Source: an optimization exercise on an open RTL-to-GDS flow (aim: small area, a short achievable clock period and few clock cycles per item). Production flows keep margins and buffers that such runs may drop.
RTL that was checked went through simulation tests only; none was proved equivalent to the original.
Some runs may be left out. An edit can pass the tests and still lose a function that they never use.
Only the layout flow was run in runs 2 to 12; the RTL was not checked for function there.

==> design.v <==
module friet_permutation_round (a, b, c, rc, new_a, new_b, new_c);
input [127:0] a;
input [127:0] b;
input [127:0] c;
input [4:0] rc;
output [127:0] new_a;
output [127:0] new_b;
output [127:0] new_c;
wire [127:0] temp_a;
wire [127:0] temp_b;
wire [127:0] temp_c;
wire [127:0] temp_t;
wire [127:0] temp_first_mix;
wire [127:0] temp_new_a;
wire [127:0] temp_new_b;
wire [127:0] temp_new_c;
assign temp_a = a;
assign temp_b = b;
assign temp_c[0]  = c[0]  ^ (rc[0] & (~rc[4]));
assign temp_c[4]  = c[4]  ^ (rc[1] & (~rc[4]));
assign temp_c[8]  = c[8]  ^ (rc[2] & (~rc[4]));
assign temp_c[12] = c[12] ^ (rc[3] & (~rc[4]));
assign temp_c[16] = c[16] ^ (rc[0] & rc[4]);
assign temp_c[20] = c[20] ^ (rc[1] & rc[4]);
assign temp_c[24] = c[24] ^ (rc[2] & rc[4]);
assign temp_c[28] = c[28] ^ (rc[3] & rc[4]);
assign temp_c[3:1]    = c[3:1];
assign temp_c[7:5]    = c[7:5];
assign temp_c[11:9]   = c[11:9];
assign temp_c[15:13]  = c[15:13];
assign temp_c[19:17]  = c[19:17];
assign temp_c[23:21]  = c[23:21];
assign temp_c[27:25]  = c[27:25];
assign temp_c[127:29] = c[127:29];
assign temp_t = temp_a ^ temp_b ^ temp_c;
assign temp_first_mix[0]     = temp_a[127]   ^ temp_c[0];
assign temp_first_mix[127:1] = temp_a[126:0] ^ temp_c[127:1];
assign temp_new_c[79:0]   = temp_first_mix[127:48] ^ temp_a[79:0];
assign temp_new_c[127:80] = temp_first_mix[47:0]   ^ temp_a[127:80];
assign temp_new_b = temp_new_c ^ temp_first_mix ^ temp_t;
assign temp_new_a[35:0]   = (temp_new_c[96:61]  & temp_new_b[127:92]) ^ temp_t[35:0];
assign temp_new_a[66:36]  = (temp_new_c[127:97] & temp_new_b[30:0])   ^ temp_t[66:36];
assign temp_new_a[127:67] = (temp_new_c[60:0]   & temp_new_b[91:31])  ^ temp_t[127:67];
assign new_a = temp_new_a;
assign new_b = temp_new_b;
assign new_c = temp_new_c;
endmodule
module friet_permutation_rc(rc, new_rc);
input [4:0] rc;
output [4:0] new_rc;
assign new_rc[0] = rc[0] ^ rc[3];
assign new_rc[1] = rc[0];
assign new_rc[2] = rc[1];
assign new_rc[3] = rc[2];
assign new_rc[4] = ~rc[4];
endmodule
module friet_ae_32_bits_state_machine(clk, arstn, din, din_valid, dout_ready, din_ready, is_din_less_than_four, is_ctr_data_size_zero, is_ctr_data_size_four, is_ctr_data_size_four_five_six_seven, is_ctr_data_size_less_than_four, is_ctr_data_size_start_zero, ctr_data_size_enable, ctr_data_size_load, is_ctr_data_duplex_one, is_ctr_data_duplex_zero, ctr_data_duplex_start, ctr_data_duplex_enable, ctr_data_duplex_force_valid, permutation_force_din_valid, permutation_din_type, permutation_din_padded_force_size_zero, permutation_state_reset, permutation_state_mode_duplex, permutation_state_mode_new_round, permutation_state_din_direct_din, is_last_rc, permutation_rc_enable, permutation_rc_start, accumulated_tag_difference_reset, tag_accumulated_tag_out, receiving_data, tag_generation_mode, tag_verification_mode);
input clk;
input arstn;
input[31:0] din;
input din_valid;
input dout_ready;
output din_ready;
input is_din_less_than_four;
input is_ctr_data_size_zero;
input is_ctr_data_size_four;
input is_ctr_data_size_four_five_six_seven;
input is_ctr_data_size_less_than_four;
input is_ctr_data_size_start_zero;
output ctr_data_size_enable;
output ctr_data_size_load;
input is_ctr_data_duplex_zero;
input is_ctr_data_duplex_one;
output ctr_data_duplex_start;
output ctr_data_duplex_enable;
output ctr_data_duplex_force_valid;
output permutation_force_din_valid;
output [1:0] permutation_din_type;
output permutation_din_padded_force_size_zero;
output permutation_state_reset;
output permutation_state_mode_duplex;
output permutation_state_mode_new_round;
output permutation_state_din_direct_din;
input is_last_rc;
output permutation_rc_enable;
output permutation_rc_start;
output accumulated_tag_difference_reset;
output tag_accumulated_tag_out;
output receiving_data;
output tag_generation_mode;
output tag_verification_mode;
reg r_din_ready;
reg r_ctr_data_size_enable;
reg r_ctr_data_size_load;
reg r_ctr_data_duplex_start;
reg r_ctr_data_duplex_enable;
reg r_ctr_data_duplex_force_valid;
reg r_permutation_force_din_valid;
reg [1:0] r_permutation_din_type;
reg r_permutation_din_padded_force_size_zero;
reg r_permutation_state_reset;
reg r_permutation_state_mode_duplex;
reg r_permutation_state_mode_new_round;
reg r_permutation_state_din_direct_din;
reg r_permutation_rc_enable;
reg r_permutation_rc_start;
reg r_accumulated_tag_difference_reset;
reg r_tag_accumulated_tag_out;
reg r_receiving_data;
reg r_tag_generation_mode;
reg r_tag_verification_mode;
localparam s_reset = 7'b0000000, s_wait_command = 7'b0000001,
s_duplex_empty_0 = 7'b0010000, s_duplex_empty_2 = 7'b0010010, s_duplex_empty_3 = 7'b0010011, s_duplex_empty_4 = 7'b0010100, s_duplex_empty_5 = 7'b0010101, s_duplex_empty_6 = 7'b0010110, s_duplex_empty_7 = 7'b0010111, s_duplex_empty_8 = 7'b0011000,
s_duplex_empty_9 = 7'b0011001, s_duplex_empty_10 = 7'b0011010, s_duplex_empty_6b = 7'b0011011, s_duplex_empty_9b = 7'b0011100,
s_duplex_enc_0 = 7'b0100000, s_duplex_enc_2 = 7'b0100010, s_duplex_enc_3 = 7'b0100011, s_duplex_enc_4 = 7'b0100100, s_duplex_enc_5 = 7'b0100101, s_duplex_enc_6 = 7'b0100110, s_duplex_enc_7 = 7'b0100111, s_duplex_enc_8 = 7'b0101000,
s_duplex_enc_9 = 7'b0101001, s_duplex_enc_10 = 7'b0101010, s_duplex_enc_6b = 7'b0101011, s_duplex_enc_9b = 7'b0101100,
s_duplex_dec_0 = 7'b0110000, s_duplex_dec_2 = 7'b0110010, s_duplex_dec_3 = 7'b0110011, s_duplex_dec_4 = 7'b0110100, s_duplex_dec_5 = 7'b0110101, s_duplex_dec_6 = 7'b0110110, s_duplex_dec_7 = 7'b0110111, s_duplex_dec_8 = 7'b0111000,
s_duplex_dec_9 = 7'b0111001, s_duplex_dec_10 = 7'b0111010, s_duplex_dec_6b = 7'b0111011, s_duplex_dec_9b = 7'b0111100,
s_duplex_gtag_0 = 7'b1000000, s_duplex_gtag_2 = 7'b1000010, s_duplex_gtag_3 = 7'b1000011, s_duplex_gtag_4 = 7'b1000100, s_duplex_gtag_5 = 7'b1000101, s_duplex_gtag_6 = 7'b1000110, s_duplex_gtag_7 = 7'b1000111, s_duplex_gtag_8 = 7'b1001000,
s_duplex_vtag_0 = 7'b1010000, s_duplex_vtag_2 = 7'b1010010, s_duplex_vtag_3 = 7'b1010011, s_duplex_vtag_4 = 7'b1010100, s_duplex_vtag_5 = 7'b1010101, s_duplex_vtag_6 = 7'b1010110, s_duplex_vtag_7 = 7'b1010111, s_duplex_vtag_8 = 7'b1011000;
reg[6:0] actual_state, next_state;
always @(posedge clk or negedge arstn) begin
    if (arstn == 1'b0) begin
        actual_state <= s_reset;
    end
    else begin
        actual_state <= next_state;
    end
end
always @(*) begin
    case(actual_state)
        s_reset : begin
            r_din_ready = 1'b0;
            r_ctr_data_size_enable = 1'b0;
            r_ctr_data_size_load = 1'b0;
            r_ctr_data_duplex_start = 1'b0;
            r_ctr_data_duplex_enable = 1'b0;
            r_ctr_data_duplex_force_valid = 1'b0;
            r_permutation_force_din_valid = 1'b0;
            r_permutation_din_type = 2'b00;
            r_permutation_din_padded_force_size_zero = 1'b0;
            r_permutation_state_reset = 1'b1;
            r_permutation_state_mode_duplex = 1'b0;
            r_permutation_state_mode_new_round = 1'b0;
            r_permutation_state_din_direct_din = 1'b0;
            r_permutation_rc_enable = 1'b0;
            r_permutation_rc_start = 1'b0;
            r_accumulated_tag_difference_reset = 1'b0;
            r_tag_accumulated_tag_out = 1'b0;
            r_receiving_data = 1'b0;
            r_tag_generation_mode = 1'b0;
            r_tag_verification_mode = 1'b0;
        end
        s_wait_command: begin
            r_din_ready = 1'b1;
            r_ctr_data_size_enable = 1'b0;
            r_ctr_data_size_load = 1'b0;
            r_ctr_data_duplex_start = 1'b0;
            r_ctr_data_duplex_enable = 1'b0;
            r_ctr_data_duplex_force_valid = 1'b0;
            r_permutation_force_din_valid = 1'b0;
            r_permutation_din_type = 2'b00;
            r_permutation_din_padded_force_size_zero = 1'b0;
            r_permutation_state_reset = 1'b0;
            r_permutation_state_mode_duplex = 1'b0;
            r_permutation_state_mode_new_round = 1'b0;
            r_permutation_state_din_direct_din = 1'b0;
            r_permutation_rc_enable = 1'b0;
            r_permutation_rc_start = 1'b0;
            r_accumulated_tag_difference_reset = 1'b0;
            r_tag_accumulated_tag_out = 1'b0;
            r_receiving_data = 1'b0;
            r_tag_generation_mode = 1'b0;
            r_tag_verification_mode = 1'b0;
        end
        s_duplex_empty_0: begin
            r_din_ready = 1'b1;
            r_ctr_data_size_enable = 1'b1;
            r_ctr_data_size_load = 1'b1;
            r_ctr_data_duplex_start = 1'b1;
            r_ctr_data_duplex_enable = 1'b1;
            r_ctr_data_duplex_force_valid = 1'b0;
            r_permutation_force_din_valid = 1'b0;
            r_permutation_din_type = 2'b00;
            r_permutation_din_padded_force_size_zero = 1'b0;
            r_permutation_state_reset = 1'b0;
            r_permutation_state_mode_duplex = 1'b0;
            r_permutation_state_mode_new_round = 1'b0;
            r_permutation_state_din_direct_din = 1'b0;
            r_permutation_rc_enable = 1'b0;
            r_permutation_rc_start = 1'b0;
            r_accumulated_tag_difference_reset = 1'b0;
            r_tag_accumulated_tag_out = 1'b0;
            r_receiving_data = 1'b0;
            r_tag_generation_mode = 1'b0;
            r_tag_verification_mode = 1'b0;
        end
        s_duplex_empty_2: begin
            r_din_ready = 1'b1;
            r_ctr_data_size_enable = 1'b1;
            r_ctr_data_size_load = 1'b0;
            r_ctr_data_duplex_start = 1'b1;
            r_ctr_data_duplex_enable = 1'b1;
            r_ctr_data_duplex_force_valid = 1'b0;
            r_permutation_force_din_valid = 1'b0;
            r_permutation_din_type = 2'b11;
            r_permutation_din_padded_force_size_zero = 1'b0;
            r_permutation_state_reset = 1'b0;
            r_permutation_state_mode_duplex = 1'b1;
            r_permutation_state_mode_new_round = 1'b0;
            r_permutation_state_din_direct_din = 1'b0;
            r_permutation_rc_enable = 1'b0;
            r_permutation_rc_start = 1'b0;
            r_accumulated_tag_difference_reset = 1'b0;
            r_tag_accumulated_tag_out = 1'b0;
            r_receiving_data = 1'b0;
            r_tag_generation_mode = 1'b0;
            r_tag_verification_mode = 1'b0;
        end
        s_duplex_empty_3: begin
            r_din_ready = 1'b1;
            r_ctr_data_size_enable = 1'b1;
            r_ctr_data_size_load = 1'b0;
            r_ctr_data_duplex_start = 1'b0;
            r_ctr_data_duplex_enable = 1'b1;
            r_ctr_data_duplex_force_valid = 1'b0;
            r_permutation_force_din_valid = 1'b0;
            r_permutation_din_type = 2'b11;
            r_permutation_din_padded_force_size_zero = 1'b0;
            r_permutation_state_reset = 1'b0;
            r_permutation_state_mode_duplex = 1'b1;
            r_permutation_state_mode_new_round = 1'b0;
            r_permutation_state_din_direct_din = 1'b0;
            r_permutation_rc_enable = 1'b0;
            r_permutation_rc_start = 1'b0;
            r_accumulated_tag_difference_reset = 1'b0;
            r_tag_accumulated_tag_out = 1'b0;
            r_receiving_data = 1'b0;
            r_tag_generation_mode = 1'b0;
            r_tag_verification_mode = 1'b0;
        end
        s_duplex_empty_4: begin
            r_din_ready = 1'b0;
            r_ctr_data_size_enable = 1'b0;
            r_ctr_data_size_load = 1'b0;
            r_ctr_data_duplex_start = 1'b0;
            r_ctr_data_duplex_enable = 1'b0;
            r_ctr_data_duplex_force_valid = 1'b0;
            r_permutation_force_din_valid = 1'b1;
            r_permutation_din_type = 2'b01;
            r_permutation_din_padded_force_size_zero = 1'b1;
            r_permutation_state_reset = 1'b0;
            r_permutation_state_mode_duplex = 1'b1;
            r_permutation_state_mode_new_round = 1'b0;
            r_permutation_state_din_direct_din = 1'b0;
            r_permutation_rc_enable = 1'b1;
            r_permutation_rc_start = 1'b1;
            r_accumulated_tag_difference_reset = 1'b0;
            r_tag_accumulated_tag_out = 1'b0;
            r_receiving_data = 1'b0;
            r_tag_generation_mode = 1'b0;
            r_tag_verification_mode = 1'b0;
        end
        s_duplex_empty_5: begin
            r_din_ready = 1'b0;
            r_ctr_data_size_enable = 1'b0;
            r_ctr_data_size_load = 1'b0;
            r_ctr_data_duplex_start = 1'b0;
            r_ctr_data_duplex_enable = 1'b0;
            r_ctr_data_duplex_force_valid = 1'b0;
            r_permutation_force_din_valid = 1'b0;
            r_permutation_din_type = 2'b00;
            r_permutation_din_padded_force_size_zero = 1'b0;
            r_permutation_state_reset = 1'b0;
            r_permutation_state_mode_duplex = 1'b0;
            r_permutation_state_mode_new_round = 1'b1;
            r_permutation_state_din_direct_din = 1'b0;
            r_permutation_rc_enable = 1'b1;
            r_permutation_rc_start = 1'b0;
            r_accumulated_tag_difference_reset = 1'b0;
            r_tag_accumulated_tag_out = 1'b0;
            r_receiving_data = 1'b0;
            r_tag_generation_mode = 1'b0;
            r_tag_verification_mode = 1'b0;
        end
        s_duplex_empty_6: begin
            r_din_ready = 1'b0;
            r_ctr_data_size_enable = 1'b0;
            r_ctr_data_size_load = 1'b0;
            r_ctr_data_duplex_start = 1'b0;
            r_ctr_data_duplex_enable = 1'b0;
            r_ctr_data_duplex_force_valid = 1'b0;
            r_permutation_force_din_valid = 1'b1;
            r_permutation_din_type = 2'b10;
            r_permutation_din_padded_force_size_zero = 1'b0;
            r_permutation_state_reset = 1'b0;
            r_permutation_state_mode_duplex = 1'b1;
            r_permutation_state_mode_new_round = 1'b0;
            r_permutation_state_din_direct_din = 1'b0;
            r_permutation_rc_enable = 1'b1;
            r_permutation_rc_start = 1'b1;
            r_accumulated_tag_difference_reset = 1'b0;
            r_tag_accumulated_tag_out = 1'b0;
            r_receiving_data = 1'b0;
            r_tag_generation_mode = 1'b0;
            r_tag_verification_mode = 1'b0;
        end
        s_duplex_empty_6b: begin
            r_din_ready = 1'b1;
            r_ctr_data_size_enable = 1'b0;
            r_ctr_data_size_load = 1'b0;
            r_ctr_data_duplex_start = 1'b0;
            r_ctr_data_duplex_enable = 1'b0;
            r_ctr_data_duplex_force_valid = 1'b0;
            r_permutation_force_din_valid = 1'b0;
            r_permutation_din_type = 2'b10;
            r_permutation_din_padded_force_size_zero = 1'b0;
            r_permutation_state_reset = 1'b0;
            r_permutation_state_mode_duplex = 1'b1;
            r_permutation_state_mode_new_round = 1'b0;
            r_permutation_state_din_direct_din = 1'b0;
            r_permutation_rc_enable = 1'b1;
            r_permutation_rc_start = 1'b1;
            r_accumulated_tag_difference_reset = 1'b0;
            r_tag_accumulated_tag_out = 1'b0;
            r_receiving_data = 1'b0;
            r_tag_generation_mode = 1'b0;
            r_tag_verification_mode = 1'b0;
        end
        s_duplex_empty_7: begin
            r_din_ready = 1'b0;
            r_ctr_data_size_enable = 1'b0;
            r_ctr_data_size_load = 1'b0;
            r_ctr_data_duplex_start = 1'b0;
            r_ctr_data_duplex_enable = 1'b1;
            r_ctr_data_duplex_force_valid = 1'b1;
            r_permutation_force_din_valid = 1'b1;
            r_permutation_din_type = 2'b00;
            r_permutation_din_padded_force_size_zero = 1'b0;
            r_permutation_state_reset = 1'b0;
            r_permutation_state_mode_duplex = 1'b1;
            r_permutation_state_mode_new_round = 1'b0;
            r_permutation_state_din_direct_din = 1'b0;
            r_permutation_rc_enable = 1'b1;
            r_permutation_rc_start = 1'b1;
            r_accumulated_tag_difference_reset = 1'b0;
            r_tag_accumulated_tag_out = 1'b0;
            r_receiving_data = 1'b0;
            r_tag_generation_mode = 1'b0;
            r_tag_verification_mode = 1'b0;
        end
        s_duplex_empty_8: begin
            r_din_ready = 1'b0;
            r_ctr_data_size_enable = 1'b0;
            r_ctr_data_size_load = 1'b0;
            r_ctr_data_duplex_start = 1'b0;
            r_ctr_data_duplex_enable = 1'b0;
            r_ctr_data_duplex_force_valid = 1'b0;
            r_permutation_force_din_valid = 1'b0;
            r_permutation_din_type = 2'b00;
            r_permutation_din_padded_force_size_zero = 1'b0;
            r_permutation_state_reset = 1'b0;
            r_permutation_state_mode_duplex = 1'b0;
            r_permutation_state_mode_new_round = 1'b1;
            r_permutation_state_din_direct_din = 1'b0;
            r_permutation_rc_enable = 1'b1;
            r_permutation_rc_start = 1'b0;
            r_accumulated_tag_difference_reset = 1'b0;
            r_tag_accumulated_tag_out = 1'b0;
            r_receiving_data = 1'b0;
            r_tag_generation_mode = 1'b0;
            r_tag_verification_mode = 1'b0;
        end
        s_duplex_empty_9: begin
            r_din_ready = 1'b0;
            r_ctr_data_size_enable = 1'b0;
            r_ctr_data_size_load = 1'b0;
            r_ctr_data_duplex_start = 1'b1;
            r_ctr_data_duplex_enable = 1'b1;
            r_ctr_data_duplex_force_valid = 1'b0;
            r_permutation_force_din_valid = 1'b1;
            r_permutation_din_type = 2'b10;
            r_permutation_din_padded_force_size_zero = 1'b1;
            r_permutation_state_reset = 1'b0;
            r_permutation_state_mode_duplex = 1'b1;
            r_permutation_state_mode_new_round = 1'b0;
            r_permutation_state_din_direct_din = 1'b0;
            r_permutation_rc_enable = 1'b1;
            r_permutation_rc_start = 1'b1;
            r_accumulated_tag_difference_reset = 1'b0;
            r_tag_accumulated_tag_out = 1'b0;
            r_receiving_data = 1'b0;
            r_tag_generation_mode = 1'b0;
            r_tag_verification_mode = 1'b0;
        end
        s_duplex_empty_9b: begin
            r_din_ready = 1'b1;
            r_ctr_data_size_enable = 1'b0;
            r_ctr_data_size_load = 1'b0;
            r_ctr_data_duplex_start = 1'b1;
            r_ctr_data_duplex_enable = 1'b1;
            r_ctr_data_duplex_force_valid = 1'b0;
            r_permutation_force_din_valid = 1'b0;
            r_permutation_din_type = 2'b10;
            r_permutation_din_padded_force_size_zero = 1'b0;
            r_permutation_state_reset = 1'b0;
            r_permutation_state_mode_duplex = 1'b1;
            r_permutation_state_mode_new_round = 1'b0;
            r_permutation_state_din_direct_din = 1'b0;
            r_permutation_rc_enable = 1'b1;
            r_permutation_rc_start = 1'b1;
            r_accumulated_tag_difference_reset = 1'b0;
            r_tag_accumulated_tag_out = 1'b0;
            r_receiving_data = 1'b0;
            r_tag_generation_mode = 1'b0;
            r_tag_verification_mode = 1'b0;
        end
        s_duplex_empty_10: begin
            r_din_ready = 1'b0;
            r_ctr_data_size_enable = 1'b0;
            r_ctr_data_size_load = 1'b0;
            r_ctr_data_duplex_start = 1'b0;
            r_ctr_data_duplex_enable = 1'b0;
            r_ctr_data_duplex_force_valid = 1'b0;
            r_permutation_force_din_valid = 1'b1;
            r_permutation_din_type = 2'b00;
            r_permutation_din_padded_force_size_zero = 1'b0;
            r_permutation_state_reset = 1'b0;
            r_permutation_state_mode_duplex = 1'b1;
            r_permutation_state_mode_new_round = 1'b0;
            r_permutation_state_din_direct_din = 1'b0;
            r_permutation_rc_enable = 1'b1;
            r_permutation_rc_start = 1'b1;
            r_accumulated_tag_difference_reset = 1'b0;
            r_tag_accumulated_tag_out = 1'b0;
            r_receiving_data = 1'b0;
            r_tag_generation_mode = 1'b0;
            r_tag_verification_mode = 1'b0;
        end
        s_duplex_enc_0: begin
            r_din_ready = 1'b1;
            r_ctr_data_size_enable = 1'b1;
            r_ctr_data_size_load = 1'b1;
            r_ctr_data_duplex_start = 1'b1;
            r_ctr_data_duplex_enable = 1'b1;
            r_ctr_data_duplex_force_valid = 1'b0;
            r_permutation_force_din_valid = 1'b0;
            r_permutation_din_type = 2'b00;
            r_permutation_din_padded_force_size_zero = 1'b0;
            r_permutation_state_reset = 1'b0;
            r_permutation_state_mode_duplex = 1'b0;
            r_permutation_state_mode_new_round = 1'b0;
            r_permutation_state_din_direct_din = 1'b0;
            r_permutation_rc_enable = 1'b0;
            r_permutation_rc_start = 1'b0;
            r_accumulated_tag_difference_reset = 1'b0;
            r_tag_accumulated_tag_out = 1'b0;
            r_receiving_data = 1'b0;
            r_tag_generation_mode = 1'b0;
            r_tag_verification_mode = 1'b0;
        end
        s_duplex_enc_2: begin
            r_din_ready = 1'b1;
            r_ctr_data_size_enable = 1'b1;
            r_ctr_data_size_load = 1'b0;
            r_ctr_data_duplex_start = 1'b1;
            r_ctr_data_duplex_enable = 1'b1;
            r_ctr_data_duplex_force_valid = 1'b0;
            r_permutation_force_din_valid = 1'b0;
            r_permutation_din_type = 2'b11;
            r_permutation_din_padded_force_size_zero = 1'b0;
            r_permutation_state_reset = 1'b0;
            r_permutation_state_mode_duplex = 1'b1;
            r_permutation_state_mode_new_round = 1'b0;
            r_permutation_state_din_direct_din = 1'b0;
            r_permutation_rc_enable = 1'b0;
            r_permutation_rc_start = 1'b0;
            r_accumulated_tag_difference_reset = 1'b0;
            r_tag_accumulated_tag_out = 1'b0;
            r_receiving_data = 1'b1;
            r_tag_generation_mode = 1'b0;
            r_tag_verification_mode = 1'b0;
        end
        s_duplex_enc_3: begin
            r_din_ready = 1'b1;
            r_ctr_data_size_enable = 1'b1;
            r_ctr_data_size_load = 1'b0;
            r_ctr_data_duplex_start = 1'b0;
            r_ctr_data_duplex_enable = 1'b1;
            r_ctr_data_duplex_force_valid = 1'b0;
            r_permutation_force_din_valid = 1'b0;
            r_permutation_din_type = 2'b11;
            r_permutation_din_padded_force_size_zero = 1'b0;
            r_permutation_state_reset = 1'b0;
            r_permutation_state_mode_duplex = 1'b1;
            r_permutation_state_mode_new_round = 1'b0;
            r_permutation_state_din_direct_din = 1'b0;
            r_permutation_rc_enable = 1'b0;
            r_permutation_rc_start = 1'b0;
            r_accumulated_tag_difference_reset = 1'b0;
            r_tag_accumulated_tag_out = 1'b0;
            r_receiving_data = 1'b1;
            r_tag_generation_mode = 1'b0;
            r_tag_verification_mode = 1'b0;
        end
        s_duplex_enc_4: begin
            r_din_ready = 1'b0;
            r_ctr_data_size_enable = 1'b0;
            r_ctr_data_size_load = 1'b0;
            r_ctr_data_duplex_start = 1'b0;
            r_ctr_data_duplex_enable = 1'b0;
            r_ctr_data_duplex_force_valid = 1'b0;
            r_permutation_force_din_valid = 1'b1;
            r_permutation_din_type = 2'b10;
            r_permutation_din_padded_force_size_zero = 1'b1;
            r_permutation_state_reset = 1'b0;
            r_permutation_state_mode_duplex = 1'b1;
            r_permutation_state_mode_new_round = 1'b0;
            r_permutation_state_din_direct_din = 1'b0;
            r_permutation_rc_enable = 1'b1;
            r_permutation_rc_start = 1'b1;
            r_accumulated_tag_difference_reset = 1'b0;
            r_tag_accumulated_tag_out = 1'b0;
            r_receiving_data = 1'b0;
            r_tag_generation_mode = 1'b0;
            r_tag_verification_mode = 1'b0;
        end
        s_duplex_enc_5: begin
            r_din_ready = 1'b0;
            r_ctr_data_size_enable = 1'b0;
            r_ctr_data_size_load = 1'b0;
            r_ctr_data_duplex_start = 1'b0;
            r_ctr_data_duplex_enable = 1'b0;
            r_ctr_data_duplex_force_valid = 1'b0;
            r_permutation_force_din_valid = 1'b0;
            r_permutation_din_type = 2'b00;
            r_permutation_din_padded_force_size_zero = 1'b0;
            r_permutation_state_reset = 1'b0;
            r_permutation_state_mode_duplex = 1'b0;
            r_permutation_state_mode_new_round = 1'b1;
            r_permutation_state_din_direct_din = 1'b0;
            r_permutation_rc_enable = 1'b1;
            r_permutation_rc_start = 1'b0;
            r_accumulated_tag_difference_reset = 1'b0;
            r_tag_accumulated_tag_out = 1'b0;
            r_receiving_data = 1'b0;
            r_tag_generation_mode = 1'b0;
            r_tag_verification_mode = 1'b0;
        end
        s_duplex_enc_6: begin
            r_din_ready = 1'b0;
            r_ctr_data_size_enable = 1'b0;
            r_ctr_data_size_load = 1'b0;
            r_ctr_data_duplex_start = 1'b0;
            r_ctr_data_duplex_enable = 1'b0;
            r_ctr_data_duplex_force_valid = 1'b0;
            r_permutation_force_din_valid = 1'b1;
            r_permutation_din_type = 2'b01;
            r_permutation_din_padded_force_size_zero = 1'b0;
            r_permutation_state_reset = 1'b0;
            r_permutation_state_mode_duplex = 1'b1;
            r_permutation_state_mode_new_round = 1'b0;
            r_permutation_state_din_direct_din = 1'b0;
            r_permutation_rc_enable = 1'b1;
            r_permutation_rc_start = 1'b1;
            r_accumulated_tag_difference_reset = 1'b0;
            r_tag_accumulated_tag_out = 1'b0;
            r_receiving_data = 1'b0;
            r_tag_generation_mode = 1'b0;
            r_tag_verification_mode = 1'b0;
        end
        s_duplex_enc_6b: begin
            r_din_ready = 1'b1;
            r_ctr_data_size_enable = 1'b0;
            r_ctr_data_size_load = 1'b0;
            r_ctr_data_duplex_start = 1'b0;
            r_ctr_data_duplex_enable = 1'b0;
            r_ctr_data_duplex_force_valid = 1'b0;
            r_permutation_force_din_valid = 1'b0;
            r_permutation_din_type = 2'b01;
            r_permutation_din_padded_force_size_zero = 1'b0;
            r_permutation_state_reset = 1'b0;
            r_permutation_state_mode_duplex = 1'b1;
            r_permutation_state_mode_new_round = 1'b0;
            r_permutation_state_din_direct_din = 1'b0;
            r_permutation_rc_enable = 1'b1;
            r_permutation_rc_start = 1'b1;
            r_accumulated_tag_difference_reset = 1'b0;
            r_tag_accumulated_tag_out = 1'b0;
            r_receiving_data = 1'b1;
            r_tag_generation_mode = 1'b0;
            r_tag_verification_mode = 1'b0;
        end
        s_duplex_enc_7: begin
            r_din_ready = 1'b0;
            r_ctr_data_size_enable = 1'b0;
            r_ctr_data_size_load = 1'b0;
            r_ctr_data_duplex_start = 1'b0;
            r_ctr_data_duplex_enable = 1'b1;
            r_ctr_data_duplex_force_valid = 1'b1;
            r_permutation_force_din_valid = 1'b1;
            r_permutation_din_type = 2'b00;
            r_permutation_din_padded_force_size_zero = 1'b0;
            r_permutation_state_reset = 1'b0;
            r_permutation_state_mode_duplex = 1'b1;
            r_permutation_state_mode_new_round = 1'b0;
            r_permutation_state_din_direct_din = 1'b0;
            r_permutation_rc_enable = 1'b1;
            r_permutation_rc_start = 1'b1;
            r_accumulated_tag_difference_reset = 1'b0;
            r_tag_accumulated_tag_out = 1'b0;
            r_receiving_data = 1'b0;
            r_tag_generation_mode = 1'b0;
            r_tag_verification_mode = 1'b0;
        end
        s_duplex_enc_8: begin
            r_din_ready = 1'b0;
            r_ctr_data_size_enable = 1'b0;
            r_ctr_data_size_load = 1'b0;
            r_ctr_data_duplex_start = 1'b0;
            r_ctr_data_duplex_enable = 1'b0;
            r_ctr_data_duplex_force_valid = 1'b0;
            r_permutation_force_din_valid = 1'b0;
            r_permutation_din_type = 2'b00;
            r_permutation_din_padded_force_size_zero = 1'b0;
            r_permutation_state_reset = 1'b0;
            r_permutation_state_mode_duplex = 1'b0;
            r_permutation_state_mode_new_round = 1'b1;
            r_permutation_state_din_direct_din = 1'b0;
            r_permutation_rc_enable = 1'b1;
            r_permutation_rc_start = 1'b0;
            r_accumulated_tag_difference_reset = 1'b0;
            r_tag_accumulated_tag_out = 1'b0;
            r_receiving_data = 1'b0;
            r_tag_generation_mode = 1'b0;
            r_tag_verification_mode = 1'b0;
        end
        s_duplex_enc_9: begin
            r_din_ready = 1'b0;
            r_ctr_data_size_enable = 1'b0;
            r_ctr_data_size_load = 1'b0;
            r_ctr_data_duplex_start = 1'b1;
            r_ctr_data_duplex_enable = 1'b1;
            r_ctr_data_duplex_force_valid = 1'b0;
            r_permutation_force_din_valid = 1'b1;
            r_permutation_din_type = 2'b01;
            r_permutation_din_padded_force_size_zero = 1'b1;
            r_permutation_state_reset = 1'b0;
            r_permutation_state_mode_duplex = 1'b1;
            r_permutation_state_mode_new_round = 1'b0;
            r_permutation_state_din_direct_din = 1'b0;
            r_permutation_rc_enable = 1'b1;
            r_permutation_rc_start = 1'b1;
            r_accumulated_tag_difference_reset = 1'b0;
            r_tag_accumulated_tag_out = 1'b0;
            r_receiving_data = 1'b0;
            r_tag_generation_mode = 1'b0;
            r_tag_verification_mode = 1'b0;
        end
        s_duplex_enc_9b: begin
            r_din_ready = 1'b1;
            r_ctr_data_size_enable = 1'b0;
            r_ctr_data_size_load = 1'b0;
            r_ctr_data_duplex_start = 1'b1;
            r_ctr_data_duplex_enable = 1'b1;
            r_ctr_data_duplex_force_valid = 1'b0;
            r_permutation_force_din_valid = 1'b0;
            r_permutation_din_type = 2'b01;
            r_permutation_din_padded_force_size_zero = 1'b0;
            r_permutation_state_reset = 1'b0;
            r_permutation_state_mode_duplex = 1'b1;
            r_permutation_state_mode_new_round = 1'b0;
            r_permutation_state_din_direct_din = 1'b0;
            r_permutation_rc_enable = 1'b1;
            r_permutation_rc_start = 1'b1;
            r_accumulated_tag_difference_reset = 1'b0;
            r_tag_accumulated_tag_out = 1'b0;
            r_receiving_data = 1'b1;
            r_tag_generation_mode = 1'b0;
            r_tag_verification_mode = 1'b0;
        end
        s_duplex_enc_10: begin
            r_din_ready = 1'b0;
            r_ctr_data_size_enable = 1'b0;
            r_ctr_data_size_load = 1'b0;
            r_ctr_data_duplex_start = 1'b0;
            r_ctr_data_duplex_enable = 1'b0;
            r_ctr_data_duplex_force_valid = 1'b0;
            r_permutation_force_din_valid = 1'b1;
            r_permutation_din_type = 2'b00;
            r_permutation_din_padded_force_size_zero = 1'b0;
            r_permutation_state_reset = 1'b0;
            r_permutation_state_mode_duplex = 1'b1;
            r_permutation_state_mode_new_round = 1'b0;
            r_permutation_state_din_direct_din = 1'b0;
            r_permutation_rc_enable = 1'b1;
            r_permutation_rc_start = 1'b1;
            r_accumulated_tag_difference_reset = 1'b0;
            r_tag_accumulated_tag_out = 1'b0;
            r_receiving_data = 1'b0;
            r_tag_generation_mode = 1'b0;
            r_tag_verification_mode = 1'b0;
        end
        s_duplex_dec_0: begin
            r_din_ready = 1'b1;
            r_ctr_data_size_enable = 1'b1;
            r_ctr_data_size_load = 1'b1;
            r_ctr_data_duplex_start = 1'b1;
            r_ctr_data_duplex_enable = 1'b1;
            r_ctr_data_duplex_force_valid = 1'b0;
            r_permutation_force_din_valid = 1'b0;
            r_permutation_din_type = 2'b00;
            r_permutation_din_padded_force_size_zero = 1'b0;
            r_permutation_state_reset = 1'b0;
            r_permutation_state_mode_duplex = 1'b0;
            r_permutation_state_mode_new_round = 1'b0;
            r_permutation_state_din_direct_din = 1'b0;
            r_permutation_rc_enable = 1'b0;
            r_permutation_rc_start = 1'b0;
            r_accumulated_tag_difference_reset = 1'b0;
            r_tag_accumulated_tag_out = 1'b0;
            r_receiving_data = 1'b0;
            r_tag_generation_mode = 1'b0;
            r_tag_verification_mode = 1'b0;
        end
        s_duplex_dec_2: begin
            r_din_ready = 1'b1;
            r_ctr_data_size_enable = 1'b1;
            r_ctr_data_size_load = 1'b0;
            r_ctr_data_duplex_start = 1'b1;
            r_ctr_data_duplex_enable = 1'b1;
            r_ctr_data_duplex_force_valid = 1'b0;
            r_permutation_force_din_valid = 1'b0;
            r_permutation_din_type = 2'b11;
            r_permutation_din_padded_force_size_zero = 1'b0;
            r_permutation_state_reset = 1'b0;
            r_permutation_state_mode_duplex = 1'b1;
            r_permutation_state_mode_new_round = 1'b0;
            r_permutation_state_din_direct_din = 1'b1;
            r_permutation_rc_enable = 1'b0;
            r_permutation_rc_start = 1'b0;
            r_accumulated_tag_difference_reset = 1'b0;
            r_tag_accumulated_tag_out = 1'b0;
            r_receiving_data = 1'b1;
            r_tag_generation_mode = 1'b0;
            r_tag_verification_mode = 1'b0;
        end
        s_duplex_dec_3: begin
            r_din_ready = 1'b1;
            r_ctr_data_size_enable = 1'b1;
            r_ctr_data_size_load = 1'b0;
            r_ctr_data_duplex_start = 1'b0;
            r_ctr_data_duplex_enable = 1'b1;
            r_ctr_data_duplex_force_valid = 1'b0;
            r_permutation_force_din_valid = 1'b0;
            r_permutation_din_type = 2'b11;
            r_permutation_din_padded_force_size_zero = 1'b0;
            r_permutation_state_reset = 1'b0;
            r_permutation_state_mode_duplex = 1'b1;
            r_permutation_state_mode_new_round = 1'b0;
            r_permutation_state_din_direct_din = 1'b1;
            r_permutation_rc_enable = 1'b0;
            r_permutation_rc_start = 1'b0;
            r_accumulated_tag_difference_reset = 1'b0;
            r_tag_accumulated_tag_out = 1'b0;
            r_receiving_data = 1'b1;
            r_tag_generation_mode = 1'b0;
            r_tag_verification_mode = 1'b0;
        end
        s_duplex_dec_4: begin
            r_din_ready = 1'b0;
            r_ctr_data_size_enable = 1'b0;
            r_ctr_data_size_load = 1'b0;
            r_ctr_data_duplex_start = 1'b0;
            r_ctr_data_duplex_enable = 1'b0;
            r_ctr_data_duplex_force_valid = 1'b0;
            r_permutation_force_din_valid = 1'b1;
            r_permutation_din_type = 2'b10;
            r_permutation_din_padded_force_size_zero = 1'b1;
            r_permutation_state_reset = 1'b0;
            r_permutation_state_mode_duplex = 1'b1;
            r_permutation_state_mode_new_round = 1'b0;
            r_permutation_state_din_direct_din = 1'b0;
            r_permutation_rc_enable = 1'b1;
            r_permutation_rc_start = 1'b1;
            r_accumulated_tag_difference_reset = 1'b0;
            r_tag_accumulated_tag_out = 1'b0;
            r_receiving_data = 1'b0;
            r_tag_generation_mode = 1'b0;
            r_tag_verification_mode = 1'b0;
        end
        s_duplex_dec_5: begin
            r_din_ready = 1'b0;
            r_ctr_data_size_enable = 1'b0;
            r_ctr_data_size_load = 1'b0;
            r_ctr_data_duplex_start = 1'b0;
            r_ctr_data_duplex_enable = 1'b0;
            r_ctr_data_duplex_force_valid = 1'b0;
            r_permutation_force_din_valid = 1'b0;
            r_permutation_din_type = 2'b00;
            r_permutation_din_padded_force_size_zero = 1'b0;
            r_permutation_state_reset = 1'b0;
            r_permutation_state_mode_duplex = 1'b0;
            r_permutation_state_mode_new_round = 1'b1;
            r_permutation_state_din_direct_din = 1'b0;
            r_permutation_rc_enable = 1'b1;
            r_permutation_rc_start = 1'b0;
            r_accumulated_tag_difference_reset = 1'b0;
            r_tag_accumulated_tag_out = 1'b0;
            r_receiving_data = 1'b0;
            r_tag_generation_mode = 1'b0;
            r_tag_verification_mode = 1'b0;
        end
        s_duplex_dec_6: begin
            r_din_ready = 1'b0;
            r_ctr_data_size_enable = 1'b0;
            r_ctr_data_size_load = 1'b0;
            r_ctr_data_duplex_start = 1'b0;
            r_ctr_data_duplex_enable = 1'b0;
            r_ctr_data_duplex_force_valid = 1'b0;
            r_permutation_force_din_valid = 1'b1;
            r_permutation_din_type = 2'b01;
            r_permutation_din_padded_force_size_zero = 1'b0;
            r_permutation_state_reset = 1'b0;
            r_permutation_state_mode_duplex = 1'b1;
            r_permutation_state_mode_new_round = 1'b0;
            r_permutation_state_din_direct_din = 1'b0;
            r_permutation_rc_enable = 1'b1;
            r_permutation_rc_start = 1'b1;
            r_accumulated_tag_difference_reset = 1'b0;
            r_tag_accumulated_tag_out = 1'b0;
            r_receiving_data = 1'b0;
            r_tag_generation_mode = 1'b0;
            r_tag_verification_mode = 1'b0;
        end
        s_duplex_dec_6b: begin
            r_din_ready = 1'b1;
            r_ctr_data_size_enable = 1'b0;
            r_ctr_data_size_load = 1'b0;
            r_ctr_data_duplex_start = 1'b0;
            r_ctr_data_duplex_enable = 1'b0;
            r_ctr_data_duplex_force_valid = 1'b0;
            r_permutation_force_din_valid = 1'b0;
            r_permutation_din_type = 2'b01;
            r_permutation_din_padded_force_size_zero = 1'b0;
            r_permutation_state_reset = 1'b0;
            r_permutation_state_mode_duplex = 1'b1;
            r_permutation_state_mode_new_round = 1'b0;
            r_permutation_state_din_direct_din = 1'b1;
            r_permutation_rc_enable = 1'b1;
            r_permutation_rc_start = 1'b1;
            r_accumulated_tag_difference_reset = 1'b0;
            r_tag_accumulated_tag_out = 1'b0;
            r_receiving_data = 1'b1;
            r_tag_generation_mode = 1'b0;
            r_tag_verification_mode = 1'b0;
        end
        s_duplex_dec_7: begin
            r_din_ready = 1'b0;
            r_ctr_data_size_enable = 1'b0;
            r_ctr_data_size_load = 1'b0;
            r_ctr_data_duplex_start = 1'b0;
            r_ctr_data_duplex_enable = 1'b1;
            r_ctr_data_duplex_force_valid = 1'b1;
            r_permutation_force_din_valid = 1'b1;
            r_permutation_din_type = 2'b00;
            r_permutation_din_padded_force_size_zero = 1'b0;
            r_permutation_state_reset = 1'b0;
            r_permutation_state_mode_duplex = 1'b1;
            r_permutation_state_mode_new_round = 1'b0;
            r_permutation_state_din_direct_din = 1'b0;
            r_permutation_rc_enable = 1'b1;
            r_permutation_rc_start = 1'b1;
            r_accumulated_tag_difference_reset = 1'b0;
            r_tag_accumulated_tag_out = 1'b0;
            r_receiving_data = 1'b0;
            r_tag_generation_mode = 1'b0;
            r_tag_verification_mode = 1'b0;
        end
        s_duplex_dec_8: begin
            r_din_ready = 1'b0;
            r_ctr_data_size_enable = 1'b0;
            r_ctr_data_size_load = 1'b0;
            r_ctr_data_duplex_start = 1'b0;
            r_ctr_data_duplex_enable = 1'b0;
            r_ctr_data_duplex_force_valid = 1'b0;
            r_permutation_force_din_valid = 1'b0;
            r_permutation_din_type = 2'b00;
            r_permutation_din_padded_force_size_zero = 1'b0;
            r_permutation_state_reset = 1'b0;
            r_permutation_state_mode_duplex = 1'b0;
            r_permutation_state_mode_new_round = 1'b1;
            r_permutation_state_din_direct_din = 1'b0;
            r_permutation_rc_enable = 1'b1;
            r_permutation_rc_start = 1'b0;
            r_accumulated_tag_difference_reset = 1'b0;
            r_tag_accumulated_tag_out = 1'b0;
            r_receiving_data = 1'b0;
            r_tag_generation_mode = 1'b0;
            r_tag_verification_mode = 1'b0;
        end
        s_duplex_dec_9: begin
            r_din_ready = 1'b0;
            r_ctr_data_size_enable = 1'b0;
            r_ctr_data_size_load = 1'b0;
            r_ctr_data_duplex_start = 1'b1;
            r_ctr_data_duplex_enable = 1'b1;
            r_ctr_data_duplex_force_valid = 1'b0;
            r_permutation_force_din_valid = 1'b1;
            r_permutation_din_type = 2'b01;
            r_permutation_din_padded_force_size_zero = 1'b1;
            r_permutation_state_reset = 1'b0;
            r_permutation_state_mode_duplex = 1'b1;
            r_permutation_state_mode_new_round = 1'b0;
            r_permutation_state_din_direct_din = 1'b0;
            r_permutation_rc_enable = 1'b1;
            r_permutation_rc_start = 1'b1;
            r_accumulated_tag_difference_reset = 1'b0;
            r_tag_accumulated_tag_out = 1'b0;
            r_receiving_data = 1'b0;
            r_tag_generation_mode = 1'b0;
            r_tag_verification_mode = 1'b0;
        end
        s_duplex_dec_9b: begin
            r_din_ready = 1'b1;
            r_ctr_data_size_enable = 1'b0;
            r_ctr_data_size_load = 1'b0;
            r_ctr_data_duplex_start = 1'b1;
            r_ctr_data_duplex_enable = 1'b1;
            r_ctr_data_duplex_force_valid = 1'b0;
            r_permutation_force_din_valid = 1'b0;
            r_permutation_din_type = 2'b01;
            r_permutation_din_padded_force_size_zero = 1'b0;
            r_permutation_state_reset = 1'b0;
            r_permutation_state_mode_duplex = 1'b1;
            r_permutation_state_mode_new_round = 1'b0;
            r_permutation_state_din_direct_din = 1'b1;
            r_permutation_rc_enable = 1'b1;
            r_permutation_rc_start = 1'b1;
            r_accumulated_tag_difference_reset = 1'b0;
            r_tag_accumulated_tag_out = 1'b0;
            r_receiving_data = 1'b1;
            r_tag_generation_mode = 1'b0;
            r_tag_verification_mode = 1'b0;
        end
        s_duplex_dec_10: begin
            r_din_ready = 1'b0;
            r_ctr_data_size_enable = 1'b0;
            r_ctr_data_size_load = 1'b0;
            r_ctr_data_duplex_start = 1'b0;
            r_ctr_data_duplex_enable = 1'b0;
            r_ctr_data_duplex_force_valid = 1'b0;
            r_permutation_force_din_valid = 1'b1;
            r_permutation_din_type = 2'b00;
            r_permutation_din_padded_force_size_zero = 1'b0;
            r_permutation_state_reset = 1'b0;
            r_permutation_state_mode_duplex = 1'b1;
            r_permutation_state_mode_new_round = 1'b0;
            r_permutation_state_din_direct_din = 1'b0;
            r_permutation_rc_enable = 1'b1;
            r_permutation_rc_start = 1'b1;
            r_accumulated_tag_difference_reset = 1'b0;
            r_tag_accumulated_tag_out = 1'b0;
            r_receiving_data = 1'b0;
            r_tag_generation_mode = 1'b0;
            r_tag_verification_mode = 1'b0;
        end
        s_duplex_gtag_0: begin
            r_din_ready = 1'b1;
            r_ctr_data_size_enable = 1'b1;
            r_ctr_data_size_load = 1'b1;
            r_ctr_data_duplex_start = 1'b1;
            r_ctr_data_duplex_enable = 1'b1;
            r_ctr_data_duplex_force_valid = 1'b0;
            r_permutation_force_din_valid = 1'b0;
            r_permutation_din_type = 2'b00;
            r_permutation_din_padded_force_size_zero = 1'b0;
            r_permutation_state_reset = 1'b0;
            r_permutation_state_mode_duplex = 1'b0;
            r_permutation_state_mode_new_round = 1'b0;
            r_permutation_state_din_direct_din = 1'b0;
            r_permutation_rc_enable = 1'b0;
            r_permutation_rc_start = 1'b0;
            r_accumulated_tag_difference_reset = 1'b0;
            r_tag_accumulated_tag_out = 1'b0;
            r_receiving_data = 1'b0;
            r_tag_generation_mode = 1'b0;
            r_tag_verification_mode = 1'b0;
        end
        s_duplex_gtag_2: begin
            r_din_ready = 1'b0;
            r_ctr_data_size_enable = 1'b1;
            r_ctr_data_size_load = 1'b0;
            r_ctr_data_duplex_start = 1'b1;
            r_ctr_data_duplex_enable = 1'b1;
            r_ctr_data_duplex_force_valid = 1'b0;
            r_permutation_force_din_valid = 1'b0;
            r_permutation_din_type = 2'b00;
            r_permutation_din_padded_force_size_zero = 1'b0;
            r_permutation_state_reset = 1'b0;
            r_permutation_state_mode_duplex = 1'b1;
            r_permutation_state_mode_new_round = 1'b0;
            r_permutation_state_din_direct_din = 1'b0;
            r_permutation_rc_enable = 1'b0;
            r_permutation_rc_start = 1'b0;
            r_accumulated_tag_difference_reset = 1'b0;
            r_tag_accumulated_tag_out = 1'b0;
            r_receiving_data = 1'b1;
            r_tag_generation_mode = 1'b1;
            r_tag_verification_mode = 1'b0;
        end
        s_duplex_gtag_3: begin
            r_din_ready = 1'b0;
            r_ctr_data_size_enable = 1'b1;
            r_ctr_data_size_load = 1'b0;
            r_ctr_data_duplex_start = 1'b0;
            r_ctr_data_duplex_enable = 1'b1;
            r_ctr_data_duplex_force_valid = 1'b0;
            r_permutation_force_din_valid = 1'b0;
            r_permutation_din_type = 2'b00;
            r_permutation_din_padded_force_size_zero = 1'b0;
            r_permutation_state_reset = 1'b0;
            r_permutation_state_mode_duplex = 1'b1;
            r_permutation_state_mode_new_round = 1'b0;
            r_permutation_state_din_direct_din = 1'b0;
            r_permutation_rc_enable = 1'b0;
            r_permutation_rc_start = 1'b0;
            r_accumulated_tag_difference_reset = 1'b0;
            r_tag_accumulated_tag_out = 1'b0;
            r_receiving_data = 1'b1;
            r_tag_generation_mode = 1'b1;
            r_tag_verification_mode = 1'b0;
        end
        s_duplex_gtag_4: begin
            r_din_ready = 1'b0;
            r_ctr_data_size_enable = 1'b0;
            r_ctr_data_size_load = 1'b0;
            r_ctr_data_duplex_start = 1'b0;
            r_ctr_data_duplex_enable = 1'b1;
            r_ctr_data_duplex_force_valid = 1'b1;
            r_permutation_force_din_valid = 1'b1;
            r_permutation_din_type = 2'b00;
            r_permutation_din_padded_force_size_zero = 1'b0;
            r_permutation_state_reset = 1'b0;
            r_permutation_state_mode_duplex = 1'b1;
            r_permutation_state_mode_new_round = 1'b0;
            r_permutation_state_din_direct_din = 1'b0;
            r_permutation_rc_enable = 1'b0;
            r_permutation_rc_start = 1'b0;
            r_accumulated_tag_difference_reset = 1'b0;
            r_tag_accumulated_tag_out = 1'b0;
            r_receiving_data = 1'b0;
            r_tag_generation_mode = 1'b0;
            r_tag_verification_mode = 1'b0;
        end
        s_duplex_gtag_5: begin
            r_din_ready = 1'b0;
            r_ctr_data_size_enable = 1'b0;
            r_ctr_data_size_load = 1'b0;
            r_ctr_data_duplex_start = 1'b1;
            r_ctr_data_duplex_enable = 1'b1;
            r_ctr_data_duplex_force_valid = 1'b0;
            r_permutation_force_din_valid = 1'b1;
            r_permutation_din_type = 2'b01;
            r_permutation_din_padded_force_size_zero = 1'b1;
            r_permutation_state_reset = 1'b0;
            r_permutation_state_mode_duplex = 1'b1;
            r_permutation_state_mode_new_round = 1'b0;
            r_permutation_state_din_direct_din = 1'b0;
            r_permutation_rc_enable = 1'b1;
            r_permutation_rc_start = 1'b1;
            r_accumulated_tag_difference_reset = 1'b0;
            r_tag_accumulated_tag_out = 1'b0;
            r_receiving_data = 1'b0;
            r_tag_generation_mode = 1'b0;
            r_tag_verification_mode = 1'b0;
        end
        s_duplex_gtag_6: begin
            r_din_ready = 1'b0;
            r_ctr_data_size_enable = 1'b0;
            r_ctr_data_size_load = 1'b0;
            r_ctr_data_duplex_start = 1'b0;
            r_ctr_data_duplex_enable = 1'b1;
            r_ctr_data_duplex_force_valid = 1'b1;
            r_permutation_force_din_valid = 1'b1;
            r_permutation_din_type = 2'b00;
            r_permutation_din_padded_force_size_zero = 1'b0;
            r_permutation_state_reset = 1'b0;
            r_permutation_state_mode_duplex = 1'b1;
            r_permutation_state_mode_new_round = 1'b0;
            r_permutation_state_din_direct_din = 1'b0;
            r_permutation_rc_enable = 1'b0;
            r_permutation_rc_start = 1'b0;
            r_accumulated_tag_difference_reset = 1'b0;
            r_tag_accumulated_tag_out = 1'b0;
            r_receiving_data = 1'b0;
            r_tag_generation_mode = 1'b0;
            r_tag_verification_mode = 1'b0;
        end
        s_duplex_gtag_7: begin
            r_din_ready = 1'b0;
            r_ctr_data_size_enable = 1'b0;
            r_ctr_data_size_load = 1'b0;
            r_ctr_data_duplex_start = 1'b0;
            r_ctr_data_duplex_enable = 1'b0;
            r_ctr_data_duplex_force_valid = 1'b0;
            r_permutation_force_din_valid = 1'b0;
            r_permutation_din_type = 2'b00;
            r_permutation_din_padded_force_size_zero = 1'b0;
            r_permutation_state_reset = 1'b0;
            r_permutation_state_mode_duplex = 1'b0;
            r_permutation_state_mode_new_round = 1'b1;
            r_permutation_state_din_direct_din = 1'b0;
            r_permutation_rc_enable = 1'b1;
            r_permutation_rc_start = 1'b0;
            r_accumulated_tag_difference_reset = 1'b0;
            r_tag_accumulated_tag_out = 1'b0;
            r_receiving_data = 1'b0;
            r_tag_generation_mode = 1'b0;
            r_tag_verification_mode = 1'b0;
        end
        s_duplex_gtag_8: begin
            r_din_ready = 1'b0;
            r_ctr_data_size_enable = 1'b0;
            r_ctr_data_size_load = 1'b0;
            r_ctr_data_duplex_start = 1'b1;
            r_ctr_data_duplex_enable = 1'b1;
            r_ctr_data_duplex_force_valid = 1'b0;
            r_permutation_force_din_valid = 1'b0;
            r_permutation_din_type = 2'b00;
            r_permutation_din_padded_force_size_zero = 1'b0;
            r_permutation_state_reset = 1'b0;
            r_permutation_state_mode_duplex = 1'b1;
            r_permutation_state_mode_new_round = 1'b0;
            r_permutation_state_din_direct_din = 1'b0;
            r_permutation_rc_enable = 1'b0;
            r_permutation_rc_start = 1'b0;
            r_accumulated_tag_difference_reset = 1'b0;
            r_tag_accumulated_tag_out = 1'b0;
            r_receiving_data = 1'b1;
            r_tag_generation_mode = 1'b1;
            r_tag_verification_mode = 1'b0;
        end
        s_duplex_vtag_0: begin
            r_din_ready = 1'b1;
            r_ctr_data_size_enable = 1'b1;
            r_ctr_data_size_load = 1'b1;
            r_ctr_data_duplex_start = 1'b1;
            r_ctr_data_duplex_enable = 1'b1;
            r_ctr_data_duplex_force_valid = 1'b0;
            r_permutation_force_din_valid = 1'b0;
            r_permutation_din_type = 2'b00;
            r_permutation_din_padded_force_size_zero = 1'b0;
            r_permutation_state_reset = 1'b0;
            r_permutation_state_mode_duplex = 1'b0;
            r_permutation_state_mode_new_round = 1'b0;
            r_permutation_state_din_direct_din = 1'b0;
            r_permutation_rc_enable = 1'b0;
            r_permutation_rc_start = 1'b0;
            r_accumulated_tag_difference_reset = 1'b1;
            r_tag_accumulated_tag_out = 1'b0;
            r_receiving_data = 1'b0;
            r_tag_generation_mode = 1'b0;
            r_tag_verification_mode = 1'b0;
        end
        s_duplex_vtag_2: begin
            r_din_ready = 1'b1;
            r_ctr_data_size_enable = 1'b1;
            r_ctr_data_size_load = 1'b0;
            r_ctr_data_duplex_start = 1'b1;
            r_ctr_data_duplex_enable = 1'b1;
            r_ctr_data_duplex_force_valid = 1'b0;
            r_permutation_force_din_valid = 1'b0;
            r_permutation_din_type = 2'b00;
            r_permutation_din_padded_force_size_zero = 1'b0;
            r_permutation_state_reset = 1'b0;
            r_permutation_state_mode_duplex = 1'b1;
            r_permutation_state_mode_new_round = 1'b0;
            r_permutation_state_din_direct_din = 1'b0;
            r_permutation_rc_enable = 1'b0;
            r_permutation_rc_start = 1'b0;
            r_accumulated_tag_difference_reset = 1'b0;
            r_tag_accumulated_tag_out = 1'b0;
            r_receiving_data = 1'b1;
            r_tag_generation_mode = 1'b0;
            r_tag_verification_mode = 1'b1;
        end
        s_duplex_vtag_3: begin
            r_din_ready = 1'b1;
            r_ctr_data_size_enable = 1'b1;
            r_ctr_data_size_load = 1'b0;
            r_ctr_data_duplex_start = 1'b0;
            r_ctr_data_duplex_enable = 1'b1;
            r_ctr_data_duplex_force_valid = 1'b0;
            r_permutation_force_din_valid = 1'b0;
            r_permutation_din_type = 2'b00;
            r_permutation_din_padded_force_size_zero = 1'b0;
            r_permutation_state_reset = 1'b0;
            r_permutation_state_mode_duplex = 1'b1;
            r_permutation_state_mode_new_round = 1'b0;
            r_permutation_state_din_direct_din = 1'b0;
            r_permutation_rc_enable = 1'b0;
            r_permutation_rc_start = 1'b0;
            r_accumulated_tag_difference_reset = 1'b0;
            r_tag_accumulated_tag_out = 1'b0;
            r_receiving_data = 1'b1;
            r_tag_generation_mode = 1'b0;
            r_tag_verification_mode = 1'b1;
        end
        s_duplex_vtag_4: begin
            r_din_ready = 1'b0;
            r_ctr_data_size_enable = 1'b0;
            r_ctr_data_size_load = 1'b0;
            r_ctr_data_duplex_start = 1'b0;
            r_ctr_data_duplex_enable = 1'b1;
            r_ctr_data_duplex_force_valid = 1'b1;
            r_permutation_force_din_valid = 1'b1;
            r_permutation_din_type = 2'b00;
            r_permutation_din_padded_force_size_zero = 1'b0;
            r_permutation_state_reset = 1'b0;
            r_permutation_state_mode_duplex = 1'b1;
            r_permutation_state_mode_new_round = 1'b0;
            r_permutation_state_din_direct_din = 1'b0;
            r_permutation_rc_enable = 1'b0;
            r_permutation_rc_start = 1'b0;
            r_accumulated_tag_difference_reset = 1'b0;
            r_tag_accumulated_tag_out = 1'b0;
            r_receiving_data = 1'b0;
            r_tag_generation_mode = 1'b0;
            r_tag_verification_mode = 1'b0;
        end
        s_duplex_vtag_5: begin
            r_din_ready = 1'b0;
            r_ctr_data_size_enable = 1'b0;
            r_ctr_data_size_load = 1'b0;
            r_ctr_data_duplex_start = 1'b1;
            r_ctr_data_duplex_enable = 1'b1;
            r_ctr_data_duplex_force_valid = 1'b0;
            r_permutation_force_din_valid = 1'b1;
            r_permutation_din_type = 2'b01;
            r_permutation_din_padded_force_size_zero = 1'b1;
            r_permutation_state_reset = 1'b0;
            r_permutation_state_mode_duplex = 1'b1;
            r_permutation_state_mode_new_round = 1'b0;
            r_permutation_state_din_direct_din = 1'b0;
            r_permutation_rc_enable = 1'b1;
            r_permutation_rc_start = 1'b1;
            r_accumulated_tag_difference_reset = 1'b0;
            r_tag_accumulated_tag_out = 1'b0;
            r_receiving_data = 1'b0;
            r_tag_generation_mode = 1'b0;
            r_tag_verification_mode = 1'b0;
        end
        s_duplex_vtag_6: begin
            r_din_ready = 1'b0;
            r_ctr_data_size_enable = 1'b0;
            r_ctr_data_size_load = 1'b0;
            r_ctr_data_duplex_start = 1'b0;
            r_ctr_data_duplex_enable = 1'b1;
            r_ctr_data_duplex_force_valid = 1'b1;
            r_permutation_force_din_valid = 1'b1;
            r_permutation_din_type = 2'b00;
            r_permutation_din_padded_force_size_zero = 1'b0;
            r_permutation_state_reset = 1'b0;
            r_permutation_state_mode_duplex = 1'b1;
            r_permutation_state_mode_new_round = 1'b0;
            r_permutation_state_din_direct_din = 1'b0;
            r_permutation_rc_enable = 1'b0;
            r_permutation_rc_start = 1'b0;
            r_accumulated_tag_difference_reset = 1'b0;
            r_tag_accumulated_tag_out = 1'b0;
            r_receiving_data = 1'b0;
            r_tag_generation_mode = 1'b0;
            r_tag_verification_mode = 1'b0;
        end
        s_duplex_vtag_7: begin
            r_din_ready = 1'b0;
            r_ctr_data_size_enable = 1'b0;
            r_ctr_data_size_load = 1'b0;
            r_ctr_data_duplex_start = 1'b0;
            r_ctr_data_duplex_enable = 1'b0;
            r_ctr_data_duplex_force_valid = 1'b0;
            r_permutation_force_din_valid = 1'b0;
            r_permutation_din_type = 2'b00;
            r_permutation_din_padded_force_size_zero = 1'b0;
            r_permutation_state_reset = 1'b0;
            r_permutation_state_mode_duplex = 1'b0;
            r_permutation_state_mode_new_round = 1'b1;
            r_permutation_state_din_direct_din = 1'b0;
            r_permutation_rc_enable = 1'b1;
            r_permutation_rc_start = 1'b0;
            r_accumulated_tag_difference_reset = 1'b0;
            r_tag_accumulated_tag_out = 1'b0;
            r_receiving_data = 1'b0;
            r_tag_generation_mode = 1'b0;
            r_tag_verification_mode = 1'b0;
        end
        s_duplex_vtag_8: begin
            r_din_ready = 1'b0;
            r_ctr_data_size_enable = 1'b0;
            r_ctr_data_size_load = 1'b0;
            r_ctr_data_duplex_start = 1'b0;
            r_ctr_data_duplex_enable = 1'b0;
            r_ctr_data_duplex_force_valid = 1'b0;
            r_permutation_force_din_valid = 1'b0;
            r_permutation_din_type = 2'b00;
            r_permutation_din_padded_force_size_zero = 1'b0;
            r_permutation_state_reset = 1'b0;
            r_permutation_state_mode_duplex = 1'b0;
            r_permutation_state_mode_new_round = 1'b0;
            r_permutation_state_din_direct_din = 1'b0;
            r_permutation_rc_enable = 1'b0;
            r_permutation_rc_start = 1'b0;
            r_accumulated_tag_difference_reset = 1'b0;
            r_tag_accumulated_tag_out = 1'b1;
            r_receiving_data = 1'b0;
            r_tag_generation_mode = 1'b1;
            r_tag_verification_mode = 1'b1;
        end
        default : begin
            r_din_ready = 1'b0;
            r_ctr_data_size_enable = 1'b0;
            r_ctr_data_size_load = 1'b0;
            r_ctr_data_duplex_start = 1'b0;
            r_ctr_data_duplex_enable = 1'b0;
            r_ctr_data_duplex_force_valid = 1'b0;
            r_permutation_force_din_valid = 1'b0;
            r_permutation_din_type = 2'b00;
            r_permutation_din_padded_force_size_zero = 1'b0;
            r_permutation_state_reset = 1'b0;
            r_permutation_state_mode_duplex = 1'b0;
            r_permutation_state_mode_new_round = 1'b0;
            r_permutation_state_din_direct_din = 1'b0;
            r_permutation_rc_enable = 1'b0;
            r_permutation_rc_start = 1'b0;
            r_accumulated_tag_difference_reset = 1'b0;
            r_tag_accumulated_tag_out = 1'b0;
            r_receiving_data = 1'b0;
            r_tag_generation_mode = 1'b0;
            r_tag_verification_mode = 1'b0;
        end
    endcase
end
always @(*) begin
    case(actual_state)
        s_reset : begin
            next_state = s_wait_command;
        end
        s_wait_command: begin
            if(din_valid == 1'b1) begin
                case(din[7:0])
                    8'h00: begin
                        next_state = s_reset;
                    end
                    8'h01: begin
                        next_state = s_duplex_empty_0;
                    end
                    8'h02: begin
                        next_state = s_duplex_enc_0;
                    end
                    8'h03: begin
                        next_state = s_duplex_dec_0;
                    end
                    8'h04: begin
                        next_state = s_duplex_gtag_0;
                    end
                    8'h05: begin
                        next_state = s_duplex_vtag_0;
                    end
                    default: begin
                        next_state = s_wait_command;
                    end
                endcase
            end else begin
                next_state = s_wait_command;
            end
        end
        s_duplex_empty_0: begin
            if(din_valid == 1'b1) begin
                if(is_ctr_data_size_start_zero == 1'b1) begin
                    next_state = s_duplex_empty_9;
                end else if(is_din_less_than_four == 1'b1) begin
                    next_state = s_duplex_empty_9b;
                end else begin
                    next_state = s_duplex_empty_2;
                end
            end else begin
                next_state = s_duplex_empty_0;
            end
        end
        s_duplex_empty_2: begin
            if(din_valid == 1'b1) begin
                if(is_ctr_data_size_four == 1'b1) begin
                    next_state = s_duplex_empty_6;
                end else if(is_ctr_data_size_four_five_six_seven == 1'b1) begin
                    next_state = s_duplex_empty_6b;
                end else begin
                    next_state = s_duplex_empty_3;
                end
            end else begin
                next_state = s_duplex_empty_2;
            end
        end
        s_duplex_empty_3: begin
            if(din_valid == 1'b1) begin
                if(is_ctr_data_size_four == 1'b1) begin
                    next_state = s_duplex_empty_6;
                end else if(is_ctr_data_duplex_one == 1'b1) begin
                    next_state = s_duplex_empty_4;
                end else if(is_ctr_data_size_four_five_six_seven == 1'b1) begin
                    next_state = s_duplex_empty_6b;
                end else begin
                    next_state = s_duplex_empty_3;
                end
            end else begin
                next_state = s_duplex_empty_3;
            end
        end
        s_duplex_empty_4: begin
            next_state = s_duplex_empty_5;
        end
        s_duplex_empty_5: begin
            if(is_last_rc == 1'b1) begin
                if(is_ctr_data_size_less_than_four == 1'b1) begin
                    next_state = s_duplex_empty_9b;
                end else begin
                    next_state = s_duplex_empty_2;
                end
            end else begin
                next_state = s_duplex_empty_5;
            end
        end
        s_duplex_empty_6: begin
            if(is_ctr_data_duplex_zero == 1'b1) begin
                next_state = s_duplex_empty_8;
            end else begin
                next_state = s_duplex_empty_7;
            end
        end
        s_duplex_empty_6b: begin
            if(din_valid == 1'b1) begin
                if(is_ctr_data_duplex_zero == 1'b1) begin
                    next_state = s_duplex_empty_8;
                end else begin
                    next_state = s_duplex_empty_7;
                end
            end else begin
                next_state = s_duplex_empty_6b;
            end
        end
        s_duplex_empty_7: begin
            if(is_ctr_data_duplex_one == 1'b1) begin
                next_state = s_duplex_empty_8;
            end else begin
                next_state = s_duplex_empty_7;
            end
        end
        s_duplex_empty_8: begin
            if(is_last_rc == 1'b1) begin
                next_state = s_wait_command;
            end else begin
                next_state = s_duplex_empty_8;
            end
        end
        s_duplex_empty_9: begin
            next_state = s_duplex_empty_10;
        end
        s_duplex_empty_9b: begin
            if(din_valid == 1'b1) begin
                next_state = s_duplex_empty_10;
            end else begin
                next_state = s_duplex_empty_9b;
            end
        end
        s_duplex_empty_10: begin
            next_state = s_duplex_empty_7;
        end
        s_duplex_enc_0: begin
            if(din_valid == 1'b1) begin
                if(is_ctr_data_size_start_zero == 1'b1) begin
                    next_state = s_duplex_enc_9;
                end else if(is_din_less_than_four == 1'b1) begin
                    next_state = s_duplex_enc_9b;
                end else begin
                    next_state = s_duplex_enc_2;
                end
            end else begin
                next_state = s_duplex_enc_0;
            end
        end
        s_duplex_enc_2: begin
            if(din_valid == 1'b1) begin
                if(is_ctr_data_size_four == 1'b1) begin
                    next_state = s_duplex_enc_6;
                end else if(is_ctr_data_size_four_five_six_seven == 1'b1) begin
                    next_state = s_duplex_enc_6b;
                end else begin
                    next_state = s_duplex_enc_3;
                end
            end else begin
                next_state = s_duplex_enc_2;
            end
        end
        s_duplex_enc_3: begin
            if(din_valid == 1'b1) begin
                if(is_ctr_data_size_four == 1'b1) begin
                    next_state = s_duplex_enc_6;
                end else if(is_ctr_data_duplex_one == 1'b1) begin
                    next_state = s_duplex_enc_4;
                end else if(is_ctr_data_size_four_five_six_seven == 1'b1) begin
                    next_state = s_duplex_enc_6b;
                end else begin
                    next_state = s_duplex_enc_3;
                end
            end else begin
                next_state = s_duplex_enc_3;
            end
        end
        s_duplex_enc_4: begin
            next_state = s_duplex_enc_5;
        end
        s_duplex_enc_5: begin
            if(is_last_rc == 1'b1) begin
                if(is_ctr_data_size_less_than_four == 1'b1) begin
                    next_state = s_duplex_enc_9b;
                end else begin
                    next_state = s_duplex_enc_2;
                end
            end else begin
                next_state = s_duplex_enc_5;
            end
        end
        s_duplex_enc_6: begin
            if(is_ctr_data_duplex_zero == 1'b1) begin
                next_state = s_duplex_enc_8;
            end else begin
                next_state = s_duplex_enc_7;
            end
        end
        s_duplex_enc_6b: begin
            if(din_valid == 1'b1) begin
                if(is_ctr_data_duplex_zero == 1'b1) begin
                    next_state = s_duplex_enc_8;
                end else begin
                    next_state = s_duplex_enc_7;
                end
            end else begin
                next_state = s_duplex_enc_6b;
            end
        end
        s_duplex_enc_7: begin
            if(is_ctr_data_duplex_one == 1'b1) begin
                next_state = s_duplex_enc_8;
            end else begin
                next_state = s_duplex_enc_7;
            end
        end
        s_duplex_enc_8: begin
            if(is_last_rc == 1'b1) begin
                next_state = s_wait_command;
            end else begin
                next_state = s_duplex_enc_8;
            end
        end
        s_duplex_enc_9: begin
            next_state = s_duplex_enc_10;
        end
        s_duplex_enc_9b: begin
            if(din_valid == 1'b1) begin
                next_state = s_duplex_enc_10;
            end else begin
                next_state = s_duplex_enc_9b;
            end
        end
        s_duplex_enc_10: begin
            next_state = s_duplex_enc_7;
        end
        s_duplex_dec_0: begin
            if(din_valid == 1'b1) begin
                if(is_ctr_data_size_start_zero == 1'b1) begin
                    next_state = s_duplex_dec_9;
                end else if(is_din_less_than_four == 1'b1) begin
                    next_state = s_duplex_dec_9b;
                end else begin
                    next_state = s_duplex_dec_2;
                end
            end else begin
                next_state = s_duplex_dec_0;
            end
        end
        s_duplex_dec_2: begin
            if(din_valid == 1'b1) begin
                if(is_ctr_data_size_four == 1'b1) begin
                    next_state = s_duplex_dec_6;
                end else if(is_ctr_data_size_four_five_six_seven == 1'b1) begin
                    next_state = s_duplex_dec_6b;
                end else begin
                    next_state = s_duplex_dec_3;
                end
            end else begin
                next_state = s_duplex_dec_2;
            end
        end
        s_duplex_dec_3: begin
            if(din_valid == 1'b1) begin
                if(is_ctr_data_size_four == 1'b1) begin
                    next_state = s_duplex_dec_6;
                end else if(is_ctr_data_duplex_one == 1'b1) begin
                    next_state = s_duplex_dec_4;
                end else if(is_ctr_data_size_four_five_six_seven == 1'b1) begin
                    next_state = s_duplex_dec_6b;
                end else begin
                    next_state = s_duplex_dec_3;
                end
            end else begin
                next_state = s_duplex_dec_3;
            end
        end
        s_duplex_dec_4: begin
            next_state = s_duplex_dec_5;
        end
        s_duplex_dec_5: begin
            if(is_last_rc == 1'b1) begin
                if(is_ctr_data_size_less_than_four == 1'b1) begin
                    next_state = s_duplex_dec_9b;
                end else begin
                    next_state = s_duplex_dec_2;
                end
            end else begin
                next_state = s_duplex_dec_5;
            end
        end
        s_duplex_dec_6: begin
            if(is_ctr_data_duplex_zero == 1'b1) begin
                next_state = s_duplex_dec_8;
            end else begin
                next_state = s_duplex_dec_7;
            end
        end
        s_duplex_dec_6b: begin
            if(din_valid == 1'b1) begin
                if(is_ctr_data_duplex_zero == 1'b1) begin
                    next_state = s_duplex_dec_8;
                end else begin
                    next_state = s_duplex_dec_7;
                end
            end else begin
                next_state = s_duplex_dec_6b;
            end
        end
        s_duplex_dec_7: begin
            if(is_ctr_data_duplex_one == 1'b1) begin
                next_state = s_duplex_dec_8;
            end else begin
                next_state = s_duplex_dec_7;
            end
        end
        s_duplex_dec_8: begin
            if(is_last_rc == 1'b1) begin
                next_state = s_wait_command;
            end else begin
                next_state = s_duplex_dec_8;
            end
        end
        s_duplex_dec_9: begin
            next_state = s_duplex_dec_10;
        end
        s_duplex_dec_9b: begin
            if(din_valid == 1'b1) begin
                next_state = s_duplex_dec_10;
            end else begin
                next_state = s_duplex_dec_9b;
            end
        end
        s_duplex_dec_10: begin
            next_state = s_duplex_dec_7;
        end
        s_duplex_gtag_0: begin
            if(din_valid == 1'b1) begin
                if(is_ctr_data_size_start_zero == 1'b1) begin
                    next_state = s_wait_command;
                end else begin
                    next_state = s_duplex_gtag_2;
                end
            end else begin
                next_state = s_duplex_gtag_0;
            end
        end
        s_duplex_gtag_2: begin
            if(dout_ready == 1'b1) begin
                if((is_ctr_data_size_four == 1'b1) || (is_ctr_data_size_less_than_four == 1'b1)) begin
                    next_state = s_duplex_gtag_4;
                end else begin
                    next_state = s_duplex_gtag_3;
                end
            end else begin
                next_state = s_duplex_gtag_2;
            end
        end
        s_duplex_gtag_3: begin
            if(dout_ready == 1'b1) begin
                if((is_ctr_data_size_four == 1'b1) || (is_ctr_data_size_less_than_four == 1'b1)) begin
                    next_state = s_duplex_gtag_4;
                end else if(is_ctr_data_duplex_one == 1'b1) begin
                    next_state = s_duplex_gtag_4;
                end else begin
                    next_state = s_duplex_gtag_3;
                end
            end else begin
                next_state = s_duplex_gtag_3;
            end
        end
        s_duplex_gtag_4: begin
            if(is_ctr_data_duplex_zero == 1'b1) begin
                next_state = s_duplex_gtag_5;
            end else begin
                next_state = s_duplex_gtag_4;
            end
        end
        s_duplex_gtag_5: begin
            next_state = s_duplex_gtag_6;
        end
        s_duplex_gtag_6: begin
            if(is_ctr_data_duplex_zero == 1'b1) begin
                next_state = s_duplex_gtag_7;
            end else begin
                next_state = s_duplex_gtag_6;
            end
        end
        s_duplex_gtag_7: begin
            if(is_last_rc == 1'b1) begin
                if(is_ctr_data_size_zero == 1'b1) begin
                    next_state = s_wait_command;
                end else begin
                    next_state = s_duplex_gtag_2;
                end
            end else begin
                next_state = s_duplex_gtag_7;
            end
        end
        s_duplex_gtag_8: begin
            if(dout_ready == 1'b1) begin
                next_state = s_duplex_gtag_4;
            end else begin
                next_state = s_duplex_gtag_8;
            end
        end
        s_duplex_vtag_0: begin
            if(din_valid == 1'b1) begin
                if(is_ctr_data_size_start_zero == 1'b1) begin
                    next_state = s_wait_command;
                end else begin
                    next_state = s_duplex_vtag_2;
                end
            end else begin
                next_state = s_duplex_vtag_0;
            end
        end
        s_duplex_vtag_2: begin
            if(din_valid == 1'b1) begin
                if((is_ctr_data_size_four == 1'b1) || (is_ctr_data_size_less_than_four == 1'b1)) begin
                    next_state = s_duplex_vtag_8;
                end else begin
                    next_state = s_duplex_vtag_3;
                end
            end else begin
                next_state = s_duplex_vtag_2;
            end
        end
        s_duplex_vtag_3: begin
            if(din_valid == 1'b1) begin
                if((is_ctr_data_size_four == 1'b1) || (is_ctr_data_size_less_than_four == 1'b1)) begin
                    next_state = s_duplex_vtag_8;
                end else if(is_ctr_data_duplex_one == 1'b1) begin
                    next_state = s_duplex_vtag_4;
                end else begin
                    next_state = s_duplex_vtag_3;
                end
            end else begin
                next_state = s_duplex_vtag_3;
            end
        end
        s_duplex_vtag_4: begin
            if(is_ctr_data_duplex_zero == 1'b1) begin
                next_state = s_duplex_vtag_5;
            end else begin
                next_state = s_duplex_vtag_4;
            end
        end
        s_duplex_vtag_5: begin
            next_state = s_duplex_vtag_6;
        end
        s_duplex_vtag_6: begin
            if(is_ctr_data_duplex_zero == 1'b1) begin
                next_state = s_duplex_vtag_7;
            end else begin
                next_state = s_duplex_vtag_6;
            end
        end
        s_duplex_vtag_7: begin
            if(is_last_rc == 1'b1) begin
                if(is_ctr_data_size_zero == 1'b1) begin
                    next_state = s_wait_command;
                end else begin
                    next_state = s_duplex_vtag_2;
                end
            end else begin
                next_state = s_duplex_vtag_7;
            end
        end
        s_duplex_vtag_8: begin
            if(dout_ready == 1'b1) begin
                next_state = s_duplex_vtag_4;
            end else begin
                next_state = s_duplex_vtag_8;
            end
        end
        default : begin
            next_state = s_reset;
        end
    endcase
end
assign din_ready = r_din_ready;
assign ctr_data_size_enable = r_ctr_data_size_enable;
assign ctr_data_size_load = r_ctr_data_size_load;
assign ctr_data_duplex_start = r_ctr_data_duplex_start;
assign ctr_data_duplex_enable = r_ctr_data_duplex_enable;
assign ctr_data_duplex_force_valid = r_ctr_data_duplex_force_valid;
assign permutation_force_din_valid = r_permutation_force_din_valid;
assign permutation_din_type = r_permutation_din_type;
assign permutation_din_padded_force_size_zero = r_permutation_din_padded_force_size_zero;
assign permutation_state_reset = r_permutation_state_reset;
assign permutation_state_mode_duplex = r_permutation_state_mode_duplex;
assign permutation_state_mode_new_round = r_permutation_state_mode_new_round;
assign permutation_state_din_direct_din = r_permutation_state_din_direct_din;
assign permutation_rc_enable = r_permutation_rc_enable;
assign permutation_rc_start = r_permutation_rc_start;
assign accumulated_tag_difference_reset = r_accumulated_tag_difference_reset;
assign tag_accumulated_tag_out = r_tag_accumulated_tag_out;
assign receiving_data = r_receiving_data;
assign tag_generation_mode = r_tag_generation_mode;
assign tag_verification_mode = r_tag_verification_mode;
endmodule
module friet_ae_32_bits(clk, arstn, din, din_valid, din_ready, dout, dout_valid, dout_ready);
parameter COMBINATIONAL_ROUNDS = 1;
input clk;
input arstn;
input [31:0] din;
input din_valid;
output din_ready;
output [31:0] dout;
output dout_valid;
input dout_ready;
reg is_din_zero;
reg is_din_less_than_four;
wire is_ctr_data_size_start_zero;
reg [31:0] ctr_data_size;
wire ctr_data_size_enable;
wire ctr_data_size_load;
wire [31:0] new_ctr_data_size;
reg is_ctr_data_size_zero;
reg is_ctr_data_size_four_five_six_seven;
reg is_ctr_data_size_less_than_four;
reg is_ctr_data_size_four;
reg [1:0] ctr_data_duplex;
wire ctr_data_duplex_start;
wire ctr_data_duplex_enable;
wire ctr_data_duplex_force_valid;
wire ctr_data_duplex_ctr_valid;
wire [1:0] new_ctr_data_duplex;
reg is_ctr_data_duplex_zero;
reg is_ctr_data_duplex_one;
reg [31:0] permutation_din;
wire permutation_din_valid;
wire permutation_force_din_valid;
wire [1:0] permutation_din_type;
wire [31:0] permutation_din_xor_state;
wire [31:0] permutation_din_xor_state_masked;
reg [31:0] din_padded;
wire permutation_din_padded_force_size_zero;
reg[31:0] permutation_state_direct_din_padded;
wire [1:0] dout_mask_type;
reg [31:0] dout_mask;
wire permutation_state_reset;
wire permutation_state_mode_duplex;
wire permutation_state_mode_new_round;
reg [383:0] permutation_state;
wire [383:0] permutation_state_one_round;
wire [127:0] friet_permutation_state_a [(COMBINATIONAL_ROUNDS - 1) : 0];
wire [127:0] friet_permutation_state_b [(COMBINATIONAL_ROUNDS - 1) : 0];
wire [127:0] friet_permutation_state_c [(COMBINATIONAL_ROUNDS - 1) : 0];
wire [127:0] friet_permutation_state_new_a [(COMBINATIONAL_ROUNDS - 1) : 0];
wire [127:0] friet_permutation_state_new_b [(COMBINATIONAL_ROUNDS - 1) : 0];
wire [127:0] friet_permutation_state_new_c [(COMBINATIONAL_ROUNDS - 1) : 0];
wire [4:0] friet_permutation_rc [(COMBINATIONAL_ROUNDS - 1) : 0];
wire [4:0] friet_permutation_new_rc [(COMBINATIONAL_ROUNDS - 1) : 0];
localparam [4:0] master_round_constant = 5'b01111;
localparam [4:0] last_round_constant_23 = 5'b11001;
localparam [4:0] last_round_constant_22 = 5'b01100;
localparam [4:0] last_round_constant_21 = 5'b10110;
localparam [4:0] last_round_constant_20 = 5'b01011;
localparam [4:0] last_round_constant_18 = 5'b01010;
localparam [4:0] last_round_constant_16 = 5'b01110;
localparam [4:0] last_round_constant_12 = 5'b00001;
localparam [4:0] last_round_constant_0 = 5'b01111;
wire permutation_rc_enable;
wire permutation_rc_start;
reg [4:0] permutation_rc;
reg is_last_rc;
wire accumulated_tag_difference_reset;
reg [31:0] accumulated_tag_difference;
wire tag_accumulated_tag_out;
wire [31:0] tag_difference;
wire permutation_state_din_direct_din;
wire receiving_data;
wire tag_generation_mode;
wire tag_verification_mode;
reg [31:0] reg_dout;
reg reg_dout_valid;
reg reg_dout_enable;
always @(*) begin
    if(ctr_data_size[31:2] == 30'd0) begin
        is_ctr_data_size_less_than_four = 1'b1;
    end else begin
        is_ctr_data_size_less_than_four = 1'b0;
    end
end
always @(*) begin
    if(ctr_data_size[31:2] == 30'd1) begin
        is_ctr_data_size_four_five_six_seven = 1'b1;
    end else begin
        is_ctr_data_size_four_five_six_seven = 1'b0;
    end
end
always @(*) begin
    if(ctr_data_size == 32'd0) begin
        is_ctr_data_size_zero = 1'b1;
    end else begin
        is_ctr_data_size_zero = 1'b0;
    end
end
always @(*) begin
    if((is_ctr_data_size_four_five_six_seven == 1'b1) && (ctr_data_size[1:0] == 2'b00)) begin
        is_ctr_data_size_four = 1'b1;
    end else begin
        is_ctr_data_size_four = 1'b0;
    end
end
always @(*) begin
    if(din == 32'd0) begin
        is_din_zero =  1'b1;
    end else begin
        is_din_zero =  1'b0;
    end
end
always @(*) begin
    if(din[31:2] == 30'd0) begin
        is_din_less_than_four =  1'b1;
    end else begin
        is_din_less_than_four =  1'b0;
    end
end
assign is_ctr_data_size_start_zero = is_din_zero;
assign new_ctr_data_size = ctr_data_size - 32'd04;
always @(posedge clk) begin
    if(ctr_data_size_enable == 1'b1) begin
        if(ctr_data_size_load == 1'b1) begin
            if((din_valid == 1'b1)) begin
                ctr_data_size <= din;
            end
        end else if((din_valid == 1'b1) || (tag_generation_mode == 1'b1 && dout_ready == 1'b1)) begin
            if(is_ctr_data_size_less_than_four == 1'b1) begin
                ctr_data_size <= 32'h00000000;
            end else begin
                ctr_data_size <= new_ctr_data_size;
            end
        end
    end
end
always @(*) begin
    if(ctr_data_duplex == 2'd1) begin
        is_ctr_data_duplex_one =  1'b1;
    end else begin
        is_ctr_data_duplex_one =  1'b0;
    end
end
always @(*) begin
    if(ctr_data_duplex == 2'd0) begin
        is_ctr_data_duplex_zero =  1'b1;
    end else begin
        is_ctr_data_duplex_zero =  1'b0;
    end
end
assign new_ctr_data_duplex = ctr_data_duplex - 2'b01;
assign ctr_data_duplex_ctr_valid = din_valid | ctr_data_duplex_force_valid | (tag_generation_mode & dout_ready);
always @(posedge clk) begin
    if(ctr_data_duplex_enable == 1'b1) begin
        if((ctr_data_duplex_start == 1'b1)) begin
            ctr_data_duplex <= 2'd3;
        end else if((ctr_data_duplex_ctr_valid == 1'b1)) begin
            ctr_data_duplex <= new_ctr_data_duplex;
        end
    end
end
assign permutation_din_valid = din_valid | permutation_force_din_valid | (tag_generation_mode & dout_ready);
always @(*) begin
    if(permutation_din_padded_force_size_zero == 1'b1) begin
        din_padded = {24'h000000, 6'b000000, 1'b1, permutation_din_type[1]};
    end else begin
        case(ctr_data_size[1:0])
            2'b00 : begin
                din_padded = {24'h000000, 6'b000000, 1'b1, permutation_din_type[1]};
            end
            2'b01 : begin
                din_padded = {16'h0000, 6'b000000, 1'b1, permutation_din_type[1], din[7:0]};
            end
            2'b10 : begin
                din_padded = {8'h00, 6'b000000, 1'b1, permutation_din_type[1], din[15:0]};
            end
            default : begin
                din_padded = {6'b000000, 1'b1, permutation_din_type[1], din[23:0]};
            end
        endcase
    end
end
always @(*) begin
    case(permutation_din_type)
        2'b00 : begin
            permutation_din = 32'h00;
        end
        2'b01, 2'b10: begin
            permutation_din = din_padded;
        end
        default : begin
            permutation_din = din;
        end
    endcase
end
assign permutation_din_xor_state = permutation_din ^ permutation_state[31:0];
assign friet_permutation_state_a[0] = permutation_state[127:0];
assign friet_permutation_state_b[0] = permutation_state[255:128];
assign friet_permutation_state_c[0] = permutation_state[383:256];
assign friet_permutation_rc[0] = permutation_rc;
generate
    genvar gen_j;
    for (gen_j = 0; gen_j < COMBINATIONAL_ROUNDS; gen_j = gen_j + 1) begin: all_combinational_rounds
        friet_permutation_round  permutation_gen_j(
            .a(friet_permutation_state_a[gen_j]),
            .b(friet_permutation_state_b[gen_j]),
            .c(friet_permutation_state_c[gen_j]),
            .rc(friet_permutation_rc[gen_j]),
            .new_a(friet_permutation_state_new_a[gen_j]),
            .new_b(friet_permutation_state_new_b[gen_j]),
            .new_c(friet_permutation_state_new_c[gen_j])
            );
        friet_permutation_rc rc_gen_j(
            .rc(friet_permutation_rc[gen_j]),
            .new_rc(friet_permutation_new_rc[gen_j])
        );
        if(gen_j > 0) begin: all_combinational_rounds_next_iteration
            assign friet_permutation_state_a[gen_j]  = friet_permutation_state_new_a[gen_j-1];
            assign friet_permutation_state_b[gen_j]  = friet_permutation_state_new_b[gen_j-1];
            assign friet_permutation_state_c[gen_j]  = friet_permutation_state_new_c[gen_j-1];
            assign friet_permutation_rc[gen_j] = friet_permutation_new_rc[gen_j-1];
        end
    end
endgenerate
always @(posedge clk) begin
    if(permutation_rc_enable == 1'b1) begin
        if(permutation_rc_start == 1'b1) begin
            permutation_rc <= master_round_constant;
        end else begin
            permutation_rc <= friet_permutation_new_rc[COMBINATIONAL_ROUNDS-1];
        end
    end
end
generate
    if(COMBINATIONAL_ROUNDS == 1) begin: last_round_for_1_round
        always @(*) begin
            if(permutation_rc == last_round_constant_23) begin
                is_last_rc = 1'b1;
            end else begin
                is_last_rc = 1'b0;
            end
        end
    end else if(COMBINATIONAL_ROUNDS == 2) begin: last_round_for_2_rounds
        always @(*) begin
            if(permutation_rc == last_round_constant_22) begin
                is_last_rc = 1'b1;
            end else begin
                is_last_rc = 1'b0;
            end
        end
    end else if(COMBINATIONAL_ROUNDS == 3) begin: last_round_for_3_rounds
        always @(*) begin
            if(permutation_rc == last_round_constant_21) begin
                is_last_rc = 1'b1;
            end else begin
                is_last_rc = 1'b0;
            end
        end
    end else if(COMBINATIONAL_ROUNDS == 4) begin: last_round_for_4_rounds
        always @(*) begin
            if(permutation_rc == last_round_constant_20) begin
                is_last_rc = 1'b1;
            end else begin
                is_last_rc = 1'b0;
            end
        end
    end else if(COMBINATIONAL_ROUNDS == 6) begin: last_round_for_6_rounds
        always @(*) begin
            if(permutation_rc == last_round_constant_18) begin
                is_last_rc = 1'b1;
            end else begin
                is_last_rc = 1'b0;
            end
        end
    end else if(COMBINATIONAL_ROUNDS == 8) begin: last_round_for_8_rounds
        always @(*) begin
            if(permutation_rc == last_round_constant_16) begin
                is_last_rc = 1'b1;
            end else begin
                is_last_rc = 1'b0;
            end
        end
    end else if(COMBINATIONAL_ROUNDS == 12) begin: last_round_for_12_rounds
        always @(*) begin
            if(permutation_rc == last_round_constant_12) begin
                is_last_rc = 1'b1;
            end else begin
                is_last_rc = 1'b0;
            end
        end
    end else if(COMBINATIONAL_ROUNDS == 24) begin: last_round_for_24_rounds
        always @(*) begin
            if(permutation_rc == last_round_constant_0) begin
                is_last_rc = 1'b1;
            end else begin
                is_last_rc = 1'b0;
            end
        end
    end
endgenerate
assign permutation_state_one_round = {friet_permutation_state_new_c[COMBINATIONAL_ROUNDS-1], friet_permutation_state_new_b[COMBINATIONAL_ROUNDS-1], friet_permutation_state_new_a[COMBINATIONAL_ROUNDS-1]};
always @(*) begin
    case(dout_mask_type)
        2'b01 : begin
            permutation_state_direct_din_padded <= {permutation_state[31:10], permutation_state[9] ^  1'b1, permutation_state[8] ^ permutation_din_type[1], din[7:0]};
        end
        2'b10 : begin
            permutation_state_direct_din_padded <= {permutation_state[31:18], permutation_state[17] ^  1'b1, permutation_state[16] ^ permutation_din_type[1], din[15:0]};
        end
        2'b11 : begin
            permutation_state_direct_din_padded <= {permutation_state[31:26], permutation_state[25] ^  1'b1, permutation_state[24] ^ permutation_din_type[1], din[23:0]};
        end
        default : begin
            permutation_state_direct_din_padded <= din;
        end
    endcase
end
always @(posedge clk) begin
    if(permutation_state_reset == 1'b1) begin
        permutation_state <= 384'b0;
    end else begin
        if(permutation_state_mode_duplex == 1'b1) begin
            if(permutation_din_valid == 1'b1) begin
                if(permutation_state_din_direct_din == 1'b1) begin
                    permutation_state[159:0] <= {permutation_state_direct_din_padded, permutation_state[159:32]};
                end else begin
                    permutation_state[159:0] <= {permutation_din_xor_state, permutation_state[159:32]};
                end
            end
        end else if(permutation_state_mode_new_round == 1'b1) begin
            permutation_state <= permutation_state_one_round;
        end
    end
end
always @(*) begin
    if((receiving_data == 1'b1 && din_valid == 1'b1) || (tag_generation_mode == 1'b1 && dout_ready == 1'b1)) begin
        reg_dout_enable = 1'b1;
    end else begin
        reg_dout_enable = 1'b0;
    end
end
assign dout_mask_type = ctr_data_size[1:0] & {2{is_ctr_data_size_less_than_four}};
always @(*) begin
    case(dout_mask_type)
        2'b01 : begin
            dout_mask = {24'h00, 8'hff};
        end
        2'b10 : begin
            dout_mask = {16'h00, 16'hffff};
        end
        2'b11 : begin
            dout_mask = {8'h00, 24'hffffff};
        end
        default : begin
            dout_mask = 32'hffffffff;
        end
    endcase
end
assign tag_difference = din ^ (permutation_state[31:0] & dout_mask);
always @(posedge clk) begin
    if(accumulated_tag_difference_reset == 1'b1) begin
        accumulated_tag_difference <= 32'b00;
    end else if(receiving_data == 1'b1 && din_valid == 1'b1 && tag_verification_mode == 1'b1) begin
        accumulated_tag_difference <= accumulated_tag_difference | tag_difference;
    end
end
assign permutation_din_xor_state_masked = permutation_din_xor_state & dout_mask;
always @(posedge clk or negedge arstn) begin
    if(arstn == 1'b0) begin
        reg_dout <= 32'h00;
    end else if(reg_dout_enable == 1'b1) begin
        if(tag_verification_mode == 1'b1) begin
            if(tag_accumulated_tag_out == 1'b1) begin
                reg_dout <= accumulated_tag_difference;
            end else begin
                reg_dout <= tag_difference;
            end
        end else begin
            reg_dout <= permutation_din_xor_state_masked;
        end
    end
end
always @(posedge clk or negedge arstn) begin
    if(arstn == 1'b0) begin
        reg_dout_valid <= 1'b0;
    end else if(reg_dout_enable == 1'b1) begin
        reg_dout_valid <= 1'b1;
    end else begin
        reg_dout_valid <= 1'b0;
    end
end
assign dout = reg_dout;
assign dout_valid = reg_dout_valid;
friet_ae_32_bits_state_machine state_machine(
    .clk(clk),
    .arstn(arstn),
    .din(din),
    .din_valid(din_valid),
    .dout_ready(dout_ready),
    .din_ready(din_ready),
    .is_din_less_than_four(is_din_less_than_four),
    .is_ctr_data_size_zero(is_ctr_data_size_zero),
    .is_ctr_data_size_four(is_ctr_data_size_four),
    .is_ctr_data_size_four_five_six_seven(is_ctr_data_size_four_five_six_seven),
    .is_ctr_data_size_less_than_four(is_ctr_data_size_less_than_four),
    .is_ctr_data_size_start_zero(is_ctr_data_size_start_zero),
    .ctr_data_size_enable(ctr_data_size_enable),
    .ctr_data_size_load(ctr_data_size_load),
    .is_ctr_data_duplex_zero(is_ctr_data_duplex_zero),
    .is_ctr_data_duplex_one(is_ctr_data_duplex_one),
    .ctr_data_duplex_start(ctr_data_duplex_start),
    .ctr_data_duplex_enable(ctr_data_duplex_enable),
    .ctr_data_duplex_force_valid(ctr_data_duplex_force_valid),
    .permutation_force_din_valid(permutation_force_din_valid),
    .permutation_din_type(permutation_din_type),
    .permutation_din_padded_force_size_zero(permutation_din_padded_force_size_zero),
    .permutation_state_reset(permutation_state_reset),
    .permutation_state_mode_duplex(permutation_state_mode_duplex),
    .permutation_state_mode_new_round(permutation_state_mode_new_round),
    .permutation_state_din_direct_din(permutation_state_din_direct_din),
    .is_last_rc(is_last_rc),
    .permutation_rc_enable(permutation_rc_enable),
    .permutation_rc_start(permutation_rc_start),
    .accumulated_tag_difference_reset(accumulated_tag_difference_reset),
    .tag_accumulated_tag_out(tag_accumulated_tag_out),
    .receiving_data(receiving_data),
    .tag_generation_mode(tag_generation_mode),
    .tag_verification_mode(tag_verification_mode)
);
endmodule
==> run.sh <==
#!/bin/bash
# synth_recipe.tcl (not shown) runs the flow's synth.tcl, then flattens the netlist and writes it again
# the make line also repeats each setting of config.mk as NAME=value (left out here)
make -C /OpenROAD-flow-scripts/flow DESIGN_CONFIG=/design/flow/config.mk WORK_HOME=/design/flow/orfs CLKGATE_MAP_FILE= SYNTH_SCRIPT=/design/flow/synth_recipe.tcl finish
==> config.mk <==
export PLATFORM = sky130hd
export DESIGN_NAME = friet_ae_32_bits
export DESIGN_NICKNAME = friet_ae_32_bits
export VERILOG_FILES = /design/flow/design.v
export SDC_FILE = /design/flow/constraint.sdc
export NUM_CORES = 4
export LEC_CHECK = 0
export CAP_MARGIN = 20
export CORE_MARGIN = 2
export CORE_UTILIZATION = 40
export SLEW_MARGIN = 20
==> constraint.sdc <==
create_clock -name core_clock -period 5.0 [get_ports {clk}]
set_input_delay 1.0000 -clock core_clock [delete_from_list [all_inputs] [get_ports {clk}]]
set_output_delay 1.0000 -clock core_clock [all_outputs]
set_load 0.01 [all_outputs]
==> impl_results.md, run 1 <==
* CP cell instances: buf_4 -> or2_2 -> nor4_1 -> nand2_1 -> o221ai_1 -> clkdlybuf4s50_1
* Required @ worst endpoint at 4.00 ns
* Synth async-reset ratio at 8.08%
* Seq/Total Area, Yosys at around 33%
* DRC Markers at 0
* FF-to-FF End: reg_dout[16]
* Syn_area_per_cell at 8.13 um2
* Worst slew pin tran at 1.05 ns
* Die width at 288 um
* Count of final hold-check violations at 0
* Critical path class: flop to output pin
* Total stage count of the critical path at 6
* Outcome: timing/DRC/antenna clean
* CTS clk-pin slew, worst paths at 0.06 ns
* CTS tree: yes
* Critical Path AT at approximately 3.4 ns
* HPWL after detailed placement at 79,400 um
* Slew Viols, Final at 0
* Clock Tree Buf Depth at 3
* Max_slew headroom at 30.0%
* Hold crit path type: input pin to asynchronous set/reset pin
* Critical Path Source Type: flop
* Synth top area share at 25.8%
* Pre-CTS WS at 0.998 ns
* Minimum clock period after layout at 4.40 ns
* Critical path capture point: din_ready
* Hold_ws at 0.452 ns
* Io pins at 70
* Synth area leaders: dfxtp_1 26%, xnor2_1 18%, xor2_1 11%
* Total number of placement rows at about 100
* Largest area contributor in the netlist: dfxtp_1
* First-pass GRT wire length at 160,000 um
* Clock Skew at 0.0214 ns
* Count leader, synth: nor2_1
* DR vias at 27,038
* Layout cell share with drive strength beyond 1 at between 5 and 6%
* Final instance area at 35,400 um2
* DR iter-0 viols at 2,608
* DP Area at 33,500 um2
* CTS sink count at between 400 and 500
* Ant diodes at 0
* RR Startpoint: state_machine.actual_state[0]
* Die Y at 288 um
* GP Congestion at 0.918
* Setup slack, reg-to-reg at approximately 0.95 ns
* Most common library cells after synthesis: 669 x nor2_1, 665 x xnor2_1, 416 x dfxtp_1
* Layout net count at about 3,900
* Initial antenna violation count at 0
* Critical path origin: state_machine.actual_state[3]
* Worst setup EP type: output pin
* Commonest cells after routing, fill and taps aside: 665 x nor2_1, 665 x xnor2_1, 416 x dfxtp_1
* Unrepaired setup endpoints after global routing: no
Testbench counts for the RTL of run 1, summed over its fixed seeds: cycles 222,460, bytes 106,199.
run 1: metrics by stage:
step | util (%) | std cells
detailed placement | 41.8 | 4811
global placement | 41.8 | 4811
floorplan | - | 3962
CTS | 44.1 | 4912
global route | 44.1 | 4912
finish | 44.1 | 4912
run 1: state kept, by name, summed over array words and instances, names as in the netlist:
name,cells
accumulated_tag_difference,32
ctr_data_size,32
ctr_data_duplex,2
reg_dout,32
reg_dout_valid,1
permutation_rc,5
permutation_state,384
state_machine.actual_state,7
run 1: routing by layer:
layer,GRT usage (%),vias to the layer above,wire length (um)
li1,-,12840,-
met1,35.3,12982,47300
met2,40.5,1055,48700
met3,2.96,161,7820
met4,8.69,0,3660
met5,0,-,0
run 1: cell families after synthesis:
| kind of cell | count (synthesis) | share of synthesized area, % |
|---|---|---|
| XOR/XNOR | 1085 | 29.8 |
| multiplexers | 106 | 3.32 |
| flip-flops | 495 | 32.6 |
| AND/OR/NAND/NOR | 1183 | 15.7 |
| AO/OA/AOI/OAI | 707 | 13.4 |
| buffers and inverters | 369 | 4.46 |
| adder cells (fa/ha/maj) | 17 | 0.660 |
run 1: cell type report:
type / count / area (um2)
Multi-Input combinational cell: 3098 / 20400
Timing Repair Buffer: 137 / 1280
Fill cell: 8007 / 44800
Clock inverter: 9 / 76.3
Tap cell: 1060 / 1330
Clock buffer: 92 / 1740
Inverter: 21 / 78.8
Sequential cell: 495 / 10500
run 1: worst register-to-register path: stages, from the launching register on:
cell and delay (ns):
dfrtp_1 0.52, inv_1 0.14, ha_1 0.27, nand2b_1 0.21, nor3b_1 0.17, a21oi_1 0.21
inv_1 0.20, ha_1 0.45, o2111ai_1 0.19, o21ai_1 0.56, buf_4 0.30, a32oi_1 0.09
xnor2_1 0.18, a222oi_1 0.33, a21oi_1 0.11
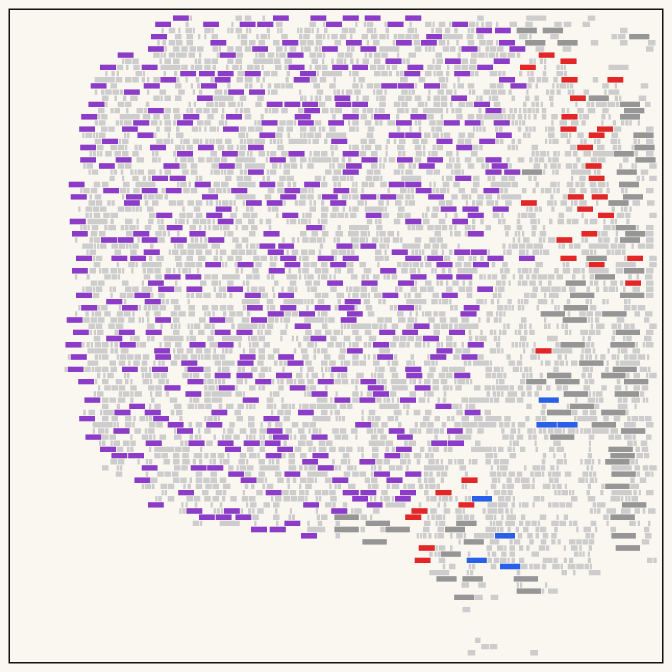
*Sequential cells grouped by signal name, run 1*
netlist name	colour	placed flops
permutation_state	purple	384
state_machine.actual_state	blue	7
accumulated_tag_difference	red	32
register area: 10,500 um2
Seq/total area: 29.7%
final core occ: 44.1%

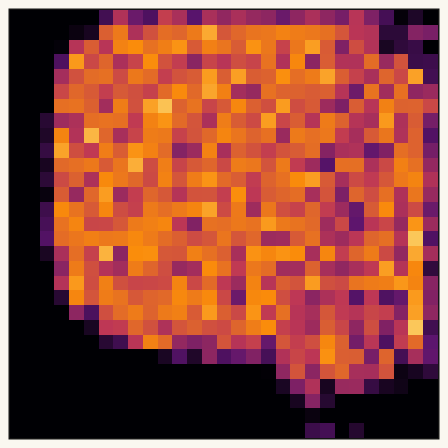
*Cell area per tile, run 1*
The die is cut into 29 by 29 equal tiles; black is low, pale yellow is high, 0 to 100% covered.
fullest tile	88%
mean over tiles	41%
emptiest ninth of the die	lower left
tiles over 75% full	5.7%
nearly empty tiles	24%
Initial Utilization: 40.2%
Core ar.: 80,200 um2

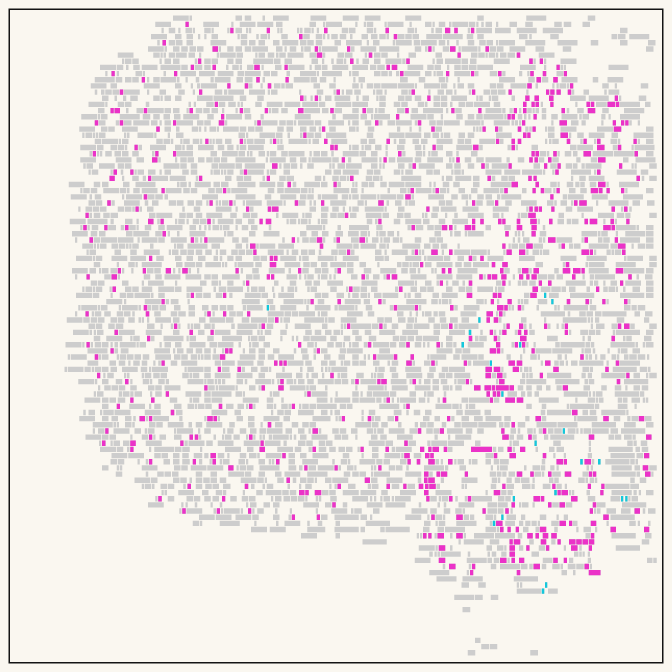
*Selected gate families, run 1*
family	colour	cells	most used
inverters	cyan	21	inv_1
inverting AOI/OAI gates	magenta	652	a21oi_1

### Placement view, run 1

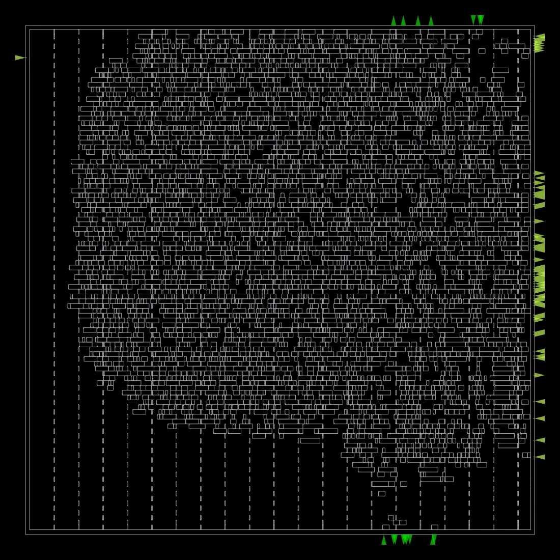

==> run 2: a larger rewrite; changed files in full <==
==> design.v <==
module friet_permutation_round (a, b, c, rc, new_a, new_b, new_c);
input [127:0] a;
input [127:0] b;
input [127:0] c;
input [4:0] rc;
output [127:0] new_a;
output [127:0] new_b;
output [127:0] new_c;
wire [127:0] cc;
wire [127:0] fm;
wire [127:0] t;
assign cc[0]  = c[0]  ^ (rc[0] & (~rc[4]));
assign cc[4]  = c[4]  ^ (rc[1] & (~rc[4]));
assign cc[8]  = c[8]  ^ (rc[2] & (~rc[4]));
assign cc[12] = c[12] ^ (rc[3] & (~rc[4]));
assign cc[16] = c[16] ^ (rc[0] & rc[4]);
assign cc[20] = c[20] ^ (rc[1] & rc[4]);
assign cc[24] = c[24] ^ (rc[2] & rc[4]);
assign cc[28] = c[28] ^ (rc[3] & rc[4]);
assign cc[3:1]    = c[3:1];
assign cc[7:5]    = c[7:5];
assign cc[11:9]   = c[11:9];
assign cc[15:13]  = c[15:13];
assign cc[19:17]  = c[19:17];
assign cc[23:21]  = c[23:21];
assign cc[27:25]  = c[27:25];
assign cc[127:29] = c[127:29];
assign fm = {a[46:0], a[127:47]} ^ {cc[47:0], cc[127:48]};
assign t = a ^ b ^ cc;
assign new_c = fm ^ a;
assign new_b = fm ^ {a[126:0], a[127]} ^ b;
assign new_a = ({new_c[60:0], new_c[127:61]} & {new_b[91:0], new_b[127:92]}) ^ t;
endmodule
module friet_permutation_rc(rc, new_rc);
input [4:0] rc;
output [4:0] new_rc;
assign new_rc[0] = rc[0] ^ rc[3];
assign new_rc[1] = rc[0];
assign new_rc[2] = rc[1];
assign new_rc[3] = rc[2];
assign new_rc[4] = ~rc[4];
endmodule
module friet_ae_32_bits(clk, arstn, din, din_valid, din_ready, dout, dout_valid, dout_ready);
parameter ROUNDS = 1;
input clk;
input arstn;
input [31:0] din;
input din_valid;
output din_ready;
output [31:0] dout;
output dout_valid;
input dout_ready;
localparam [2:0] PH_CMD = 3'd0, PH_SIZE = 3'd1, PH_DATA = 3'd2, PH_PAD0 = 3'd3, PH_ORW = 3'd4;
localparam [2:0] OP_ABS = 3'd1, OP_ENC = 3'd2, OP_DEC = 3'd3, OP_GTAG = 3'd4, OP_VTAG = 3'd5;
localparam [4:0] RC_START = 5'b01111;
localparam [4:0] RC_LAST = (ROUNDS == 1)  ? 5'b11001 :
                           (ROUNDS == 2)  ? 5'b01100 :
                           (ROUNDS == 3)  ? 5'b10110 :
                           (ROUNDS == 4)  ? 5'b01011 :
                           (ROUNDS == 6)  ? 5'b01010 :
                           (ROUNDS == 8)  ? 5'b01110 :
                           (ROUNDS == 12) ? 5'b00001 : 5'b01111;
reg [2:0] phase;
reg [2:0] op;
reg busy;
reg clr;
reg [31:0] ctr;
reg [1:0] widx;
reg [4:0] rc;
reg [383:0] state;
reg [31:0] acc;
reg [31:0] reg_dout;
reg reg_dout_valid;
wire op_abs  = (op == OP_ABS);
wire op_dec  = (op == OP_DEC);
wire op_gtag = (op == OP_GTAG);
wire op_vtag = (op == OP_VTAG);
wire in_data = (phase == PH_DATA);
assign din_ready = (phase == PH_CMD) | (phase == PH_SIZE) | (in_data & ~busy & ~op_gtag);
wire take = din_valid & din_ready;
wire step = in_data & ~busy & (op_gtag ? dout_ready : din_valid);
wire partial = (ctr[31:2] == 30'd0);
wire ctr_four = (ctr[31:2] == 30'd1) & (ctr[1:0] == 2'b00);
wire last = partial | ctr_four;
wire block_end = last | (widx == 2'd3);
reg [31:0] mask;
always @(*) begin
    case ({partial, ctr[1:0]})
        3'b101 : mask = 32'h000000ff;
        3'b110 : mask = 32'h0000ffff;
        3'b111 : mask = 32'h00ffffff;
        default : mask = 32'hffffffff;
    endcase
end
wire fpad0 = op_abs;
reg [31:0] inpad;
always @(*) begin
    case ({partial, ctr[1:0]})
        3'b101 : inpad = {22'd0, 1'b1, fpad0, 8'd0};
        3'b110 : inpad = {14'd0, 1'b1, fpad0, 16'd0};
        3'b111 : inpad = {6'd0, 1'b1, fpad0, 24'd0};
        default : inpad = 32'd0;
    endcase
end
reg [31:0] wsel;
always @(*) begin
    case (widx)
        2'd0 : wsel = state[31:0];
        2'd1 : wsel = state[63:32];
        2'd2 : wsel = state[95:64];
        default : wsel = state[127:96];
    endcase
end
wire [31:0] din_x_w = din ^ wsel;
wire [31:0] din_x_w_masked = din_x_w & mask;
wire [31:0] inj = (op_dec ? din_x_w_masked : (din & mask)) ^ inpad;
wire inj_en = step & ~op_gtag & ~op_vtag;
wire npad_en = step & ~op_gtag & ~op_vtag & (ctr_four | (~last & (widx == 2'd3)));
wire [1:0] npad = {1'b1, ctr_four ? fpad0 : ~fpad0};
wire spad_en = step & (op_gtag | op_vtag) & block_end;
wire zpad_en = (phase == PH_PAD0) & ~busy;
reg [159:0] rate_x;
integer k;
always @(*) begin
    rate_x = 160'd0;
    for (k = 0; k < 4; k = k + 1) begin
        if (inj_en && widx == k) begin
            rate_x[32*k +: 32] = inj;
        end
    end
    for (k = 0; k < 4; k = k + 1) begin
        if (npad_en && widx == k) begin
            rate_x[32*(k+1) +: 2] = npad;
        end
    end
    if (spad_en) begin
        rate_x[1] = 1'b1;
    end
    if (zpad_en) begin
        rate_x[1:0] = {1'b1, fpad0};
    end
end
wire start_perm = (step & block_end) | zpad_en;
wire [127:0] ra [0:ROUNDS];
wire [127:0] rb [0:ROUNDS];
wire [127:0] rcc [0:ROUNDS];
wire [4:0] rrc [0:ROUNDS];
assign ra[0] = state[127:0];
assign rb[0] = state[255:128];
assign rcc[0] = state[383:256];
assign rrc[0] = rc;
genvar g;
generate
    for (g = 0; g < ROUNDS; g = g + 1) begin : rounds
        friet_permutation_round round_g(
            .a(ra[g]), .b(rb[g]), .c(rcc[g]), .rc(rrc[g]),
            .new_a(ra[g+1]), .new_b(rb[g+1]), .new_c(rcc[g+1]));
        friet_permutation_rc rc_g(.rc(rrc[g]), .new_rc(rrc[g+1]));
    end
endgenerate
always @(posedge clk) begin
    if (clr == 1'b1) begin
        state <= 384'd0;
    end else if (busy == 1'b1) begin
        state <= {rcc[ROUNDS], rb[ROUNDS], ra[ROUNDS]};
    end else begin
        state[159:0] <= state[159:0] ^ rate_x;
    end
end
always @(posedge clk) begin
    if (start_perm == 1'b1) begin
        rc <= RC_START;
    end else if (busy == 1'b1) begin
        rc <= rrc[ROUNDS];
    end
end
always @(posedge clk or negedge arstn) begin
    if (arstn == 1'b0) begin
        busy <= 1'b0;
    end else if (phase == PH_CMD && take == 1'b1 && din[7:0] == 8'h00) begin
        busy <= 1'b0;
    end else if (start_perm == 1'b1) begin
        busy <= 1'b1;
    end else if (busy == 1'b1 && rc == RC_LAST) begin
        busy <= 1'b0;
    end
end
always @(posedge clk or negedge arstn) begin
    if (arstn == 1'b0) begin
        clr <= 1'b1;
    end else begin
        clr <= (phase == PH_CMD) & take & (din[7:0] == 8'h00);
    end
end
always @(posedge clk or negedge arstn) begin
    if (arstn == 1'b0) begin
        phase <= PH_CMD;
    end else begin
        case (phase)
            PH_CMD : begin
                if (take == 1'b1 && din[7:0] >= 8'h01 && din[7:0] <= 8'h05) begin
                    phase <= PH_SIZE;
                end
            end
            PH_SIZE : begin
                if (take == 1'b1) begin
                    if (din != 32'd0) begin
                        phase <= PH_DATA;
                    end else if (op_gtag == 1'b1 || op_vtag == 1'b1) begin
                        phase <= PH_CMD;
                    end else begin
                        phase <= PH_PAD0;
                    end
                end
            end
            PH_DATA : begin
                if (step == 1'b1 && last == 1'b1) begin
                    phase <= op_vtag ? PH_ORW : PH_CMD;
                end
            end
            PH_PAD0 : begin
                if (busy == 1'b0) begin
                    phase <= PH_CMD;
                end
            end
            default : begin
                if (dout_ready == 1'b1) begin
                    phase <= PH_CMD;
                end
            end
        endcase
    end
end
always @(posedge clk) begin
    if (phase == PH_CMD && take == 1'b1) begin
        op <= din[2:0];
    end
end
always @(posedge clk) begin
    if (phase == PH_SIZE && take == 1'b1) begin
        ctr <= din;
    end else if (step == 1'b1) begin
        if (partial == 1'b1) begin
            ctr <= 32'd0;
        end else begin
            ctr <= ctr - 32'd4;
        end
    end
end
always @(posedge clk) begin
    if (phase == PH_SIZE) begin
        widx <= 2'd0;
    end else if (step == 1'b1) begin
        if (block_end == 1'b1) begin
            widx <= 2'd0;
        end else begin
            widx <= widx + 2'd1;
        end
    end
end
wire [31:0] tag_difference = din ^ (wsel & mask);
always @(posedge clk) begin
    if (phase == PH_SIZE) begin
        acc <= 32'd0;
    end else if (step == 1'b1 && op_vtag == 1'b1) begin
        acc <= acc | tag_difference;
    end
end
wire out_en = step & ~op_abs;
wire orw_en = (phase == PH_ORW) & dout_ready;
always @(posedge clk or negedge arstn) begin
    if (arstn == 1'b0) begin
        reg_dout <= 32'd0;
    end else if (orw_en == 1'b1) begin
        reg_dout <= acc;
    end else if (out_en == 1'b1) begin
        if (op_vtag == 1'b1) begin
            reg_dout <= tag_difference;
        end else if (op_gtag == 1'b1) begin
            reg_dout <= wsel & mask;
        end else begin
            reg_dout <= din_x_w_masked;
        end
    end
end
always @(posedge clk or negedge arstn) begin
    if (arstn == 1'b0) begin
        reg_dout_valid <= 1'b0;
    end else begin
        reg_dout_valid <= out_en | orw_en;
    end
end
assign dout = reg_dout;
assign dout_valid = reg_dout_valid;
endmodule
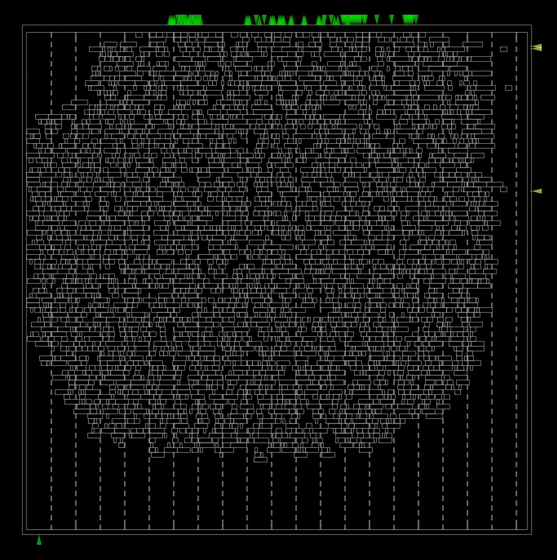
*Placement view, run 2*
Seq/total area: 29.8%
Seq cells: 496
Core ar.: 79,100 um2
Fill cells: 7,798

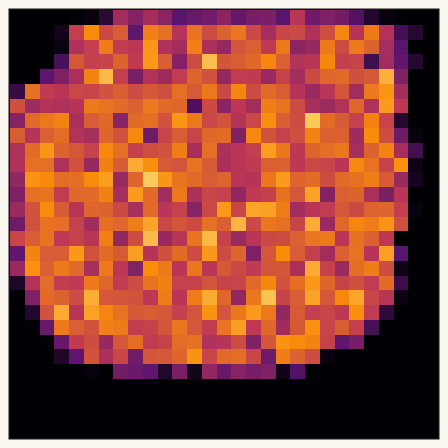
*Cell area per tile, run 2*
The die is cut into 29 by 29 equal tiles; black is low, pale yellow is high, 0 to 100% covered.
nearly empty tiles	25%
emptiest ninth of the die	lower right
fullest tile	89%
tiles over 75% full	6.4%
mean over tiles	41%
Initial Utilization: 40.5%
final core occ: 44.4%

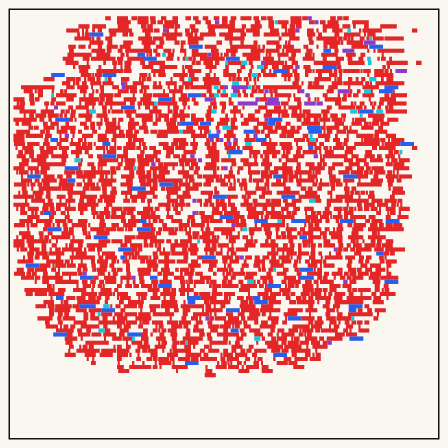
*Drive-strength map, run 2*
size	colour	cells
drive 3 to 4	purple	52
drive 1 or less	red	3,308
drive 2	cyan	51
drive 6 and up	blue	82

==> impl_results.md, run 2 <==
* Outcome: timing/DRC/antenna clean (unchanged)
* Register area at 10,500 um2 (about the same)
* CTS tree: yes (unchanged)
* GP Congestion at 0.899 (was 0.918)
* Required @ worst endpoint at 5.50 ns (was 4.00 ns)
* Critical path class: flop to flop (was flop to output pin)
* Largest reg by FF count: state (was permutation_state)
* Critical Path Source Type: flop (unchanged)
* Count of final hold-check violations at 0 (unchanged)
* Clock Skew at 0.0129 ns (was 0.0214 ns)
* Ant diodes at 1 (was 0)
* Synth area leaders: dfxtp_1 26%, xnor2_1 18%, xor2_1 10% (was dfxtp_1 26%, xnor2_1 18%, xor2_1 11%)
* CTS sink count at 496 (was 495)
* Minimum clock period after layout at 3.58 ns (was 4.40 ns)
* Syn_area_per_cell at 8.95 um2 (was 8.13 um2)
* Slew Viols, Final at 0 (unchanged)
* Multi-input gate share of total cell area at 57.9% (was 57.6%)
* Hold crit path type: flop to flop (was input pin to asynchronous set/reset pin)
* Unrepaired setup endpoints after global routing: no (unchanged)
* CP cell instances: nor4_4 -> nand4_2 -> nor4_4 -> a21oi_1 -> a311oi_1 -> nor2_1 (was buf_4 -> or2_2 -> nor4_1 -> nand2_1 -> o221ai_1 -> clkdlybuf4s50_1)
* Total number of placement rows at 103 (was 104)
* Layout net count at 3,488 (was 3,862)
* Seq/Total Area, Yosys at 32.7% (was 32.6%)
* Worst setup EP type: flop (was output pin)
* First-pass GRT wire length at 155,000 um (was 160,000 um)
* DRC Markers at 0 (unchanged)
* Initial antenna violation count at 0 (unchanged)
* HPWL after detailed placement at 77,500 um (was 79,400 um)
* Non-Clock Buffer Count at 114 (was 137)
* Count leader, synth: xnor2_1 (was nor2_1)
* Clock Buffer Count at 86 (was 92)
* DP Area at 33,300 um2 (was 33,500 um2)
* Inverters at 18 (was 21)
* Clk cell area share at 5.29% (was 5.13%)
* DR iter-0 viols at 2,438 (was 2,608)
* DR vias at 24,459 (was 27,038)
* Synth async-reset ratio at 7.66% (was 8.08%)
* Commonest cells after routing, fill and taps aside: 648 x xnor2_1, 480 x nor2_1, 423 x dfxtp_1 (was 665 x nor2_1, 665 x xnor2_1, 416 x dfxtp_1)
* Worst slew pin tran at 1.11 ns (was 1.05 ns)
* Io pins at 70 (unchanged)
* Die Y at 287 um (was 288 um)
run 2: cell types whose count changed in the layout (fill, tap and decap cells not counted), sizes merged, moves of 23 or more:
| cell | before | now |
|---|---|---|
| xnor3 | 6 | 99 |
| a21oi | 286 | 120 |
| a22oi | 9 | 135 |
| nand2 | 241 | 337 |
| mux2i | 98 | 123 |
| nand3 | 120 | 10 |
| buf | 69 | 46 |
| nor2b | 13 | 55 |
| xor2 | 412 | 380 |
| o21ai | 181 | 57 |
| nor2 | 669 | 482 |
run 2: through the flow:
stage / hold slack, ns / worst slack (ns) / instances
2_1_floorplan: 0.437 / 2.27 / 3583
3_3_place_gp: 0.452 / 0.976 / 4437
3_5_place_dp: 0.458 / 0.888 / 4437
4_1_cts: 0.474 / 1.43 / 4543
5_1_grt: 0.493 / 1.31 / 4543
6_report: 0.471 / 1.42 / 4544
run 2: cell families after synthesis:
kind of cell / after synthesis / synth area share (%)
XOR/XNOR: 1129 / 35.2
AND/OR/NAND/NOR: 1025 / 14.0
flip-flops: 496 / 32.7
AO/OA/AOI/OAI: 464 / 9.71
buffers and inverters: 328 / 3.94
multiplexers: 134 / 4.23
adder cells (fa/ha/maj): 7 / 0.273
run 2: final timing paths:
kind,startpoint,to,slack (ns),cells past startpoint
setup / recovery,ctr[12],reg_dout[28],1.42,6
hold / removal,acc[2],acc[2],0.47,2
setup reg to reg,ctr[12],reg_dout[28],1.42,6
hold reg to reg,acc[2],acc[2],0.47,2
max in group asynchronous,arstn,busy,3.80,1
min in group asynchronous,arstn,reg_dout[30],0.51,1
run 2: routing by layer:
layer	up-vias	share of wire, %	track usage (%)
li1	11505	-	-
met1	11899	45	35.8
met2	894	44	38.3
met3	161	7.6	3.87
met4	0	3.8	9.57
met5	-	0	0
run 2: worst reg2reg max path, stage by stage, from the launching register on:
cell	delay, ns
edfxtp_1	0.51
nor4_4	0.47
nand4_2	0.49
nor4_4	0.92
a21oi_1	0.50
a311oi_1	0.48
nor2_1	0.09
### Selected gate families, run 2

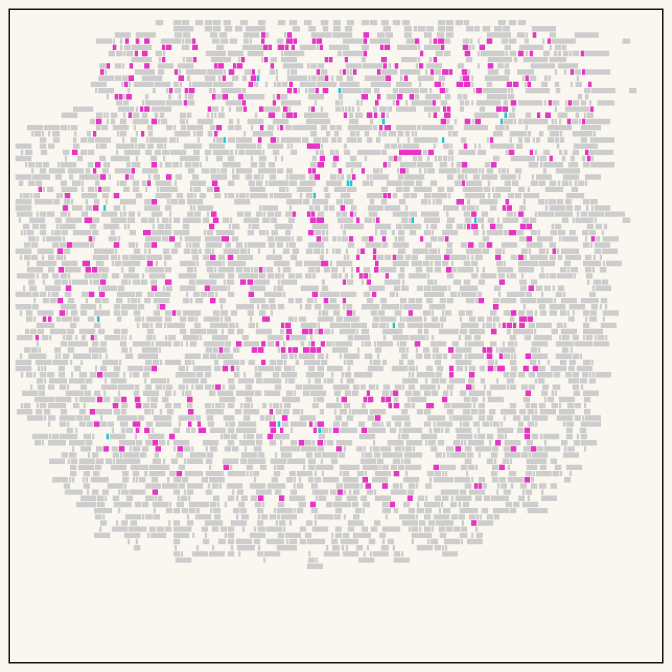

==> run 3, diff against run 2 <==
--- a/config.mk
+++ b/config.mk
@@ -5,7 +5,9 @@
 export SDC_FILE = /design/flow/constraint.sdc
 export NUM_CORES = 4
 export LEC_CHECK = 0
+export ABC_CLOCK_PERIOD_IN_PS = 2000
 export CAP_MARGIN = 20
 export CORE_MARGIN = 2
 export CORE_UTILIZATION = 40
+export SETUP_SLACK_MARGIN = 3.0
 export SLEW_MARGIN = 20
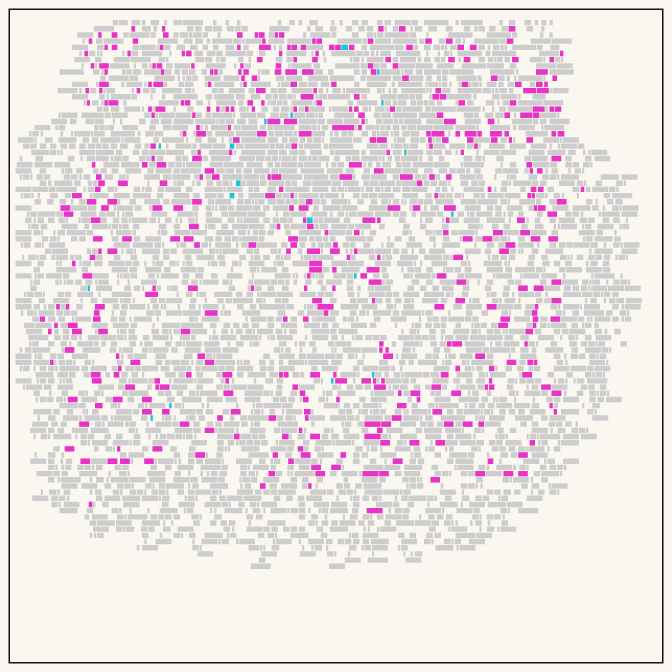
*Selected gate families, run 3*
family	colour	cells	most used
inverters	cyan	18	inv_1
inverting AOI/OAI gates	magenta	435	a22oi_2
multi-input gate share of total cell area: 56.8%
Non-Filler Instances: 4,763
most common cell after layout, fill and taps aside: xnor2_1

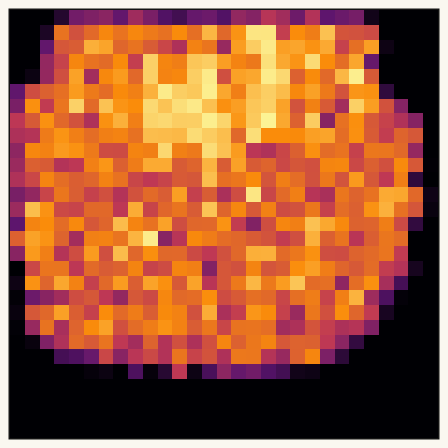
*Cell area per tile, run 3*
The die is cut into 29 by 29 equal tiles; black is low, pale yellow is high, 0 to 100% covered.
emptiest ninth of the die	lower right
mean over tiles	47%
densest ninth of the die	top centre
tiles over 75% full	18%
fullest tile	97%
final core occ: 50.5%

==> impl_results.md, run 3 <==
* Outcome: timing/DRC/antenna clean (unchanged)
* First-pass GRT wire length at 167,000 um (was 155,000 um)
* Slew Viols, Final at 0 (unchanged)
* Ant diodes at 0 (was 1)
* Most common library cells after synthesis: 648 x xnor2_1, 480 x nor2_1, 423 x dfxtp_1 (unchanged)
* Critical path origin: op[2] (was ctr[12])
* Syn_area_per_cell at 8.95 um2 (unchanged)
* Critical Path AT at 1.85 ns (was 4.08 ns)
* Die width at 287 um (unchanged)
* Layout cell share with drive strength beyond 1 at 21.2% (was 5.30%)
* Unrepaired setup endpoints after global routing: yes (was no)
* Post-Synth Simple-Gate Area at 14.0% (unchanged)
* Largest reg by FF count: state (unchanged)
* Critical Path Source Type: flop (unchanged)
* Synth top area share at 26.4% (unchanged)
* Initial Utilization at 40.5% (unchanged)
* Clock Skew at 0.0258 ns (was 0.0129 ns)
* Worst slew pin tran at 0.939 ns (was 1.11 ns)
* Seq/Total Area, Yosys at 32.7% (unchanged)
* Final instance area at 39,900 um2 (was 35,100 um2)
* Critical path class: flop to output pin (was flop to flop)
* Required @ worst endpoint at 4.00 ns (was 5.50 ns)
* DRC Markers at 0 (unchanged)
* DP Area at 33,800 um2 (was 33,300 um2)
* GP Congestion at 0.909 (was 0.899)
* Minimum clock period after layout at 2.85 ns (was 3.58 ns)
* Initial antenna violation count at 0 (unchanged)
* Post-synthesis compound-gate area fraction at 9.71% (unchanged)
* Synth async-reset ratio at 7.66% (unchanged)
* Count of final hold-check violations at 0 (unchanged)
* Count leader, synth: xnor2_1 (unchanged)
* Worst setup EP type: output pin (was flop)
* HPWL after detailed placement at 77,700 um (was 77,500 um)
* Synth area leaders: dfxtp_1 26%, xnor2_1 18%, xor2_1 10% (unchanged)
* Layout net count at 3,709 (was 3,488)
* Die Y at 287 um (unchanged)
* Largest family of logic cells by synthesized area: XOR/XNOR gates (unchanged)
* Mux contribution to synthesized area at 4.23% (unchanged)
* Clock Tree Buf Depth at 3 (unchanged)
* CTS tree: yes (unchanged)
* Hold_ws at 0.434 ns (was 0.471 ns)
* Max_slew headroom at 37.3% (was 26.1%)
* CTS sink count at 496 (unchanged)
* DR iter-0 viols at 2,966 (was 2,438)
* Core ar. at 79,100 um2 (unchanged)
* DR vias at 26,565 (was 24,459)
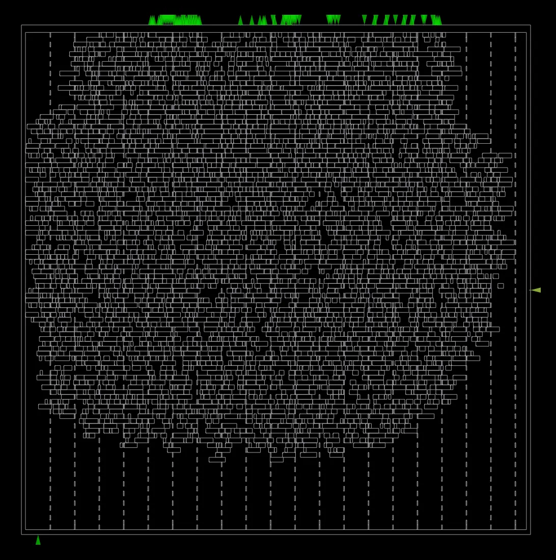
*Placement view, run 3*
Fill cells: 7,193
Well Taps: 1,050
total number of placement rows: 103
Seq/total area: 26.3%

## run 3: changes by cell type in the layout (fill, tap and decap cells not counted), sizes merged, moves of 2 or more
cell	delta
inv	-3
clkdlybuf4s15	+4
nand2	+3
bufinv	+6
dlygate4sd2	+24
buf	+246
clkinv	-2
clkdlybuf4s50	-63
## run 3: worst max-delay path, cell delays in order, from the launching register on
cell      delay [ns]
edfxtp_1        0.44
nand2b_4        0.12
nor2_4          0.04
or3_4           0.35
a21oi_4         0.15
buf_6           0.12
## run 3: final timing paths
path	end	slack, ns
setup / recovery	din_ready	2.15
hold / removal	reg_dout_valid	0.43
setup reg to reg	state[116]	2.30
hold reg to reg	acc[21]	0.47
max in group asynchronous	busy	4.08
min in group core_clock	acc[21]	0.47
## run 3: through the flow
step                instances  worst slack (ns)
finish                   4763              2.15
global route             4763              2.11
CTS                      4698              2.05
detailed placement       4431              1.27
global placement         4431              1.25
floorplan                3583              2.49
## run 3: kinds of logic (layout without fill, tap and decap cells)
| group | count (synthesis) | in the layout |
|---|---|---|
| AO/OA/AOI/OAI | 464 | 464 |
| XOR/XNOR | 1129 | 1129 |
| adder cells (fa/ha/maj) | 7 | 7 |
| buffers and inverters | 328 | 453 |
| flip-flops | 496 | 496 |
| multiplexers | 134 | 134 |
| AND/OR/NAND/NOR | 1025 | 1030 |
## run 3: timing repair
item	CTS	global route
pin swaps	173	129
setup endpoints to repair	516	430
resized for setup	537	140
buffers inserted	152	63
gates cloned	9	2
hold buffers	0	0
## run 3: final cells by class
class	count	area (um2)	share of cell area (%)
repair buffers	329	3390	8.49
flip-flops and latches	496	10500	26.3
multi-input cells	2764	22700	56.8
well taps	1050	1310	3.29
clock buffers	84	1690	4.23
clock inverters	22	283	0.708
inverters	18	83.8	0.210
## run 3: routing by layer
layer / global-route usage [%] / wire length (um) / vias up
li1: - / - / 11985
met1: 38.3 / 49700 / 13056
met2: 41.3 / 50700 / 1241
met3: 4.77 / 10600 / 283
met4: 11.2 / 6170 / 0
met5: 0 / 0 / -
### Drive-strength map, run 3

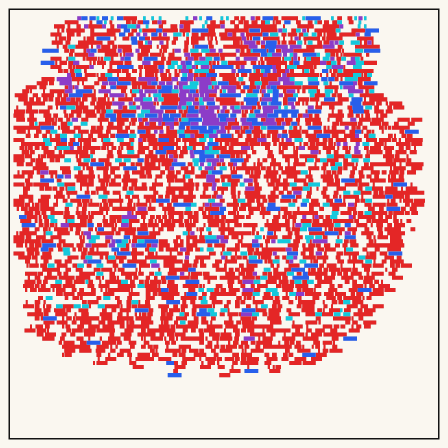

--- run 4 (changed files replaced; the others as in run 3) ---
==> design.v <==
module friet_permutation_round (a, b, c, rc, new_a, new_b, new_c);
input [127:0] a;
input [127:0] b;
input [127:0] c;
input [4:0] rc;
output [127:0] new_a;
output [127:0] new_b;
output [127:0] new_c;
wire [127:0] cc;
wire [127:0] fm;
wire [127:0] t;
assign cc[0]  = c[0]  ^ (rc[0] & (~rc[4]));
assign cc[4]  = c[4]  ^ (rc[1] & (~rc[4]));
assign cc[8]  = c[8]  ^ (rc[2] & (~rc[4]));
assign cc[12] = c[12] ^ (rc[3] & (~rc[4]));
assign cc[16] = c[16] ^ (rc[0] & rc[4]);
assign cc[20] = c[20] ^ (rc[1] & rc[4]);
assign cc[24] = c[24] ^ (rc[2] & rc[4]);
assign cc[28] = c[28] ^ (rc[3] & rc[4]);
assign cc[3:1]    = c[3:1];
assign cc[7:5]    = c[7:5];
assign cc[11:9]   = c[11:9];
assign cc[15:13]  = c[15:13];
assign cc[19:17]  = c[19:17];
assign cc[23:21]  = c[23:21];
assign cc[27:25]  = c[27:25];
assign cc[127:29] = c[127:29];
assign fm = {a[46:0], a[127:47]} ^ {cc[47:0], cc[127:48]};
assign t = a ^ b ^ cc;
assign new_c = fm ^ a;
assign new_b = fm ^ {a[126:0], a[127]} ^ b;
assign new_a = ({new_c[60:0], new_c[127:61]} & {new_b[91:0], new_b[127:92]}) ^ t;
endmodule
module friet_permutation_rc(rc, new_rc);
input [4:0] rc;
output [4:0] new_rc;
assign new_rc[0] = rc[0] ^ rc[3];
assign new_rc[1] = rc[0];
assign new_rc[2] = rc[1];
assign new_rc[3] = rc[2];
assign new_rc[4] = ~rc[4];
endmodule
module friet_ae_32_bits(clk, arstn, din, din_valid, din_ready, dout, dout_valid, dout_ready);
parameter ROUNDS = 1;
input clk;
input arstn;
input [31:0] din;
input din_valid;
output din_ready;
output [31:0] dout;
output dout_valid;
input dout_ready;
localparam [1:0] PH_CMD = 2'd0, PH_SIZE = 2'd1, PH_DATA = 2'd2, PH_ORW = 2'd3;
localparam [2:0] OP_ABS = 3'd1, OP_ENC = 3'd2, OP_DEC = 3'd3, OP_GTAG = 3'd4, OP_VTAG = 3'd5;
localparam [4:0] RC_START = 5'b01111;
localparam [4:0] RC_LAST = (ROUNDS == 1)  ? 5'b11001 :
                           (ROUNDS == 2)  ? 5'b01100 :
                           (ROUNDS == 3)  ? 5'b10110 : 5'b01011;
localparam [4:0] RC_PEN  = (ROUNDS == 1)  ? 5'b01100 :
                           (ROUNDS == 2)  ? 5'b01011 :
                           (ROUNDS == 3)  ? 5'b01010 : 5'b01110;
reg [31:0] din_q;
reg vld_q;
reg din_ready_q;
reg [2:0] room;
wire take = din_valid & din_ready_q;
always @(posedge clk) begin
    din_q <= din;
end
wire inc1;
wire data_grant;
wire [2:0] data_amt;
wire [2:0] room_inc = room + {2'b00, inc1};
always @(posedge clk or negedge arstn) begin
    if (arstn == 1'b0) begin
        vld_q <= 1'b0;
        room <= 3'd1;
        din_ready_q <= 1'b1;
    end else begin
        vld_q <= take;
        if (data_grant == 1'b1) begin
            room <= data_amt;
        end else if (take == 1'b1) begin
            room <= room_inc - 3'd1;
        end else begin
            room <= room_inc;
        end
        din_ready_q <= data_grant | inc1 | (take ? (room[2:1] != 2'b00) : din_ready_q);
    end
end
assign din_ready = din_ready_q;
reg [1:0] phase;
reg [2:0] op;
reg busy;
reg clr;
reg pad0_pend;
reg granted;
reg dec16_pend;
reg gtag_done;
reg op_abs_pad0;    
reg orw_done;
reg zero_done;
reg [31:0] ctr;
reg gt16;           
reg [1:0] widx;
reg [4:0] rc;
reg [383:0] state;
reg [31:0] acc;
reg [31:0] reg_dout;
reg reg_dout_valid;
wire op_abs  = (op == OP_ABS);
wire op_enc  = (op == OP_ENC);
wire op_dec  = (op == OP_DEC);
wire op_gtag = (op == OP_GTAG);
wire op_vtag = (op == OP_VTAG);
wire ph_cmd  = (phase == PH_CMD);
wire ph_size = (phase == PH_SIZE);
wire ph_data = (phase == PH_DATA);
wire ph_orw  = (phase == PH_ORW);
wire [3:0] ctr_low_m1 = ctr[3:0] - 4'd1;
wire [1:0] nm1 = gt16 ? 2'd3 : ctr_low_m1[3:2];
wire final_blk = ~gt16;
wire last_w = (widx == nm1);
wire op_last_w = final_blk & last_w;
wire partial = op_last_w & (ctr[1:0] != 2'b00);
wire full_end = op_last_w & (ctr[1:0] == 2'b00);
reg [31:0] mask;
always @(*) begin
    case ({partial, ctr[1:0]})
        3'b101 : mask = 32'h000000ff;
        3'b110 : mask = 32'h0000ffff;
        3'b111 : mask = 32'h00ffffff;
        default : mask = 32'hffffffff;
    endcase
end
wire fpad0 = op_abs;
reg [31:0] inpad;
always @(*) begin
    case ({partial, ctr[1:0]})
        3'b101 : inpad = {22'd0, 1'b1, fpad0, 8'd0};
        3'b110 : inpad = {14'd0, 1'b1, fpad0, 16'd0};
        3'b111 : inpad = {6'd0, 1'b1, fpad0, 24'd0};
        default : inpad = 32'd0;
    endcase
end
reg [31:0] wsel;
always @(*) begin
    case (widx)
        2'd0 : wsel = state[31:0];
        2'd1 : wsel = state[63:32];
        2'd2 : wsel = state[95:64];
        default : wsel = state[127:96];
    endcase
end
wire s_idle = ~busy & ~clr & ~pad0_pend;
wire dstep = vld_q & ph_data;
wire dstep_x = dstep & ~op_vtag;
wire emit_ok = ph_data & op_gtag & s_idle;
wire emit = emit_ok & dout_ready;
wire [31:0] din_x_w = din_q ^ wsel;
wire [31:0] din_x_w_masked = din_x_w & mask;
wire [31:0] wsel_masked = wsel & mask;
wire [31:0] tag_difference = din_q ^ wsel_masked;
wire [31:0] inj = (op_dec ? din_x_w_masked : (din_q & mask)) ^ inpad;
wire npad_en = dstep_x & (full_end | (~final_blk & (widx == 2'd3)));
wire [1:0] npad = {1'b1, final_blk ? fpad0 : ~fpad0};
wire spad_en = (emit & last_w) | (dstep & op_vtag & last_w);
wire zpad_en = pad0_pend & ~busy & ~clr;
reg [159:0] rate_x;
integer k;
always @(*) begin
    rate_x = 160'd0;
    for (k = 0; k < 4; k = k + 1) begin
        if (dstep_x && widx == k) begin
            rate_x[32*k +: 32] = inj;
        end
    end
    for (k = 0; k < 4; k = k + 1) begin
        if (npad_en && widx == k) begin
            rate_x[32*(k+1) +: 2] = npad;
        end
    end
    if (spad_en) begin
        rate_x[1] = 1'b1;
    end
    if (zpad_en) begin
        rate_x[1:0] = {1'b1, op_abs_pad0};
    end
end
wire start_perm = (dstep & last_w) | (emit & last_w) | zpad_en;
wire [127:0] ra [0:ROUNDS];
wire [127:0] rb [0:ROUNDS];
wire [127:0] rcc [0:ROUNDS];
wire [4:0] rrc [0:ROUNDS];
assign ra[0] = state[127:0];
assign rb[0] = state[255:128];
assign rcc[0] = state[383:256];
assign rrc[0] = rc;
genvar g;
generate
    for (g = 0; g < ROUNDS; g = g + 1) begin : rounds
        friet_permutation_round round_g(
            .a(ra[g]), .b(rb[g]), .c(rcc[g]), .rc(rrc[g]),
            .new_a(ra[g+1]), .new_b(rb[g+1]), .new_c(rcc[g+1]));
        friet_permutation_rc rc_g(.rc(rrc[g]), .new_rc(rrc[g+1]));
    end
endgenerate
always @(posedge clk) begin
    if (clr == 1'b1) begin
        state <= 384'd0;
    end else if (busy == 1'b1) begin
        state <= {rcc[ROUNDS], rb[ROUNDS], ra[ROUNDS]};
    end else begin
        state[159:0] <= state[159:0] ^ rate_x;
    end
end
always @(posedge clk) begin
    if (busy == 1'b0) begin
        rc <= RC_START;
    end else begin
        rc <= rrc[ROUNDS];
    end
end
wire cmd_step = vld_q & ph_cmd;
wire [7:0] cmd = din_q[7:0];
wire cmd_clear = cmd_step & (cmd == 8'h00);
wire cmd_op = cmd_step & (cmd >= 8'h01) & (cmd <= 8'h05);
wire size_step = vld_q & ph_size;
wire size_zero = (din_q == 32'd0);
wire size_gt16 = (din_q[31:5] != 27'd0) | (din_q[4] & (din_q[3:0] != 4'd0));
wire op_data = op_abs | op_enc | op_dec | op_vtag;
always @(posedge clk or negedge arstn) begin
    if (arstn == 1'b0) begin
        busy <= 1'b0;
    end else if (cmd_clear == 1'b1) begin
        busy <= 1'b0;
    end else if (start_perm == 1'b1) begin
        busy <= 1'b1;
    end else if (busy == 1'b1 && rc == RC_LAST) begin
        busy <= 1'b0;
    end
end
always @(posedge clk or negedge arstn) begin
    if (arstn == 1'b0) begin
        clr <= 1'b1;
    end else begin
        clr <= cmd_clear;
    end
end
always @(posedge clk or negedge arstn) begin
    if (arstn == 1'b0) begin
        pad0_pend <= 1'b0;
    end else if (cmd_clear == 1'b1) begin
        pad0_pend <= 1'b0;
    end else if (size_step == 1'b1 && size_zero == 1'b1 && op_data == 1'b1 && op_vtag == 1'b0) begin
        pad0_pend <= 1'b1;
    end else if (zpad_en == 1'b1) begin
        pad0_pend <= 1'b0;
    end
end
always @(posedge clk) begin
    if (size_step == 1'b1 && size_zero == 1'b1 && op_data == 1'b1 && op_vtag == 1'b0) begin
        op_abs_pad0 <= op_abs;
    end
end
always @(posedge clk or negedge arstn) begin
    if (arstn == 1'b0) begin
        phase <= PH_CMD;
    end else begin
        case (phase)
            PH_CMD : begin
                if (cmd_op == 1'b1) begin
                    phase <= PH_SIZE;
                end
            end
            PH_SIZE : begin
                if (vld_q == 1'b1) begin
                    phase <= size_zero ? PH_CMD : PH_DATA;
                end
            end
            PH_DATA : begin
                if ((dstep | emit) & op_last_w) begin
                    phase <= op_vtag ? PH_ORW : PH_CMD;
                end
            end
            default : begin
                if (dout_ready == 1'b1) begin
                    phase <= PH_CMD;
                end
            end
        endcase
    end
end
always @(posedge clk) begin
    if (cmd_step == 1'b1) begin
        op <= din_q[2:0];
    end
end
always @(posedge clk) begin
    if (size_step == 1'b1) begin
        ctr <= din_q;
        gt16 <= size_gt16;
    end else if (dec16_pend == 1'b1) begin
        ctr[31:4] <= ctr[31:4] - 28'd1;
        gt16 <= (ctr[31:6] != 26'd0) | (ctr[5] & (ctr[4:0] != 5'd0));
    end
end
always @(posedge clk or negedge arstn) begin
    if (arstn == 1'b0) begin
        dec16_pend <= 1'b0;
    end else begin
        dec16_pend <= (dstep | emit) & last_w & ~final_blk;
    end
end
always @(posedge clk) begin
    if (size_step == 1'b1) begin
        widx <= 2'd0;
    end else if (dstep | emit) begin
        widx <= last_w ? 2'd0 : widx + 2'd1;
    end
end
wire s_ready_soon = ~clr & ~pad0_pend & (~busy | rc == RC_PEN | rc == RC_LAST);
assign data_grant = ph_data & op_data & ~granted & s_ready_soon;
always @(posedge clk) begin
    if (size_step == 1'b1) begin
        granted <= 1'b0;
    end else if (dstep == 1'b1 && last_w == 1'b1) begin
        granted <= 1'b0;
    end else if (data_grant == 1'b1) begin
        granted <= 1'b1;
    end
end
always @(posedge clk or negedge arstn) begin
    if (arstn == 1'b0) begin
        gtag_done <= 1'b0;
        orw_done <= 1'b0;
        zero_done <= 1'b0;
    end else begin
        gtag_done <= emit & op_last_w;
        orw_done <= ph_orw & dout_ready;
        zero_done <= size_step & size_zero;
    end
end
wire [2:0] data_n = {1'b0, nm1} + 3'd1;
assign data_amt = data_n + {2'b00, final_blk & ~op_vtag};
assign inc1 = cmd_step | zero_done | gtag_done | orw_done;
always @(posedge clk) begin
    if (size_step == 1'b1) begin
        acc <= 32'd0;
    end else if (dstep == 1'b1 && op_vtag == 1'b1) begin
        acc <= acc | tag_difference;
    end
end
always @(posedge clk) begin
    if (ph_orw == 1'b1) begin
        reg_dout <= acc;
    end else if (op_gtag == 1'b1) begin
        reg_dout <= wsel_masked;
    end else if (op_vtag == 1'b1) begin
        reg_dout <= tag_difference;
    end else begin
        reg_dout <= din_x_w_masked;
    end
end
always @(posedge clk or negedge arstn) begin
    if (arstn == 1'b0) begin
        reg_dout_valid <= 1'b0;
    end else begin
        reg_dout_valid <= (dstep & ~op_abs) | emit | (ph_orw & dout_ready);
    end
end
assign dout = reg_dout;
assign dout_valid = reg_dout_valid;
endmodule
==> config.mk <==
export PLATFORM = sky130hd
export DESIGN_NAME = friet_ae_32_bits
export DESIGN_NICKNAME = friet_ae_32_bits
export VERILOG_FILES = /design/flow/design.v
export SDC_FILE = /design/flow/constraint.sdc
export NUM_CORES = 4
export LEC_CHECK = 0
export CAP_MARGIN = 20
export CORE_MARGIN = 2
export CORE_UTILIZATION = 40
export SLEW_MARGIN = 20
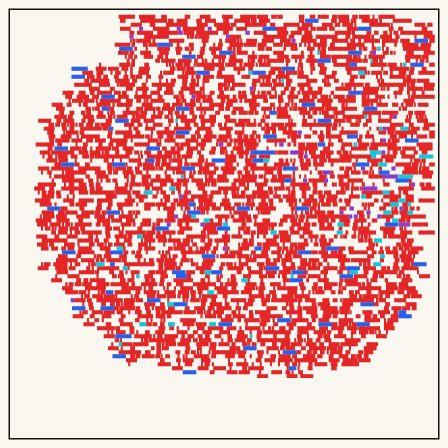
*Drive-strength map, run 4*
size	colour	cells
drive 2	cyan	55
drive 6 and up	blue	90
drive 1 or less	red	3,435
drive 3 to 4	purple	42

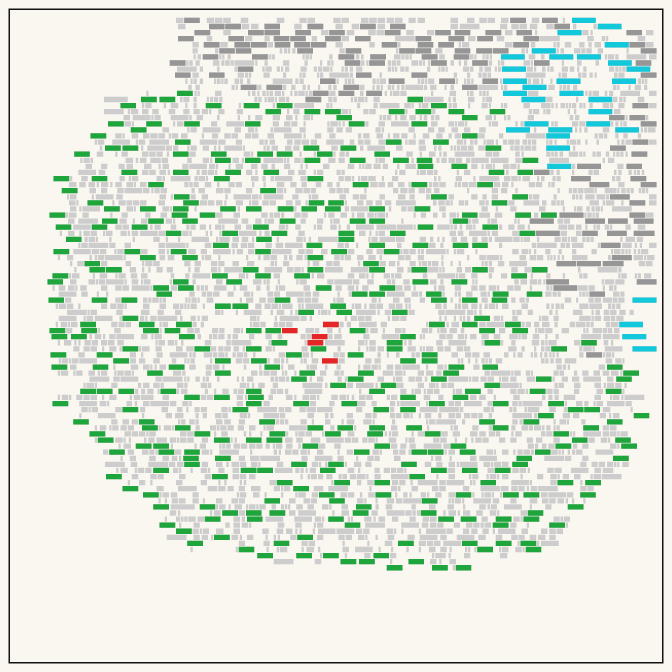
*Sequential cells grouped by signal name, run 4*
netlist name	colour	placed flops
ctr	cyan	32
state	green	384
rc	red	5
not coloured	119

==> impl_results.md, run 4 <==
* Outcome: timing/DRC/antenna clean (unchanged)
* HPWL after detailed placement at 80,800 um (was 77,700 um)
* Critical path's largest stage delay at 0.91 ns (was 0.44 ns)
* Io pins at 70 (unchanged)
* DR iter-0 viols at 2,714 (was 2,966)
* DR vias at 25,158 (was 26,565)
* Count of final hold-check violations at 0 (unchanged)
* Hold crit path type: flop to flop (was input pin to asynchronous set/reset pin)
* Synth async-reset ratio at 2.78% (was 7.66%)
* Synth area leaders: dfxtp_1 30%, xnor2_1 17%, xor2_1 10% (was dfxtp_1 26%, xnor2_1 18%, xor2_1 10%)
* Seq/Total Area, Yosys at 34.0% (was 32.7%)
* CTS clk-pin slew, worst paths at 0.06 ns (about the same)
* Most common cell after layout, fill and taps aside: xnor2_1 (unchanged)
* Worst slew pin tran at 1.12 ns (was 0.939 ns)
* Final instance area at 36,300 um2 (was 39,900 um2)
* Clock Tree Buf Depth at 3 (unchanged)
* Initial antenna violation count at 1 (was 0)
* Max_slew headroom at 25.1% (was 37.3%)
* Layout cell share with drive strength beyond 1 at 5.16% (was 21.2%)
* Post_cts resized at 0 (was 537)
* Most common library cells after synthesis: 638 x xnor2_1, 488 x dfxtp_1, 487 x nor2_1 (was 648 x xnor2_1, 480 x nor2_1, 423 x dfxtp_1)
* Worst setup EP type: flop (was output pin)
* Die Y at 292 um (was 287 um)
* Count leader, synth: xnor2_1 (unchanged)
* GP Congestion at 0.925 (was 0.909)
* Layout net count at 3,628 (was 3,709)
* Synth top area share at 29.5% (was 26.4%)
* Critical Path AT at 4.18 ns (was 1.85 ns)
* CTS tree: yes (unchanged)
* DRC Markers at 0 (unchanged)
* Required @ worst endpoint at 5.49 ns (was 4.00 ns)
* Largest reg by FF count: state (unchanged)
* Critical Path Source Type: flop (unchanged)
* CTS Hold Bufs at 0 (unchanged)
* Minimum clock period after layout at 3.69 ns (was 2.85 ns)
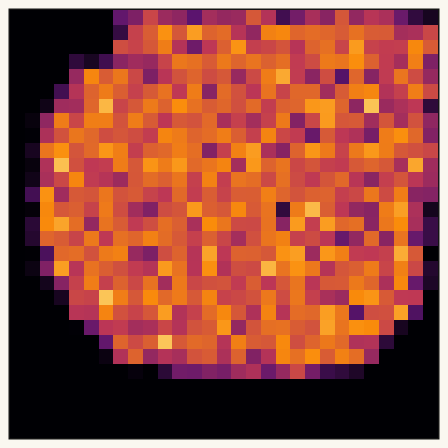
*Cell area per tile, run 4*
The die is cut into 29 by 29 equal tiles; black is low, pale yellow is high, 0 to 100% covered.
nearly empty tiles	26%
emptiest ninth of the die	lower left
fullest tile	88%
Initial Utilization: 40.4%
final core occ: 44.3%
Core ar.: 82,000 um2

run 4: cell types whose count changed in the layout (fill, tap and decap cells not counted), moves of 61 or more:
cell / before / now
dfxtp_1: 417 / 488
buf_6: 78 / 0
a22oi_2: 101 / 6
clkdlybuf4s50_1: 5 / 69
o21ai_0: 21 / 93
nand2_1: 317 / 378
buf_4: 146 / 34
a21oi_1: 86 / 191
run 4: layer usage:
metal  vias up  wire length (um)  track usage [%]  part of all wire [%]
met5         -                 0                0                     0
met4         0              5560             11.5                   5.1
met3       205              8380             4.37                   7.6
met2       926             47500             38.3                    43
met1     12176             48300             34.9                    44
li1      11851                 -                -                     -
run 4: logic make-up after synthesis:
logic type / count (synthesis) / synth area share (%)
AND/OR/NAND/NOR: 1048 / 13.5
multiplexers: 138 / 4.24
buffers and inverters: 343 / 4.14
flip-flops: 540 / 34.0
adder cells (fa/ha/maj): 14 / 0.529
AO/OA/AOI/OAI: 506 / 9.45
XOR/XNOR: 1127 / 34.2
run 4: final timing paths:
check                      startpoint            to  slack (ns)  cells after the start
max                           widx[0]      state[1]        1.31                     10
min                           acc[10]  reg_dout[10]        0.44                      2
max reg2reg                   widx[0]      state[1]        1.31                     10
min reg2reg                   acc[10]  reg_dout[10]        0.44                      2
max in group asynchronous       arstn          busy        3.68                      1
min in group asynchronous       arstn       room[2]        0.81                      1
run 4: metrics by stage:
| stage | instances | setup slack, ns |
|---|---|---|
| finish | 4695 | 1.31 |
| global route | 4692 | 1.20 |
| CTS | 4692 | 1.47 |
| detailed placement | 4579 | 1.48 |
| global placement | 4579 | 1.53 |
| floorplan | 3716 | 2.58 |
run 4: layout make-up:
class	instances	area [um2]
clock buffers	99	1950
inverters	29	109
fillers	8003	45700
multi-input cells	2833	20500
clock inverters	14	136
well taps	1070	1340
flip-flops and latches	540	11300
repair buffers	107	1030
diodes	3	7.51
run 4: critical path, delay by kind of cell (launching register included):
family          cells  cell delay [ns]
buf+inv             2             0.63
compound gates      4             0.92
flops               1             0.43
simple gates        1             0.10
fa+ha+maj           1             0.91
xor+xnor            1             0.23
mux                 1             0.33
### Placement view, run 4

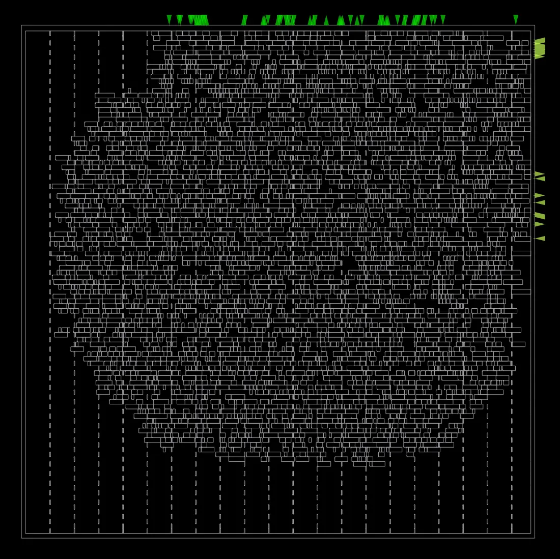

==> run 5, diff against run 4 <==
--- a/config.mk
+++ b/config.mk
@@ -8,4 +8,5 @@
 export CAP_MARGIN = 20
 export CORE_MARGIN = 2
 export CORE_UTILIZATION = 40
+export SETUP_SLACK_MARGIN = 2.5
 export SLEW_MARGIN = 20
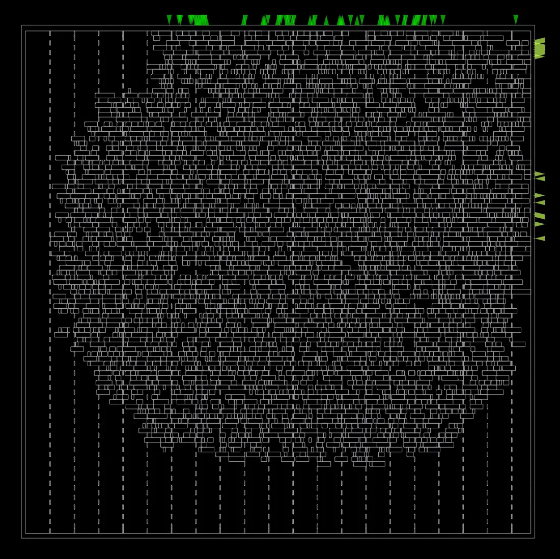
*Placement view, run 5*
Seq cells: 540
total number of placement rows: 105
Well Taps: 1,070
Non-Filler Instances: 4,806

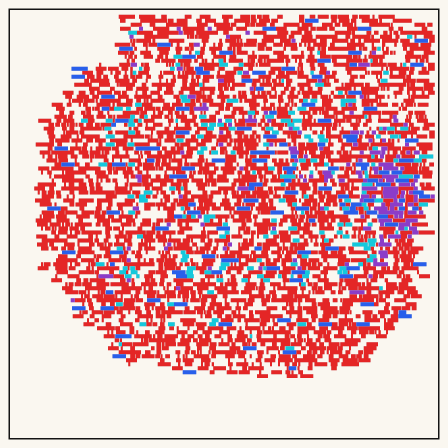
*Drive-strength map, run 5*
size	colour	cells
drive 2	cyan	203
drive 3 to 4	purple	161
drive 6 and up	blue	130
drive 1 or less	red	3,239

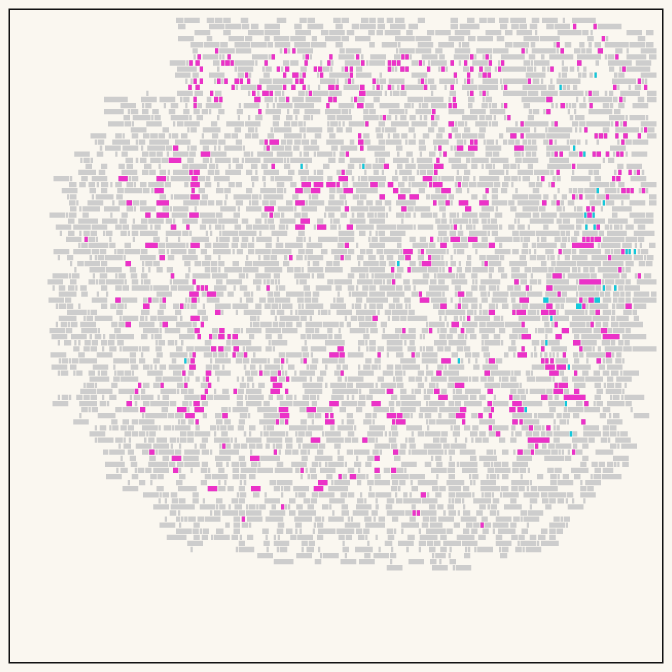
*Selected gate families, run 5*
family	colour	cells	most used
inverters	cyan	29	inv_1
inverting AOI/OAI gates	magenta	487	a21oi_1

==> impl_results.md, run 5 <==
* Unrepaired setup endpoints after global routing: yes (was no)
* Count of final hold-check violations at 0 (unchanged)
* Worst slew pin tran at 0.914 ns (was 1.12 ns)
* HPWL after detailed placement at 80,800 um (unchanged)
* Synth area leaders: dfxtp_1 30%, xnor2_1 17%, xor2_1 10% (unchanged)
* RR Startpoint: op[2] (was widx[0])
* Max reg flops at 384 (unchanged)
* Largest area contributor in the netlist: dfxtp_1 (unchanged)
* Slew Viols, Final at 0 (unchanged)
* GP Congestion at 0.925 (unchanged)
* Critical path origin: op[2] (was widx[0])
* Layout cell share with drive strength beyond 1 at 13.2% (was 5.16%)
* Commonest cells after routing, fill and taps aside: 615 x xnor2_1, 484 x dfxtp_1, 477 x nor2_1 (was 638 x xnor2_1, 488 x dfxtp_1, 485 x nor2_1)
* Die Y at 292 um (unchanged)
* Worst Min Path Start: acc[10] (unchanged)
* Max_slew headroom at 39.0% (was 25.1%)
* Critical Path Source Type: flop (unchanged)
* Count leader, synth: xnor2_1 (unchanged)
* Core ar. at 82,000 um2 (unchanged)
* CTS tree: yes (unchanged)
* Most common library cells after synthesis: 638 x xnor2_1, 488 x dfxtp_1, 487 x nor2_1 (unchanged)
* Placed insts at 4,579 (unchanged)
* Required @ worst endpoint at 5.49 ns (about the same)
* DR iter-0 viols at 2,812 (was 2,714)
* DR vias at 26,418 (was 25,158)
* DP Area at 34,200 um2 (unchanged)
* CTS sink count at 540 (unchanged)
* Io pins at 70 (unchanged)
* Layout net count at 3,739 (was 3,628)
* Outcome: timing/DRC/antenna clean (unchanged)
* Synth top area share at 29.5% (unchanged)
* CTS clk-pin slew, worst paths at 0.06 ns (about the same)
* Die width at 292 um (unchanged)
* Final core occ at 47.3% (was 44.3%)
* GRT met2 Usage at 39.2% (was 38.3%)
* Clock Tree Buf Depth at 3 (unchanged)
* Final instance area at 38,800 um2 (was 36,300 um2)
* Initial Utilization at 40.4% (unchanged)
* Hold crit path type: flop to flop (unchanged)
* Clock Skew at 0.0242 ns (was 0.0227 ns)
* M3 GR Usage at 4.09% (was 4.37%)
* Grt peak-use layer: met2 (unchanged)
* Critical path class: flop to flop (unchanged)
* Most common cell after layout, fill and taps aside: xnor2_1 (unchanged)
## run 5: cell count changes in the layout (fill, tap and decap cells not counted), sizes merged, moves of 5 or more
cell / before / now
buf: 38 / 141
clkdlybuf4s50: 69 / 53
dlygate4sd2: 0 / 9
dlymetal6s2s: 0 / 7
clkbuf: 99 / 104
## run 5: layout make-up
cell class	count	area [um2]
Multi-Input combinational cell	2834	21600
Antenna cell	3	7.51
Inverter	29	120
Sequential cell	540	11300
Fill cell	7728	43200
Clock buffer	99	1950
Clock inverter	14	136
Timing Repair Buffer	217	2320
Tap cell	1070	1340
## run 5: worst paths after layout
| path | cells past startpoint | end |
|---|---|---|
| setup / recovery | 7 | state[0] |
| hold / removal | 2 | reg_dout[10] |
| setup reg to reg | 7 | state[0] |
| hold reg to reg | 2 | reg_dout[10] |
| max in group asynchronous | 1 | busy |
| min in group asynchronous | 1 | room[2] |
## run 5: logic make-up (layout without fill, tap and decap cells)
logic type / after synthesis / in the layout / synth area share, %
xor gates and xnor gates: 1127 / 1127 / 34.2
and+or+nand+nor: 1048 / 1049 / 13.5
DFF: 540 / 540 / 34.0
AOI/OAI and AO/OA: 506 / 506 / 9.45
buffers and inverters: 343 / 359 / 4.14
muxes: 138 / 138 / 4.24
adders and majority gates: 14 / 14 / 0.529
other: 0 / 3 / 0
## run 5: layer usage
layer | vias up | share of wire (%)
met2 | 1258 | 43
met1 | 12792 | 42
met5 | - | 0.011
met3 | 293 | 9.6
li1 | 12073 | -
met4 | 2 | 6.0
## run 5: stage by stage
stage	setup slack, ns	hold WS, ns
CTS	2.32	0.448
global route	2.33	0.483
detailed placement	1.48	0.445
finish	2.32	0.439
floorplan	2.58	0.426
global placement	1.53	0.440
## run 5: critical path, cell delays in order (launching register included)
cell,delay [ns]
edfxtp_1,0.49
buf_4,0.22
and3b_1,0.64
nand2_1,0.22
xnor2_2,0.21
a221o_1,0.34
o31a_1,0.12
mux2_1,0.31
## run 5: repair_timing
item / 4_1_cts / 5_1_grt
pin swaps: 10 / 94
hold buffers: 0 / 0
setup endpoints to repair: 324 / 187
buffers inserted: 44 / 58
gates cloned: 5 / 4
gates resized for setup: 96 / 210
### Cell area per tile, run 5

The die is cut into 29 by 29 equal tiles; black is low, pale yellow is high, 0 to 100% covered.
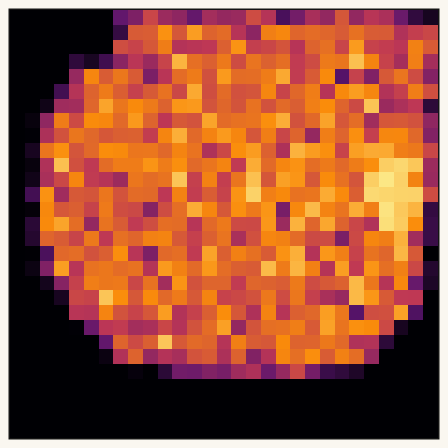

--- run 6 (changed files replaced; the others as in run 5) ---
==> design.v <==
module friet_permutation_round (a, b, c, rc, new_a, new_b, new_c);
input [127:0] a;
input [127:0] b;
input [127:0] c;
input [4:0] rc;
output [127:0] new_a;
output [127:0] new_b;
output [127:0] new_c;
wire [127:0] cc;
wire [127:0] fm;
wire [127:0] t;
assign cc[0]  = c[0]  ^ (rc[0] & (~rc[4]));
assign cc[4]  = c[4]  ^ (rc[1] & (~rc[4]));
assign cc[8]  = c[8]  ^ (rc[2] & (~rc[4]));
assign cc[12] = c[12] ^ (rc[3] & (~rc[4]));
assign cc[16] = c[16] ^ (rc[0] & rc[4]);
assign cc[20] = c[20] ^ (rc[1] & rc[4]);
assign cc[24] = c[24] ^ (rc[2] & rc[4]);
assign cc[28] = c[28] ^ (rc[3] & rc[4]);
assign cc[3:1]    = c[3:1];
assign cc[7:5]    = c[7:5];
assign cc[11:9]   = c[11:9];
assign cc[15:13]  = c[15:13];
assign cc[19:17]  = c[19:17];
assign cc[23:21]  = c[23:21];
assign cc[27:25]  = c[27:25];
assign cc[127:29] = c[127:29];
assign fm = {a[46:0], a[127:47]} ^ {cc[47:0], cc[127:48]};
assign t = a ^ b ^ cc;
assign new_c = fm ^ a;
assign new_b = fm ^ {a[126:0], a[127]} ^ b;
assign new_a = ({new_c[60:0], new_c[127:61]} & {new_b[91:0], new_b[127:92]}) ^ t;
endmodule
module friet_permutation_rc(rc, new_rc);
input [4:0] rc;
output [4:0] new_rc;
assign new_rc[0] = rc[0] ^ rc[3];
assign new_rc[1] = rc[0];
assign new_rc[2] = rc[1];
assign new_rc[3] = rc[2];
assign new_rc[4] = ~rc[4];
endmodule
module friet_ae_32_bits(clk, arstn, din, din_valid, din_ready, dout, dout_valid, dout_ready);
input clk;
input arstn;
input [31:0] din;
input din_valid;
output din_ready;
output [31:0] dout;
output dout_valid;
input dout_ready;
localparam [4:0] RC_START = 5'b01111;
localparam [4:0] RC_PEN   = 5'b01100;
localparam [4:0] RC_LAST  = 5'b11001;
reg [31:0] din_q;
reg vld_q;
reg din_ready_q;
reg [2:0] room;
wire take = din_valid & din_ready_q;
always @(posedge clk) begin
    din_q <= din;
end
wire [1:0] inc;
wire data_grant;
wire [2:0] data_amt;
wire [2:0] room_inc = room + {1'b0, inc};
always @(posedge clk or negedge arstn) begin
    if (arstn == 1'b0) begin
        vld_q <= 1'b0;
        room <= 3'd2;
        din_ready_q <= 1'b1;
    end else begin
        vld_q <= take;
        if (data_grant == 1'b1) begin
            room <= data_amt;
        end else if (take == 1'b1) begin
            room <= room_inc - 3'd1;
        end else begin
            room <= room_inc;
        end
        din_ready_q <= data_grant | (inc != 2'b00) | (take ? (room[2:1] != 2'b00) : din_ready_q);
    end
end
assign din_ready = din_ready_q;
reg p_cmd, p_size, p_data, p_orw;
reg o_abs, o_enc, o_dec, o_gtag, o_vtag;
reg busy;
reg clr;
reg pad0_pend;
reg pad0_abs;       
reg granted;
reg dec16_pend;
reg gblk_done;      
reg gtag_done;
reg orw_done;
reg zero_done;
reg noop_done;
reg [31:0] ctr;
reg gt16;           
reg [1:0] widx;
reg [4:0] rc;
reg [383:0] state;
reg [31:0] acc;
reg [31:0] reg_dout;
reg reg_dout_valid;
wire o_data = o_abs | o_enc | o_dec | o_vtag;
wire o_dup = o_abs | o_enc | o_dec;
wire [3:0] ctr_low_m1 = ctr[3:0] - 4'd1;
wire [1:0] nm1 = gt16 ? 2'd3 : ctr_low_m1[3:2];
wire final_blk = ~gt16;
wire last_w = (widx == nm1);
wire op_last_w = final_blk & last_w;
wire partial = op_last_w & (ctr[1:0] != 2'b00);
wire full_end = op_last_w & (ctr[1:0] == 2'b00);
wire [3:0] bmask;
assign bmask[0] = 1'b1;
assign bmask[1] = ~partial | (ctr[1:0] != 2'b01);
assign bmask[2] = ~partial | (ctr[1:0] == 2'b11);
assign bmask[3] = ~partial;
wire [31:0] mask = {{8{bmask[3]}}, {8{bmask[2]}}, {8{bmask[1]}}, {8{bmask[0]}}};
wire [3:0] pbyte;
assign pbyte[0] = 1'b0;
assign pbyte[1] = partial & (ctr[1:0] == 2'b01);
assign pbyte[2] = partial & (ctr[1:0] == 2'b10);
assign pbyte[3] = partial & (ctr[1:0] == 2'b11);
wire [31:0] inpad = {6'd0, pbyte[3], pbyte[3] & o_abs, 6'd0, pbyte[2], pbyte[2] & o_abs,
                     6'd0, pbyte[1], pbyte[1] & o_abs, 8'd0};
wire s_idle = ~busy & ~clr & ~pad0_pend;
wire dstep = vld_q & p_data;
wire dstep_x = dstep & o_dup;
wire emit_ok = p_data & o_gtag & s_idle & ~gblk_done;
wire emit = emit_ok & dout_ready;
reg [31:0] wsel;
always @(*) begin
    case (widx)
        2'd0 : wsel = state[31:0];
        2'd1 : wsel = state[63:32];
        2'd2 : wsel = state[95:64];
        default : wsel = state[127:96];
    endcase
end
wire [3:0] wsel_1h;
assign wsel_1h[0] = dstep_x & (widx == 2'd0);
assign wsel_1h[1] = dstep_x & (widx == 2'd1);
assign wsel_1h[2] = dstep_x & (widx == 2'd2);
assign wsel_1h[3] = dstep_x & (widx == 2'd3);
wire npad_en = dstep_x & (full_end | (~final_blk & (widx == 2'd3)));
wire npad0 = final_blk ? o_abs : ~o_abs;
wire spad_en = gblk_done | (dstep & o_vtag & last_w);
wire zpad_en = pad0_pend & ~busy & ~clr;
reg [159:0] rate_x;
integer j;
always @(*) begin
    for (j = 0; j < 4; j = j + 1) begin
        rate_x[32*j +: 32] = ({32{wsel_1h[j]}} & mask & (o_dec ? (din_q ^ state[32*j +: 32]) : din_q))
                           ^ ({32{wsel_1h[j]}} & inpad);
    end
    rate_x[159:128] = 32'd0;
    for (j = 0; j < 4; j = j + 1) begin
        rate_x[32*(j+1)]     = rate_x[32*(j+1)]     ^ (npad_en & (widx == j) & npad0);
        rate_x[32*(j+1) + 1] = rate_x[32*(j+1) + 1] ^ (npad_en & (widx == j));
    end
    rate_x[0] = rate_x[0] ^ (zpad_en & pad0_abs);
    rate_x[1] = rate_x[1] ^ zpad_en ^ spad_en;
end
wire start_perm = (dstep & last_w) | gblk_done | zpad_en;
wire [383:0] state_round;
wire [4:0] rc_next;
friet_permutation_round round_0(
    .a(state[127:0]), .b(state[255:128]), .c(state[383:256]), .rc(rc),
    .new_a(state_round[127:0]), .new_b(state_round[255:128]), .new_c(state_round[383:256]));
friet_permutation_rc rc_0(.rc(rc), .new_rc(rc_next));
always @(posedge clk) begin
    if (clr == 1'b1) begin
        state <= 384'd0;
    end else if (busy == 1'b1) begin
        state <= state_round;
    end else begin
        state[159:0] <= state[159:0] ^ rate_x;
    end
end
always @(posedge clk) begin
    if (busy == 1'b0) begin
        rc <= RC_START;
    end else begin
        rc <= rc_next;
    end
end
wire cmd_step = vld_q & p_cmd;
wire [7:0] cmd = din_q[7:0];
wire cmd_clear = cmd_step & (cmd == 8'h00);
wire cmd_op = (cmd >= 8'h01) & (cmd <= 8'h05);
wire size_step = vld_q & p_size;
wire size_zero = (din_q == 32'd0);
wire size_gt16 = (din_q[31:5] != 27'd0) | (din_q[4] & (din_q[3:0] != 4'd0));
always @(posedge clk or negedge arstn) begin
    if (arstn == 1'b0) begin
        busy <= 1'b0;
    end else if (cmd_clear == 1'b1) begin
        busy <= 1'b0;
    end else if (start_perm == 1'b1) begin
        busy <= 1'b1;
    end else if (busy == 1'b1 && rc == RC_LAST) begin
        busy <= 1'b0;
    end
end
always @(posedge clk or negedge arstn) begin
    if (arstn == 1'b0) begin
        clr <= 1'b1;
    end else begin
        clr <= cmd_clear;
    end
end
always @(posedge clk or negedge arstn) begin
    if (arstn == 1'b0) begin
        pad0_pend <= 1'b0;
    end else if (cmd_clear == 1'b1) begin
        pad0_pend <= 1'b0;
    end else if (size_step == 1'b1 && size_zero == 1'b1 && o_dup == 1'b1) begin
        pad0_pend <= 1'b1;
    end else if (zpad_en == 1'b1) begin
        pad0_pend <= 1'b0;
    end
end
always @(posedge clk) begin
    if (size_step == 1'b1 && size_zero == 1'b1 && o_dup == 1'b1) begin
        pad0_abs <= o_abs;
    end
end
wire blk_end = (dstep | emit) & last_w;
wire op_end = (dstep | emit) & op_last_w;
always @(posedge clk or negedge arstn) begin
    if (arstn == 1'b0) begin
        p_cmd <= 1'b1;
        p_size <= 1'b0;
        p_data <= 1'b0;
        p_orw <= 1'b0;
    end else begin
        p_cmd <= (p_cmd & ~(vld_q & cmd_op)) | (size_step & size_zero) | (op_end & ~o_vtag) | (p_orw & dout_ready);
        p_size <= (p_size & ~vld_q) | (cmd_step & cmd_op);
        p_data <= (p_data & ~op_end) | (size_step & ~size_zero);
        p_orw <= (p_orw & ~dout_ready) | (op_end & o_vtag);
    end
end
always @(posedge clk) begin
    if (cmd_step == 1'b1) begin
        o_abs <= (cmd[2:0] == 3'd1);
        o_enc <= (cmd[2:0] == 3'd2);
        o_dec <= (cmd[2:0] == 3'd3);
        o_gtag <= (cmd[2:0] == 3'd4);
        o_vtag <= (cmd[2:0] == 3'd5);
    end
end
always @(posedge clk) begin
    if (size_step == 1'b1) begin
        ctr <= din_q;
        gt16 <= size_gt16;
    end else if (dec16_pend == 1'b1) begin
        ctr[31:4] <= ctr[31:4] - 28'd1;
        gt16 <= (ctr[31:6] != 26'd0) | (ctr[5] & (ctr[4:0] != 5'd0));
    end
end
always @(posedge clk or negedge arstn) begin
    if (arstn == 1'b0) begin
        dec16_pend <= 1'b0;
        gblk_done <= 1'b0;
    end else begin
        dec16_pend <= blk_end & ~final_blk;
        gblk_done <= emit & last_w;
    end
end
always @(posedge clk) begin
    if (size_step == 1'b1) begin
        widx <= 2'd0;
    end else if (dstep | emit) begin
        widx <= last_w ? 2'd0 : widx + 2'd1;
    end
end
wire s_ready_soon = ~clr & ~pad0_pend & (~busy | rc == RC_PEN | rc == RC_LAST);
assign data_grant = p_data & o_data & ~granted & s_ready_soon;
always @(posedge clk) begin
    if (size_step == 1'b1) begin
        granted <= 1'b0;
    end else if (dstep == 1'b1 && last_w == 1'b1) begin
        granted <= 1'b0;
    end else if (data_grant == 1'b1) begin
        granted <= 1'b1;
    end
end
always @(posedge clk or negedge arstn) begin
    if (arstn == 1'b0) begin
        gtag_done <= 1'b0;
        orw_done <= 1'b0;
        zero_done <= 1'b0;
        noop_done <= 1'b0;
    end else begin
        gtag_done <= emit & op_last_w;
        orw_done <= p_orw & dout_ready;
        zero_done <= size_step & size_zero;
        noop_done <= cmd_step & ~cmd_op;
    end
end
assign data_amt = {1'b0, nm1} + 3'd1 + {final_blk & ~o_vtag, 1'b0};
assign inc = {zero_done | gtag_done | orw_done, noop_done};
wire [31:0] w_m = (o_vtag | o_gtag) ? (wsel & mask) : wsel;
wire [31:0] w_x = o_gtag ? w_m : (din_q ^ w_m);
wire [31:0] out_word = (o_enc | o_dec) ? (w_x & mask) : w_x;
always @(posedge clk) begin
    if (size_step == 1'b1) begin
        acc <= 32'd0;
    end else if (dstep == 1'b1 && o_vtag == 1'b1) begin
        acc <= acc | w_x;
    end
end
always @(posedge clk) begin
    if (p_orw == 1'b1) begin
        reg_dout <= acc;
    end else begin
        reg_dout <= out_word;
    end
end
always @(posedge clk or negedge arstn) begin
    if (arstn == 1'b0) begin
        reg_dout_valid <= 1'b0;
    end else begin
        reg_dout_valid <= (dstep & ~o_abs) | emit | (p_orw & dout_ready);
    end
end
assign dout = reg_dout;
assign dout_valid = reg_dout_valid;
endmodule
==> config.mk <==
export PLATFORM = sky130hd
export DESIGN_NAME = friet_ae_32_bits
export DESIGN_NICKNAME = friet_ae_32_bits
export VERILOG_FILES = /design/flow/design.v
export SDC_FILE = /design/flow/constraint.sdc
export NUM_CORES = 4
export LEC_CHECK = 0
export CAP_MARGIN = 20
export CORE_MARGIN = 2
export CORE_UTILIZATION = 40
export SETUP_SLACK_MARGIN = 3.2
export SLEW_MARGIN = 20
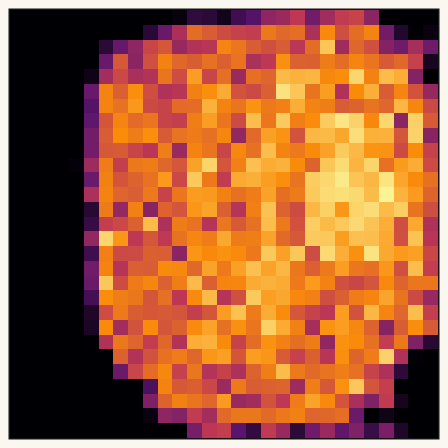
*Cell area per tile, run 6*
The die is cut into 29 by 29 equal tiles; black is low, pale yellow is high, 0 to 100% covered.
emptiest ninth of the die	lower left
fullest tile	97%
mean over tiles	48%
nearly empty tiles	24%
tiles over 75% full	21%

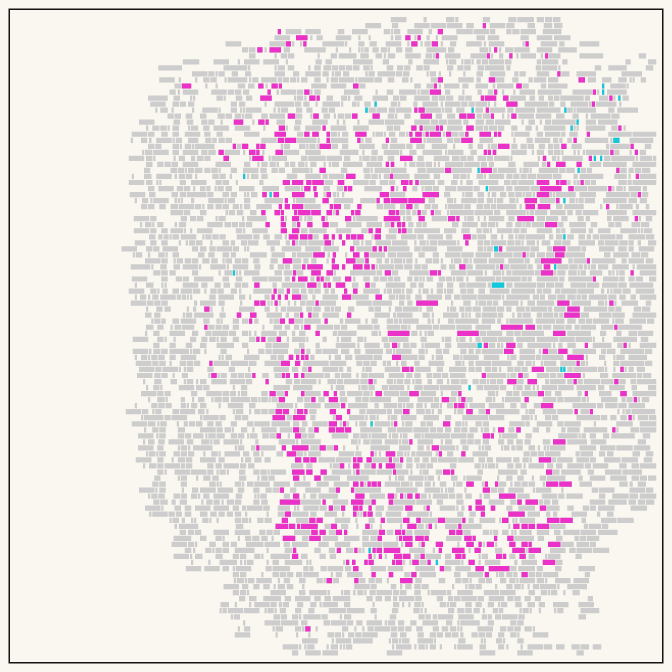
*Selected gate families, run 6*
family	colour	cells	most used
inverting AOI/OAI gates	magenta	588	a21oi_1
inverters	cyan	30	inv_1
Non-Filler Instances: 5,098
multi-input gate share of total cell area: 55.2%

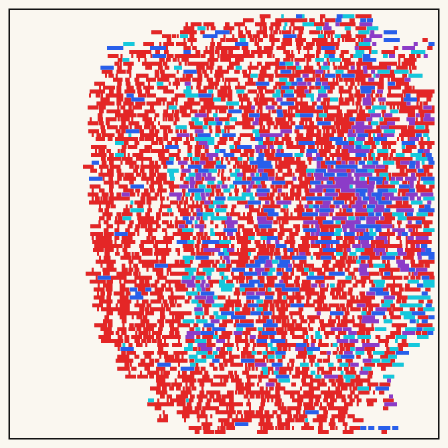
*Drive-strength map, run 6*
size	colour	cells
drive 1 or less	red	3,105
drive 6 and up	blue	258
drive 3 to 4	purple	339
drive 2	cyan	314

==> impl_results.md, run 6 <==
* Register area at 11,600 um2 (was 11,300 um2)
* Initial antenna violation count at 2 (was 4)
* Initial Utilization at 40.3% (was 40.4%)
* Minimum clock period after layout at 2.58 ns (was 2.68 ns)
* DR iter-0 viols at 3,893 (was 2,812)
* DRC Markers at 0 (unchanged)
* FF-to-FF End: state[128] (was state[0])
* Area occupied by multi-input gates at 23,700 um2 (was 21,600 um2)
* Most common cell after layout, fill and taps aside: xnor2_1 (unchanged)
* Fill cells at 7,378 (was 7,728)
* Critical path's largest stage delay at 0.63 ns (was 0.64 ns)
* Final core occ at 51.5% (was 47.3%)
* First-pass GRT wire length at 194,000 um (was 164,000 um)
* Critical path class: flop to flop (unchanged)
* Most common library cells after synthesis: 771 x xnor2_1, 488 x dfxtp_1, 417 x nor2_1 (was 638 x xnor2_1, 488 x dfxtp_1, 487 x nor2_1)
* Synth area leaders: dfxtp_1 29%, xnor2_1 20%, xor2_1 8.0% (was dfxtp_1 30%, xnor2_1 17%, xor2_1 10%)
* CP cell instances: buf_6 -> nor3_4 -> or4_4 -> a21oi_4 -> buf_8 -> a22oi_2 -> buf_4 -> or3_4 -> a31oi_1 (was buf_4 -> and3b_1 -> nand2_1 -> xnor2_2 -> a221o_1 -> o31a_1 -> mux2_1)
* Layout cell share with drive strength beyond 1 at 22.7% (was 13.2%)
* Seq/Total Area, Yosys at 33.9% (was 34.0%)
* Setup slack, reg-to-reg at 2.42 ns (was 2.32 ns)
* CTS clk-pin slew, worst paths at 0.07 ns (was 0.06 ns)
* Clock Tree Buf Depth at 3 (unchanged)
* Synth top area share at 29.0% (was 29.5%)
* Total number of placement rows at 106 (was 105)
* Core ar. at 83,400 um2 (was 82,000 um2)
* Clock Skew at 0.0215 ns (was 0.0242 ns)
* Hold_ws at 0.321 ns (was 0.439 ns)
* Count leader, synth: xnor2_1 (unchanged)
* Placed insts at 4,739 (was 4,579)
* CTS tree: yes (unchanged)
* GP Congestion at 0.942 (was 0.925)
* Commonest cells after routing, fill and taps aside: 743 x xnor2_1, 406 x dfxtp_1, 395 x nor2_1 (was 615 x xnor2_1, 484 x dfxtp_1, 477 x nor2_1)
* Worst slew pin tran at 0.801 ns (was 0.914 ns)
* Io pins at 70 (unchanged)
* Critical Path AT at 3.17 ns (was 3.16 ns)
* RR Startpoint: ctr[0] (was op[2])
* Critical path capture point: state[128] (was state[0])
* Die Y at 294 um (was 292 um)
* Worst setup EP type: flop (unchanged)
* Outcome: timing/DRC/antenna clean (unchanged)
* DR vias at 30,133 (was 26,418)
* Critical path origin: ctr[0] (was op[2])
==> run 6: changes by cell type in the layout (fill, tap and decap cells not counted), moves of 40 or more <==
| cell | delta |
|---|---|
| xnor2_1 | +128 |
| nor2_1 | -82 |
| a21oi_1 | -79 |
| buf_6 | +78 |
| dfxtp_1 | -78 |
| xor2_1 | -78 |
| xnor3_1 | -76 |
| dfxtp_2 | +65 |
| a22o_1 | +47 |
| o21ai_1 | +41 |
| o22ai_1 | +40 |
==> run 6: worst min path at each step <==
stage | startpoint | end | cells past startpoint
3_3_place_gp | acc[4] | acc[4] | 2
3_5_place_dp | acc[1] | acc[1] | 2
6_report | arstn | dec16_pend | 1
4_1_cts | acc[1] | acc[1] | 2
2_1_floorplan | din_q[3] | ctr[3] | 0
5_1_grt | arstn | dec16_pend | 1
==> run 6: worst max-delay path, delay by kind of cell (launching register included) <==
family | cells | cell delay (ns)
AO/OA/AOI/OAI | 3 | 0.48
buffers and inverters | 3 | 0.51
flip-flops | 1 | 0.49
AND/OR/NAND/NOR | 3 | 1.00
==> run 6: per-layer routing <==
metal,vias up,wire length [um],global-route usage [%]
li1,13253,-,-
met5,-,0,0
met4,0,11500,19.4
met2,1867,59600,46.9
met1,14485,52800,38.5
met3,528,15100,6.81
==> run 6: cell type report <==
cell class | count | share of cell area [%]
Clock buffer | 84 | 4.01
Clock inverter | 27 | 0.902
Timing Repair Buffer | 347 | 9.53
Inverter | 30 | 0.314
Sequential cell | 546 | 26.9
Multi-Input combinational cell | 2982 | 55.2
Antenna cell | 2 | 0.0116
Tap cell | 1080 | 3.14
==> run 6: through the flow <==
stage	setup WS, ns	area, um2
after detailed placement	2.14	35400
after global placement	2.15	35400
after floorplan	2.63	34700
after CTS	2.53	41200
final	2.42	43000
after global routing	2.36	43000
==> run 6: kinds of logic (layout without fill, tap and decap cells) <==
| logic type | after synthesis | after routing | synth area share (%) |
|---|---|---|---|
| other cells | 0 | 2 | 0 |
| compound gates | 692 | 695 | 14.0 |
| xor+xnor | 1111 | 1111 | 30.2 |
| simple gates | 1025 | 1035 | 13.2 |
| flops | 546 | 546 | 33.9 |
| fa+ha+maj | 9 | 9 | 0.379 |
| buf+inv | 372 | 488 | 4.28 |
| mux | 132 | 132 | 3.99 |
==> run 6: repair_timing <==
action,in CTS,in global routing
setup buffers,158,53
setup endpoints to repair,551,407
pin swaps,154,173
cloned,28,7
resized for setup,584,268
### Sequential cells grouped by signal name, run 6

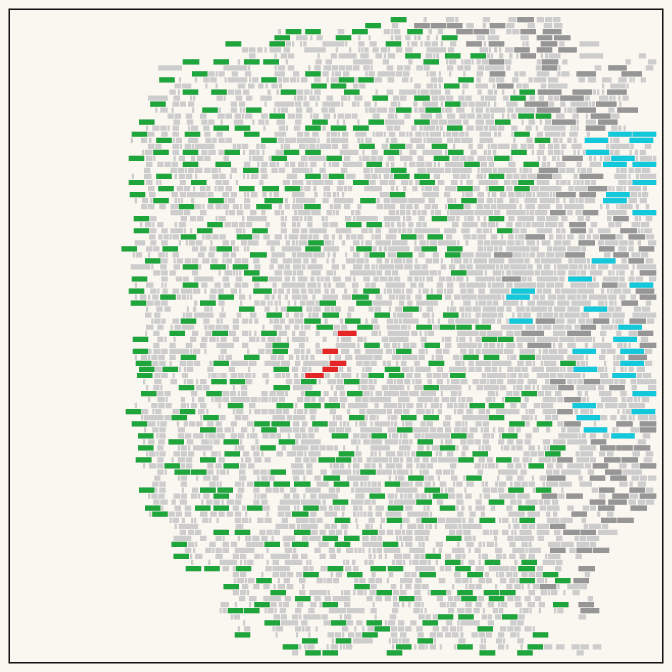

==> run 7, diff against run 6 <==
--- a/design.v
+++ b/design.v
@@ -107,28 +107,45 @@
 wire o_dup = o_abs | o_enc | o_dec;
 wire [3:0] ctr_low_m1 = ctr[3:0] - 4'd1;
 wire [1:0] nm1 = gt16 ? 2'd3 : ctr_low_m1[3:2];
+reg [3:0] lastpos;
+reg [3:1] pmask;
+reg r_nz;           
+reg [2:0] blk_n;
+reg flags_ok;
+reg size_step_d;
+always @(posedge clk) begin
+    lastpos <= {nm1 == 2'd3, nm1 == 2'd2, nm1 == 2'd1, nm1 == 2'd0};
+    pmask[1] <= (ctr[1:0] != 2'b01);
+    pmask[2] <= (ctr[1:0] == 2'b11);
+    pmask[3] <= 1'b0;
+    r_nz <= ~gt16 & (ctr[1:0] != 2'b00);
+    blk_n <= {1'b0, nm1} + 3'd1;
+    size_step_d <= size_step;
+    flags_ok <= ~size_step & ~size_step_d;
+end
+reg [3:0] widx_1h;
 wire final_blk = ~gt16;
-wire last_w = (widx == nm1);
+wire last_w = |(widx_1h & lastpos);
 wire op_last_w = final_blk & last_w;
-wire partial = op_last_w & (ctr[1:0] != 2'b00);
-wire full_end = op_last_w & (ctr[1:0] == 2'b00);
+wire partial = last_w & r_nz;
+wire full_end = op_last_w & ~r_nz;
 wire [3:0] bmask;
 assign bmask[0] = 1'b1;
-assign bmask[1] = ~partial | (ctr[1:0] != 2'b01);
-assign bmask[2] = ~partial | (ctr[1:0] == 2'b11);
+assign bmask[1] = ~partial | pmask[1];
+assign bmask[2] = ~partial | pmask[2];
 assign bmask[3] = ~partial;
 wire [31:0] mask = {{8{bmask[3]}}, {8{bmask[2]}}, {8{bmask[1]}}, {8{bmask[0]}}};
 wire [3:0] pbyte;
 assign pbyte[0] = 1'b0;
-assign pbyte[1] = partial & (ctr[1:0] == 2'b01);
-assign pbyte[2] = partial & (ctr[1:0] == 2'b10);
-assign pbyte[3] = partial & (ctr[1:0] == 2'b11);
+assign pbyte[1] = partial & ~pmask[1];
+assign pbyte[2] = partial & pmask[1] & ~pmask[2];
+assign pbyte[3] = partial & pmask[2];
 wire [31:0] inpad = {6'd0, pbyte[3], pbyte[3] & o_abs, 6'd0, pbyte[2], pbyte[2] & o_abs,
                      6'd0, pbyte[1], pbyte[1] & o_abs, 8'd0};
 wire s_idle = ~busy & ~clr & ~pad0_pend;
 wire dstep = vld_q & p_data;
 wire dstep_x = dstep & o_dup;
-wire emit_ok = p_data & o_gtag & s_idle & ~gblk_done;
+wire emit_ok = p_data & o_gtag & s_idle & ~gblk_done & flags_ok;
 wire emit = emit_ok & dout_ready;
 reg [31:0] wsel;
 always @(*) begin
@@ -139,12 +156,8 @@
         default : wsel = state[127:96];
     endcase
 end
-wire [3:0] wsel_1h;
-assign wsel_1h[0] = dstep_x & (widx == 2'd0);
-assign wsel_1h[1] = dstep_x & (widx == 2'd1);
-assign wsel_1h[2] = dstep_x & (widx == 2'd2);
-assign wsel_1h[3] = dstep_x & (widx == 2'd3);
-wire npad_en = dstep_x & (full_end | (~final_blk & (widx == 2'd3)));
+wire [3:0] wsel_1h = {4{dstep_x}} & widx_1h;
+wire npad_en = dstep_x & (full_end | (~final_blk & widx_1h[3]));
 wire npad0 = final_blk ? o_abs : ~o_abs;
 wire spad_en = gblk_done | (dstep & o_vtag & last_w);
 wire zpad_en = pad0_pend & ~busy & ~clr;
@@ -157,8 +170,8 @@
     end
     rate_x[159:128] = 32'd0;
     for (j = 0; j < 4; j = j + 1) begin
-        rate_x[32*(j+1)]     = rate_x[32*(j+1)]     ^ (npad_en & (widx == j) & npad0);
-        rate_x[32*(j+1) + 1] = rate_x[32*(j+1) + 1] ^ (npad_en & (widx == j));
+        rate_x[32*(j+1)]     = rate_x[32*(j+1)]     ^ (npad_en & widx_1h[j] & npad0);
+        rate_x[32*(j+1) + 1] = rate_x[32*(j+1) + 1] ^ (npad_en & widx_1h[j]);
     end
     rate_x[0] = rate_x[0] ^ (zpad_en & pad0_abs);
     rate_x[1] = rate_x[1] ^ zpad_en ^ spad_en;
@@ -192,7 +205,6 @@
 wire cmd_op = (cmd >= 8'h01) & (cmd <= 8'h05);
 wire size_step = vld_q & p_size;
 wire size_zero = (din_q == 32'd0);
-wire size_gt16 = (din_q[31:5] != 27'd0) | (din_q[4] & (din_q[3:0] != 4'd0));
 always @(posedge clk or negedge arstn) begin
     if (arstn == 1'b0) begin
         busy <= 1'b0;
@@ -251,14 +263,20 @@
         o_vtag <= (cmd[2:0] == 3'd5);
     end
 end
+reg borrow_q;
 always @(posedge clk) begin
     if (size_step == 1'b1) begin
         ctr <= din_q;
-        gt16 <= size_gt16;
-    end else if (dec16_pend == 1'b1) begin
-        ctr[31:4] <= ctr[31:4] - 28'd1;
-        gt16 <= (ctr[31:6] != 26'd0) | (ctr[5] & (ctr[4:0] != 5'd0));
+    end else begin
+        if (dec16_pend == 1'b1) begin
+            ctr[17:4] <= ctr[17:4] - 14'd1;
+        end
+        if (borrow_q == 1'b1) begin
+            ctr[31:18] <= ctr[31:18] - 14'd1;
+        end
     end
+    borrow_q <= dec16_pend & (ctr[17:4] == 14'd0);
+    gt16 <= (ctr[31:5] != 27'd0) | (ctr[4] & (ctr[3:0] != 4'd0));
 end
 always @(posedge clk or negedge arstn) begin
     if (arstn == 1'b0) begin
@@ -272,12 +290,14 @@
 always @(posedge clk) begin
     if (size_step == 1'b1) begin
         widx <= 2'd0;
+        widx_1h <= 4'b0001;
     end else if (dstep | emit) begin
         widx <= last_w ? 2'd0 : widx + 2'd1;
+        widx_1h <= last_w ? 4'b0001 : {widx_1h[2:0], 1'b0};
     end
 end
 wire s_ready_soon = ~clr & ~pad0_pend & (~busy | rc == RC_PEN | rc == RC_LAST);
-assign data_grant = p_data & o_data & ~granted & s_ready_soon;
+assign data_grant = p_data & o_data & ~granted & s_ready_soon & flags_ok;
 always @(posedge clk) begin
     if (size_step == 1'b1) begin
         granted <= 1'b0;
@@ -300,7 +320,7 @@
         noop_done <= cmd_step & ~cmd_op;
     end
 end
-assign data_amt = {1'b0, nm1} + 3'd1 + {final_blk & ~o_vtag, 1'b0};
+assign data_amt = blk_n + {final_blk & ~o_vtag, 1'b0};
 assign inc = {zero_done | gtag_done | orw_done, noop_done};
 wire [31:0] w_m = (o_vtag | o_gtag) ? (wsel & mask) : wsel;
 wire [31:0] w_x = o_gtag ? w_m : (din_q ^ w_m);
--- a/config.mk
+++ b/config.mk
@@ -8,5 +8,5 @@
 export CAP_MARGIN = 20
 export CORE_MARGIN = 2
 export CORE_UTILIZATION = 40
-export SETUP_SLACK_MARGIN = 3.2
+export SETUP_SLACK_MARGIN = 2.5
 export SLEW_MARGIN = 20
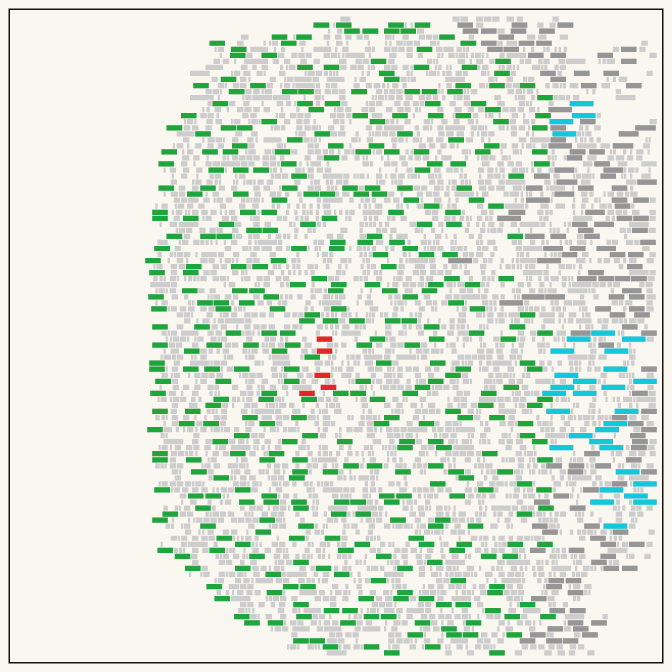
*Sequential cells grouped by signal name, run 7*
netlist name	colour	placed flops
ctr	cyan	32
rc	red	5
state	green	384
not coloured	141
register area: 11,700 um2
final core occ: 44.4%
Seq/total area: 31.7%

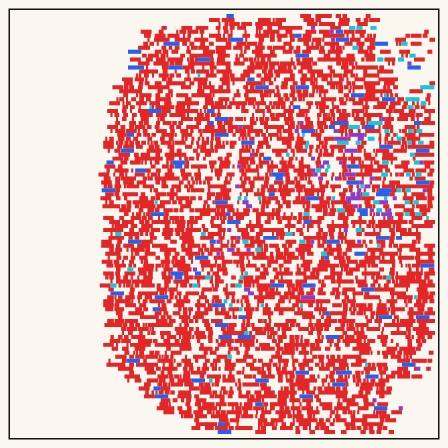
*Drive-strength map, run 7*
size	colour	cells
drive 2	cyan	86
drive 1 or less	red	3,622
drive 6 and up	blue	99
drive 3 to 4	purple	61
Non-Clock Buffer Count: 120
final instance area: 37,100 um2

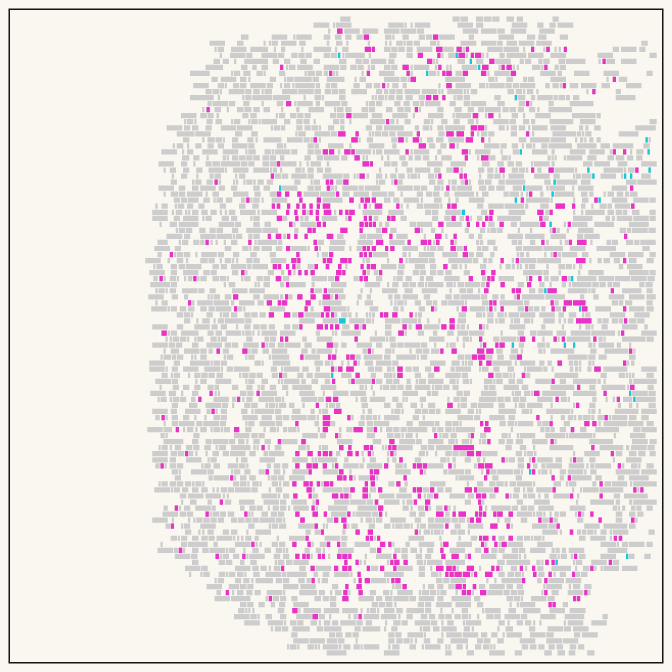
*Selected gate families, run 7*
family	colour	cells	most used
inverting AOI/OAI gates	magenta	673	o21ai_0
inverters	cyan	35	inv_1
multi-input gate share of total cell area: 55.8%
Non-Filler Instances: 4,948

==> impl_results.md, run 7 <==
* Outcome: timing/DRC/antenna clean (unchanged)
* Slew Viols, Final at 0 (unchanged)
* Synth area leaders: dfxtp_1 30%, xnor2_1 21%, xor2_1 7.5% (was dfxtp_1 29%, xnor2_1 20%, xor2_1 8.0%)
* Critical path's largest stage delay at 0.48 ns (was 0.63 ns)
* Count of final hold-check violations at 0 (unchanged)
* Hold_ws at 0.324 ns (was 0.321 ns)
* Synth top area share at 30.1% (was 29.0%)
* DR iter-0 viols at 3,357 (was 3,893)
* Most common library cells after synthesis: 791 x xnor2_1, 505 x dfxtp_1, 421 x nor2_1 (was 771 x xnor2_1, 488 x dfxtp_1, 417 x nor2_1)
* Required @ worst endpoint at 5.50 ns (was 5.59 ns)
* Critical Path Source Type: flop (unchanged)
* Setup slack, reg-to-reg at 2.50 ns (was 2.42 ns)
* CTS Hold Bufs at 0 (unchanged)
* FF-to-FF End: state[79] (was state[128])
* Layout cell share with drive strength beyond 1 at 6.36% (was 22.7%)
* CTS sink count at 562 (was 546)
* GP Congestion at 0.969 (was 0.942)
* Seq/Total Area, Yosys at 34.9% (was 33.9%)
* RR Startpoint: widx_1h[1] (was ctr[0])
* DR vias at 27,263 (was 30,133)
* HPWL after detailed placement at 84,200 um (was 86,500 um)
* Commonest cells after routing, fill and taps aside: 791 x xnor2_1, 503 x dfxtp_1, 409 x nor2_1 (was 743 x xnor2_1, 406 x dfxtp_1, 395 x nor2_1)
* Clock Tree Buf Depth at 3 (unchanged)
* Max reg flops at 384 (unchanged)
* Critical Path AT at 3.00 ns (was 3.17 ns)
* First-pass GRT wire length at 170,000 um (was 194,000 um)
* Syn_area_per_cell at 8.47 um2 (was 8.66 um2)
==> run 7: cell types whose count changed in the layout (fill, tap and decap cells not counted), sizes merged, moves of 17 or more <==
cell         before  now
buf             299   52
o21ai           194  252
nand2           365  413
nor2b            67  113
mux2i           116   75
a21oi           110  150
a22o             50   12
dlygate4sd2       1   31
a211oi           41   68
xnor2           771  791
xor2            309  289
o311ai           18    0
dfxtp           488  505
o221ai           18    1
==> run 7: kinds of logic after synthesis <==
logic type | Yosys count | synth area share [%]
simple gates | 1100 | 14.2
compound gates | 725 | 13.5
buf+inv | 368 | 4.19
mux | 96 | 2.94
fa+ha+maj | 14 | 0.544
xor+xnor | 1103 | 29.7
flops | 562 | 34.9
==> run 7: routing by layer <==
metal	vias up	track usage [%]	share of wire, %	wire, um
li1	12802	-	-	-
met2	1239	41.7	44	51900
met3	268	4.62	9.0	10600
met1	12954	34.9	41	48400
met5	-	0	0	0
met4	0	12.8	5.5	6500
==> run 7: cell type report <==
type	count	area [um2]	area share, %
Inverter	35	138	0.371
Timing Repair Buffer	120	1120	3.01
Sequential cell	562	11700	31.7
Tap cell	1080	1350	3.65
Clock inverter	18	176	0.476
Multi-Input combinational cell	3039	20700	55.8
Clock buffer	94	1870	5.05
==> run 7: metrics by stage <==
stage / cell area (um2) / std cells
finish: 37100 / 4948
global placement: 34700 / 4828
floorplan: 33600 / 3968
detailed placement: 34700 / 4828
global route: 37100 / 4948
CTS: 36900 / 4941
==> run 7: worst max path at each step <==
| stage | end | start | cells past startpoint |
|---|---|---|---|
| 4_1_cts | acc[22] | widx[0] | 7 |
| 5_1_grt | state[9] | o_dec | 7 |
| 6_report | state[79] | widx_1h[1] | 6 |
| 3_5_place_dp | state[52] | o_dec | 8 |
| 2_1_floorplan | p_data | dout_ready | 7 |
| 3_3_place_gp | state[52] | o_dec | 8 |
==> run 7: timing repair <==
action / CTS / global route
endpoints found under the setup margin: 232 / 106
pin swaps: 0 / 2
cloned: 1 / 0
buffers inserted: 0 / 7
gates resized for setup: 71 / 32
==> run 7: worst max-delay path, delay by kind of cell (launching register included) <==
family	cells	cell delay [ns]
flip-flops	1	0.42
AND/OR/NAND/NOR	1	0.40
AO/OA/AOI/OAI	5	1.50
### Cell area per tile, run 7

The die is cut into 29 by 29 equal tiles; black is low, pale yellow is high, 0 to 100% covered.
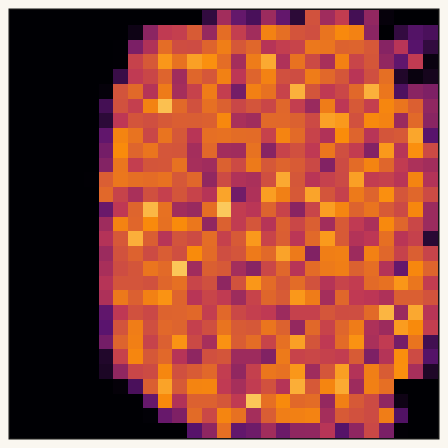

==> run 8, diff against run 7 <==
--- a/design.v
+++ b/design.v
@@ -49,9 +49,14 @@
 output [31:0] dout;
 output dout_valid;
 input dout_ready;
+parameter ROUNDS = 2;
 localparam [4:0] RC_START = 5'b01111;
-localparam [4:0] RC_PEN   = 5'b01100;
-localparam [4:0] RC_LAST  = 5'b11001;
+localparam [4:0] RC_LAST = (ROUNDS == 1)  ? 5'b11001 :
+                           (ROUNDS == 2)  ? 5'b01100 :
+                           (ROUNDS == 3)  ? 5'b10110 : 5'b01011;
+localparam [4:0] RC_PEN  = (ROUNDS == 1)  ? 5'b01100 :
+                           (ROUNDS == 2)  ? 5'b01011 :
+                           (ROUNDS == 3)  ? 5'b01010 : 5'b01110;
 reg [31:0] din_q;
 reg vld_q;
 reg din_ready_q;
@@ -177,12 +182,25 @@
     rate_x[1] = rate_x[1] ^ zpad_en ^ spad_en;
 end
 wire start_perm = (dstep & last_w) | gblk_done | zpad_en;
-wire [383:0] state_round;
-wire [4:0] rc_next;
-friet_permutation_round round_0(
-    .a(state[127:0]), .b(state[255:128]), .c(state[383:256]), .rc(rc),
-    .new_a(state_round[127:0]), .new_b(state_round[255:128]), .new_c(state_round[383:256]));
-friet_permutation_rc rc_0(.rc(rc), .new_rc(rc_next));
+wire [127:0] ra [0:ROUNDS];
+wire [127:0] rb [0:ROUNDS];
+wire [127:0] rcc [0:ROUNDS];
+wire [4:0] rrc [0:ROUNDS];
+assign ra[0] = state[127:0];
+assign rb[0] = state[255:128];
+assign rcc[0] = state[383:256];
+assign rrc[0] = rc;
+genvar g;
+generate
+    for (g = 0; g < ROUNDS; g = g + 1) begin : rounds
+        friet_permutation_round round_g(
+            .a(ra[g]), .b(rb[g]), .c(rcc[g]), .rc(rrc[g]),
+            .new_a(ra[g+1]), .new_b(rb[g+1]), .new_c(rcc[g+1]));
+        friet_permutation_rc rc_g(.rc(rrc[g]), .new_rc(rrc[g+1]));
+    end
+endgenerate
+wire [383:0] state_round = {rcc[ROUNDS], rb[ROUNDS], ra[ROUNDS]};
+wire [4:0] rc_next = rrc[ROUNDS];
 always @(posedge clk) begin
     if (clr == 1'b1) begin
         state <= 384'd0;
--- a/config.mk
+++ b/config.mk
@@ -8,5 +8,5 @@
 export CAP_MARGIN = 20
 export CORE_MARGIN = 2
 export CORE_UTILIZATION = 40
-export SETUP_SLACK_MARGIN = 2.5
+export SETUP_SLACK_MARGIN = 2.0
 export SLEW_MARGIN = 20
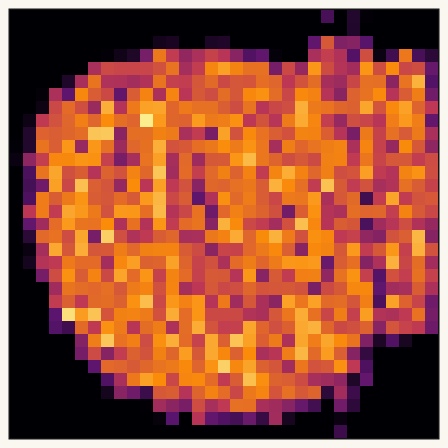
*Cell area per tile, run 8*
The die is cut into 33 by 33 equal tiles; black is low, pale yellow is high, 0 to 100% covered.
emptiest ninth of the die	lower left
mean over tiles	44%
tiles over 75% full	11%
Initial Utilization: 40.5%
final core occ: 46.9%
Core ar.: 107,000 um2

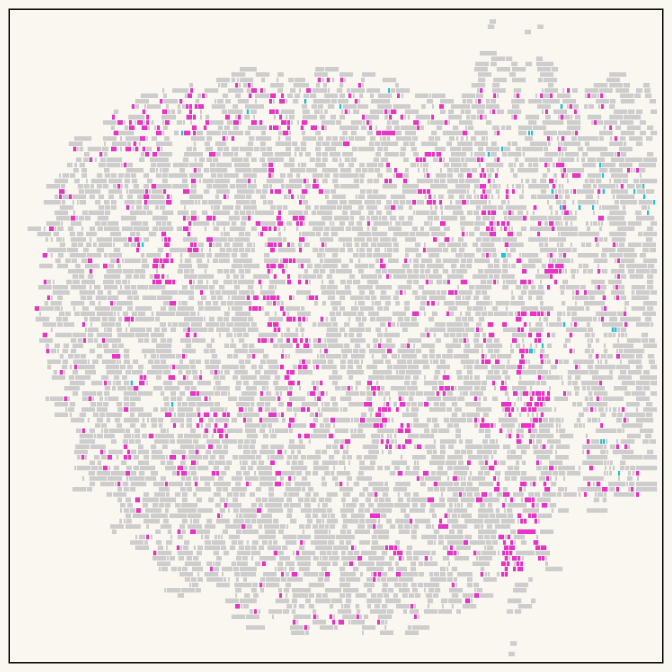
*Selected gate families, run 8*
family	colour	cells	most used
inverters	cyan	34	inv_1
inverting AOI/OAI gates	magenta	788	o21ai_0

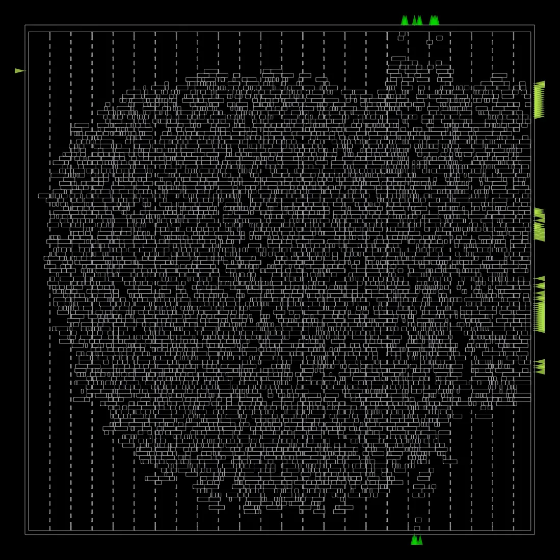
*Placement view, run 8*
Well Taps: 1,403
Seq cells: 561
Non-Filler Instances: 6,079

==> impl_results.md, run 8 <==
* Outcome: timing/DRC/antenna clean (unchanged)
* Synth async-reset ratio at 3.39% (was 3.38%)
* FF-to-FF End: state[11] (was state[79])
* Max_slew headroom at 15.1% (was 12.5%)
* Most common library cells after synthesis: 961 x xnor2_1, 504 x dfxtp_1, 444 x nor2_1 (was 791 x xnor2_1, 505 x dfxtp_1, 421 x nor2_1)
* Placed insts at 5,910 (was 4,828)
* Area occupied by multi-input gates at 32,400 um2 (was 20,700 um2)
* R2r worst-path depth at 9 (was 6)
* Total number of placement rows at 120 (was 106)
* GP Congestion at 1.08 (was 0.969)
* Layout net count at 4,666 (was 3,868)
* CTS clk-pin slew, worst paths at 0.06 ns (was 0.07 ns)
* DP Area at 45,100 um2 (was 34,700 um2)
* Largest area contributor in the netlist: dfxtp_1 (unchanged)
* First-pass GRT wire length at 271,000 um (was 170,000 um)
* Count of final hold-check violations at 0 (unchanged)
* Register area at 11,900 um2 (was 11,700 um2)
* CTS tree: yes (unchanged)
* Layout cell share with drive strength beyond 1 at 16.7% (was 6.36%)
* DR iter-0 viols at 6,271 (was 3,357)
* Most common cell after layout, fill and taps aside: xnor2_1 (unchanged)
* Die width at 334 um (was 294 um)
* Count leader, synth: xnor2_1 (unchanged)
* Fill cells at 9,966 (was 8,184)
* Hold crit path type: input pin to asynchronous set/reset pin (unchanged)
* Die Y at 334 um (was 294 um)
* Unrepaired setup endpoints after global routing: yes (unchanged)
* Critical Path AT at 3.72 ns (was 3.00 ns)
* Final instance area at 50,300 um2 (was 37,100 um2)
* Critical path's largest stage delay at 0.49 ns (was 0.48 ns)
* Slew Viols, Final at 0 (unchanged)
* Worst setup EP type: flop (unchanged)
* Clock Tree Buf Depth at 3 (unchanged)
* Max reg flops at 384 (unchanged)
* Top delay family on crit path: compound AO/OA/AOI/OAI gates (unchanged)
* Minimum clock period after layout at 3.14 ns (was 2.50 ns)
* Critical path class: flop to flop (unchanged)
* CP bufs+invs at 1 (was 0)
* Hold_ws at 0.298 ns (was 0.324 ns)
* Critical Path Source Type: flop (unchanged)
* Synth area leaders: dfxtp_1 23%, xnor2_1 19%, xnor3_1 9.2% (was dfxtp_1 30%, xnor2_1 21%, xor2_1 7.5%)
* RR Startpoint: o_enc (was widx_1h[1])
* Worst slew pin tran at 1.27 ns (was 1.30 ns)
* Seq/Total Area, Yosys at 26.9% (was 34.9%)
* Syn_area_per_cell at 9.25 um2 (was 8.47 um2)
* HPWL after detailed placement at 151,000 um (was 84,200 um)
* Synth top area share at 23.2% (was 30.1%)
* CP max stage cell: o311a_1 (was a22oi_2)
* DR vias at 37,080 (was 27,263)
==> run 8: cell count changes in the layout (fill, tap and decap cells not counted), moves of 63 or more <==
cell,delta
buf_4,+63
nand2_1,-66
xnor2_2,+127
dfxtp_2,+80
xor2_1,+64
dfxtp_1,-111
xnor3_1,+144
==> run 8: how the worst max path moves through the flow <==
stage | start | to | slack (ns) | cells past startpoint
finish | o_enc | state[11] | 1.86 | 9
global route | o_enc | state[11] | 1.87 | 9
CTS | state[63] | state[41] | 1.96 | 7
detailed placement | o_abs | state[42] | 1.28 | 6
global placement | o_abs | state[42] | 1.28 | 6
floorplan | rc[0] | state[8] | 2.44 | 9
==> run 8: cells by family (layout without fill, tap and decap cells) <==
kind of cell,after synthesis,count (layout),share of synthesized area [%]
xor gates and xnor gates,1663,1663,42.2
DFF,561,561,26.9
and+or+nand+nor,1136,1136,11.8
buffers and inverters,375,346,3.88
other,0,8,0
AOI/OAI and AO/OA,841,841,12.3
muxes,107,107,2.49
adders and majority gates,14,14,0.420
==> run 8: area by class of cell <==
type                    count  area share [%]
multi-input cells        3761            64.4
flip-flops and latches    561            23.7
clock buffers              97            4.03
well taps                1403            3.49
repair buffers            187            3.41
clock inverters            28           0.634
inverters                  34           0.266
diodes                      8          0.0398
==> run 8: routing by layer <==
layer	track usage, %	vias up	share of wire [%]
met2	49.0	2894	40
met4	24.0	10	8.7
met5	0	-	0.033
met1	42.9	17805	36
li1	-	15637	-
met3	13.8	734	15
==> run 8: what timing repair did <==
item                                    CTS  global route
pin swaps                                13            24
resized for setup                       348           218
setup buffers                            17            18
endpoints found under the setup margin  226           125
### Sequential cells grouped by signal name, run 8

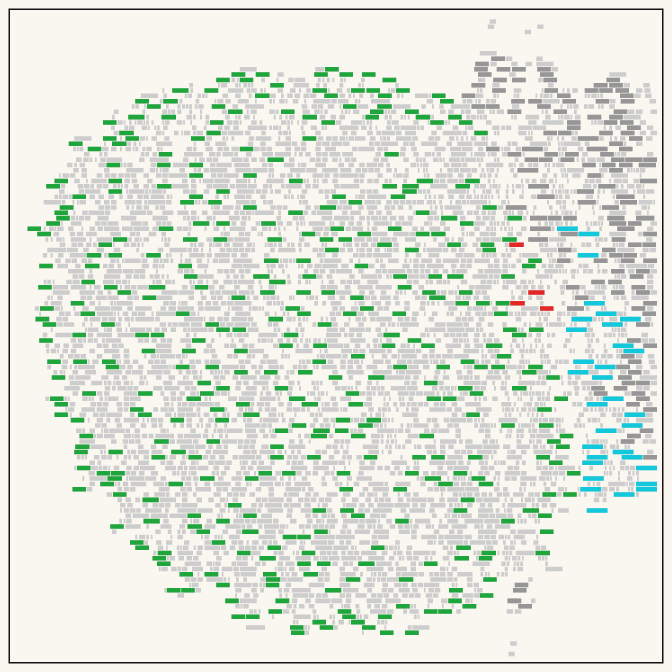

==> run 9, diff against run 8 <==
--- a/design.v
+++ b/design.v
@@ -118,6 +118,7 @@
 reg [2:0] blk_n;
 reg flags_ok;
 reg size_step_d;
+reg size_step_dd;
 always @(posedge clk) begin
     lastpos <= {nm1 == 2'd3, nm1 == 2'd2, nm1 == 2'd1, nm1 == 2'd0};
     pmask[1] <= (ctr[1:0] != 2'b01);
@@ -126,32 +127,48 @@
     r_nz <= ~gt16 & (ctr[1:0] != 2'b00);
     blk_n <= {1'b0, nm1} + 3'd1;
     size_step_d <= size_step;
-    flags_ok <= ~size_step & ~size_step_d;
+    size_step_dd <= size_step_d;
+    flags_ok <= ~size_step & ~size_step_d & ~size_step_dd;
 end
-reg [3:0] widx_1h;
 wire final_blk = ~gt16;
-wire last_w = |(widx_1h & lastpos);
-wire op_last_w = final_blk & last_w;
-wire partial = last_w & r_nz;
-wire full_end = op_last_w & ~r_nz;
-wire [3:0] bmask;
-assign bmask[0] = 1'b1;
-assign bmask[1] = ~partial | pmask[1];
-assign bmask[2] = ~partial | pmask[2];
-assign bmask[3] = ~partial;
-wire [31:0] mask = {{8{bmask[3]}}, {8{bmask[2]}}, {8{bmask[1]}}, {8{bmask[0]}}};
-wire [3:0] pbyte;
-assign pbyte[0] = 1'b0;
-assign pbyte[1] = partial & ~pmask[1];
-assign pbyte[2] = partial & pmask[1] & ~pmask[2];
-assign pbyte[3] = partial & pmask[2];
-wire [31:0] inpad = {6'd0, pbyte[3], pbyte[3] & o_abs, 6'd0, pbyte[2], pbyte[2] & o_abs,
-                     6'd0, pbyte[1], pbyte[1] & o_abs, 8'd0};
+reg [3:0] widx_1h;
+reg lw_q;
+reg part_q;
+reg [3:1] bm_q;
+reg [15:0] we_q;
+reg [11:0] ip_q;
+reg [3:0] np_q;
+wire adv;
+wire [3:0] widx_1h_n = size_step ? 4'b0001 :
+                       adv ? (lw_q ? 4'b0001 : {widx_1h[2:0], 1'b0}) : widx_1h;
+wire lw_n = |(widx_1h_n & lastpos);
+wire part_n = lw_n & r_nz;
+wire fe_n = final_blk & lw_n & ~r_nz;
+wire [3:1] bm_n = {~part_n, ~part_n | pmask[2], ~part_n | pmask[1]};
+wire [3:1] pb_n = {part_n & pmask[2], part_n & pmask[1] & ~pmask[2], part_n & ~pmask[1]};
+integer jj, kk;
+always @(posedge clk) begin
+    widx_1h <= widx_1h_n;
+    lw_q <= lw_n;
+    part_q <= part_n;
+    bm_q <= bm_n;
+    for (jj = 0; jj < 4; jj = jj + 1) begin
+        we_q[4*jj] <= widx_1h_n[jj] & o_dup;
+        for (kk = 1; kk < 4; kk = kk + 1) begin
+            we_q[4*jj+kk] <= widx_1h_n[jj] & o_dup & bm_n[kk];
+            ip_q[3*jj+kk-1] <= widx_1h_n[jj] & o_dup & pb_n[kk];
+        end
+        np_q[jj] <= widx_1h_n[jj] & o_dup & (fe_n | (gt16 & (jj == 3)));
+    end
+end
+wire last_w = lw_q;
+wire op_last_w = final_blk & lw_q;
+wire [31:0] mask = {{8{bm_q[3]}}, {8{bm_q[2]}}, {8{bm_q[1]}}, 8'hff};
 wire s_idle = ~busy & ~clr & ~pad0_pend;
 wire dstep = vld_q & p_data;
-wire dstep_x = dstep & o_dup;
 wire emit_ok = p_data & o_gtag & s_idle & ~gblk_done & flags_ok;
 wire emit = emit_ok & dout_ready;
+assign adv = dstep | emit;
 reg [31:0] wsel;
 always @(*) begin
     case (widx)
@@ -161,22 +178,26 @@
         default : wsel = state[127:96];
     endcase
 end
-wire [3:0] wsel_1h = {4{dstep_x}} & widx_1h;
-wire npad_en = dstep_x & (full_end | (~final_blk & widx_1h[3]));
 wire npad0 = final_blk ? o_abs : ~o_abs;
 wire spad_en = gblk_done | (dstep & o_vtag & last_w);
 wire zpad_en = pad0_pend & ~busy & ~clr;
 reg [159:0] rate_x;
-integer j;
+integer j, k;
 always @(*) begin
+    rate_x = 160'd0;
     for (j = 0; j < 4; j = j + 1) begin
-        rate_x[32*j +: 32] = ({32{wsel_1h[j]}} & mask & (o_dec ? (din_q ^ state[32*j +: 32]) : din_q))
-                           ^ ({32{wsel_1h[j]}} & inpad);
+        for (k = 0; k < 4; k = k + 1) begin
+            rate_x[32*j+8*k +: 8] = {8{dstep & we_q[4*j+k]}} &
+                (o_dec ? (din_q[8*k +: 8] ^ state[32*j+8*k +: 8]) : din_q[8*k +: 8]);
+        end
+        for (k = 1; k < 4; k = k + 1) begin
+            rate_x[32*j+8*k]     = rate_x[32*j+8*k]     ^ (dstep & ip_q[3*j+k-1] & o_abs);
+            rate_x[32*j+8*k + 1] = rate_x[32*j+8*k + 1] ^ (dstep & ip_q[3*j+k-1]);
+        end
     end
-    rate_x[159:128] = 32'd0;
     for (j = 0; j < 4; j = j + 1) begin
-        rate_x[32*(j+1)]     = rate_x[32*(j+1)]     ^ (npad_en & widx_1h[j] & npad0);
-        rate_x[32*(j+1) + 1] = rate_x[32*(j+1) + 1] ^ (npad_en & widx_1h[j]);
+        rate_x[32*(j+1)]     = rate_x[32*(j+1)]     ^ (dstep & np_q[j] & npad0);
+        rate_x[32*(j+1) + 1] = rate_x[32*(j+1) + 1] ^ (dstep & np_q[j]);
     end
     rate_x[0] = rate_x[0] ^ (zpad_en & pad0_abs);
     rate_x[1] = rate_x[1] ^ zpad_en ^ spad_en;
@@ -308,10 +329,8 @@
 always @(posedge clk) begin
     if (size_step == 1'b1) begin
         widx <= 2'd0;
-        widx_1h <= 4'b0001;
-    end else if (dstep | emit) begin
+    end else if (adv == 1'b1) begin
         widx <= last_w ? 2'd0 : widx + 2'd1;
-        widx_1h <= last_w ? 4'b0001 : {widx_1h[2:0], 1'b0};
     end
 end
 wire s_ready_soon = ~clr & ~pad0_pend & (~busy | rc == RC_PEN | rc == RC_LAST);
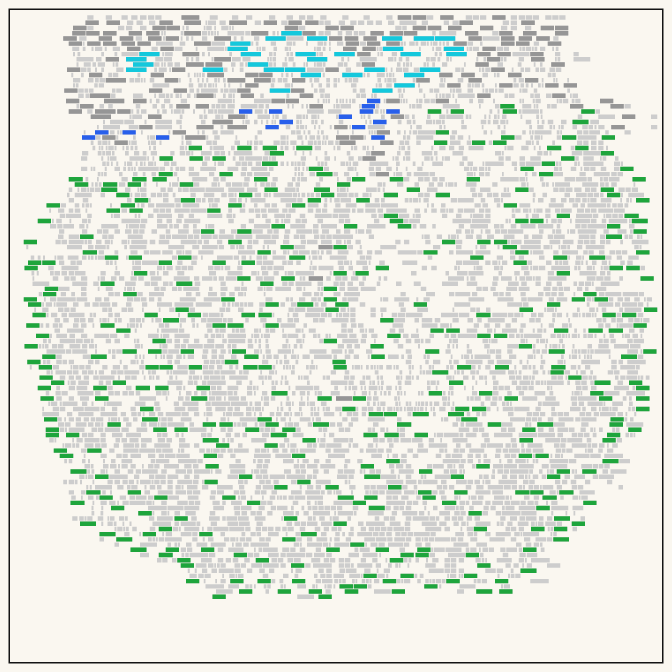
*Sequential cells grouped by signal name, run 9*
netlist name	colour	placed flops
we_q	blue	16
ctr	cyan	32
state	green	384
not coloured	166

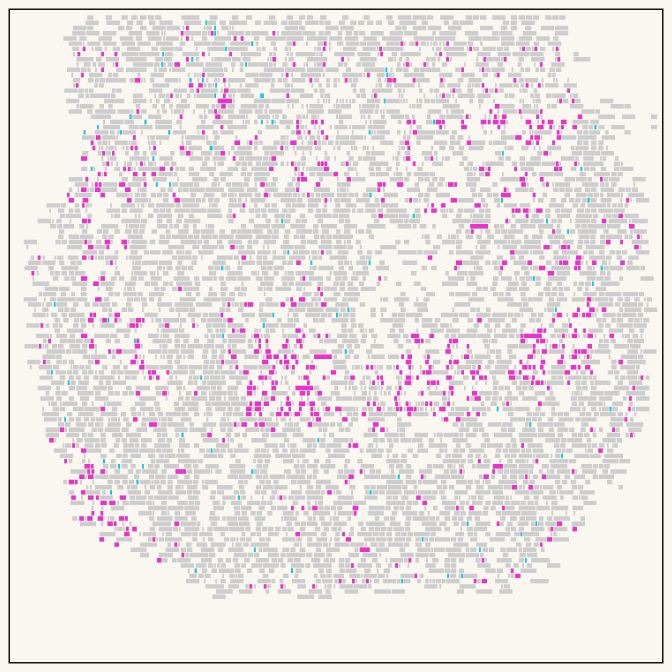
*Selected gate families, run 9*
family	colour	cells	most used
inverting AOI/OAI gates	magenta	687	a21oi_1
inverters	cyan	91	inv_1

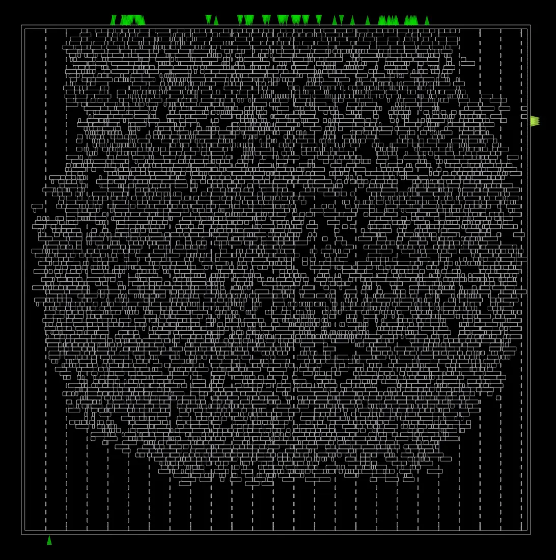
*Placement view, run 9*
Fill cells: 10,446
total number of placement rows: 123
Core ar.: 112,000 um2

==> impl_results.md, run 9 <==
* Outcome: timing/DRC/antenna clean (unchanged)
* Layout net count at 4,931 (was 4,666)
* RR Startpoint: state[25] (was o_enc)
* Post_cts resized at 506 (was 348)
* Synth area leaders: dfxtp_1 24%, xnor2_1 20%, xor2_1 8.4% (was dfxtp_1 23%, xnor2_1 19%, xnor3_1 9.2%)
* First-pass GRT wire length at 275,000 um (was 271,000 um)
* Die Y at 340 um (was 334 um)
* Worst Min Path Start: size_step_d
* Seq/Total Area, Yosys at 27.6% (was 26.9%)
* Largest area contributor in the netlist: dfxtp_1 (unchanged)
* DR iter-0 viols at 5,645 (was 6,271)
* Hold crit path type: flop to flop (was input pin to asynchronous set/reset pin)
* GP Congestion at 1.07 (was 1.08)
* Placed insts at 6,253 (was 5,910)
* Worst setup EP type: flop (unchanged)
* DRC Markers at 0 (unchanged)
* HPWL after detailed placement at 159,000 um (was 151,000 um)
* Largest reg by FF count: state (unchanged)
* Initial Utilization at 40.2% (was 40.5%)
* CTS tree: yes (unchanged)
* Post-CTS setup buffer count at 13 (was 17)
* Most common cell after layout, fill and taps aside: xnor2_1 (unchanged)
* Most common library cells after synthesis: 1,034 x xnor2_1, 621 x nor2_1, 541 x dfxtp_1 (was 961 x xnor2_1, 504 x dfxtp_1, 444 x nor2_1)
* Synth top area share at 24.0% (was 23.2%)
* CTS sink count at 598 (was 561)
* CTS clk-pin slew, worst paths at 0.06 ns (about the same)
* Count leader, synth: xnor2_1 (unchanged)
* Clock Skew at 0.0330 ns (was 0.0369 ns)
* Hold_ws at 0.354 ns (was 0.298 ns)
* Critical Path AT at 3.67 ns (was 3.72 ns)
## run 9: cell types whose count changed in the layout (fill, tap and decap cells not counted), moves of 32 or more
| cell | previous run | this run |
|---|---|---|
| nand2_1 | 340 | 254 |
| dfxtp_1 | 392 | 432 |
| a21oi_1 | 185 | 238 |
| nand2b_1 | 59 | 119 |
| a311oi_1 | 73 | 123 |
| xnor3_1 | 166 | 134 |
| inv_1 | 29 | 87 |
| mux2i_1 | 96 | 162 |
| nor2_1 | 353 | 523 |
| o21ai_0 | 288 | 144 |
## run 9: metal layers
metal	share of wire, %	wire length [um]	up-vias	global-route usage, %
li1	-	-	16302	-
met1	40	80600	18514	45.9
met2	40	81500	2415	47.4
met3	12	23900	545	8.72
met4	8.0	16100	2	22.1
met5	0.0054	11	-	0
## run 9: cells by family (layout without fill, tap and decap cells)
group / after synthesis / in the layout / synth area share [%]
xor gates and xnor gates: 1707 / 1707 / 40.3
and+or+nand+nor: 1277 / 1277 / 12.9
AOI/OAI and AO/OA: 727 / 727 / 10.6
DFF: 598 / 598 / 27.6
buffers and inverters: 447 / 442 / 4.24
muxes: 176 / 176 / 3.94
adders and majority gates: 14 / 14 / 0.405
## run 9: final cells by class
class	instances	area [um2]	area share [%]
flip-flops and latches	598	12700	23.7
repair buffers	213	1920	3.57
inverters	91	345	0.643
clock buffers	105	2170	4.05
multi-input cells	3901	34300	63.9
well taps	1500	1880	3.50
clock inverters	33	358	0.666
## run 9: worst max-delay path, stage by stage (launching register included)
cell      delay [ns]
dfxtp_4         0.53
xnor2_1         0.12
xnor2_1         0.41
nor2_2          0.17
xnor2_4         0.43
xnor2_1         0.19
xor2_1          0.20
or3_1           0.42
a311oi_4        0.52
## run 9: worst max-delay path by stage
stage / startpoint / end / slack, ns
floorplan: dout_ready / we_q[10] / 2.31
global placement: state[25] / state[82] / 0.64
detailed placement: state[25] / state[82] / 0.74
CTS: state[56] / state[82] / 1.85
global route: state[42] / state[82] / 1.83
finish: state[25] / state[82] / 1.86
## run 9: metrics by stage
| step | util, % | area, um2 | worst slack, ns |
|---|---|---|---|
| final | 47.9 | 53700 | 1.86 |
| after global routing | 47.9 | 53700 | 1.83 |
| after CTS | 46.2 | 51800 | 1.85 |
| after detailed placement | 41.8 | 46900 | 0.739 |
| after global placement | 41.8 | 46900 | 0.635 |
| after floorplan | - | 45100 | 2.31 |
### Cell area per tile, run 9

The die is cut into 34 by 34 equal tiles; black is low, pale yellow is high, 0 to 100% covered.
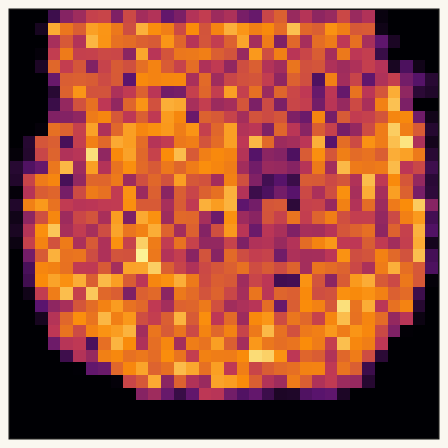

==> run 10, diff against run 9 <==
--- a/design.v
+++ b/design.v
@@ -49,7 +49,7 @@
 output [31:0] dout;
 output dout_valid;
 input dout_ready;
-parameter ROUNDS = 2;
+parameter ROUNDS = 1;
 localparam [4:0] RC_START = 5'b01111;
 localparam [4:0] RC_LAST = (ROUNDS == 1)  ? 5'b11001 :
                            (ROUNDS == 2)  ? 5'b01100 :
--- a/config.mk
+++ b/config.mk
@@ -5,8 +5,9 @@
 export SDC_FILE = /design/flow/constraint.sdc
 export NUM_CORES = 4
 export LEC_CHECK = 0
+export ABC_AREA = 1
 export CAP_MARGIN = 20
 export CORE_MARGIN = 2
 export CORE_UTILIZATION = 40
-export SETUP_SLACK_MARGIN = 2.0
+export SETUP_SLACK_MARGIN = 2.5
 export SLEW_MARGIN = 20
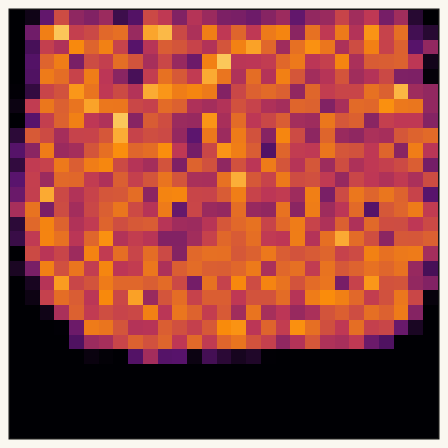
*Cell area per tile, run 10*
The die is cut into 29 by 29 equal tiles; black is low, pale yellow is high, 0 to 100% covered.
emptiest ninth of the die	lower left
mean over tiles	41%
fullest tile	88%
tiles over 75% full	3.6%

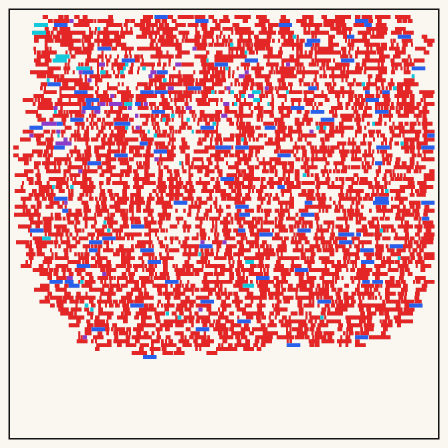
*Drive-strength map, run 10*
size	colour	cells
drive 6 and up	blue	104
drive 1 or less	red	4,102
drive 3 to 4	purple	43
drive 2	cyan	64
area grow syn2layout: 10.4%
Non-Clock Buffer Count: 100
setup ws final: 2.45 ns
final instance area: 37,300 um2

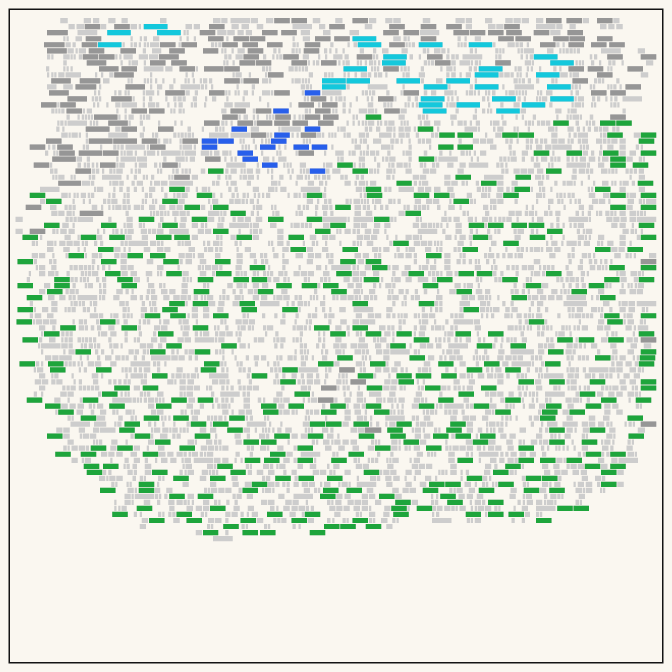
*Sequential cells grouped by signal name, run 10*
netlist name	colour	placed flops
state	green	384
we_q	blue	16
ctr	cyan	32
Seq/total area: 33.5%
final core occ: 44.6%

==> impl_results.md, run 10 <==
* HPWL after detailed placement at 98,200 um (was 159,000 um)
* Minimum clock period after layout at 2.55 ns (was 3.14 ns)
* Area occupied by multi-input gates at 18,500 um2 (was 34,300 um2)
* Critical path's largest stage delay at 0.78 ns (was 0.53 ns)
* CP cell instances: inv_2 -> buf_6 -> a21oi_1 -> o31ai_1 -> buf_4 -> nand2_1 -> inv_1 -> nand2_1 -> o21ai_0 (was xnor2_1 -> xnor2_1 -> nor2_2 -> xnor2_4 -> xnor2_1 -> xor2_1 -> or3_1 -> a311oi_4)
* Required @ worst endpoint at 5.50 ns (was 5.53 ns)
* Count leader, synth: nand2_1 (was xnor2_1)
* Clock Skew at 0.0318 ns (was 0.0330 ns)
* Commonest cells after routing, fill and taps aside: 630 x nand2_1, 541 x dfxtp_1, 519 x o21ai_0 (was 864 x xnor2_1, 523 x nor2_1, 432 x dfxtp_1)
* Largest reg by FF count: state (unchanged)
* Initial Utilization at 40.4% (was 40.2%)
* DRC Markers at 0 (unchanged)
* CP most frequent cell: nand2_1 (was xnor2_1)
* Max layer used: met4 (was met5)
* Critical Path Source Type: flop (unchanged)
* Fill cells at 8,390 (was 10,446)
* Largest area contributor in the netlist: dfxtp_1 (unchanged)
* CTS clk-pin slew, worst paths at 0.06 ns (about the same)
* Pre-Repair DR Iteration Count at 8 (was 10)
* DR iter-0 viols at 3,904 (was 5,645)
* Max_slew headroom at 27.0% (was 23.2%)
* Critical path class: flop to flop (unchanged)
* CTS sink count at 599 (was 598)
* Worst setup EP type: flop (unchanged)
* Unrepaired setup endpoints after global routing: yes (unchanged)
* Metal2 WL at 55,900 um (was 81,500 um)
* GP Congestion at 1.01 (was 1.07)
* Layout cell share with drive strength beyond 1 at 4.89% (was 18.2%)
* Outcome: timing/DRC/antenna clean (unchanged)
* Most common library cells after synthesis: 633 x nand2_1, 542 x dfxtp_1, 520 x o21ai_0 (was 1,034 x xnor2_1, 621 x nor2_1, 541 x dfxtp_1)
* Seq/Total Area, Yosys at 36.9% (was 27.6%)
* DP Area at 34,900 um2 (was 46,900 um2)
* CP max stage cell: a21oi_1 (was dfxtp_4)
* First-pass GRT wire length at 190,000 um (was 275,000 um)
* Count of final hold-check violations at 0 (unchanged)
* Io pins at 70 (unchanged)
* DR vias at 30,333 (was 37,778)
* DR WL met3 at 13,100 um (was 23,900 um)
* Clock Tree Buf Depth at 3 (unchanged)
* Most common cell after layout, fill and taps aside: nand2_1 (was xnor2_1)
* Layout net count at 4,312 (was 4,931)
* Die Y at 295 um (was 340 um)
* Max reg flops at 384 (unchanged)
* Critical Path AT at 3.05 ns (was 3.67 ns)
* Synth area leaders: dfxtp_1 32%, xnor2_1 13%, xor2_1 10% (was dfxtp_1 24%, xnor2_1 20%, xor2_1 8.4%)
* Syn_area_per_cell at 7.73 um2 (was 9.12 um2)
* Synth async-reset ratio at 3.17% (was 3.18%)
* Register area at 12,500 um2 (was 12,700 um2)
* Hold crit path type: flop to flop (unchanged)
* Synth top area share at 32.1% (was 24.0%)
run 10: metal layers:
metal,up-vias,track usage (%)
met4,0,15.0
li1,13855,-
met3,356,5.16
met5,-,0
met1,14455,41.7
met2,1667,44.6
run 10: final cells by class:
class / instances / area share (%)
Tap cell: 1080 / 3.63
Multi-Input combinational cell: 3040 / 49.7
Clock inverter: 25 / 0.712
Inverter: 454 / 4.65
Clock buffer: 95 / 5.25
Sequential cell: 599 / 33.5
Timing Repair Buffer: 100 / 2.61
Antenna cell: 1 / 0.00671
run 10: what timing repair did:
item / 4_1_cts / 5_1_grt
resized for setup: 36 / 24
endpoints found under the hold margin: 0 / 0
cloned: 0 / 1
hold buffers: 0 / 0
pin swaps: 0 / 2
setup endpoints to repair: 259 / 76
buffers inserted: 1 / 0
run 10: metrics by stage:
stage	hold slack (ns)	setup WS (ns)	cells	utilization [%]
after floorplan	0.331	2.86	4369	-
after global placement	0.339	2.12	5271	41.8
after detailed placement	0.343	2.10	5271	41.8
after CTS	0.356	2.50	5392	44.5
after global routing	0.368	2.46	5394	44.6
final	0.357	2.45	5394	44.6
run 10: logic make-up (layout without fill, tap and decap cells):
logic type      Yosys count  in the layout  synth area share [%]
flops                   599            599                  36.9
simple gates           1102           1103                  14.1
xor+xnor                895            895                  23.2
compound gates         1028           1028                  16.7
buf+inv                 731            674                  8.53
fa+ha+maj                14             14                 0.541
other cells               0              1                     0
run 10: path summary, 6_finish.rpt:
kind | from | to | slack [ns] | cells past startpoint
worst max register to register | busy | room[0] | 2.45 | 9
worst min register to register | size_step_d | size_step_dd | 0.36 | 0
min in group asynchronous | arstn | dec16_pend | 0.90 | 1
max in group asynchronous | arstn | busy | 3.37 | 1
worst max-delay path | busy | room[0] | 2.45 | 9
worst min-delay path | size_step_d | size_step_dd | 0.36 | 0
run 10: critical path: cells and delay by family (launching register included):
family | cells | cell delay, ns
AO/OA/AOI/OAI | 3 | 1.05
buffers and inverters | 4 | 0.67
flip-flops | 1 | 0.41
AND/OR/NAND/NOR | 2 | 0.26
### Placement view, run 10

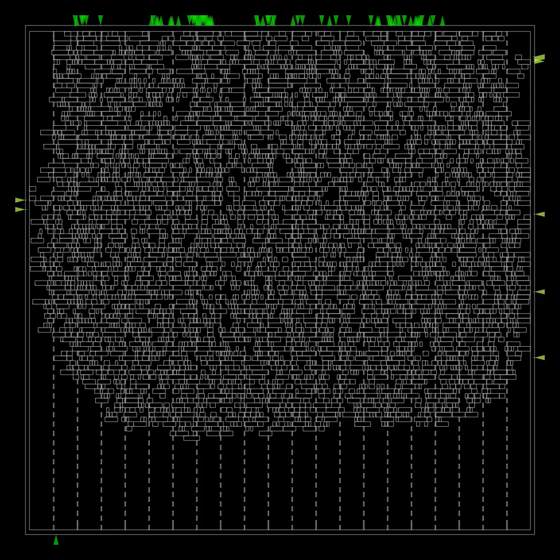

==> run 11, diff against run 10 <==
--- a/config.mk
+++ b/config.mk
@@ -9,5 +9,5 @@
 export CAP_MARGIN = 20
 export CORE_MARGIN = 2
 export CORE_UTILIZATION = 40
-export SETUP_SLACK_MARGIN = 2.5
+export SETUP_SLACK_MARGIN = 2.7
 export SLEW_MARGIN = 20
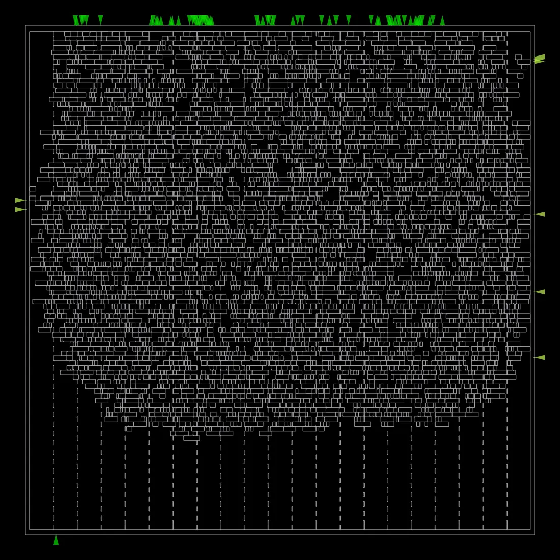
*Placement view, run 11*
total number of placement rows: 106
Fill cells: 8,350
final core occ: 45.0%
Well Taps: 1,080

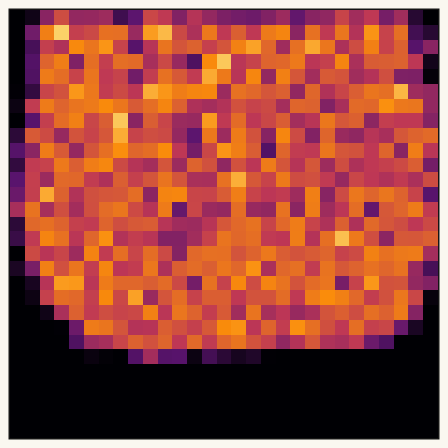
*Cell area per tile, run 11*
The die is cut into 29 by 29 equal tiles; black is low, pale yellow is high, 0 to 100% covered.
mean over tiles	42%
nearly empty tiles	23%
emptiest ninth of the die	lower left
tiles over 75% full	3.8%

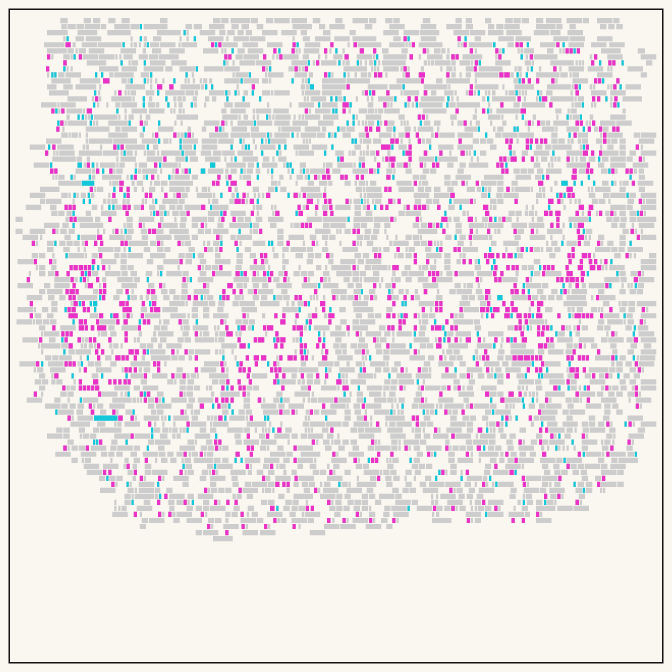
*Selected gate families, run 11*
family	colour	cells	most used
inverting AOI/OAI gates	magenta	985	o21ai_0
inverters	cyan	454	inv_1

==> impl_results.md, run 11 <==
* Critical path's largest stage delay at 0.47 ns (was 0.78 ns)
* Critical path class: flop to flop (unchanged)
* Die width at 295 um (unchanged)
* Synth top area share at 32.1% (unchanged)
* Minimum clock period after layout at 2.38 ns (was 2.55 ns)
* DP Area at 34,900 um2 (unchanged)
* Area grow syn2layout at 11.4% (was 10.4%)
* Final instance area at 37,600 um2 (was 37,300 um2)
* Critical Path AT at 2.91 ns (was 3.05 ns)
* Placed insts at 5,271 (unchanged)
* Critical Path Source Type: flop (unchanged)
* Synth async-reset ratio at 3.17% (unchanged)
* Unrepaired setup endpoints after global routing: yes (unchanged)
* Largest reg by FF count: state (unchanged)
* Hold_ws at 0.357 ns (about the same)
* DR vias at 30,466 (was 30,333)
* Max reg flops at 384 (unchanged)
* CP max stage cell: buf_16 (was a21oi_1)
* RR Startpoint: busy (unchanged)
* Outcome: timing/DRC/antenna clean (unchanged)
* CTS clk-pin slew, worst paths at 0.06 ns (about the same)
* Top delay family on crit path: buffers and inverters (was compound AO/OA/AOI/OAI gates)
* Clock Skew at 0.0331 ns (was 0.0318 ns)
* Die Y at 295 um (unchanged)
* Worst setup EP type: flop (unchanged)
* HPWL after detailed placement at 98,200 um (unchanged)
* Count leader, synth: nand2_1 (unchanged)
[run 11: what timing repair did]
item / in CTS / in global routing
cloned: 0 / 1
pin swaps: 3 / 4
setup buffers: 4 / 6
gates resized for setup: 87 / 53
endpoints found under the hold margin: 0 / 0
setup endpoints to repair: 372 / 162
[run 11: worst reg2reg max path, cell delays in order, from the launching register on]
cell      delay [ns]
dfrtp_4         0.41
inv_2           0.09
buf_6           0.23
nor2_4          0.36
buf_16          0.47
nand3b_1        0.54
o21ai_0         0.20
[run 11: worst paths after layout]
check | endpoint | depth (start not counted)
setup / recovery | state[66] | 6
hold / removal | size_step_dd | 0
setup reg to reg | state[66] | 6
hold reg to reg | size_step_dd | 0
max in group asynchronous | busy | 1
min in group asynchronous | dec16_pend | 1
[run 11: cells by family (layout without fill, tap and decap cells)]
| logic type | Yosys count | count (layout) | synth area share (%) |
|---|---|---|---|
| adder cells (fa/ha/maj) | 14 | 14 | 0.541 |
| flip-flops | 599 | 599 | 36.9 |
| buffers and inverters | 731 | 683 | 8.53 |
| AND/OR/NAND/NOR | 1102 | 1103 | 14.1 |
| other | 0 | 1 | 0 |
| XOR/XNOR | 895 | 895 | 23.2 |
| AO/OA/AOI/OAI | 1028 | 1028 | 16.7 |
[run 11: cell type report]
type / count / area, um2 / share of cell area (%)
well taps: 1080 / 1350 / 3.59
inverters: 454 / 1770 / 4.69
flip-flops and latches: 599 / 12500 / 33.2
clock buffers: 95 / 1960 / 5.20
multi-input cells: 3040 / 18700 / 49.7
diodes: 1 / 2.50 / 0.00665
clock inverters: 25 / 265 / 0.705
repair buffers: 109 / 1090 / 2.90
[run 11: routing by layer]
layer,track usage [%],wire length (um),vias up
met5,0,0,-
met4,15.0,7250,0
met3,4.95,13000,326
met2,44.6,56500,1650
li1,-,-,13876
met1,41.8,55900,14614
### Sequential cells grouped by signal name, run 11

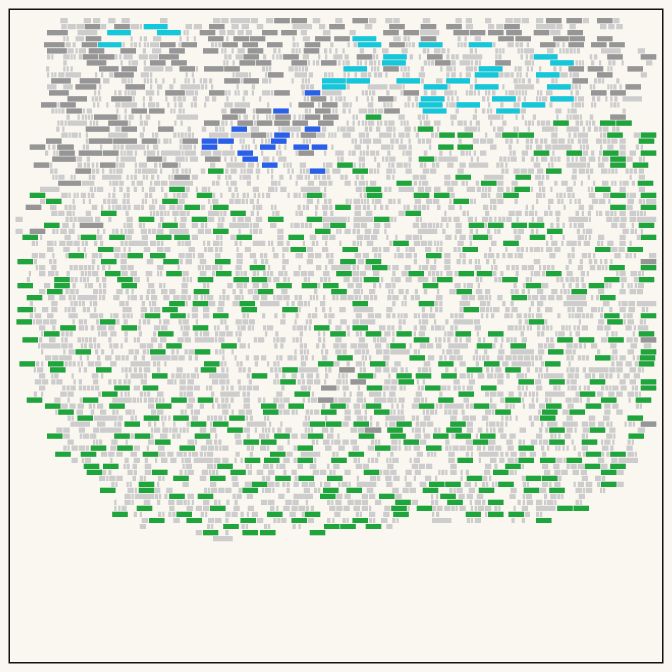

==> run 12, diff against run 11 <==
--- a/config.mk
+++ b/config.mk
@@ -9,5 +9,5 @@
 export CAP_MARGIN = 20
 export CORE_MARGIN = 2
 export CORE_UTILIZATION = 40
-export SETUP_SLACK_MARGIN = 2.7
+export SETUP_SLACK_MARGIN = 2.9
 export SLEW_MARGIN = 20
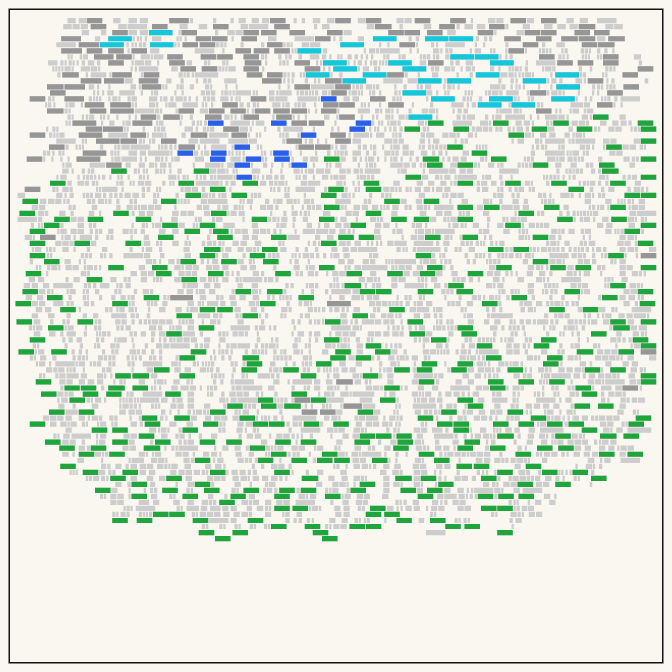
*Sequential cells grouped by signal name, run 12*
netlist name	colour	placed flops
we_q	blue	16
state	green	384
ctr	cyan	32
not coloured	167

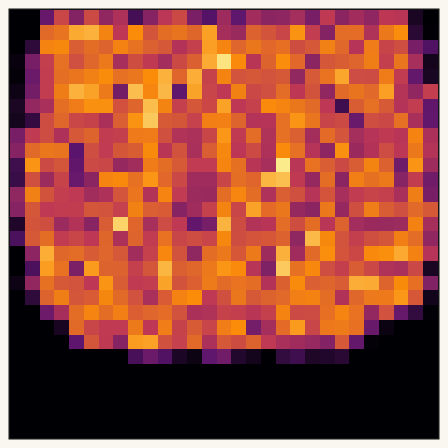
*Cell area per tile, run 12*
The die is cut into 29 by 29 equal tiles; black is low, pale yellow is high, 0 to 100% covered.
mean over tiles	43%
nearly empty tiles	23%
tiles over 75% full	6.9%
fullest tile	96%

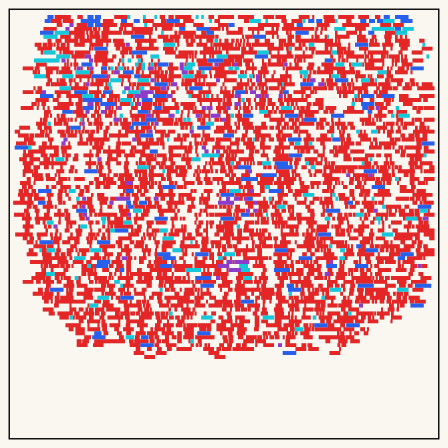
*Drive-strength map, run 12*
size	colour	cells
drive 1 or less	red	3,937
drive 2	cyan	183
drive 3 to 4	purple	100
drive 6 and up	blue	148
area grow syn2layout: 14.2%
setup ws final: 2.73 ns

==> impl_results.md, run 12 <==
* Minimum clock period after layout at 2.27 ns (was 2.38 ns)
* First-pass GRT wire length at 195,000 um (was 191,000 um)
* Pre-CTS WS at 2.10 ns (about the same)
* CP max stage cell: dfstp_2 (was buf_16)
* Worst hold stages at 0 (unchanged)
* HPWL after detailed placement at 99,400 um (was 98,200 um)
* Unrepaired setup endpoints after global routing: yes (unchanged)
* Critical path's largest stage delay at 0.54 ns (was 0.47 ns)
* CTS Hold Bufs at 0 (unchanged)
* Critical Path AT at 1.27 ns (was 2.91 ns)
* Pre-Repair DR Iteration Count at 5 (was 6)
* DRC Markers at 0 (unchanged)
* Clock Skew at 0.0265 ns (was 0.0331 ns)
* Critical path class: flop to output pin (was flop to flop)
* Most common cell after layout, fill and taps aside: nand2_1 (unchanged)
* RR Startpoint: vld_q (was busy)
* Post-Synth Simple-Gate Area at 14.1% (unchanged)
* CTS tree: yes (unchanged)
* Syn_area_per_cell at 7.73 um2 (unchanged)
* Largest family of logic cells by synthesized area: XOR/XNOR gates (unchanged)
* Die width at 295 um (unchanged)
* Required @ worst endpoint at 4.00 ns (was 5.54 ns)
* XOR/XNOR share of the synthesized area at 23.2% (unchanged)
* Worst Min Path Start: size_step_d (unchanged)
* Area occupied by multi-input gates at 19,000 um2 (was 18,700 um2)
* Fill cells at 8,231 (was 8,350)
* Count of final hold-check violations at 0 (unchanged)
* Final instance area at 38,500 um2 (was 37,600 um2)
* Hold_ws at 0.353 ns (was 0.357 ns)
* Register area at 12,500 um2 (about the same)
* Largest reg by FF count: state (unchanged)
* CP bufs+invs at 1 (was 3)
* Setup slack, reg-to-reg at 2.83 ns (was 2.62 ns)
* Total number of placement rows at 106 (unchanged)
* Outcome: timing/DRC/antenna clean (unchanged)
* Max_slew headroom at 35.8% (was 33.7%)
* Slew Viols, Final at 0 (unchanged)
* Synth async-reset ratio at 3.17% (unchanged)
* Hold crit path type: flop to flop (unchanged)
* Max reg flops at 384 (unchanged)
* Core ar. at 83,600 um2 (unchanged)
* Initial Utilization at 40.4% (unchanged)
* Hold EP: size_step_dd (unchanged)
* GP Congestion at 0.990 (was 1.01)
* Count leader, synth: nand2_1 (unchanged)
* Top delay family on crit path: flip-flops (was buffers and inverters)
* FF-to-FF End: state[112] (was state[66])
* Initial antenna violation count at 4 (was 2)
* Synth top area share at 32.1% (unchanged)
* CTS sink count at 599 (unchanged)
* CP cell instances: buf_6 (was inv_2 -> buf_6 -> nor2_4 -> buf_16 -> nand3b_1 -> o21ai_0)
* R2r worst-path depth at 7 (was 6)
* Worst slew pin tran at 0.962 ns (was 0.991 ns)
==> run 12: routing by layer <==
layer | GRT usage (%) | vias to the layer above | part of all wire (%)
met5 | 0 | - | 0.043
met4 | 17.1 | 8 | 6.5
met3 | 6.56 | 419 | 11
met2 | 45.2 | 1897 | 42
met1 | 42.4 | 14829 | 41
li1 | - | 13978 | -
==> run 12: area by class of cell <==
cell class	instances	share of cell area, %
flip-flops and latches	599	32.5
clock buffers	94	5.04
well taps	1080	3.51
repair buffers	150	3.93
inverters	454	4.74
diodes	1	0.00649
clock inverters	26	0.821
repair inverters	2	0.0455
multi-input cells	3043	49.4
==> run 12: worst max-delay path by stage <==
stage / startpoint / end / cells past startpoint
6_report: din_ready_q / din_ready / 1
5_1_grt: din_ready_q / din_ready / 1
4_1_cts: din_ready_q / din_ready / 1
3_5_place_dp: clr / state[19] / 6
3_3_place_gp: clr / state[19] / 6
2_1_floorplan: dout_ready / ip_q[2] / 11
==> run 12: per-stage QoR <==
| step | cells | util [%] |
|---|---|---|
| 6_report | 5449 | 46.1 |
| 5_1_grt | 5448 | 46.1 |
| 4_1_cts | 5420 | 45.3 |
| 3_5_place_dp | 5271 | 41.8 |
| 3_3_place_gp | 5271 | 41.8 |
| 2_1_floorplan | 4369 | - |
==> run 12: timing repair <==
item / CTS / global route
pin swaps: 12 / 11
gates cloned: 7 / 3
endpoints found under the setup margin: 522 / 221
buffers inserted: 22 / 25
gates resized for setup: 275 / 125
==> run 12: cell families (layout without fill, tap and decap cells) <==
kind of cell             count (synthesis)  in the layout
buffers and inverters                  731            726
XOR/XNOR                               895            895
flip-flops                             599            599
adder cells (fa/ha/maj)                 14             14
AND/OR/NAND/NOR                       1102           1106
AO/OA/AOI/OAI                         1028           1028
other                                    0              1
### Selected gate families, run 12

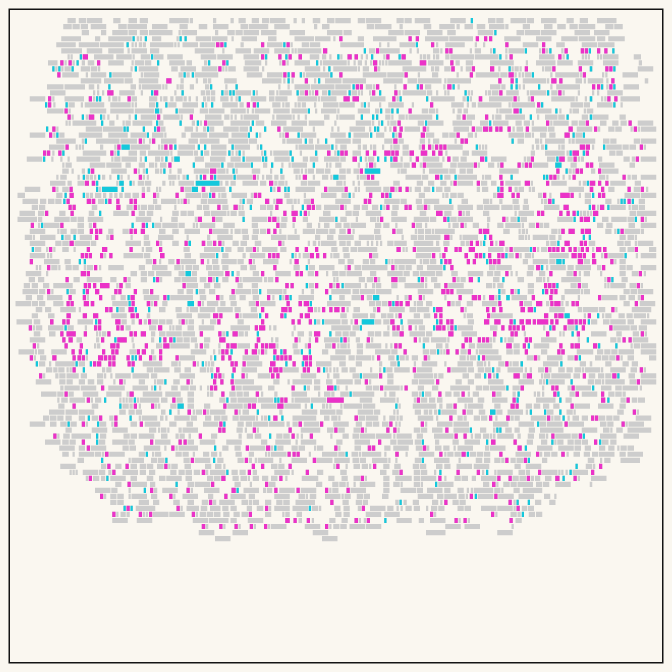

==> run 13, diff against run 12 <==
--- a/design.v
+++ b/design.v
@@ -62,11 +62,34 @@
 reg din_ready_q;
 reg [2:0] room;
 wire take = din_valid & din_ready_q;
+reg cq_noop;        
+reg cq_clear;       
+reg [4:0] cq_op;    
+reg sq_zero;        
+reg sq_gt16;        
+reg sq_rnz;         
+reg [3:0] sq_lastpos;
+reg [2:1] sq_pmask;
+reg [2:0] sq_blkn;
+wire [3:0] din_low_m1 = din[3:0] - 4'd1;
+wire din_gt16 = (din[31:5] != 27'd0) | (din[4] & (din[3:0] != 4'd0));
+wire [1:0] din_nm1 = din_gt16 ? 2'd3 : din_low_m1[3:2];
 always @(posedge clk) begin
     din_q <= din;
+    cq_noop <= ~((din[7:0] >= 8'h01) & (din[7:0] <= 8'h05));
+    cq_clear <= (din[7:0] == 8'h00);
+    cq_op <= {din[2:0] == 3'd5, din[2:0] == 3'd4, din[2:0] == 3'd3, din[2:0] == 3'd2, din[2:0] == 3'd1};
+    sq_zero <= (din == 32'd0);
+    sq_gt16 <= din_gt16;
+    sq_rnz <= ~din_gt16 & (din[1:0] != 2'b00);
+    sq_lastpos <= {din_nm1 == 2'd3, din_nm1 == 2'd2, din_nm1 == 2'd1, din_nm1 == 2'd0};
+    sq_pmask[1] <= (din[1:0] != 2'b01);
+    sq_pmask[2] <= (din[1:0] == 2'b11);
+    sq_blkn <= {1'b0, din_nm1} + 3'd1;
 end
 wire [1:0] inc;
 wire data_grant;
+wire size_grant;
 wire [2:0] data_amt;
 wire [2:0] room_inc = room + {1'b0, inc};
 always @(posedge clk or negedge arstn) begin
@@ -76,14 +99,14 @@
         din_ready_q <= 1'b1;
     end else begin
         vld_q <= take;
-        if (data_grant == 1'b1) begin
+        if (data_grant == 1'b1 || size_grant == 1'b1) begin
             room <= data_amt;
         end else if (take == 1'b1) begin
             room <= room_inc - 3'd1;
         end else begin
             room <= room_inc;
         end
-        din_ready_q <= data_grant | (inc != 2'b00) | (take ? (room[2:1] != 2'b00) : din_ready_q);
+        din_ready_q <= data_grant | size_grant | (inc != 2'b00) | (take ? (room[2:1] != 2'b00) : din_ready_q);
     end
 end
 assign din_ready = din_ready_q;
@@ -98,8 +121,6 @@
 reg gblk_done;      
 reg gtag_done;
 reg orw_done;
-reg zero_done;
-reg noop_done;
 reg [31:0] ctr;
 reg gt16;           
 reg [1:0] widx;
@@ -116,19 +137,22 @@
 reg [3:1] pmask;
 reg r_nz;           
 reg [2:0] blk_n;
-reg flags_ok;
 reg size_step_d;
-reg size_step_dd;
 always @(posedge clk) begin
-    lastpos <= {nm1 == 2'd3, nm1 == 2'd2, nm1 == 2'd1, nm1 == 2'd0};
-    pmask[1] <= (ctr[1:0] != 2'b01);
-    pmask[2] <= (ctr[1:0] == 2'b11);
+    if (size_step == 1'b1) begin
+        lastpos <= sq_lastpos;
+        pmask[2:1] <= sq_pmask;
+        r_nz <= sq_rnz;
+        blk_n <= sq_blkn;
+    end else begin
+        lastpos <= {nm1 == 2'd3, nm1 == 2'd2, nm1 == 2'd1, nm1 == 2'd0};
+        pmask[1] <= (ctr[1:0] != 2'b01);
+        pmask[2] <= (ctr[1:0] == 2'b11);
+        r_nz <= ~gt16 & (ctr[1:0] != 2'b00);
+        blk_n <= {1'b0, nm1} + 3'd1;
+    end
     pmask[3] <= 1'b0;
-    r_nz <= ~gt16 & (ctr[1:0] != 2'b00);
-    blk_n <= {1'b0, nm1} + 3'd1;
     size_step_d <= size_step;
-    size_step_dd <= size_step_d;
-    flags_ok <= ~size_step & ~size_step_d & ~size_step_dd;
 end
 wire final_blk = ~gt16;
 reg [3:0] widx_1h;
@@ -166,7 +190,7 @@
 wire [31:0] mask = {{8{bm_q[3]}}, {8{bm_q[2]}}, {8{bm_q[1]}}, 8'hff};
 wire s_idle = ~busy & ~clr & ~pad0_pend;
 wire dstep = vld_q & p_data;
-wire emit_ok = p_data & o_gtag & s_idle & ~gblk_done & flags_ok;
+wire emit_ok = p_data & o_gtag & s_idle & ~gblk_done & ~size_step_d;
 wire emit = emit_ok & dout_ready;
 assign adv = dstep | emit;
 reg [31:0] wsel;
@@ -240,10 +264,10 @@
 end
 wire cmd_step = vld_q & p_cmd;
 wire [7:0] cmd = din_q[7:0];
-wire cmd_clear = cmd_step & (cmd == 8'h00);
-wire cmd_op = (cmd >= 8'h01) & (cmd <= 8'h05);
+wire cmd_clear = cmd_step & cq_clear;
+wire cmd_op = ~cq_noop;
 wire size_step = vld_q & p_size;
-wire size_zero = (din_q == 32'd0);
+wire size_zero = sq_zero;
 always @(posedge clk or negedge arstn) begin
     if (arstn == 1'b0) begin
         busy <= 1'b0;
@@ -295,11 +319,11 @@
 end
 always @(posedge clk) begin
     if (cmd_step == 1'b1) begin
-        o_abs <= (cmd[2:0] == 3'd1);
-        o_enc <= (cmd[2:0] == 3'd2);
-        o_dec <= (cmd[2:0] == 3'd3);
-        o_gtag <= (cmd[2:0] == 3'd4);
-        o_vtag <= (cmd[2:0] == 3'd5);
+        o_abs <= cq_op[0];
+        o_enc <= cq_op[1];
+        o_dec <= cq_op[2];
+        o_gtag <= cq_op[3];
+        o_vtag <= cq_op[4];
     end
 end
 reg borrow_q;
@@ -315,7 +339,7 @@
         end
     end
     borrow_q <= dec16_pend & (ctr[17:4] == 14'd0);
-    gt16 <= (ctr[31:5] != 27'd0) | (ctr[4] & (ctr[3:0] != 4'd0));
+    gt16 <= size_step ? sq_gt16 : ((ctr[31:5] != 27'd0) | (ctr[4] & (ctr[3:0] != 4'd0)));
 end
 always @(posedge clk or negedge arstn) begin
     if (arstn == 1'b0) begin
@@ -334,10 +358,11 @@
     end
 end
 wire s_ready_soon = ~clr & ~pad0_pend & (~busy | rc == RC_PEN | rc == RC_LAST);
-assign data_grant = p_data & o_data & ~granted & s_ready_soon & flags_ok;
+assign data_grant = p_data & o_data & ~granted & s_ready_soon;
+assign size_grant = size_step & ~sq_zero & o_data & s_ready_soon;
 always @(posedge clk) begin
     if (size_step == 1'b1) begin
-        granted <= 1'b0;
+        granted <= size_grant;
     end else if (dstep == 1'b1 && last_w == 1'b1) begin
         granted <= 1'b0;
     end else if (data_grant == 1'b1) begin
@@ -348,17 +373,13 @@
     if (arstn == 1'b0) begin
         gtag_done <= 1'b0;
         orw_done <= 1'b0;
-        zero_done <= 1'b0;
-        noop_done <= 1'b0;
     end else begin
         gtag_done <= emit & op_last_w;
         orw_done <= p_orw & dout_ready;
-        zero_done <= size_step & size_zero;
-        noop_done <= cmd_step & ~cmd_op;
     end
 end
-assign data_amt = blk_n + {final_blk & ~o_vtag, 1'b0};
-assign inc = {zero_done | gtag_done | orw_done, noop_done};
+assign data_amt = size_step ? (sq_blkn + {~sq_gt16 & ~o_vtag, 1'b0}) : (blk_n + {final_blk & ~o_vtag, 1'b0});
+assign inc = {(size_step & sq_zero & ~o_dup) | zpad_en | gtag_done | orw_done, cmd_step & cq_noop};
 wire [31:0] w_m = (o_vtag | o_gtag) ? (wsel & mask) : wsel;
 wire [31:0] w_x = o_gtag ? w_m : (din_q ^ w_m);
 wire [31:0] out_word = (o_enc | o_dec) ? (w_x & mask) : w_x;
--- a/config.mk
+++ b/config.mk
@@ -9,5 +9,5 @@
 export CAP_MARGIN = 20
 export CORE_MARGIN = 2
 export CORE_UTILIZATION = 40
-export SETUP_SLACK_MARGIN = 2.9
+export SETUP_SLACK_MARGIN = 3.1
 export SLEW_MARGIN = 20
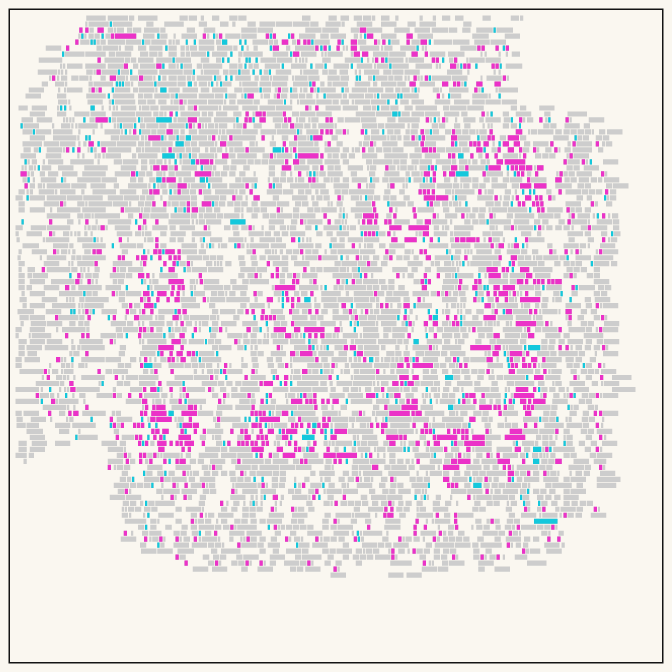
*Selected gate families, run 13*
family	colour	cells	most used
inverting AOI/OAI gates	magenta	958	o21ai_0
inverters	cyan	425	inv_1

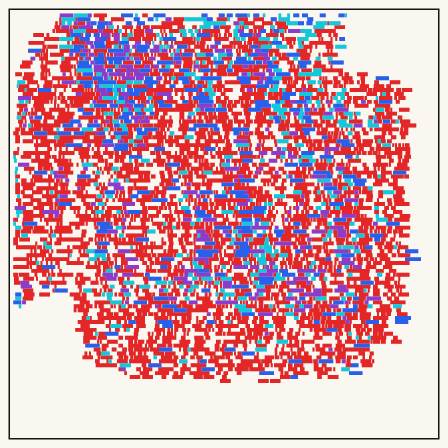
*Drive-strength map, run 13*
size	colour	cells
drive 1 or less	red	3,548
drive 2	cyan	419
drive 3 to 4	purple	296
drive 6 and up	blue	325

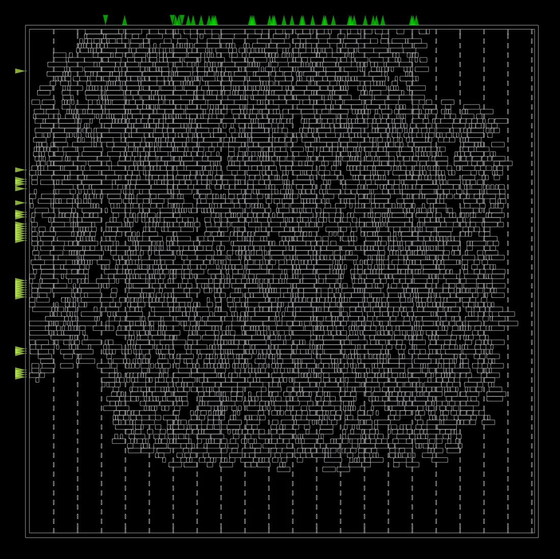
*Placement view, run 13*
Core ar.: 84,900 um2
Non-Filler Instances: 5,733
Well Taps: 1,144
final core occ: 52.9%

==> impl_results.md, run 13 <==
* Outcome: timing/DRC/antenna clean (unchanged)
* Post_cts resized at 630 (was 275)
* Slew Viols, Final at 0 (unchanged)
* Seq/Total Area, Yosys at 37.4% (was 36.9%)
* First-pass GRT wire length at 202,000 um (was 195,000 um)
* GP Congestion at 0.994 (was 0.990)
* Die width at 296 um (was 295 um)
* Placed insts at 5,349 (was 5,271)
* Setup slack, reg-to-reg at 2.77 ns (was 2.83 ns)
* Setup ws final at 2.71 ns (was 2.73 ns)
* Worst setup EP type: output pin (unchanged)
* Synth async-reset ratio at 2.77% (was 3.17%)
* DR iter-0 viols at 4,574 (was 4,177)
* Minimum clock period after layout at 2.29 ns (was 2.27 ns)
* DP Area at 35,600 um2 (was 34,900 um2)
* R2r worst-path depth at 9 (was 7)
* Total stage count of the critical path at 1 (unchanged)
* Final instance area at 44,900 um2 (was 38,500 um2)
* Top delay family on crit path: flip-flops (unchanged)
* Critical path's largest stage delay at 0.54 ns (about the same)
* CTS Hold Bufs at 0 (unchanged)
* CP cell instances: buf_6 (unchanged)
* Count of final hold-check violations at 0 (unchanged)
* Most common library cells after synthesis: 637 x nand2_1, 557 x dfxtp_1, 505 x o21ai_0, 505 x xnor2_1, 411 x inv_1 (was 633 x nand2_1, 542 x dfxtp_1, 520 x o21ai_0)
* Clock Skew at 0.0220 ns (was 0.0265 ns)
* Hold crit path type: flop to flop (unchanged)
* Syn_area_per_cell at 7.78 um2 (was 7.73 um2)
* Largest reg by FF count: state (unchanged)
* CTS clk-pin slew, worst paths at 0.06 ns (about the same)
* Die Y at 296 um (was 295 um)
* Required @ worst endpoint at 4.00 ns (about the same)
* RR Startpoint: clr (was vld_q)
* Critical Path AT at 1.29 ns (was 1.27 ns)
* Synth area leaders: dfxtp_1 33%, xnor2_1 13%, xor2_1 10% (was dfxtp_1 32%, xnor2_1 13%, xor2_1 10%)
* Synth top area share at 32.7% (was 32.1%)
* Critical Path Source Type: flop (unchanged)
* Initial antenna violation count at 6 (was 4)
* Most common cell after layout, fill and taps aside: nand2_1 (unchanged)
Testbench counts for the RTL of run 13, summed over its fixed seeds: cycles 192,210, bytes 106,199.
-- run 13: worst register-to-register path: cells and delay by family (launching register included) --
| kind | cells | cell delay, ns |
|---|---|---|
| adder cells (fa/ha/maj) | 2 | 0.74 |
| AO/OA/AOI/OAI | 3 | 0.51 |
| flip-flops | 1 | 0.59 |
| AND/OR/NAND/NOR | 3 | 0.24 |
| buffers and inverters | 1 | 0.05 |
-- run 13: cell type report --
class / count / area [um2]
clock inverters: 33 / 384
multi-input cells: 3078 / 21900
repair inverters: 5 / 51.3
well taps: 1144 / 1430
clock buffers: 96 / 2030
flip-flops and latches: 613 / 12900
inverters: 420 / 1760
diodes: 1 / 2.50
repair buffers: 343 / 4510
fillers: 7579 / 40000
-- run 13: cells by family (layout without fill, tap and decap cells) --
logic type | after synthesis | after routing | share of synthesized area (%)
AO/OA/AOI/OAI | 1031 | 1031 | 16.6
flip-flops | 613 | 613 | 37.4
buffers and inverters | 699 | 897 | 7.92
multiplexers | 1 | 1 | 0.0293
other | 0 | 1 | 0
XOR/XNOR | 902 | 902 | 23.1
AND/OR/NAND/NOR | 1119 | 1124 | 14.1
adder cells (fa/ha/maj) | 20 | 20 | 0.755
-- run 13: routing by layer --
| layer | up-vias | track usage (%) | share of wire (%) |
|---|---|---|---|
| met1 | 15689 | 41.7 | 37 |
| li1 | 14489 | - | - |
| met2 | 2399 | 47.0 | 41 |
| met4 | 6 | 21.5 | 9.4 |
| met5 | - | 0 | 0.027 |
| met3 | 681 | 6.81 | 13 |
-- run 13: worst min path at each step --
stage | from | end | slack [ns]
3_3_place_gp | cq_op[4] | o_vtag | 0.39
3_5_place_dp | cq_op[3] | o_gtag | 0.40
4_1_cts | cq_op[3] | o_gtag | 0.41
6_report | cq_op[3] | o_gtag | 0.41
5_1_grt | cq_op[2] | o_dec | 0.42
2_1_floorplan | cq_clear | clr | 0.37

==> screenshots <==
Placement view.
shot_01.png
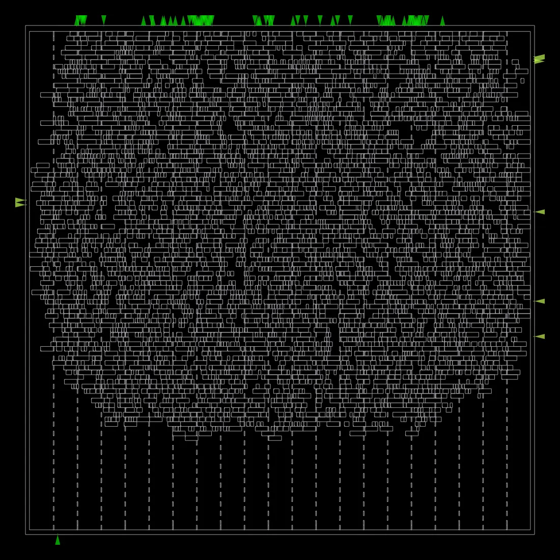
shot_02.png
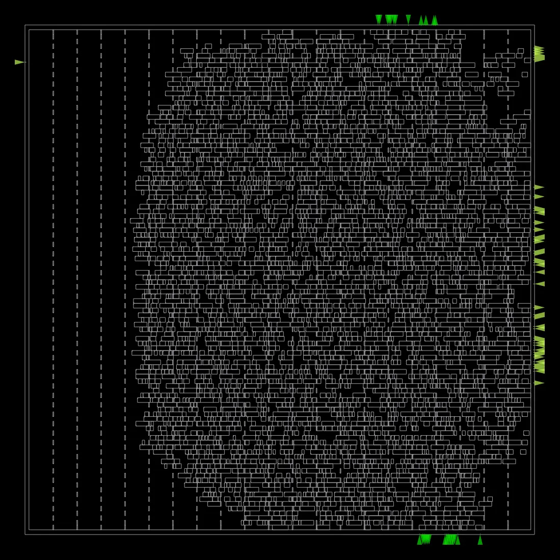
| from | picture |
|---|---|
| run 12 | shot_01.png |
| run 7 | shot_02.png |


==> notes/layouts.md <==
Pictures saved along the way, in no particular order.

Sequential cells grouped by signal name.
image #1
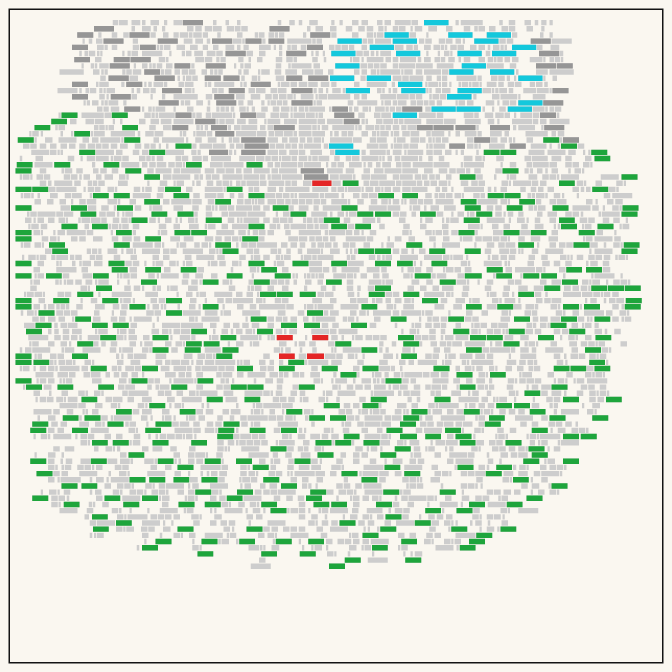
image #2
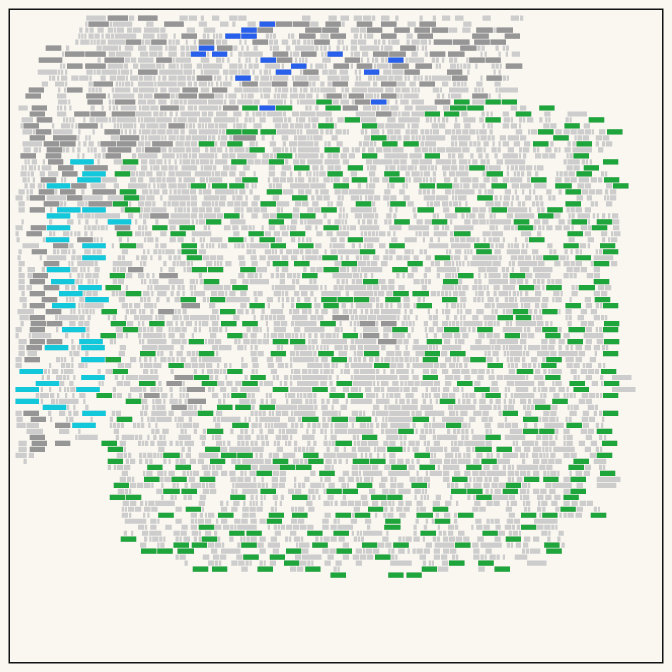
image #3
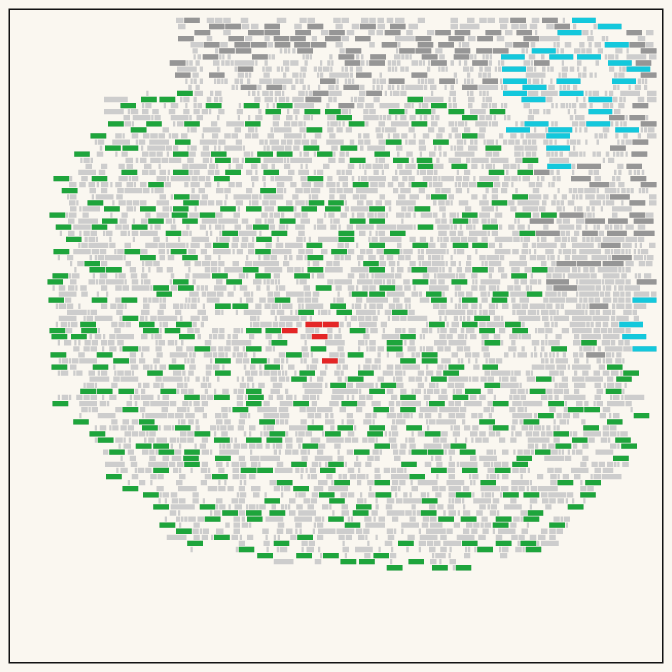
- image #1 = run 3
- image #2 = run 13
- image #3 = run 5
Of these, most cells: image #2

Key to image #3:
netlist name	colour	placed flops
ctr	cyan	32
state	green	384
rc	red	5
not coloured	119

-- port drivers added, routing unchanged --
In the flow no input, the clock included, has a driving cell. The finished layouts below were timed again as built, in two steps.
Step 1, drivers: a clkbuf_16 drives clk and a buf_2 each remaining input, both assumed.
Step 2 times the ports against the registers' clock, not the clock port: input delays grow and output delays shrink by t, the midpoint of the rising clock arrivals with the driver on.
Three values: ideal ports, drivers, drivers and shift; two values: the first two.
run | shift t [ns] | setup slack, ns | hold WS [ns] | worst data-port slew with drivers (ns) | cell pins on the clock port's net
run 1 | 0.697 | 0.599 / 0.529 / 0.947 | 0.452 / 0.402 / 0.470 | 0.05 | 1
run 2 | 0.688 | 1.425 / 1.393 / 0.766 | 0.471 / 0.471 / 0.471 | 0.05 | 1
run 3 | 0.689 | 2.149 / 2.089 / 1.794 | 0.434 / 0.395 / 0.468 | 0.05 | 1
run 4 | 0.669 | 1.312 / 1.312 / 1.312 | 0.435 / 0.435 / 0.435 | 0.06 | 1
run 5 | 0.663 | 2.325 / 2.325 / 1.920 | 0.439 / 0.439 / 0.439 | 0.06 | 1
run 6 | 0.712 | 2.420 / 2.420 / 2.420 | 0.321 / 0.281 / 0.469 | 0.05 | 1
run 7 | 0.722 | 2.499 / 2.462 / 2.019 | 0.324 / 0.271 / 0.412 | 0.04 | 1
run 8 | 0.744 | 1.861 / 1.861 / 1.861 | 0.298 / 0.252 / 0.384 | 0.05 | 1
run 9 | 0.738 | 1.856 / 1.856 / 1.568 | 0.354 / 0.354 / 0.354 | 0.06 | 1
run 10 | 0.692 | 2.452 / 2.452 / 2.062 | 0.357 / 0.357 / 0.357 | 0.07 | 1
run 11 | 0.688 | 2.621 / 2.621 / 2.133 | 0.357 / 0.357 / 0.357 | 0.07 | 1
run 12 | 0.688 | 2.734 / 2.671 / 2.423 | 0.353 / 0.350 / 0.353 | 0.06 | 1
run 13 | 0.718 | 2.713 / 2.643 / 2.307 | 0.411 / 0.411 / 0.411 | 0.05 | 1
After both steps every run listed still meets setup and hold. For run 2, which loses most, drivers alone change the setup slack by -0.032 ns; drivers and shift together by -0.659 ns.
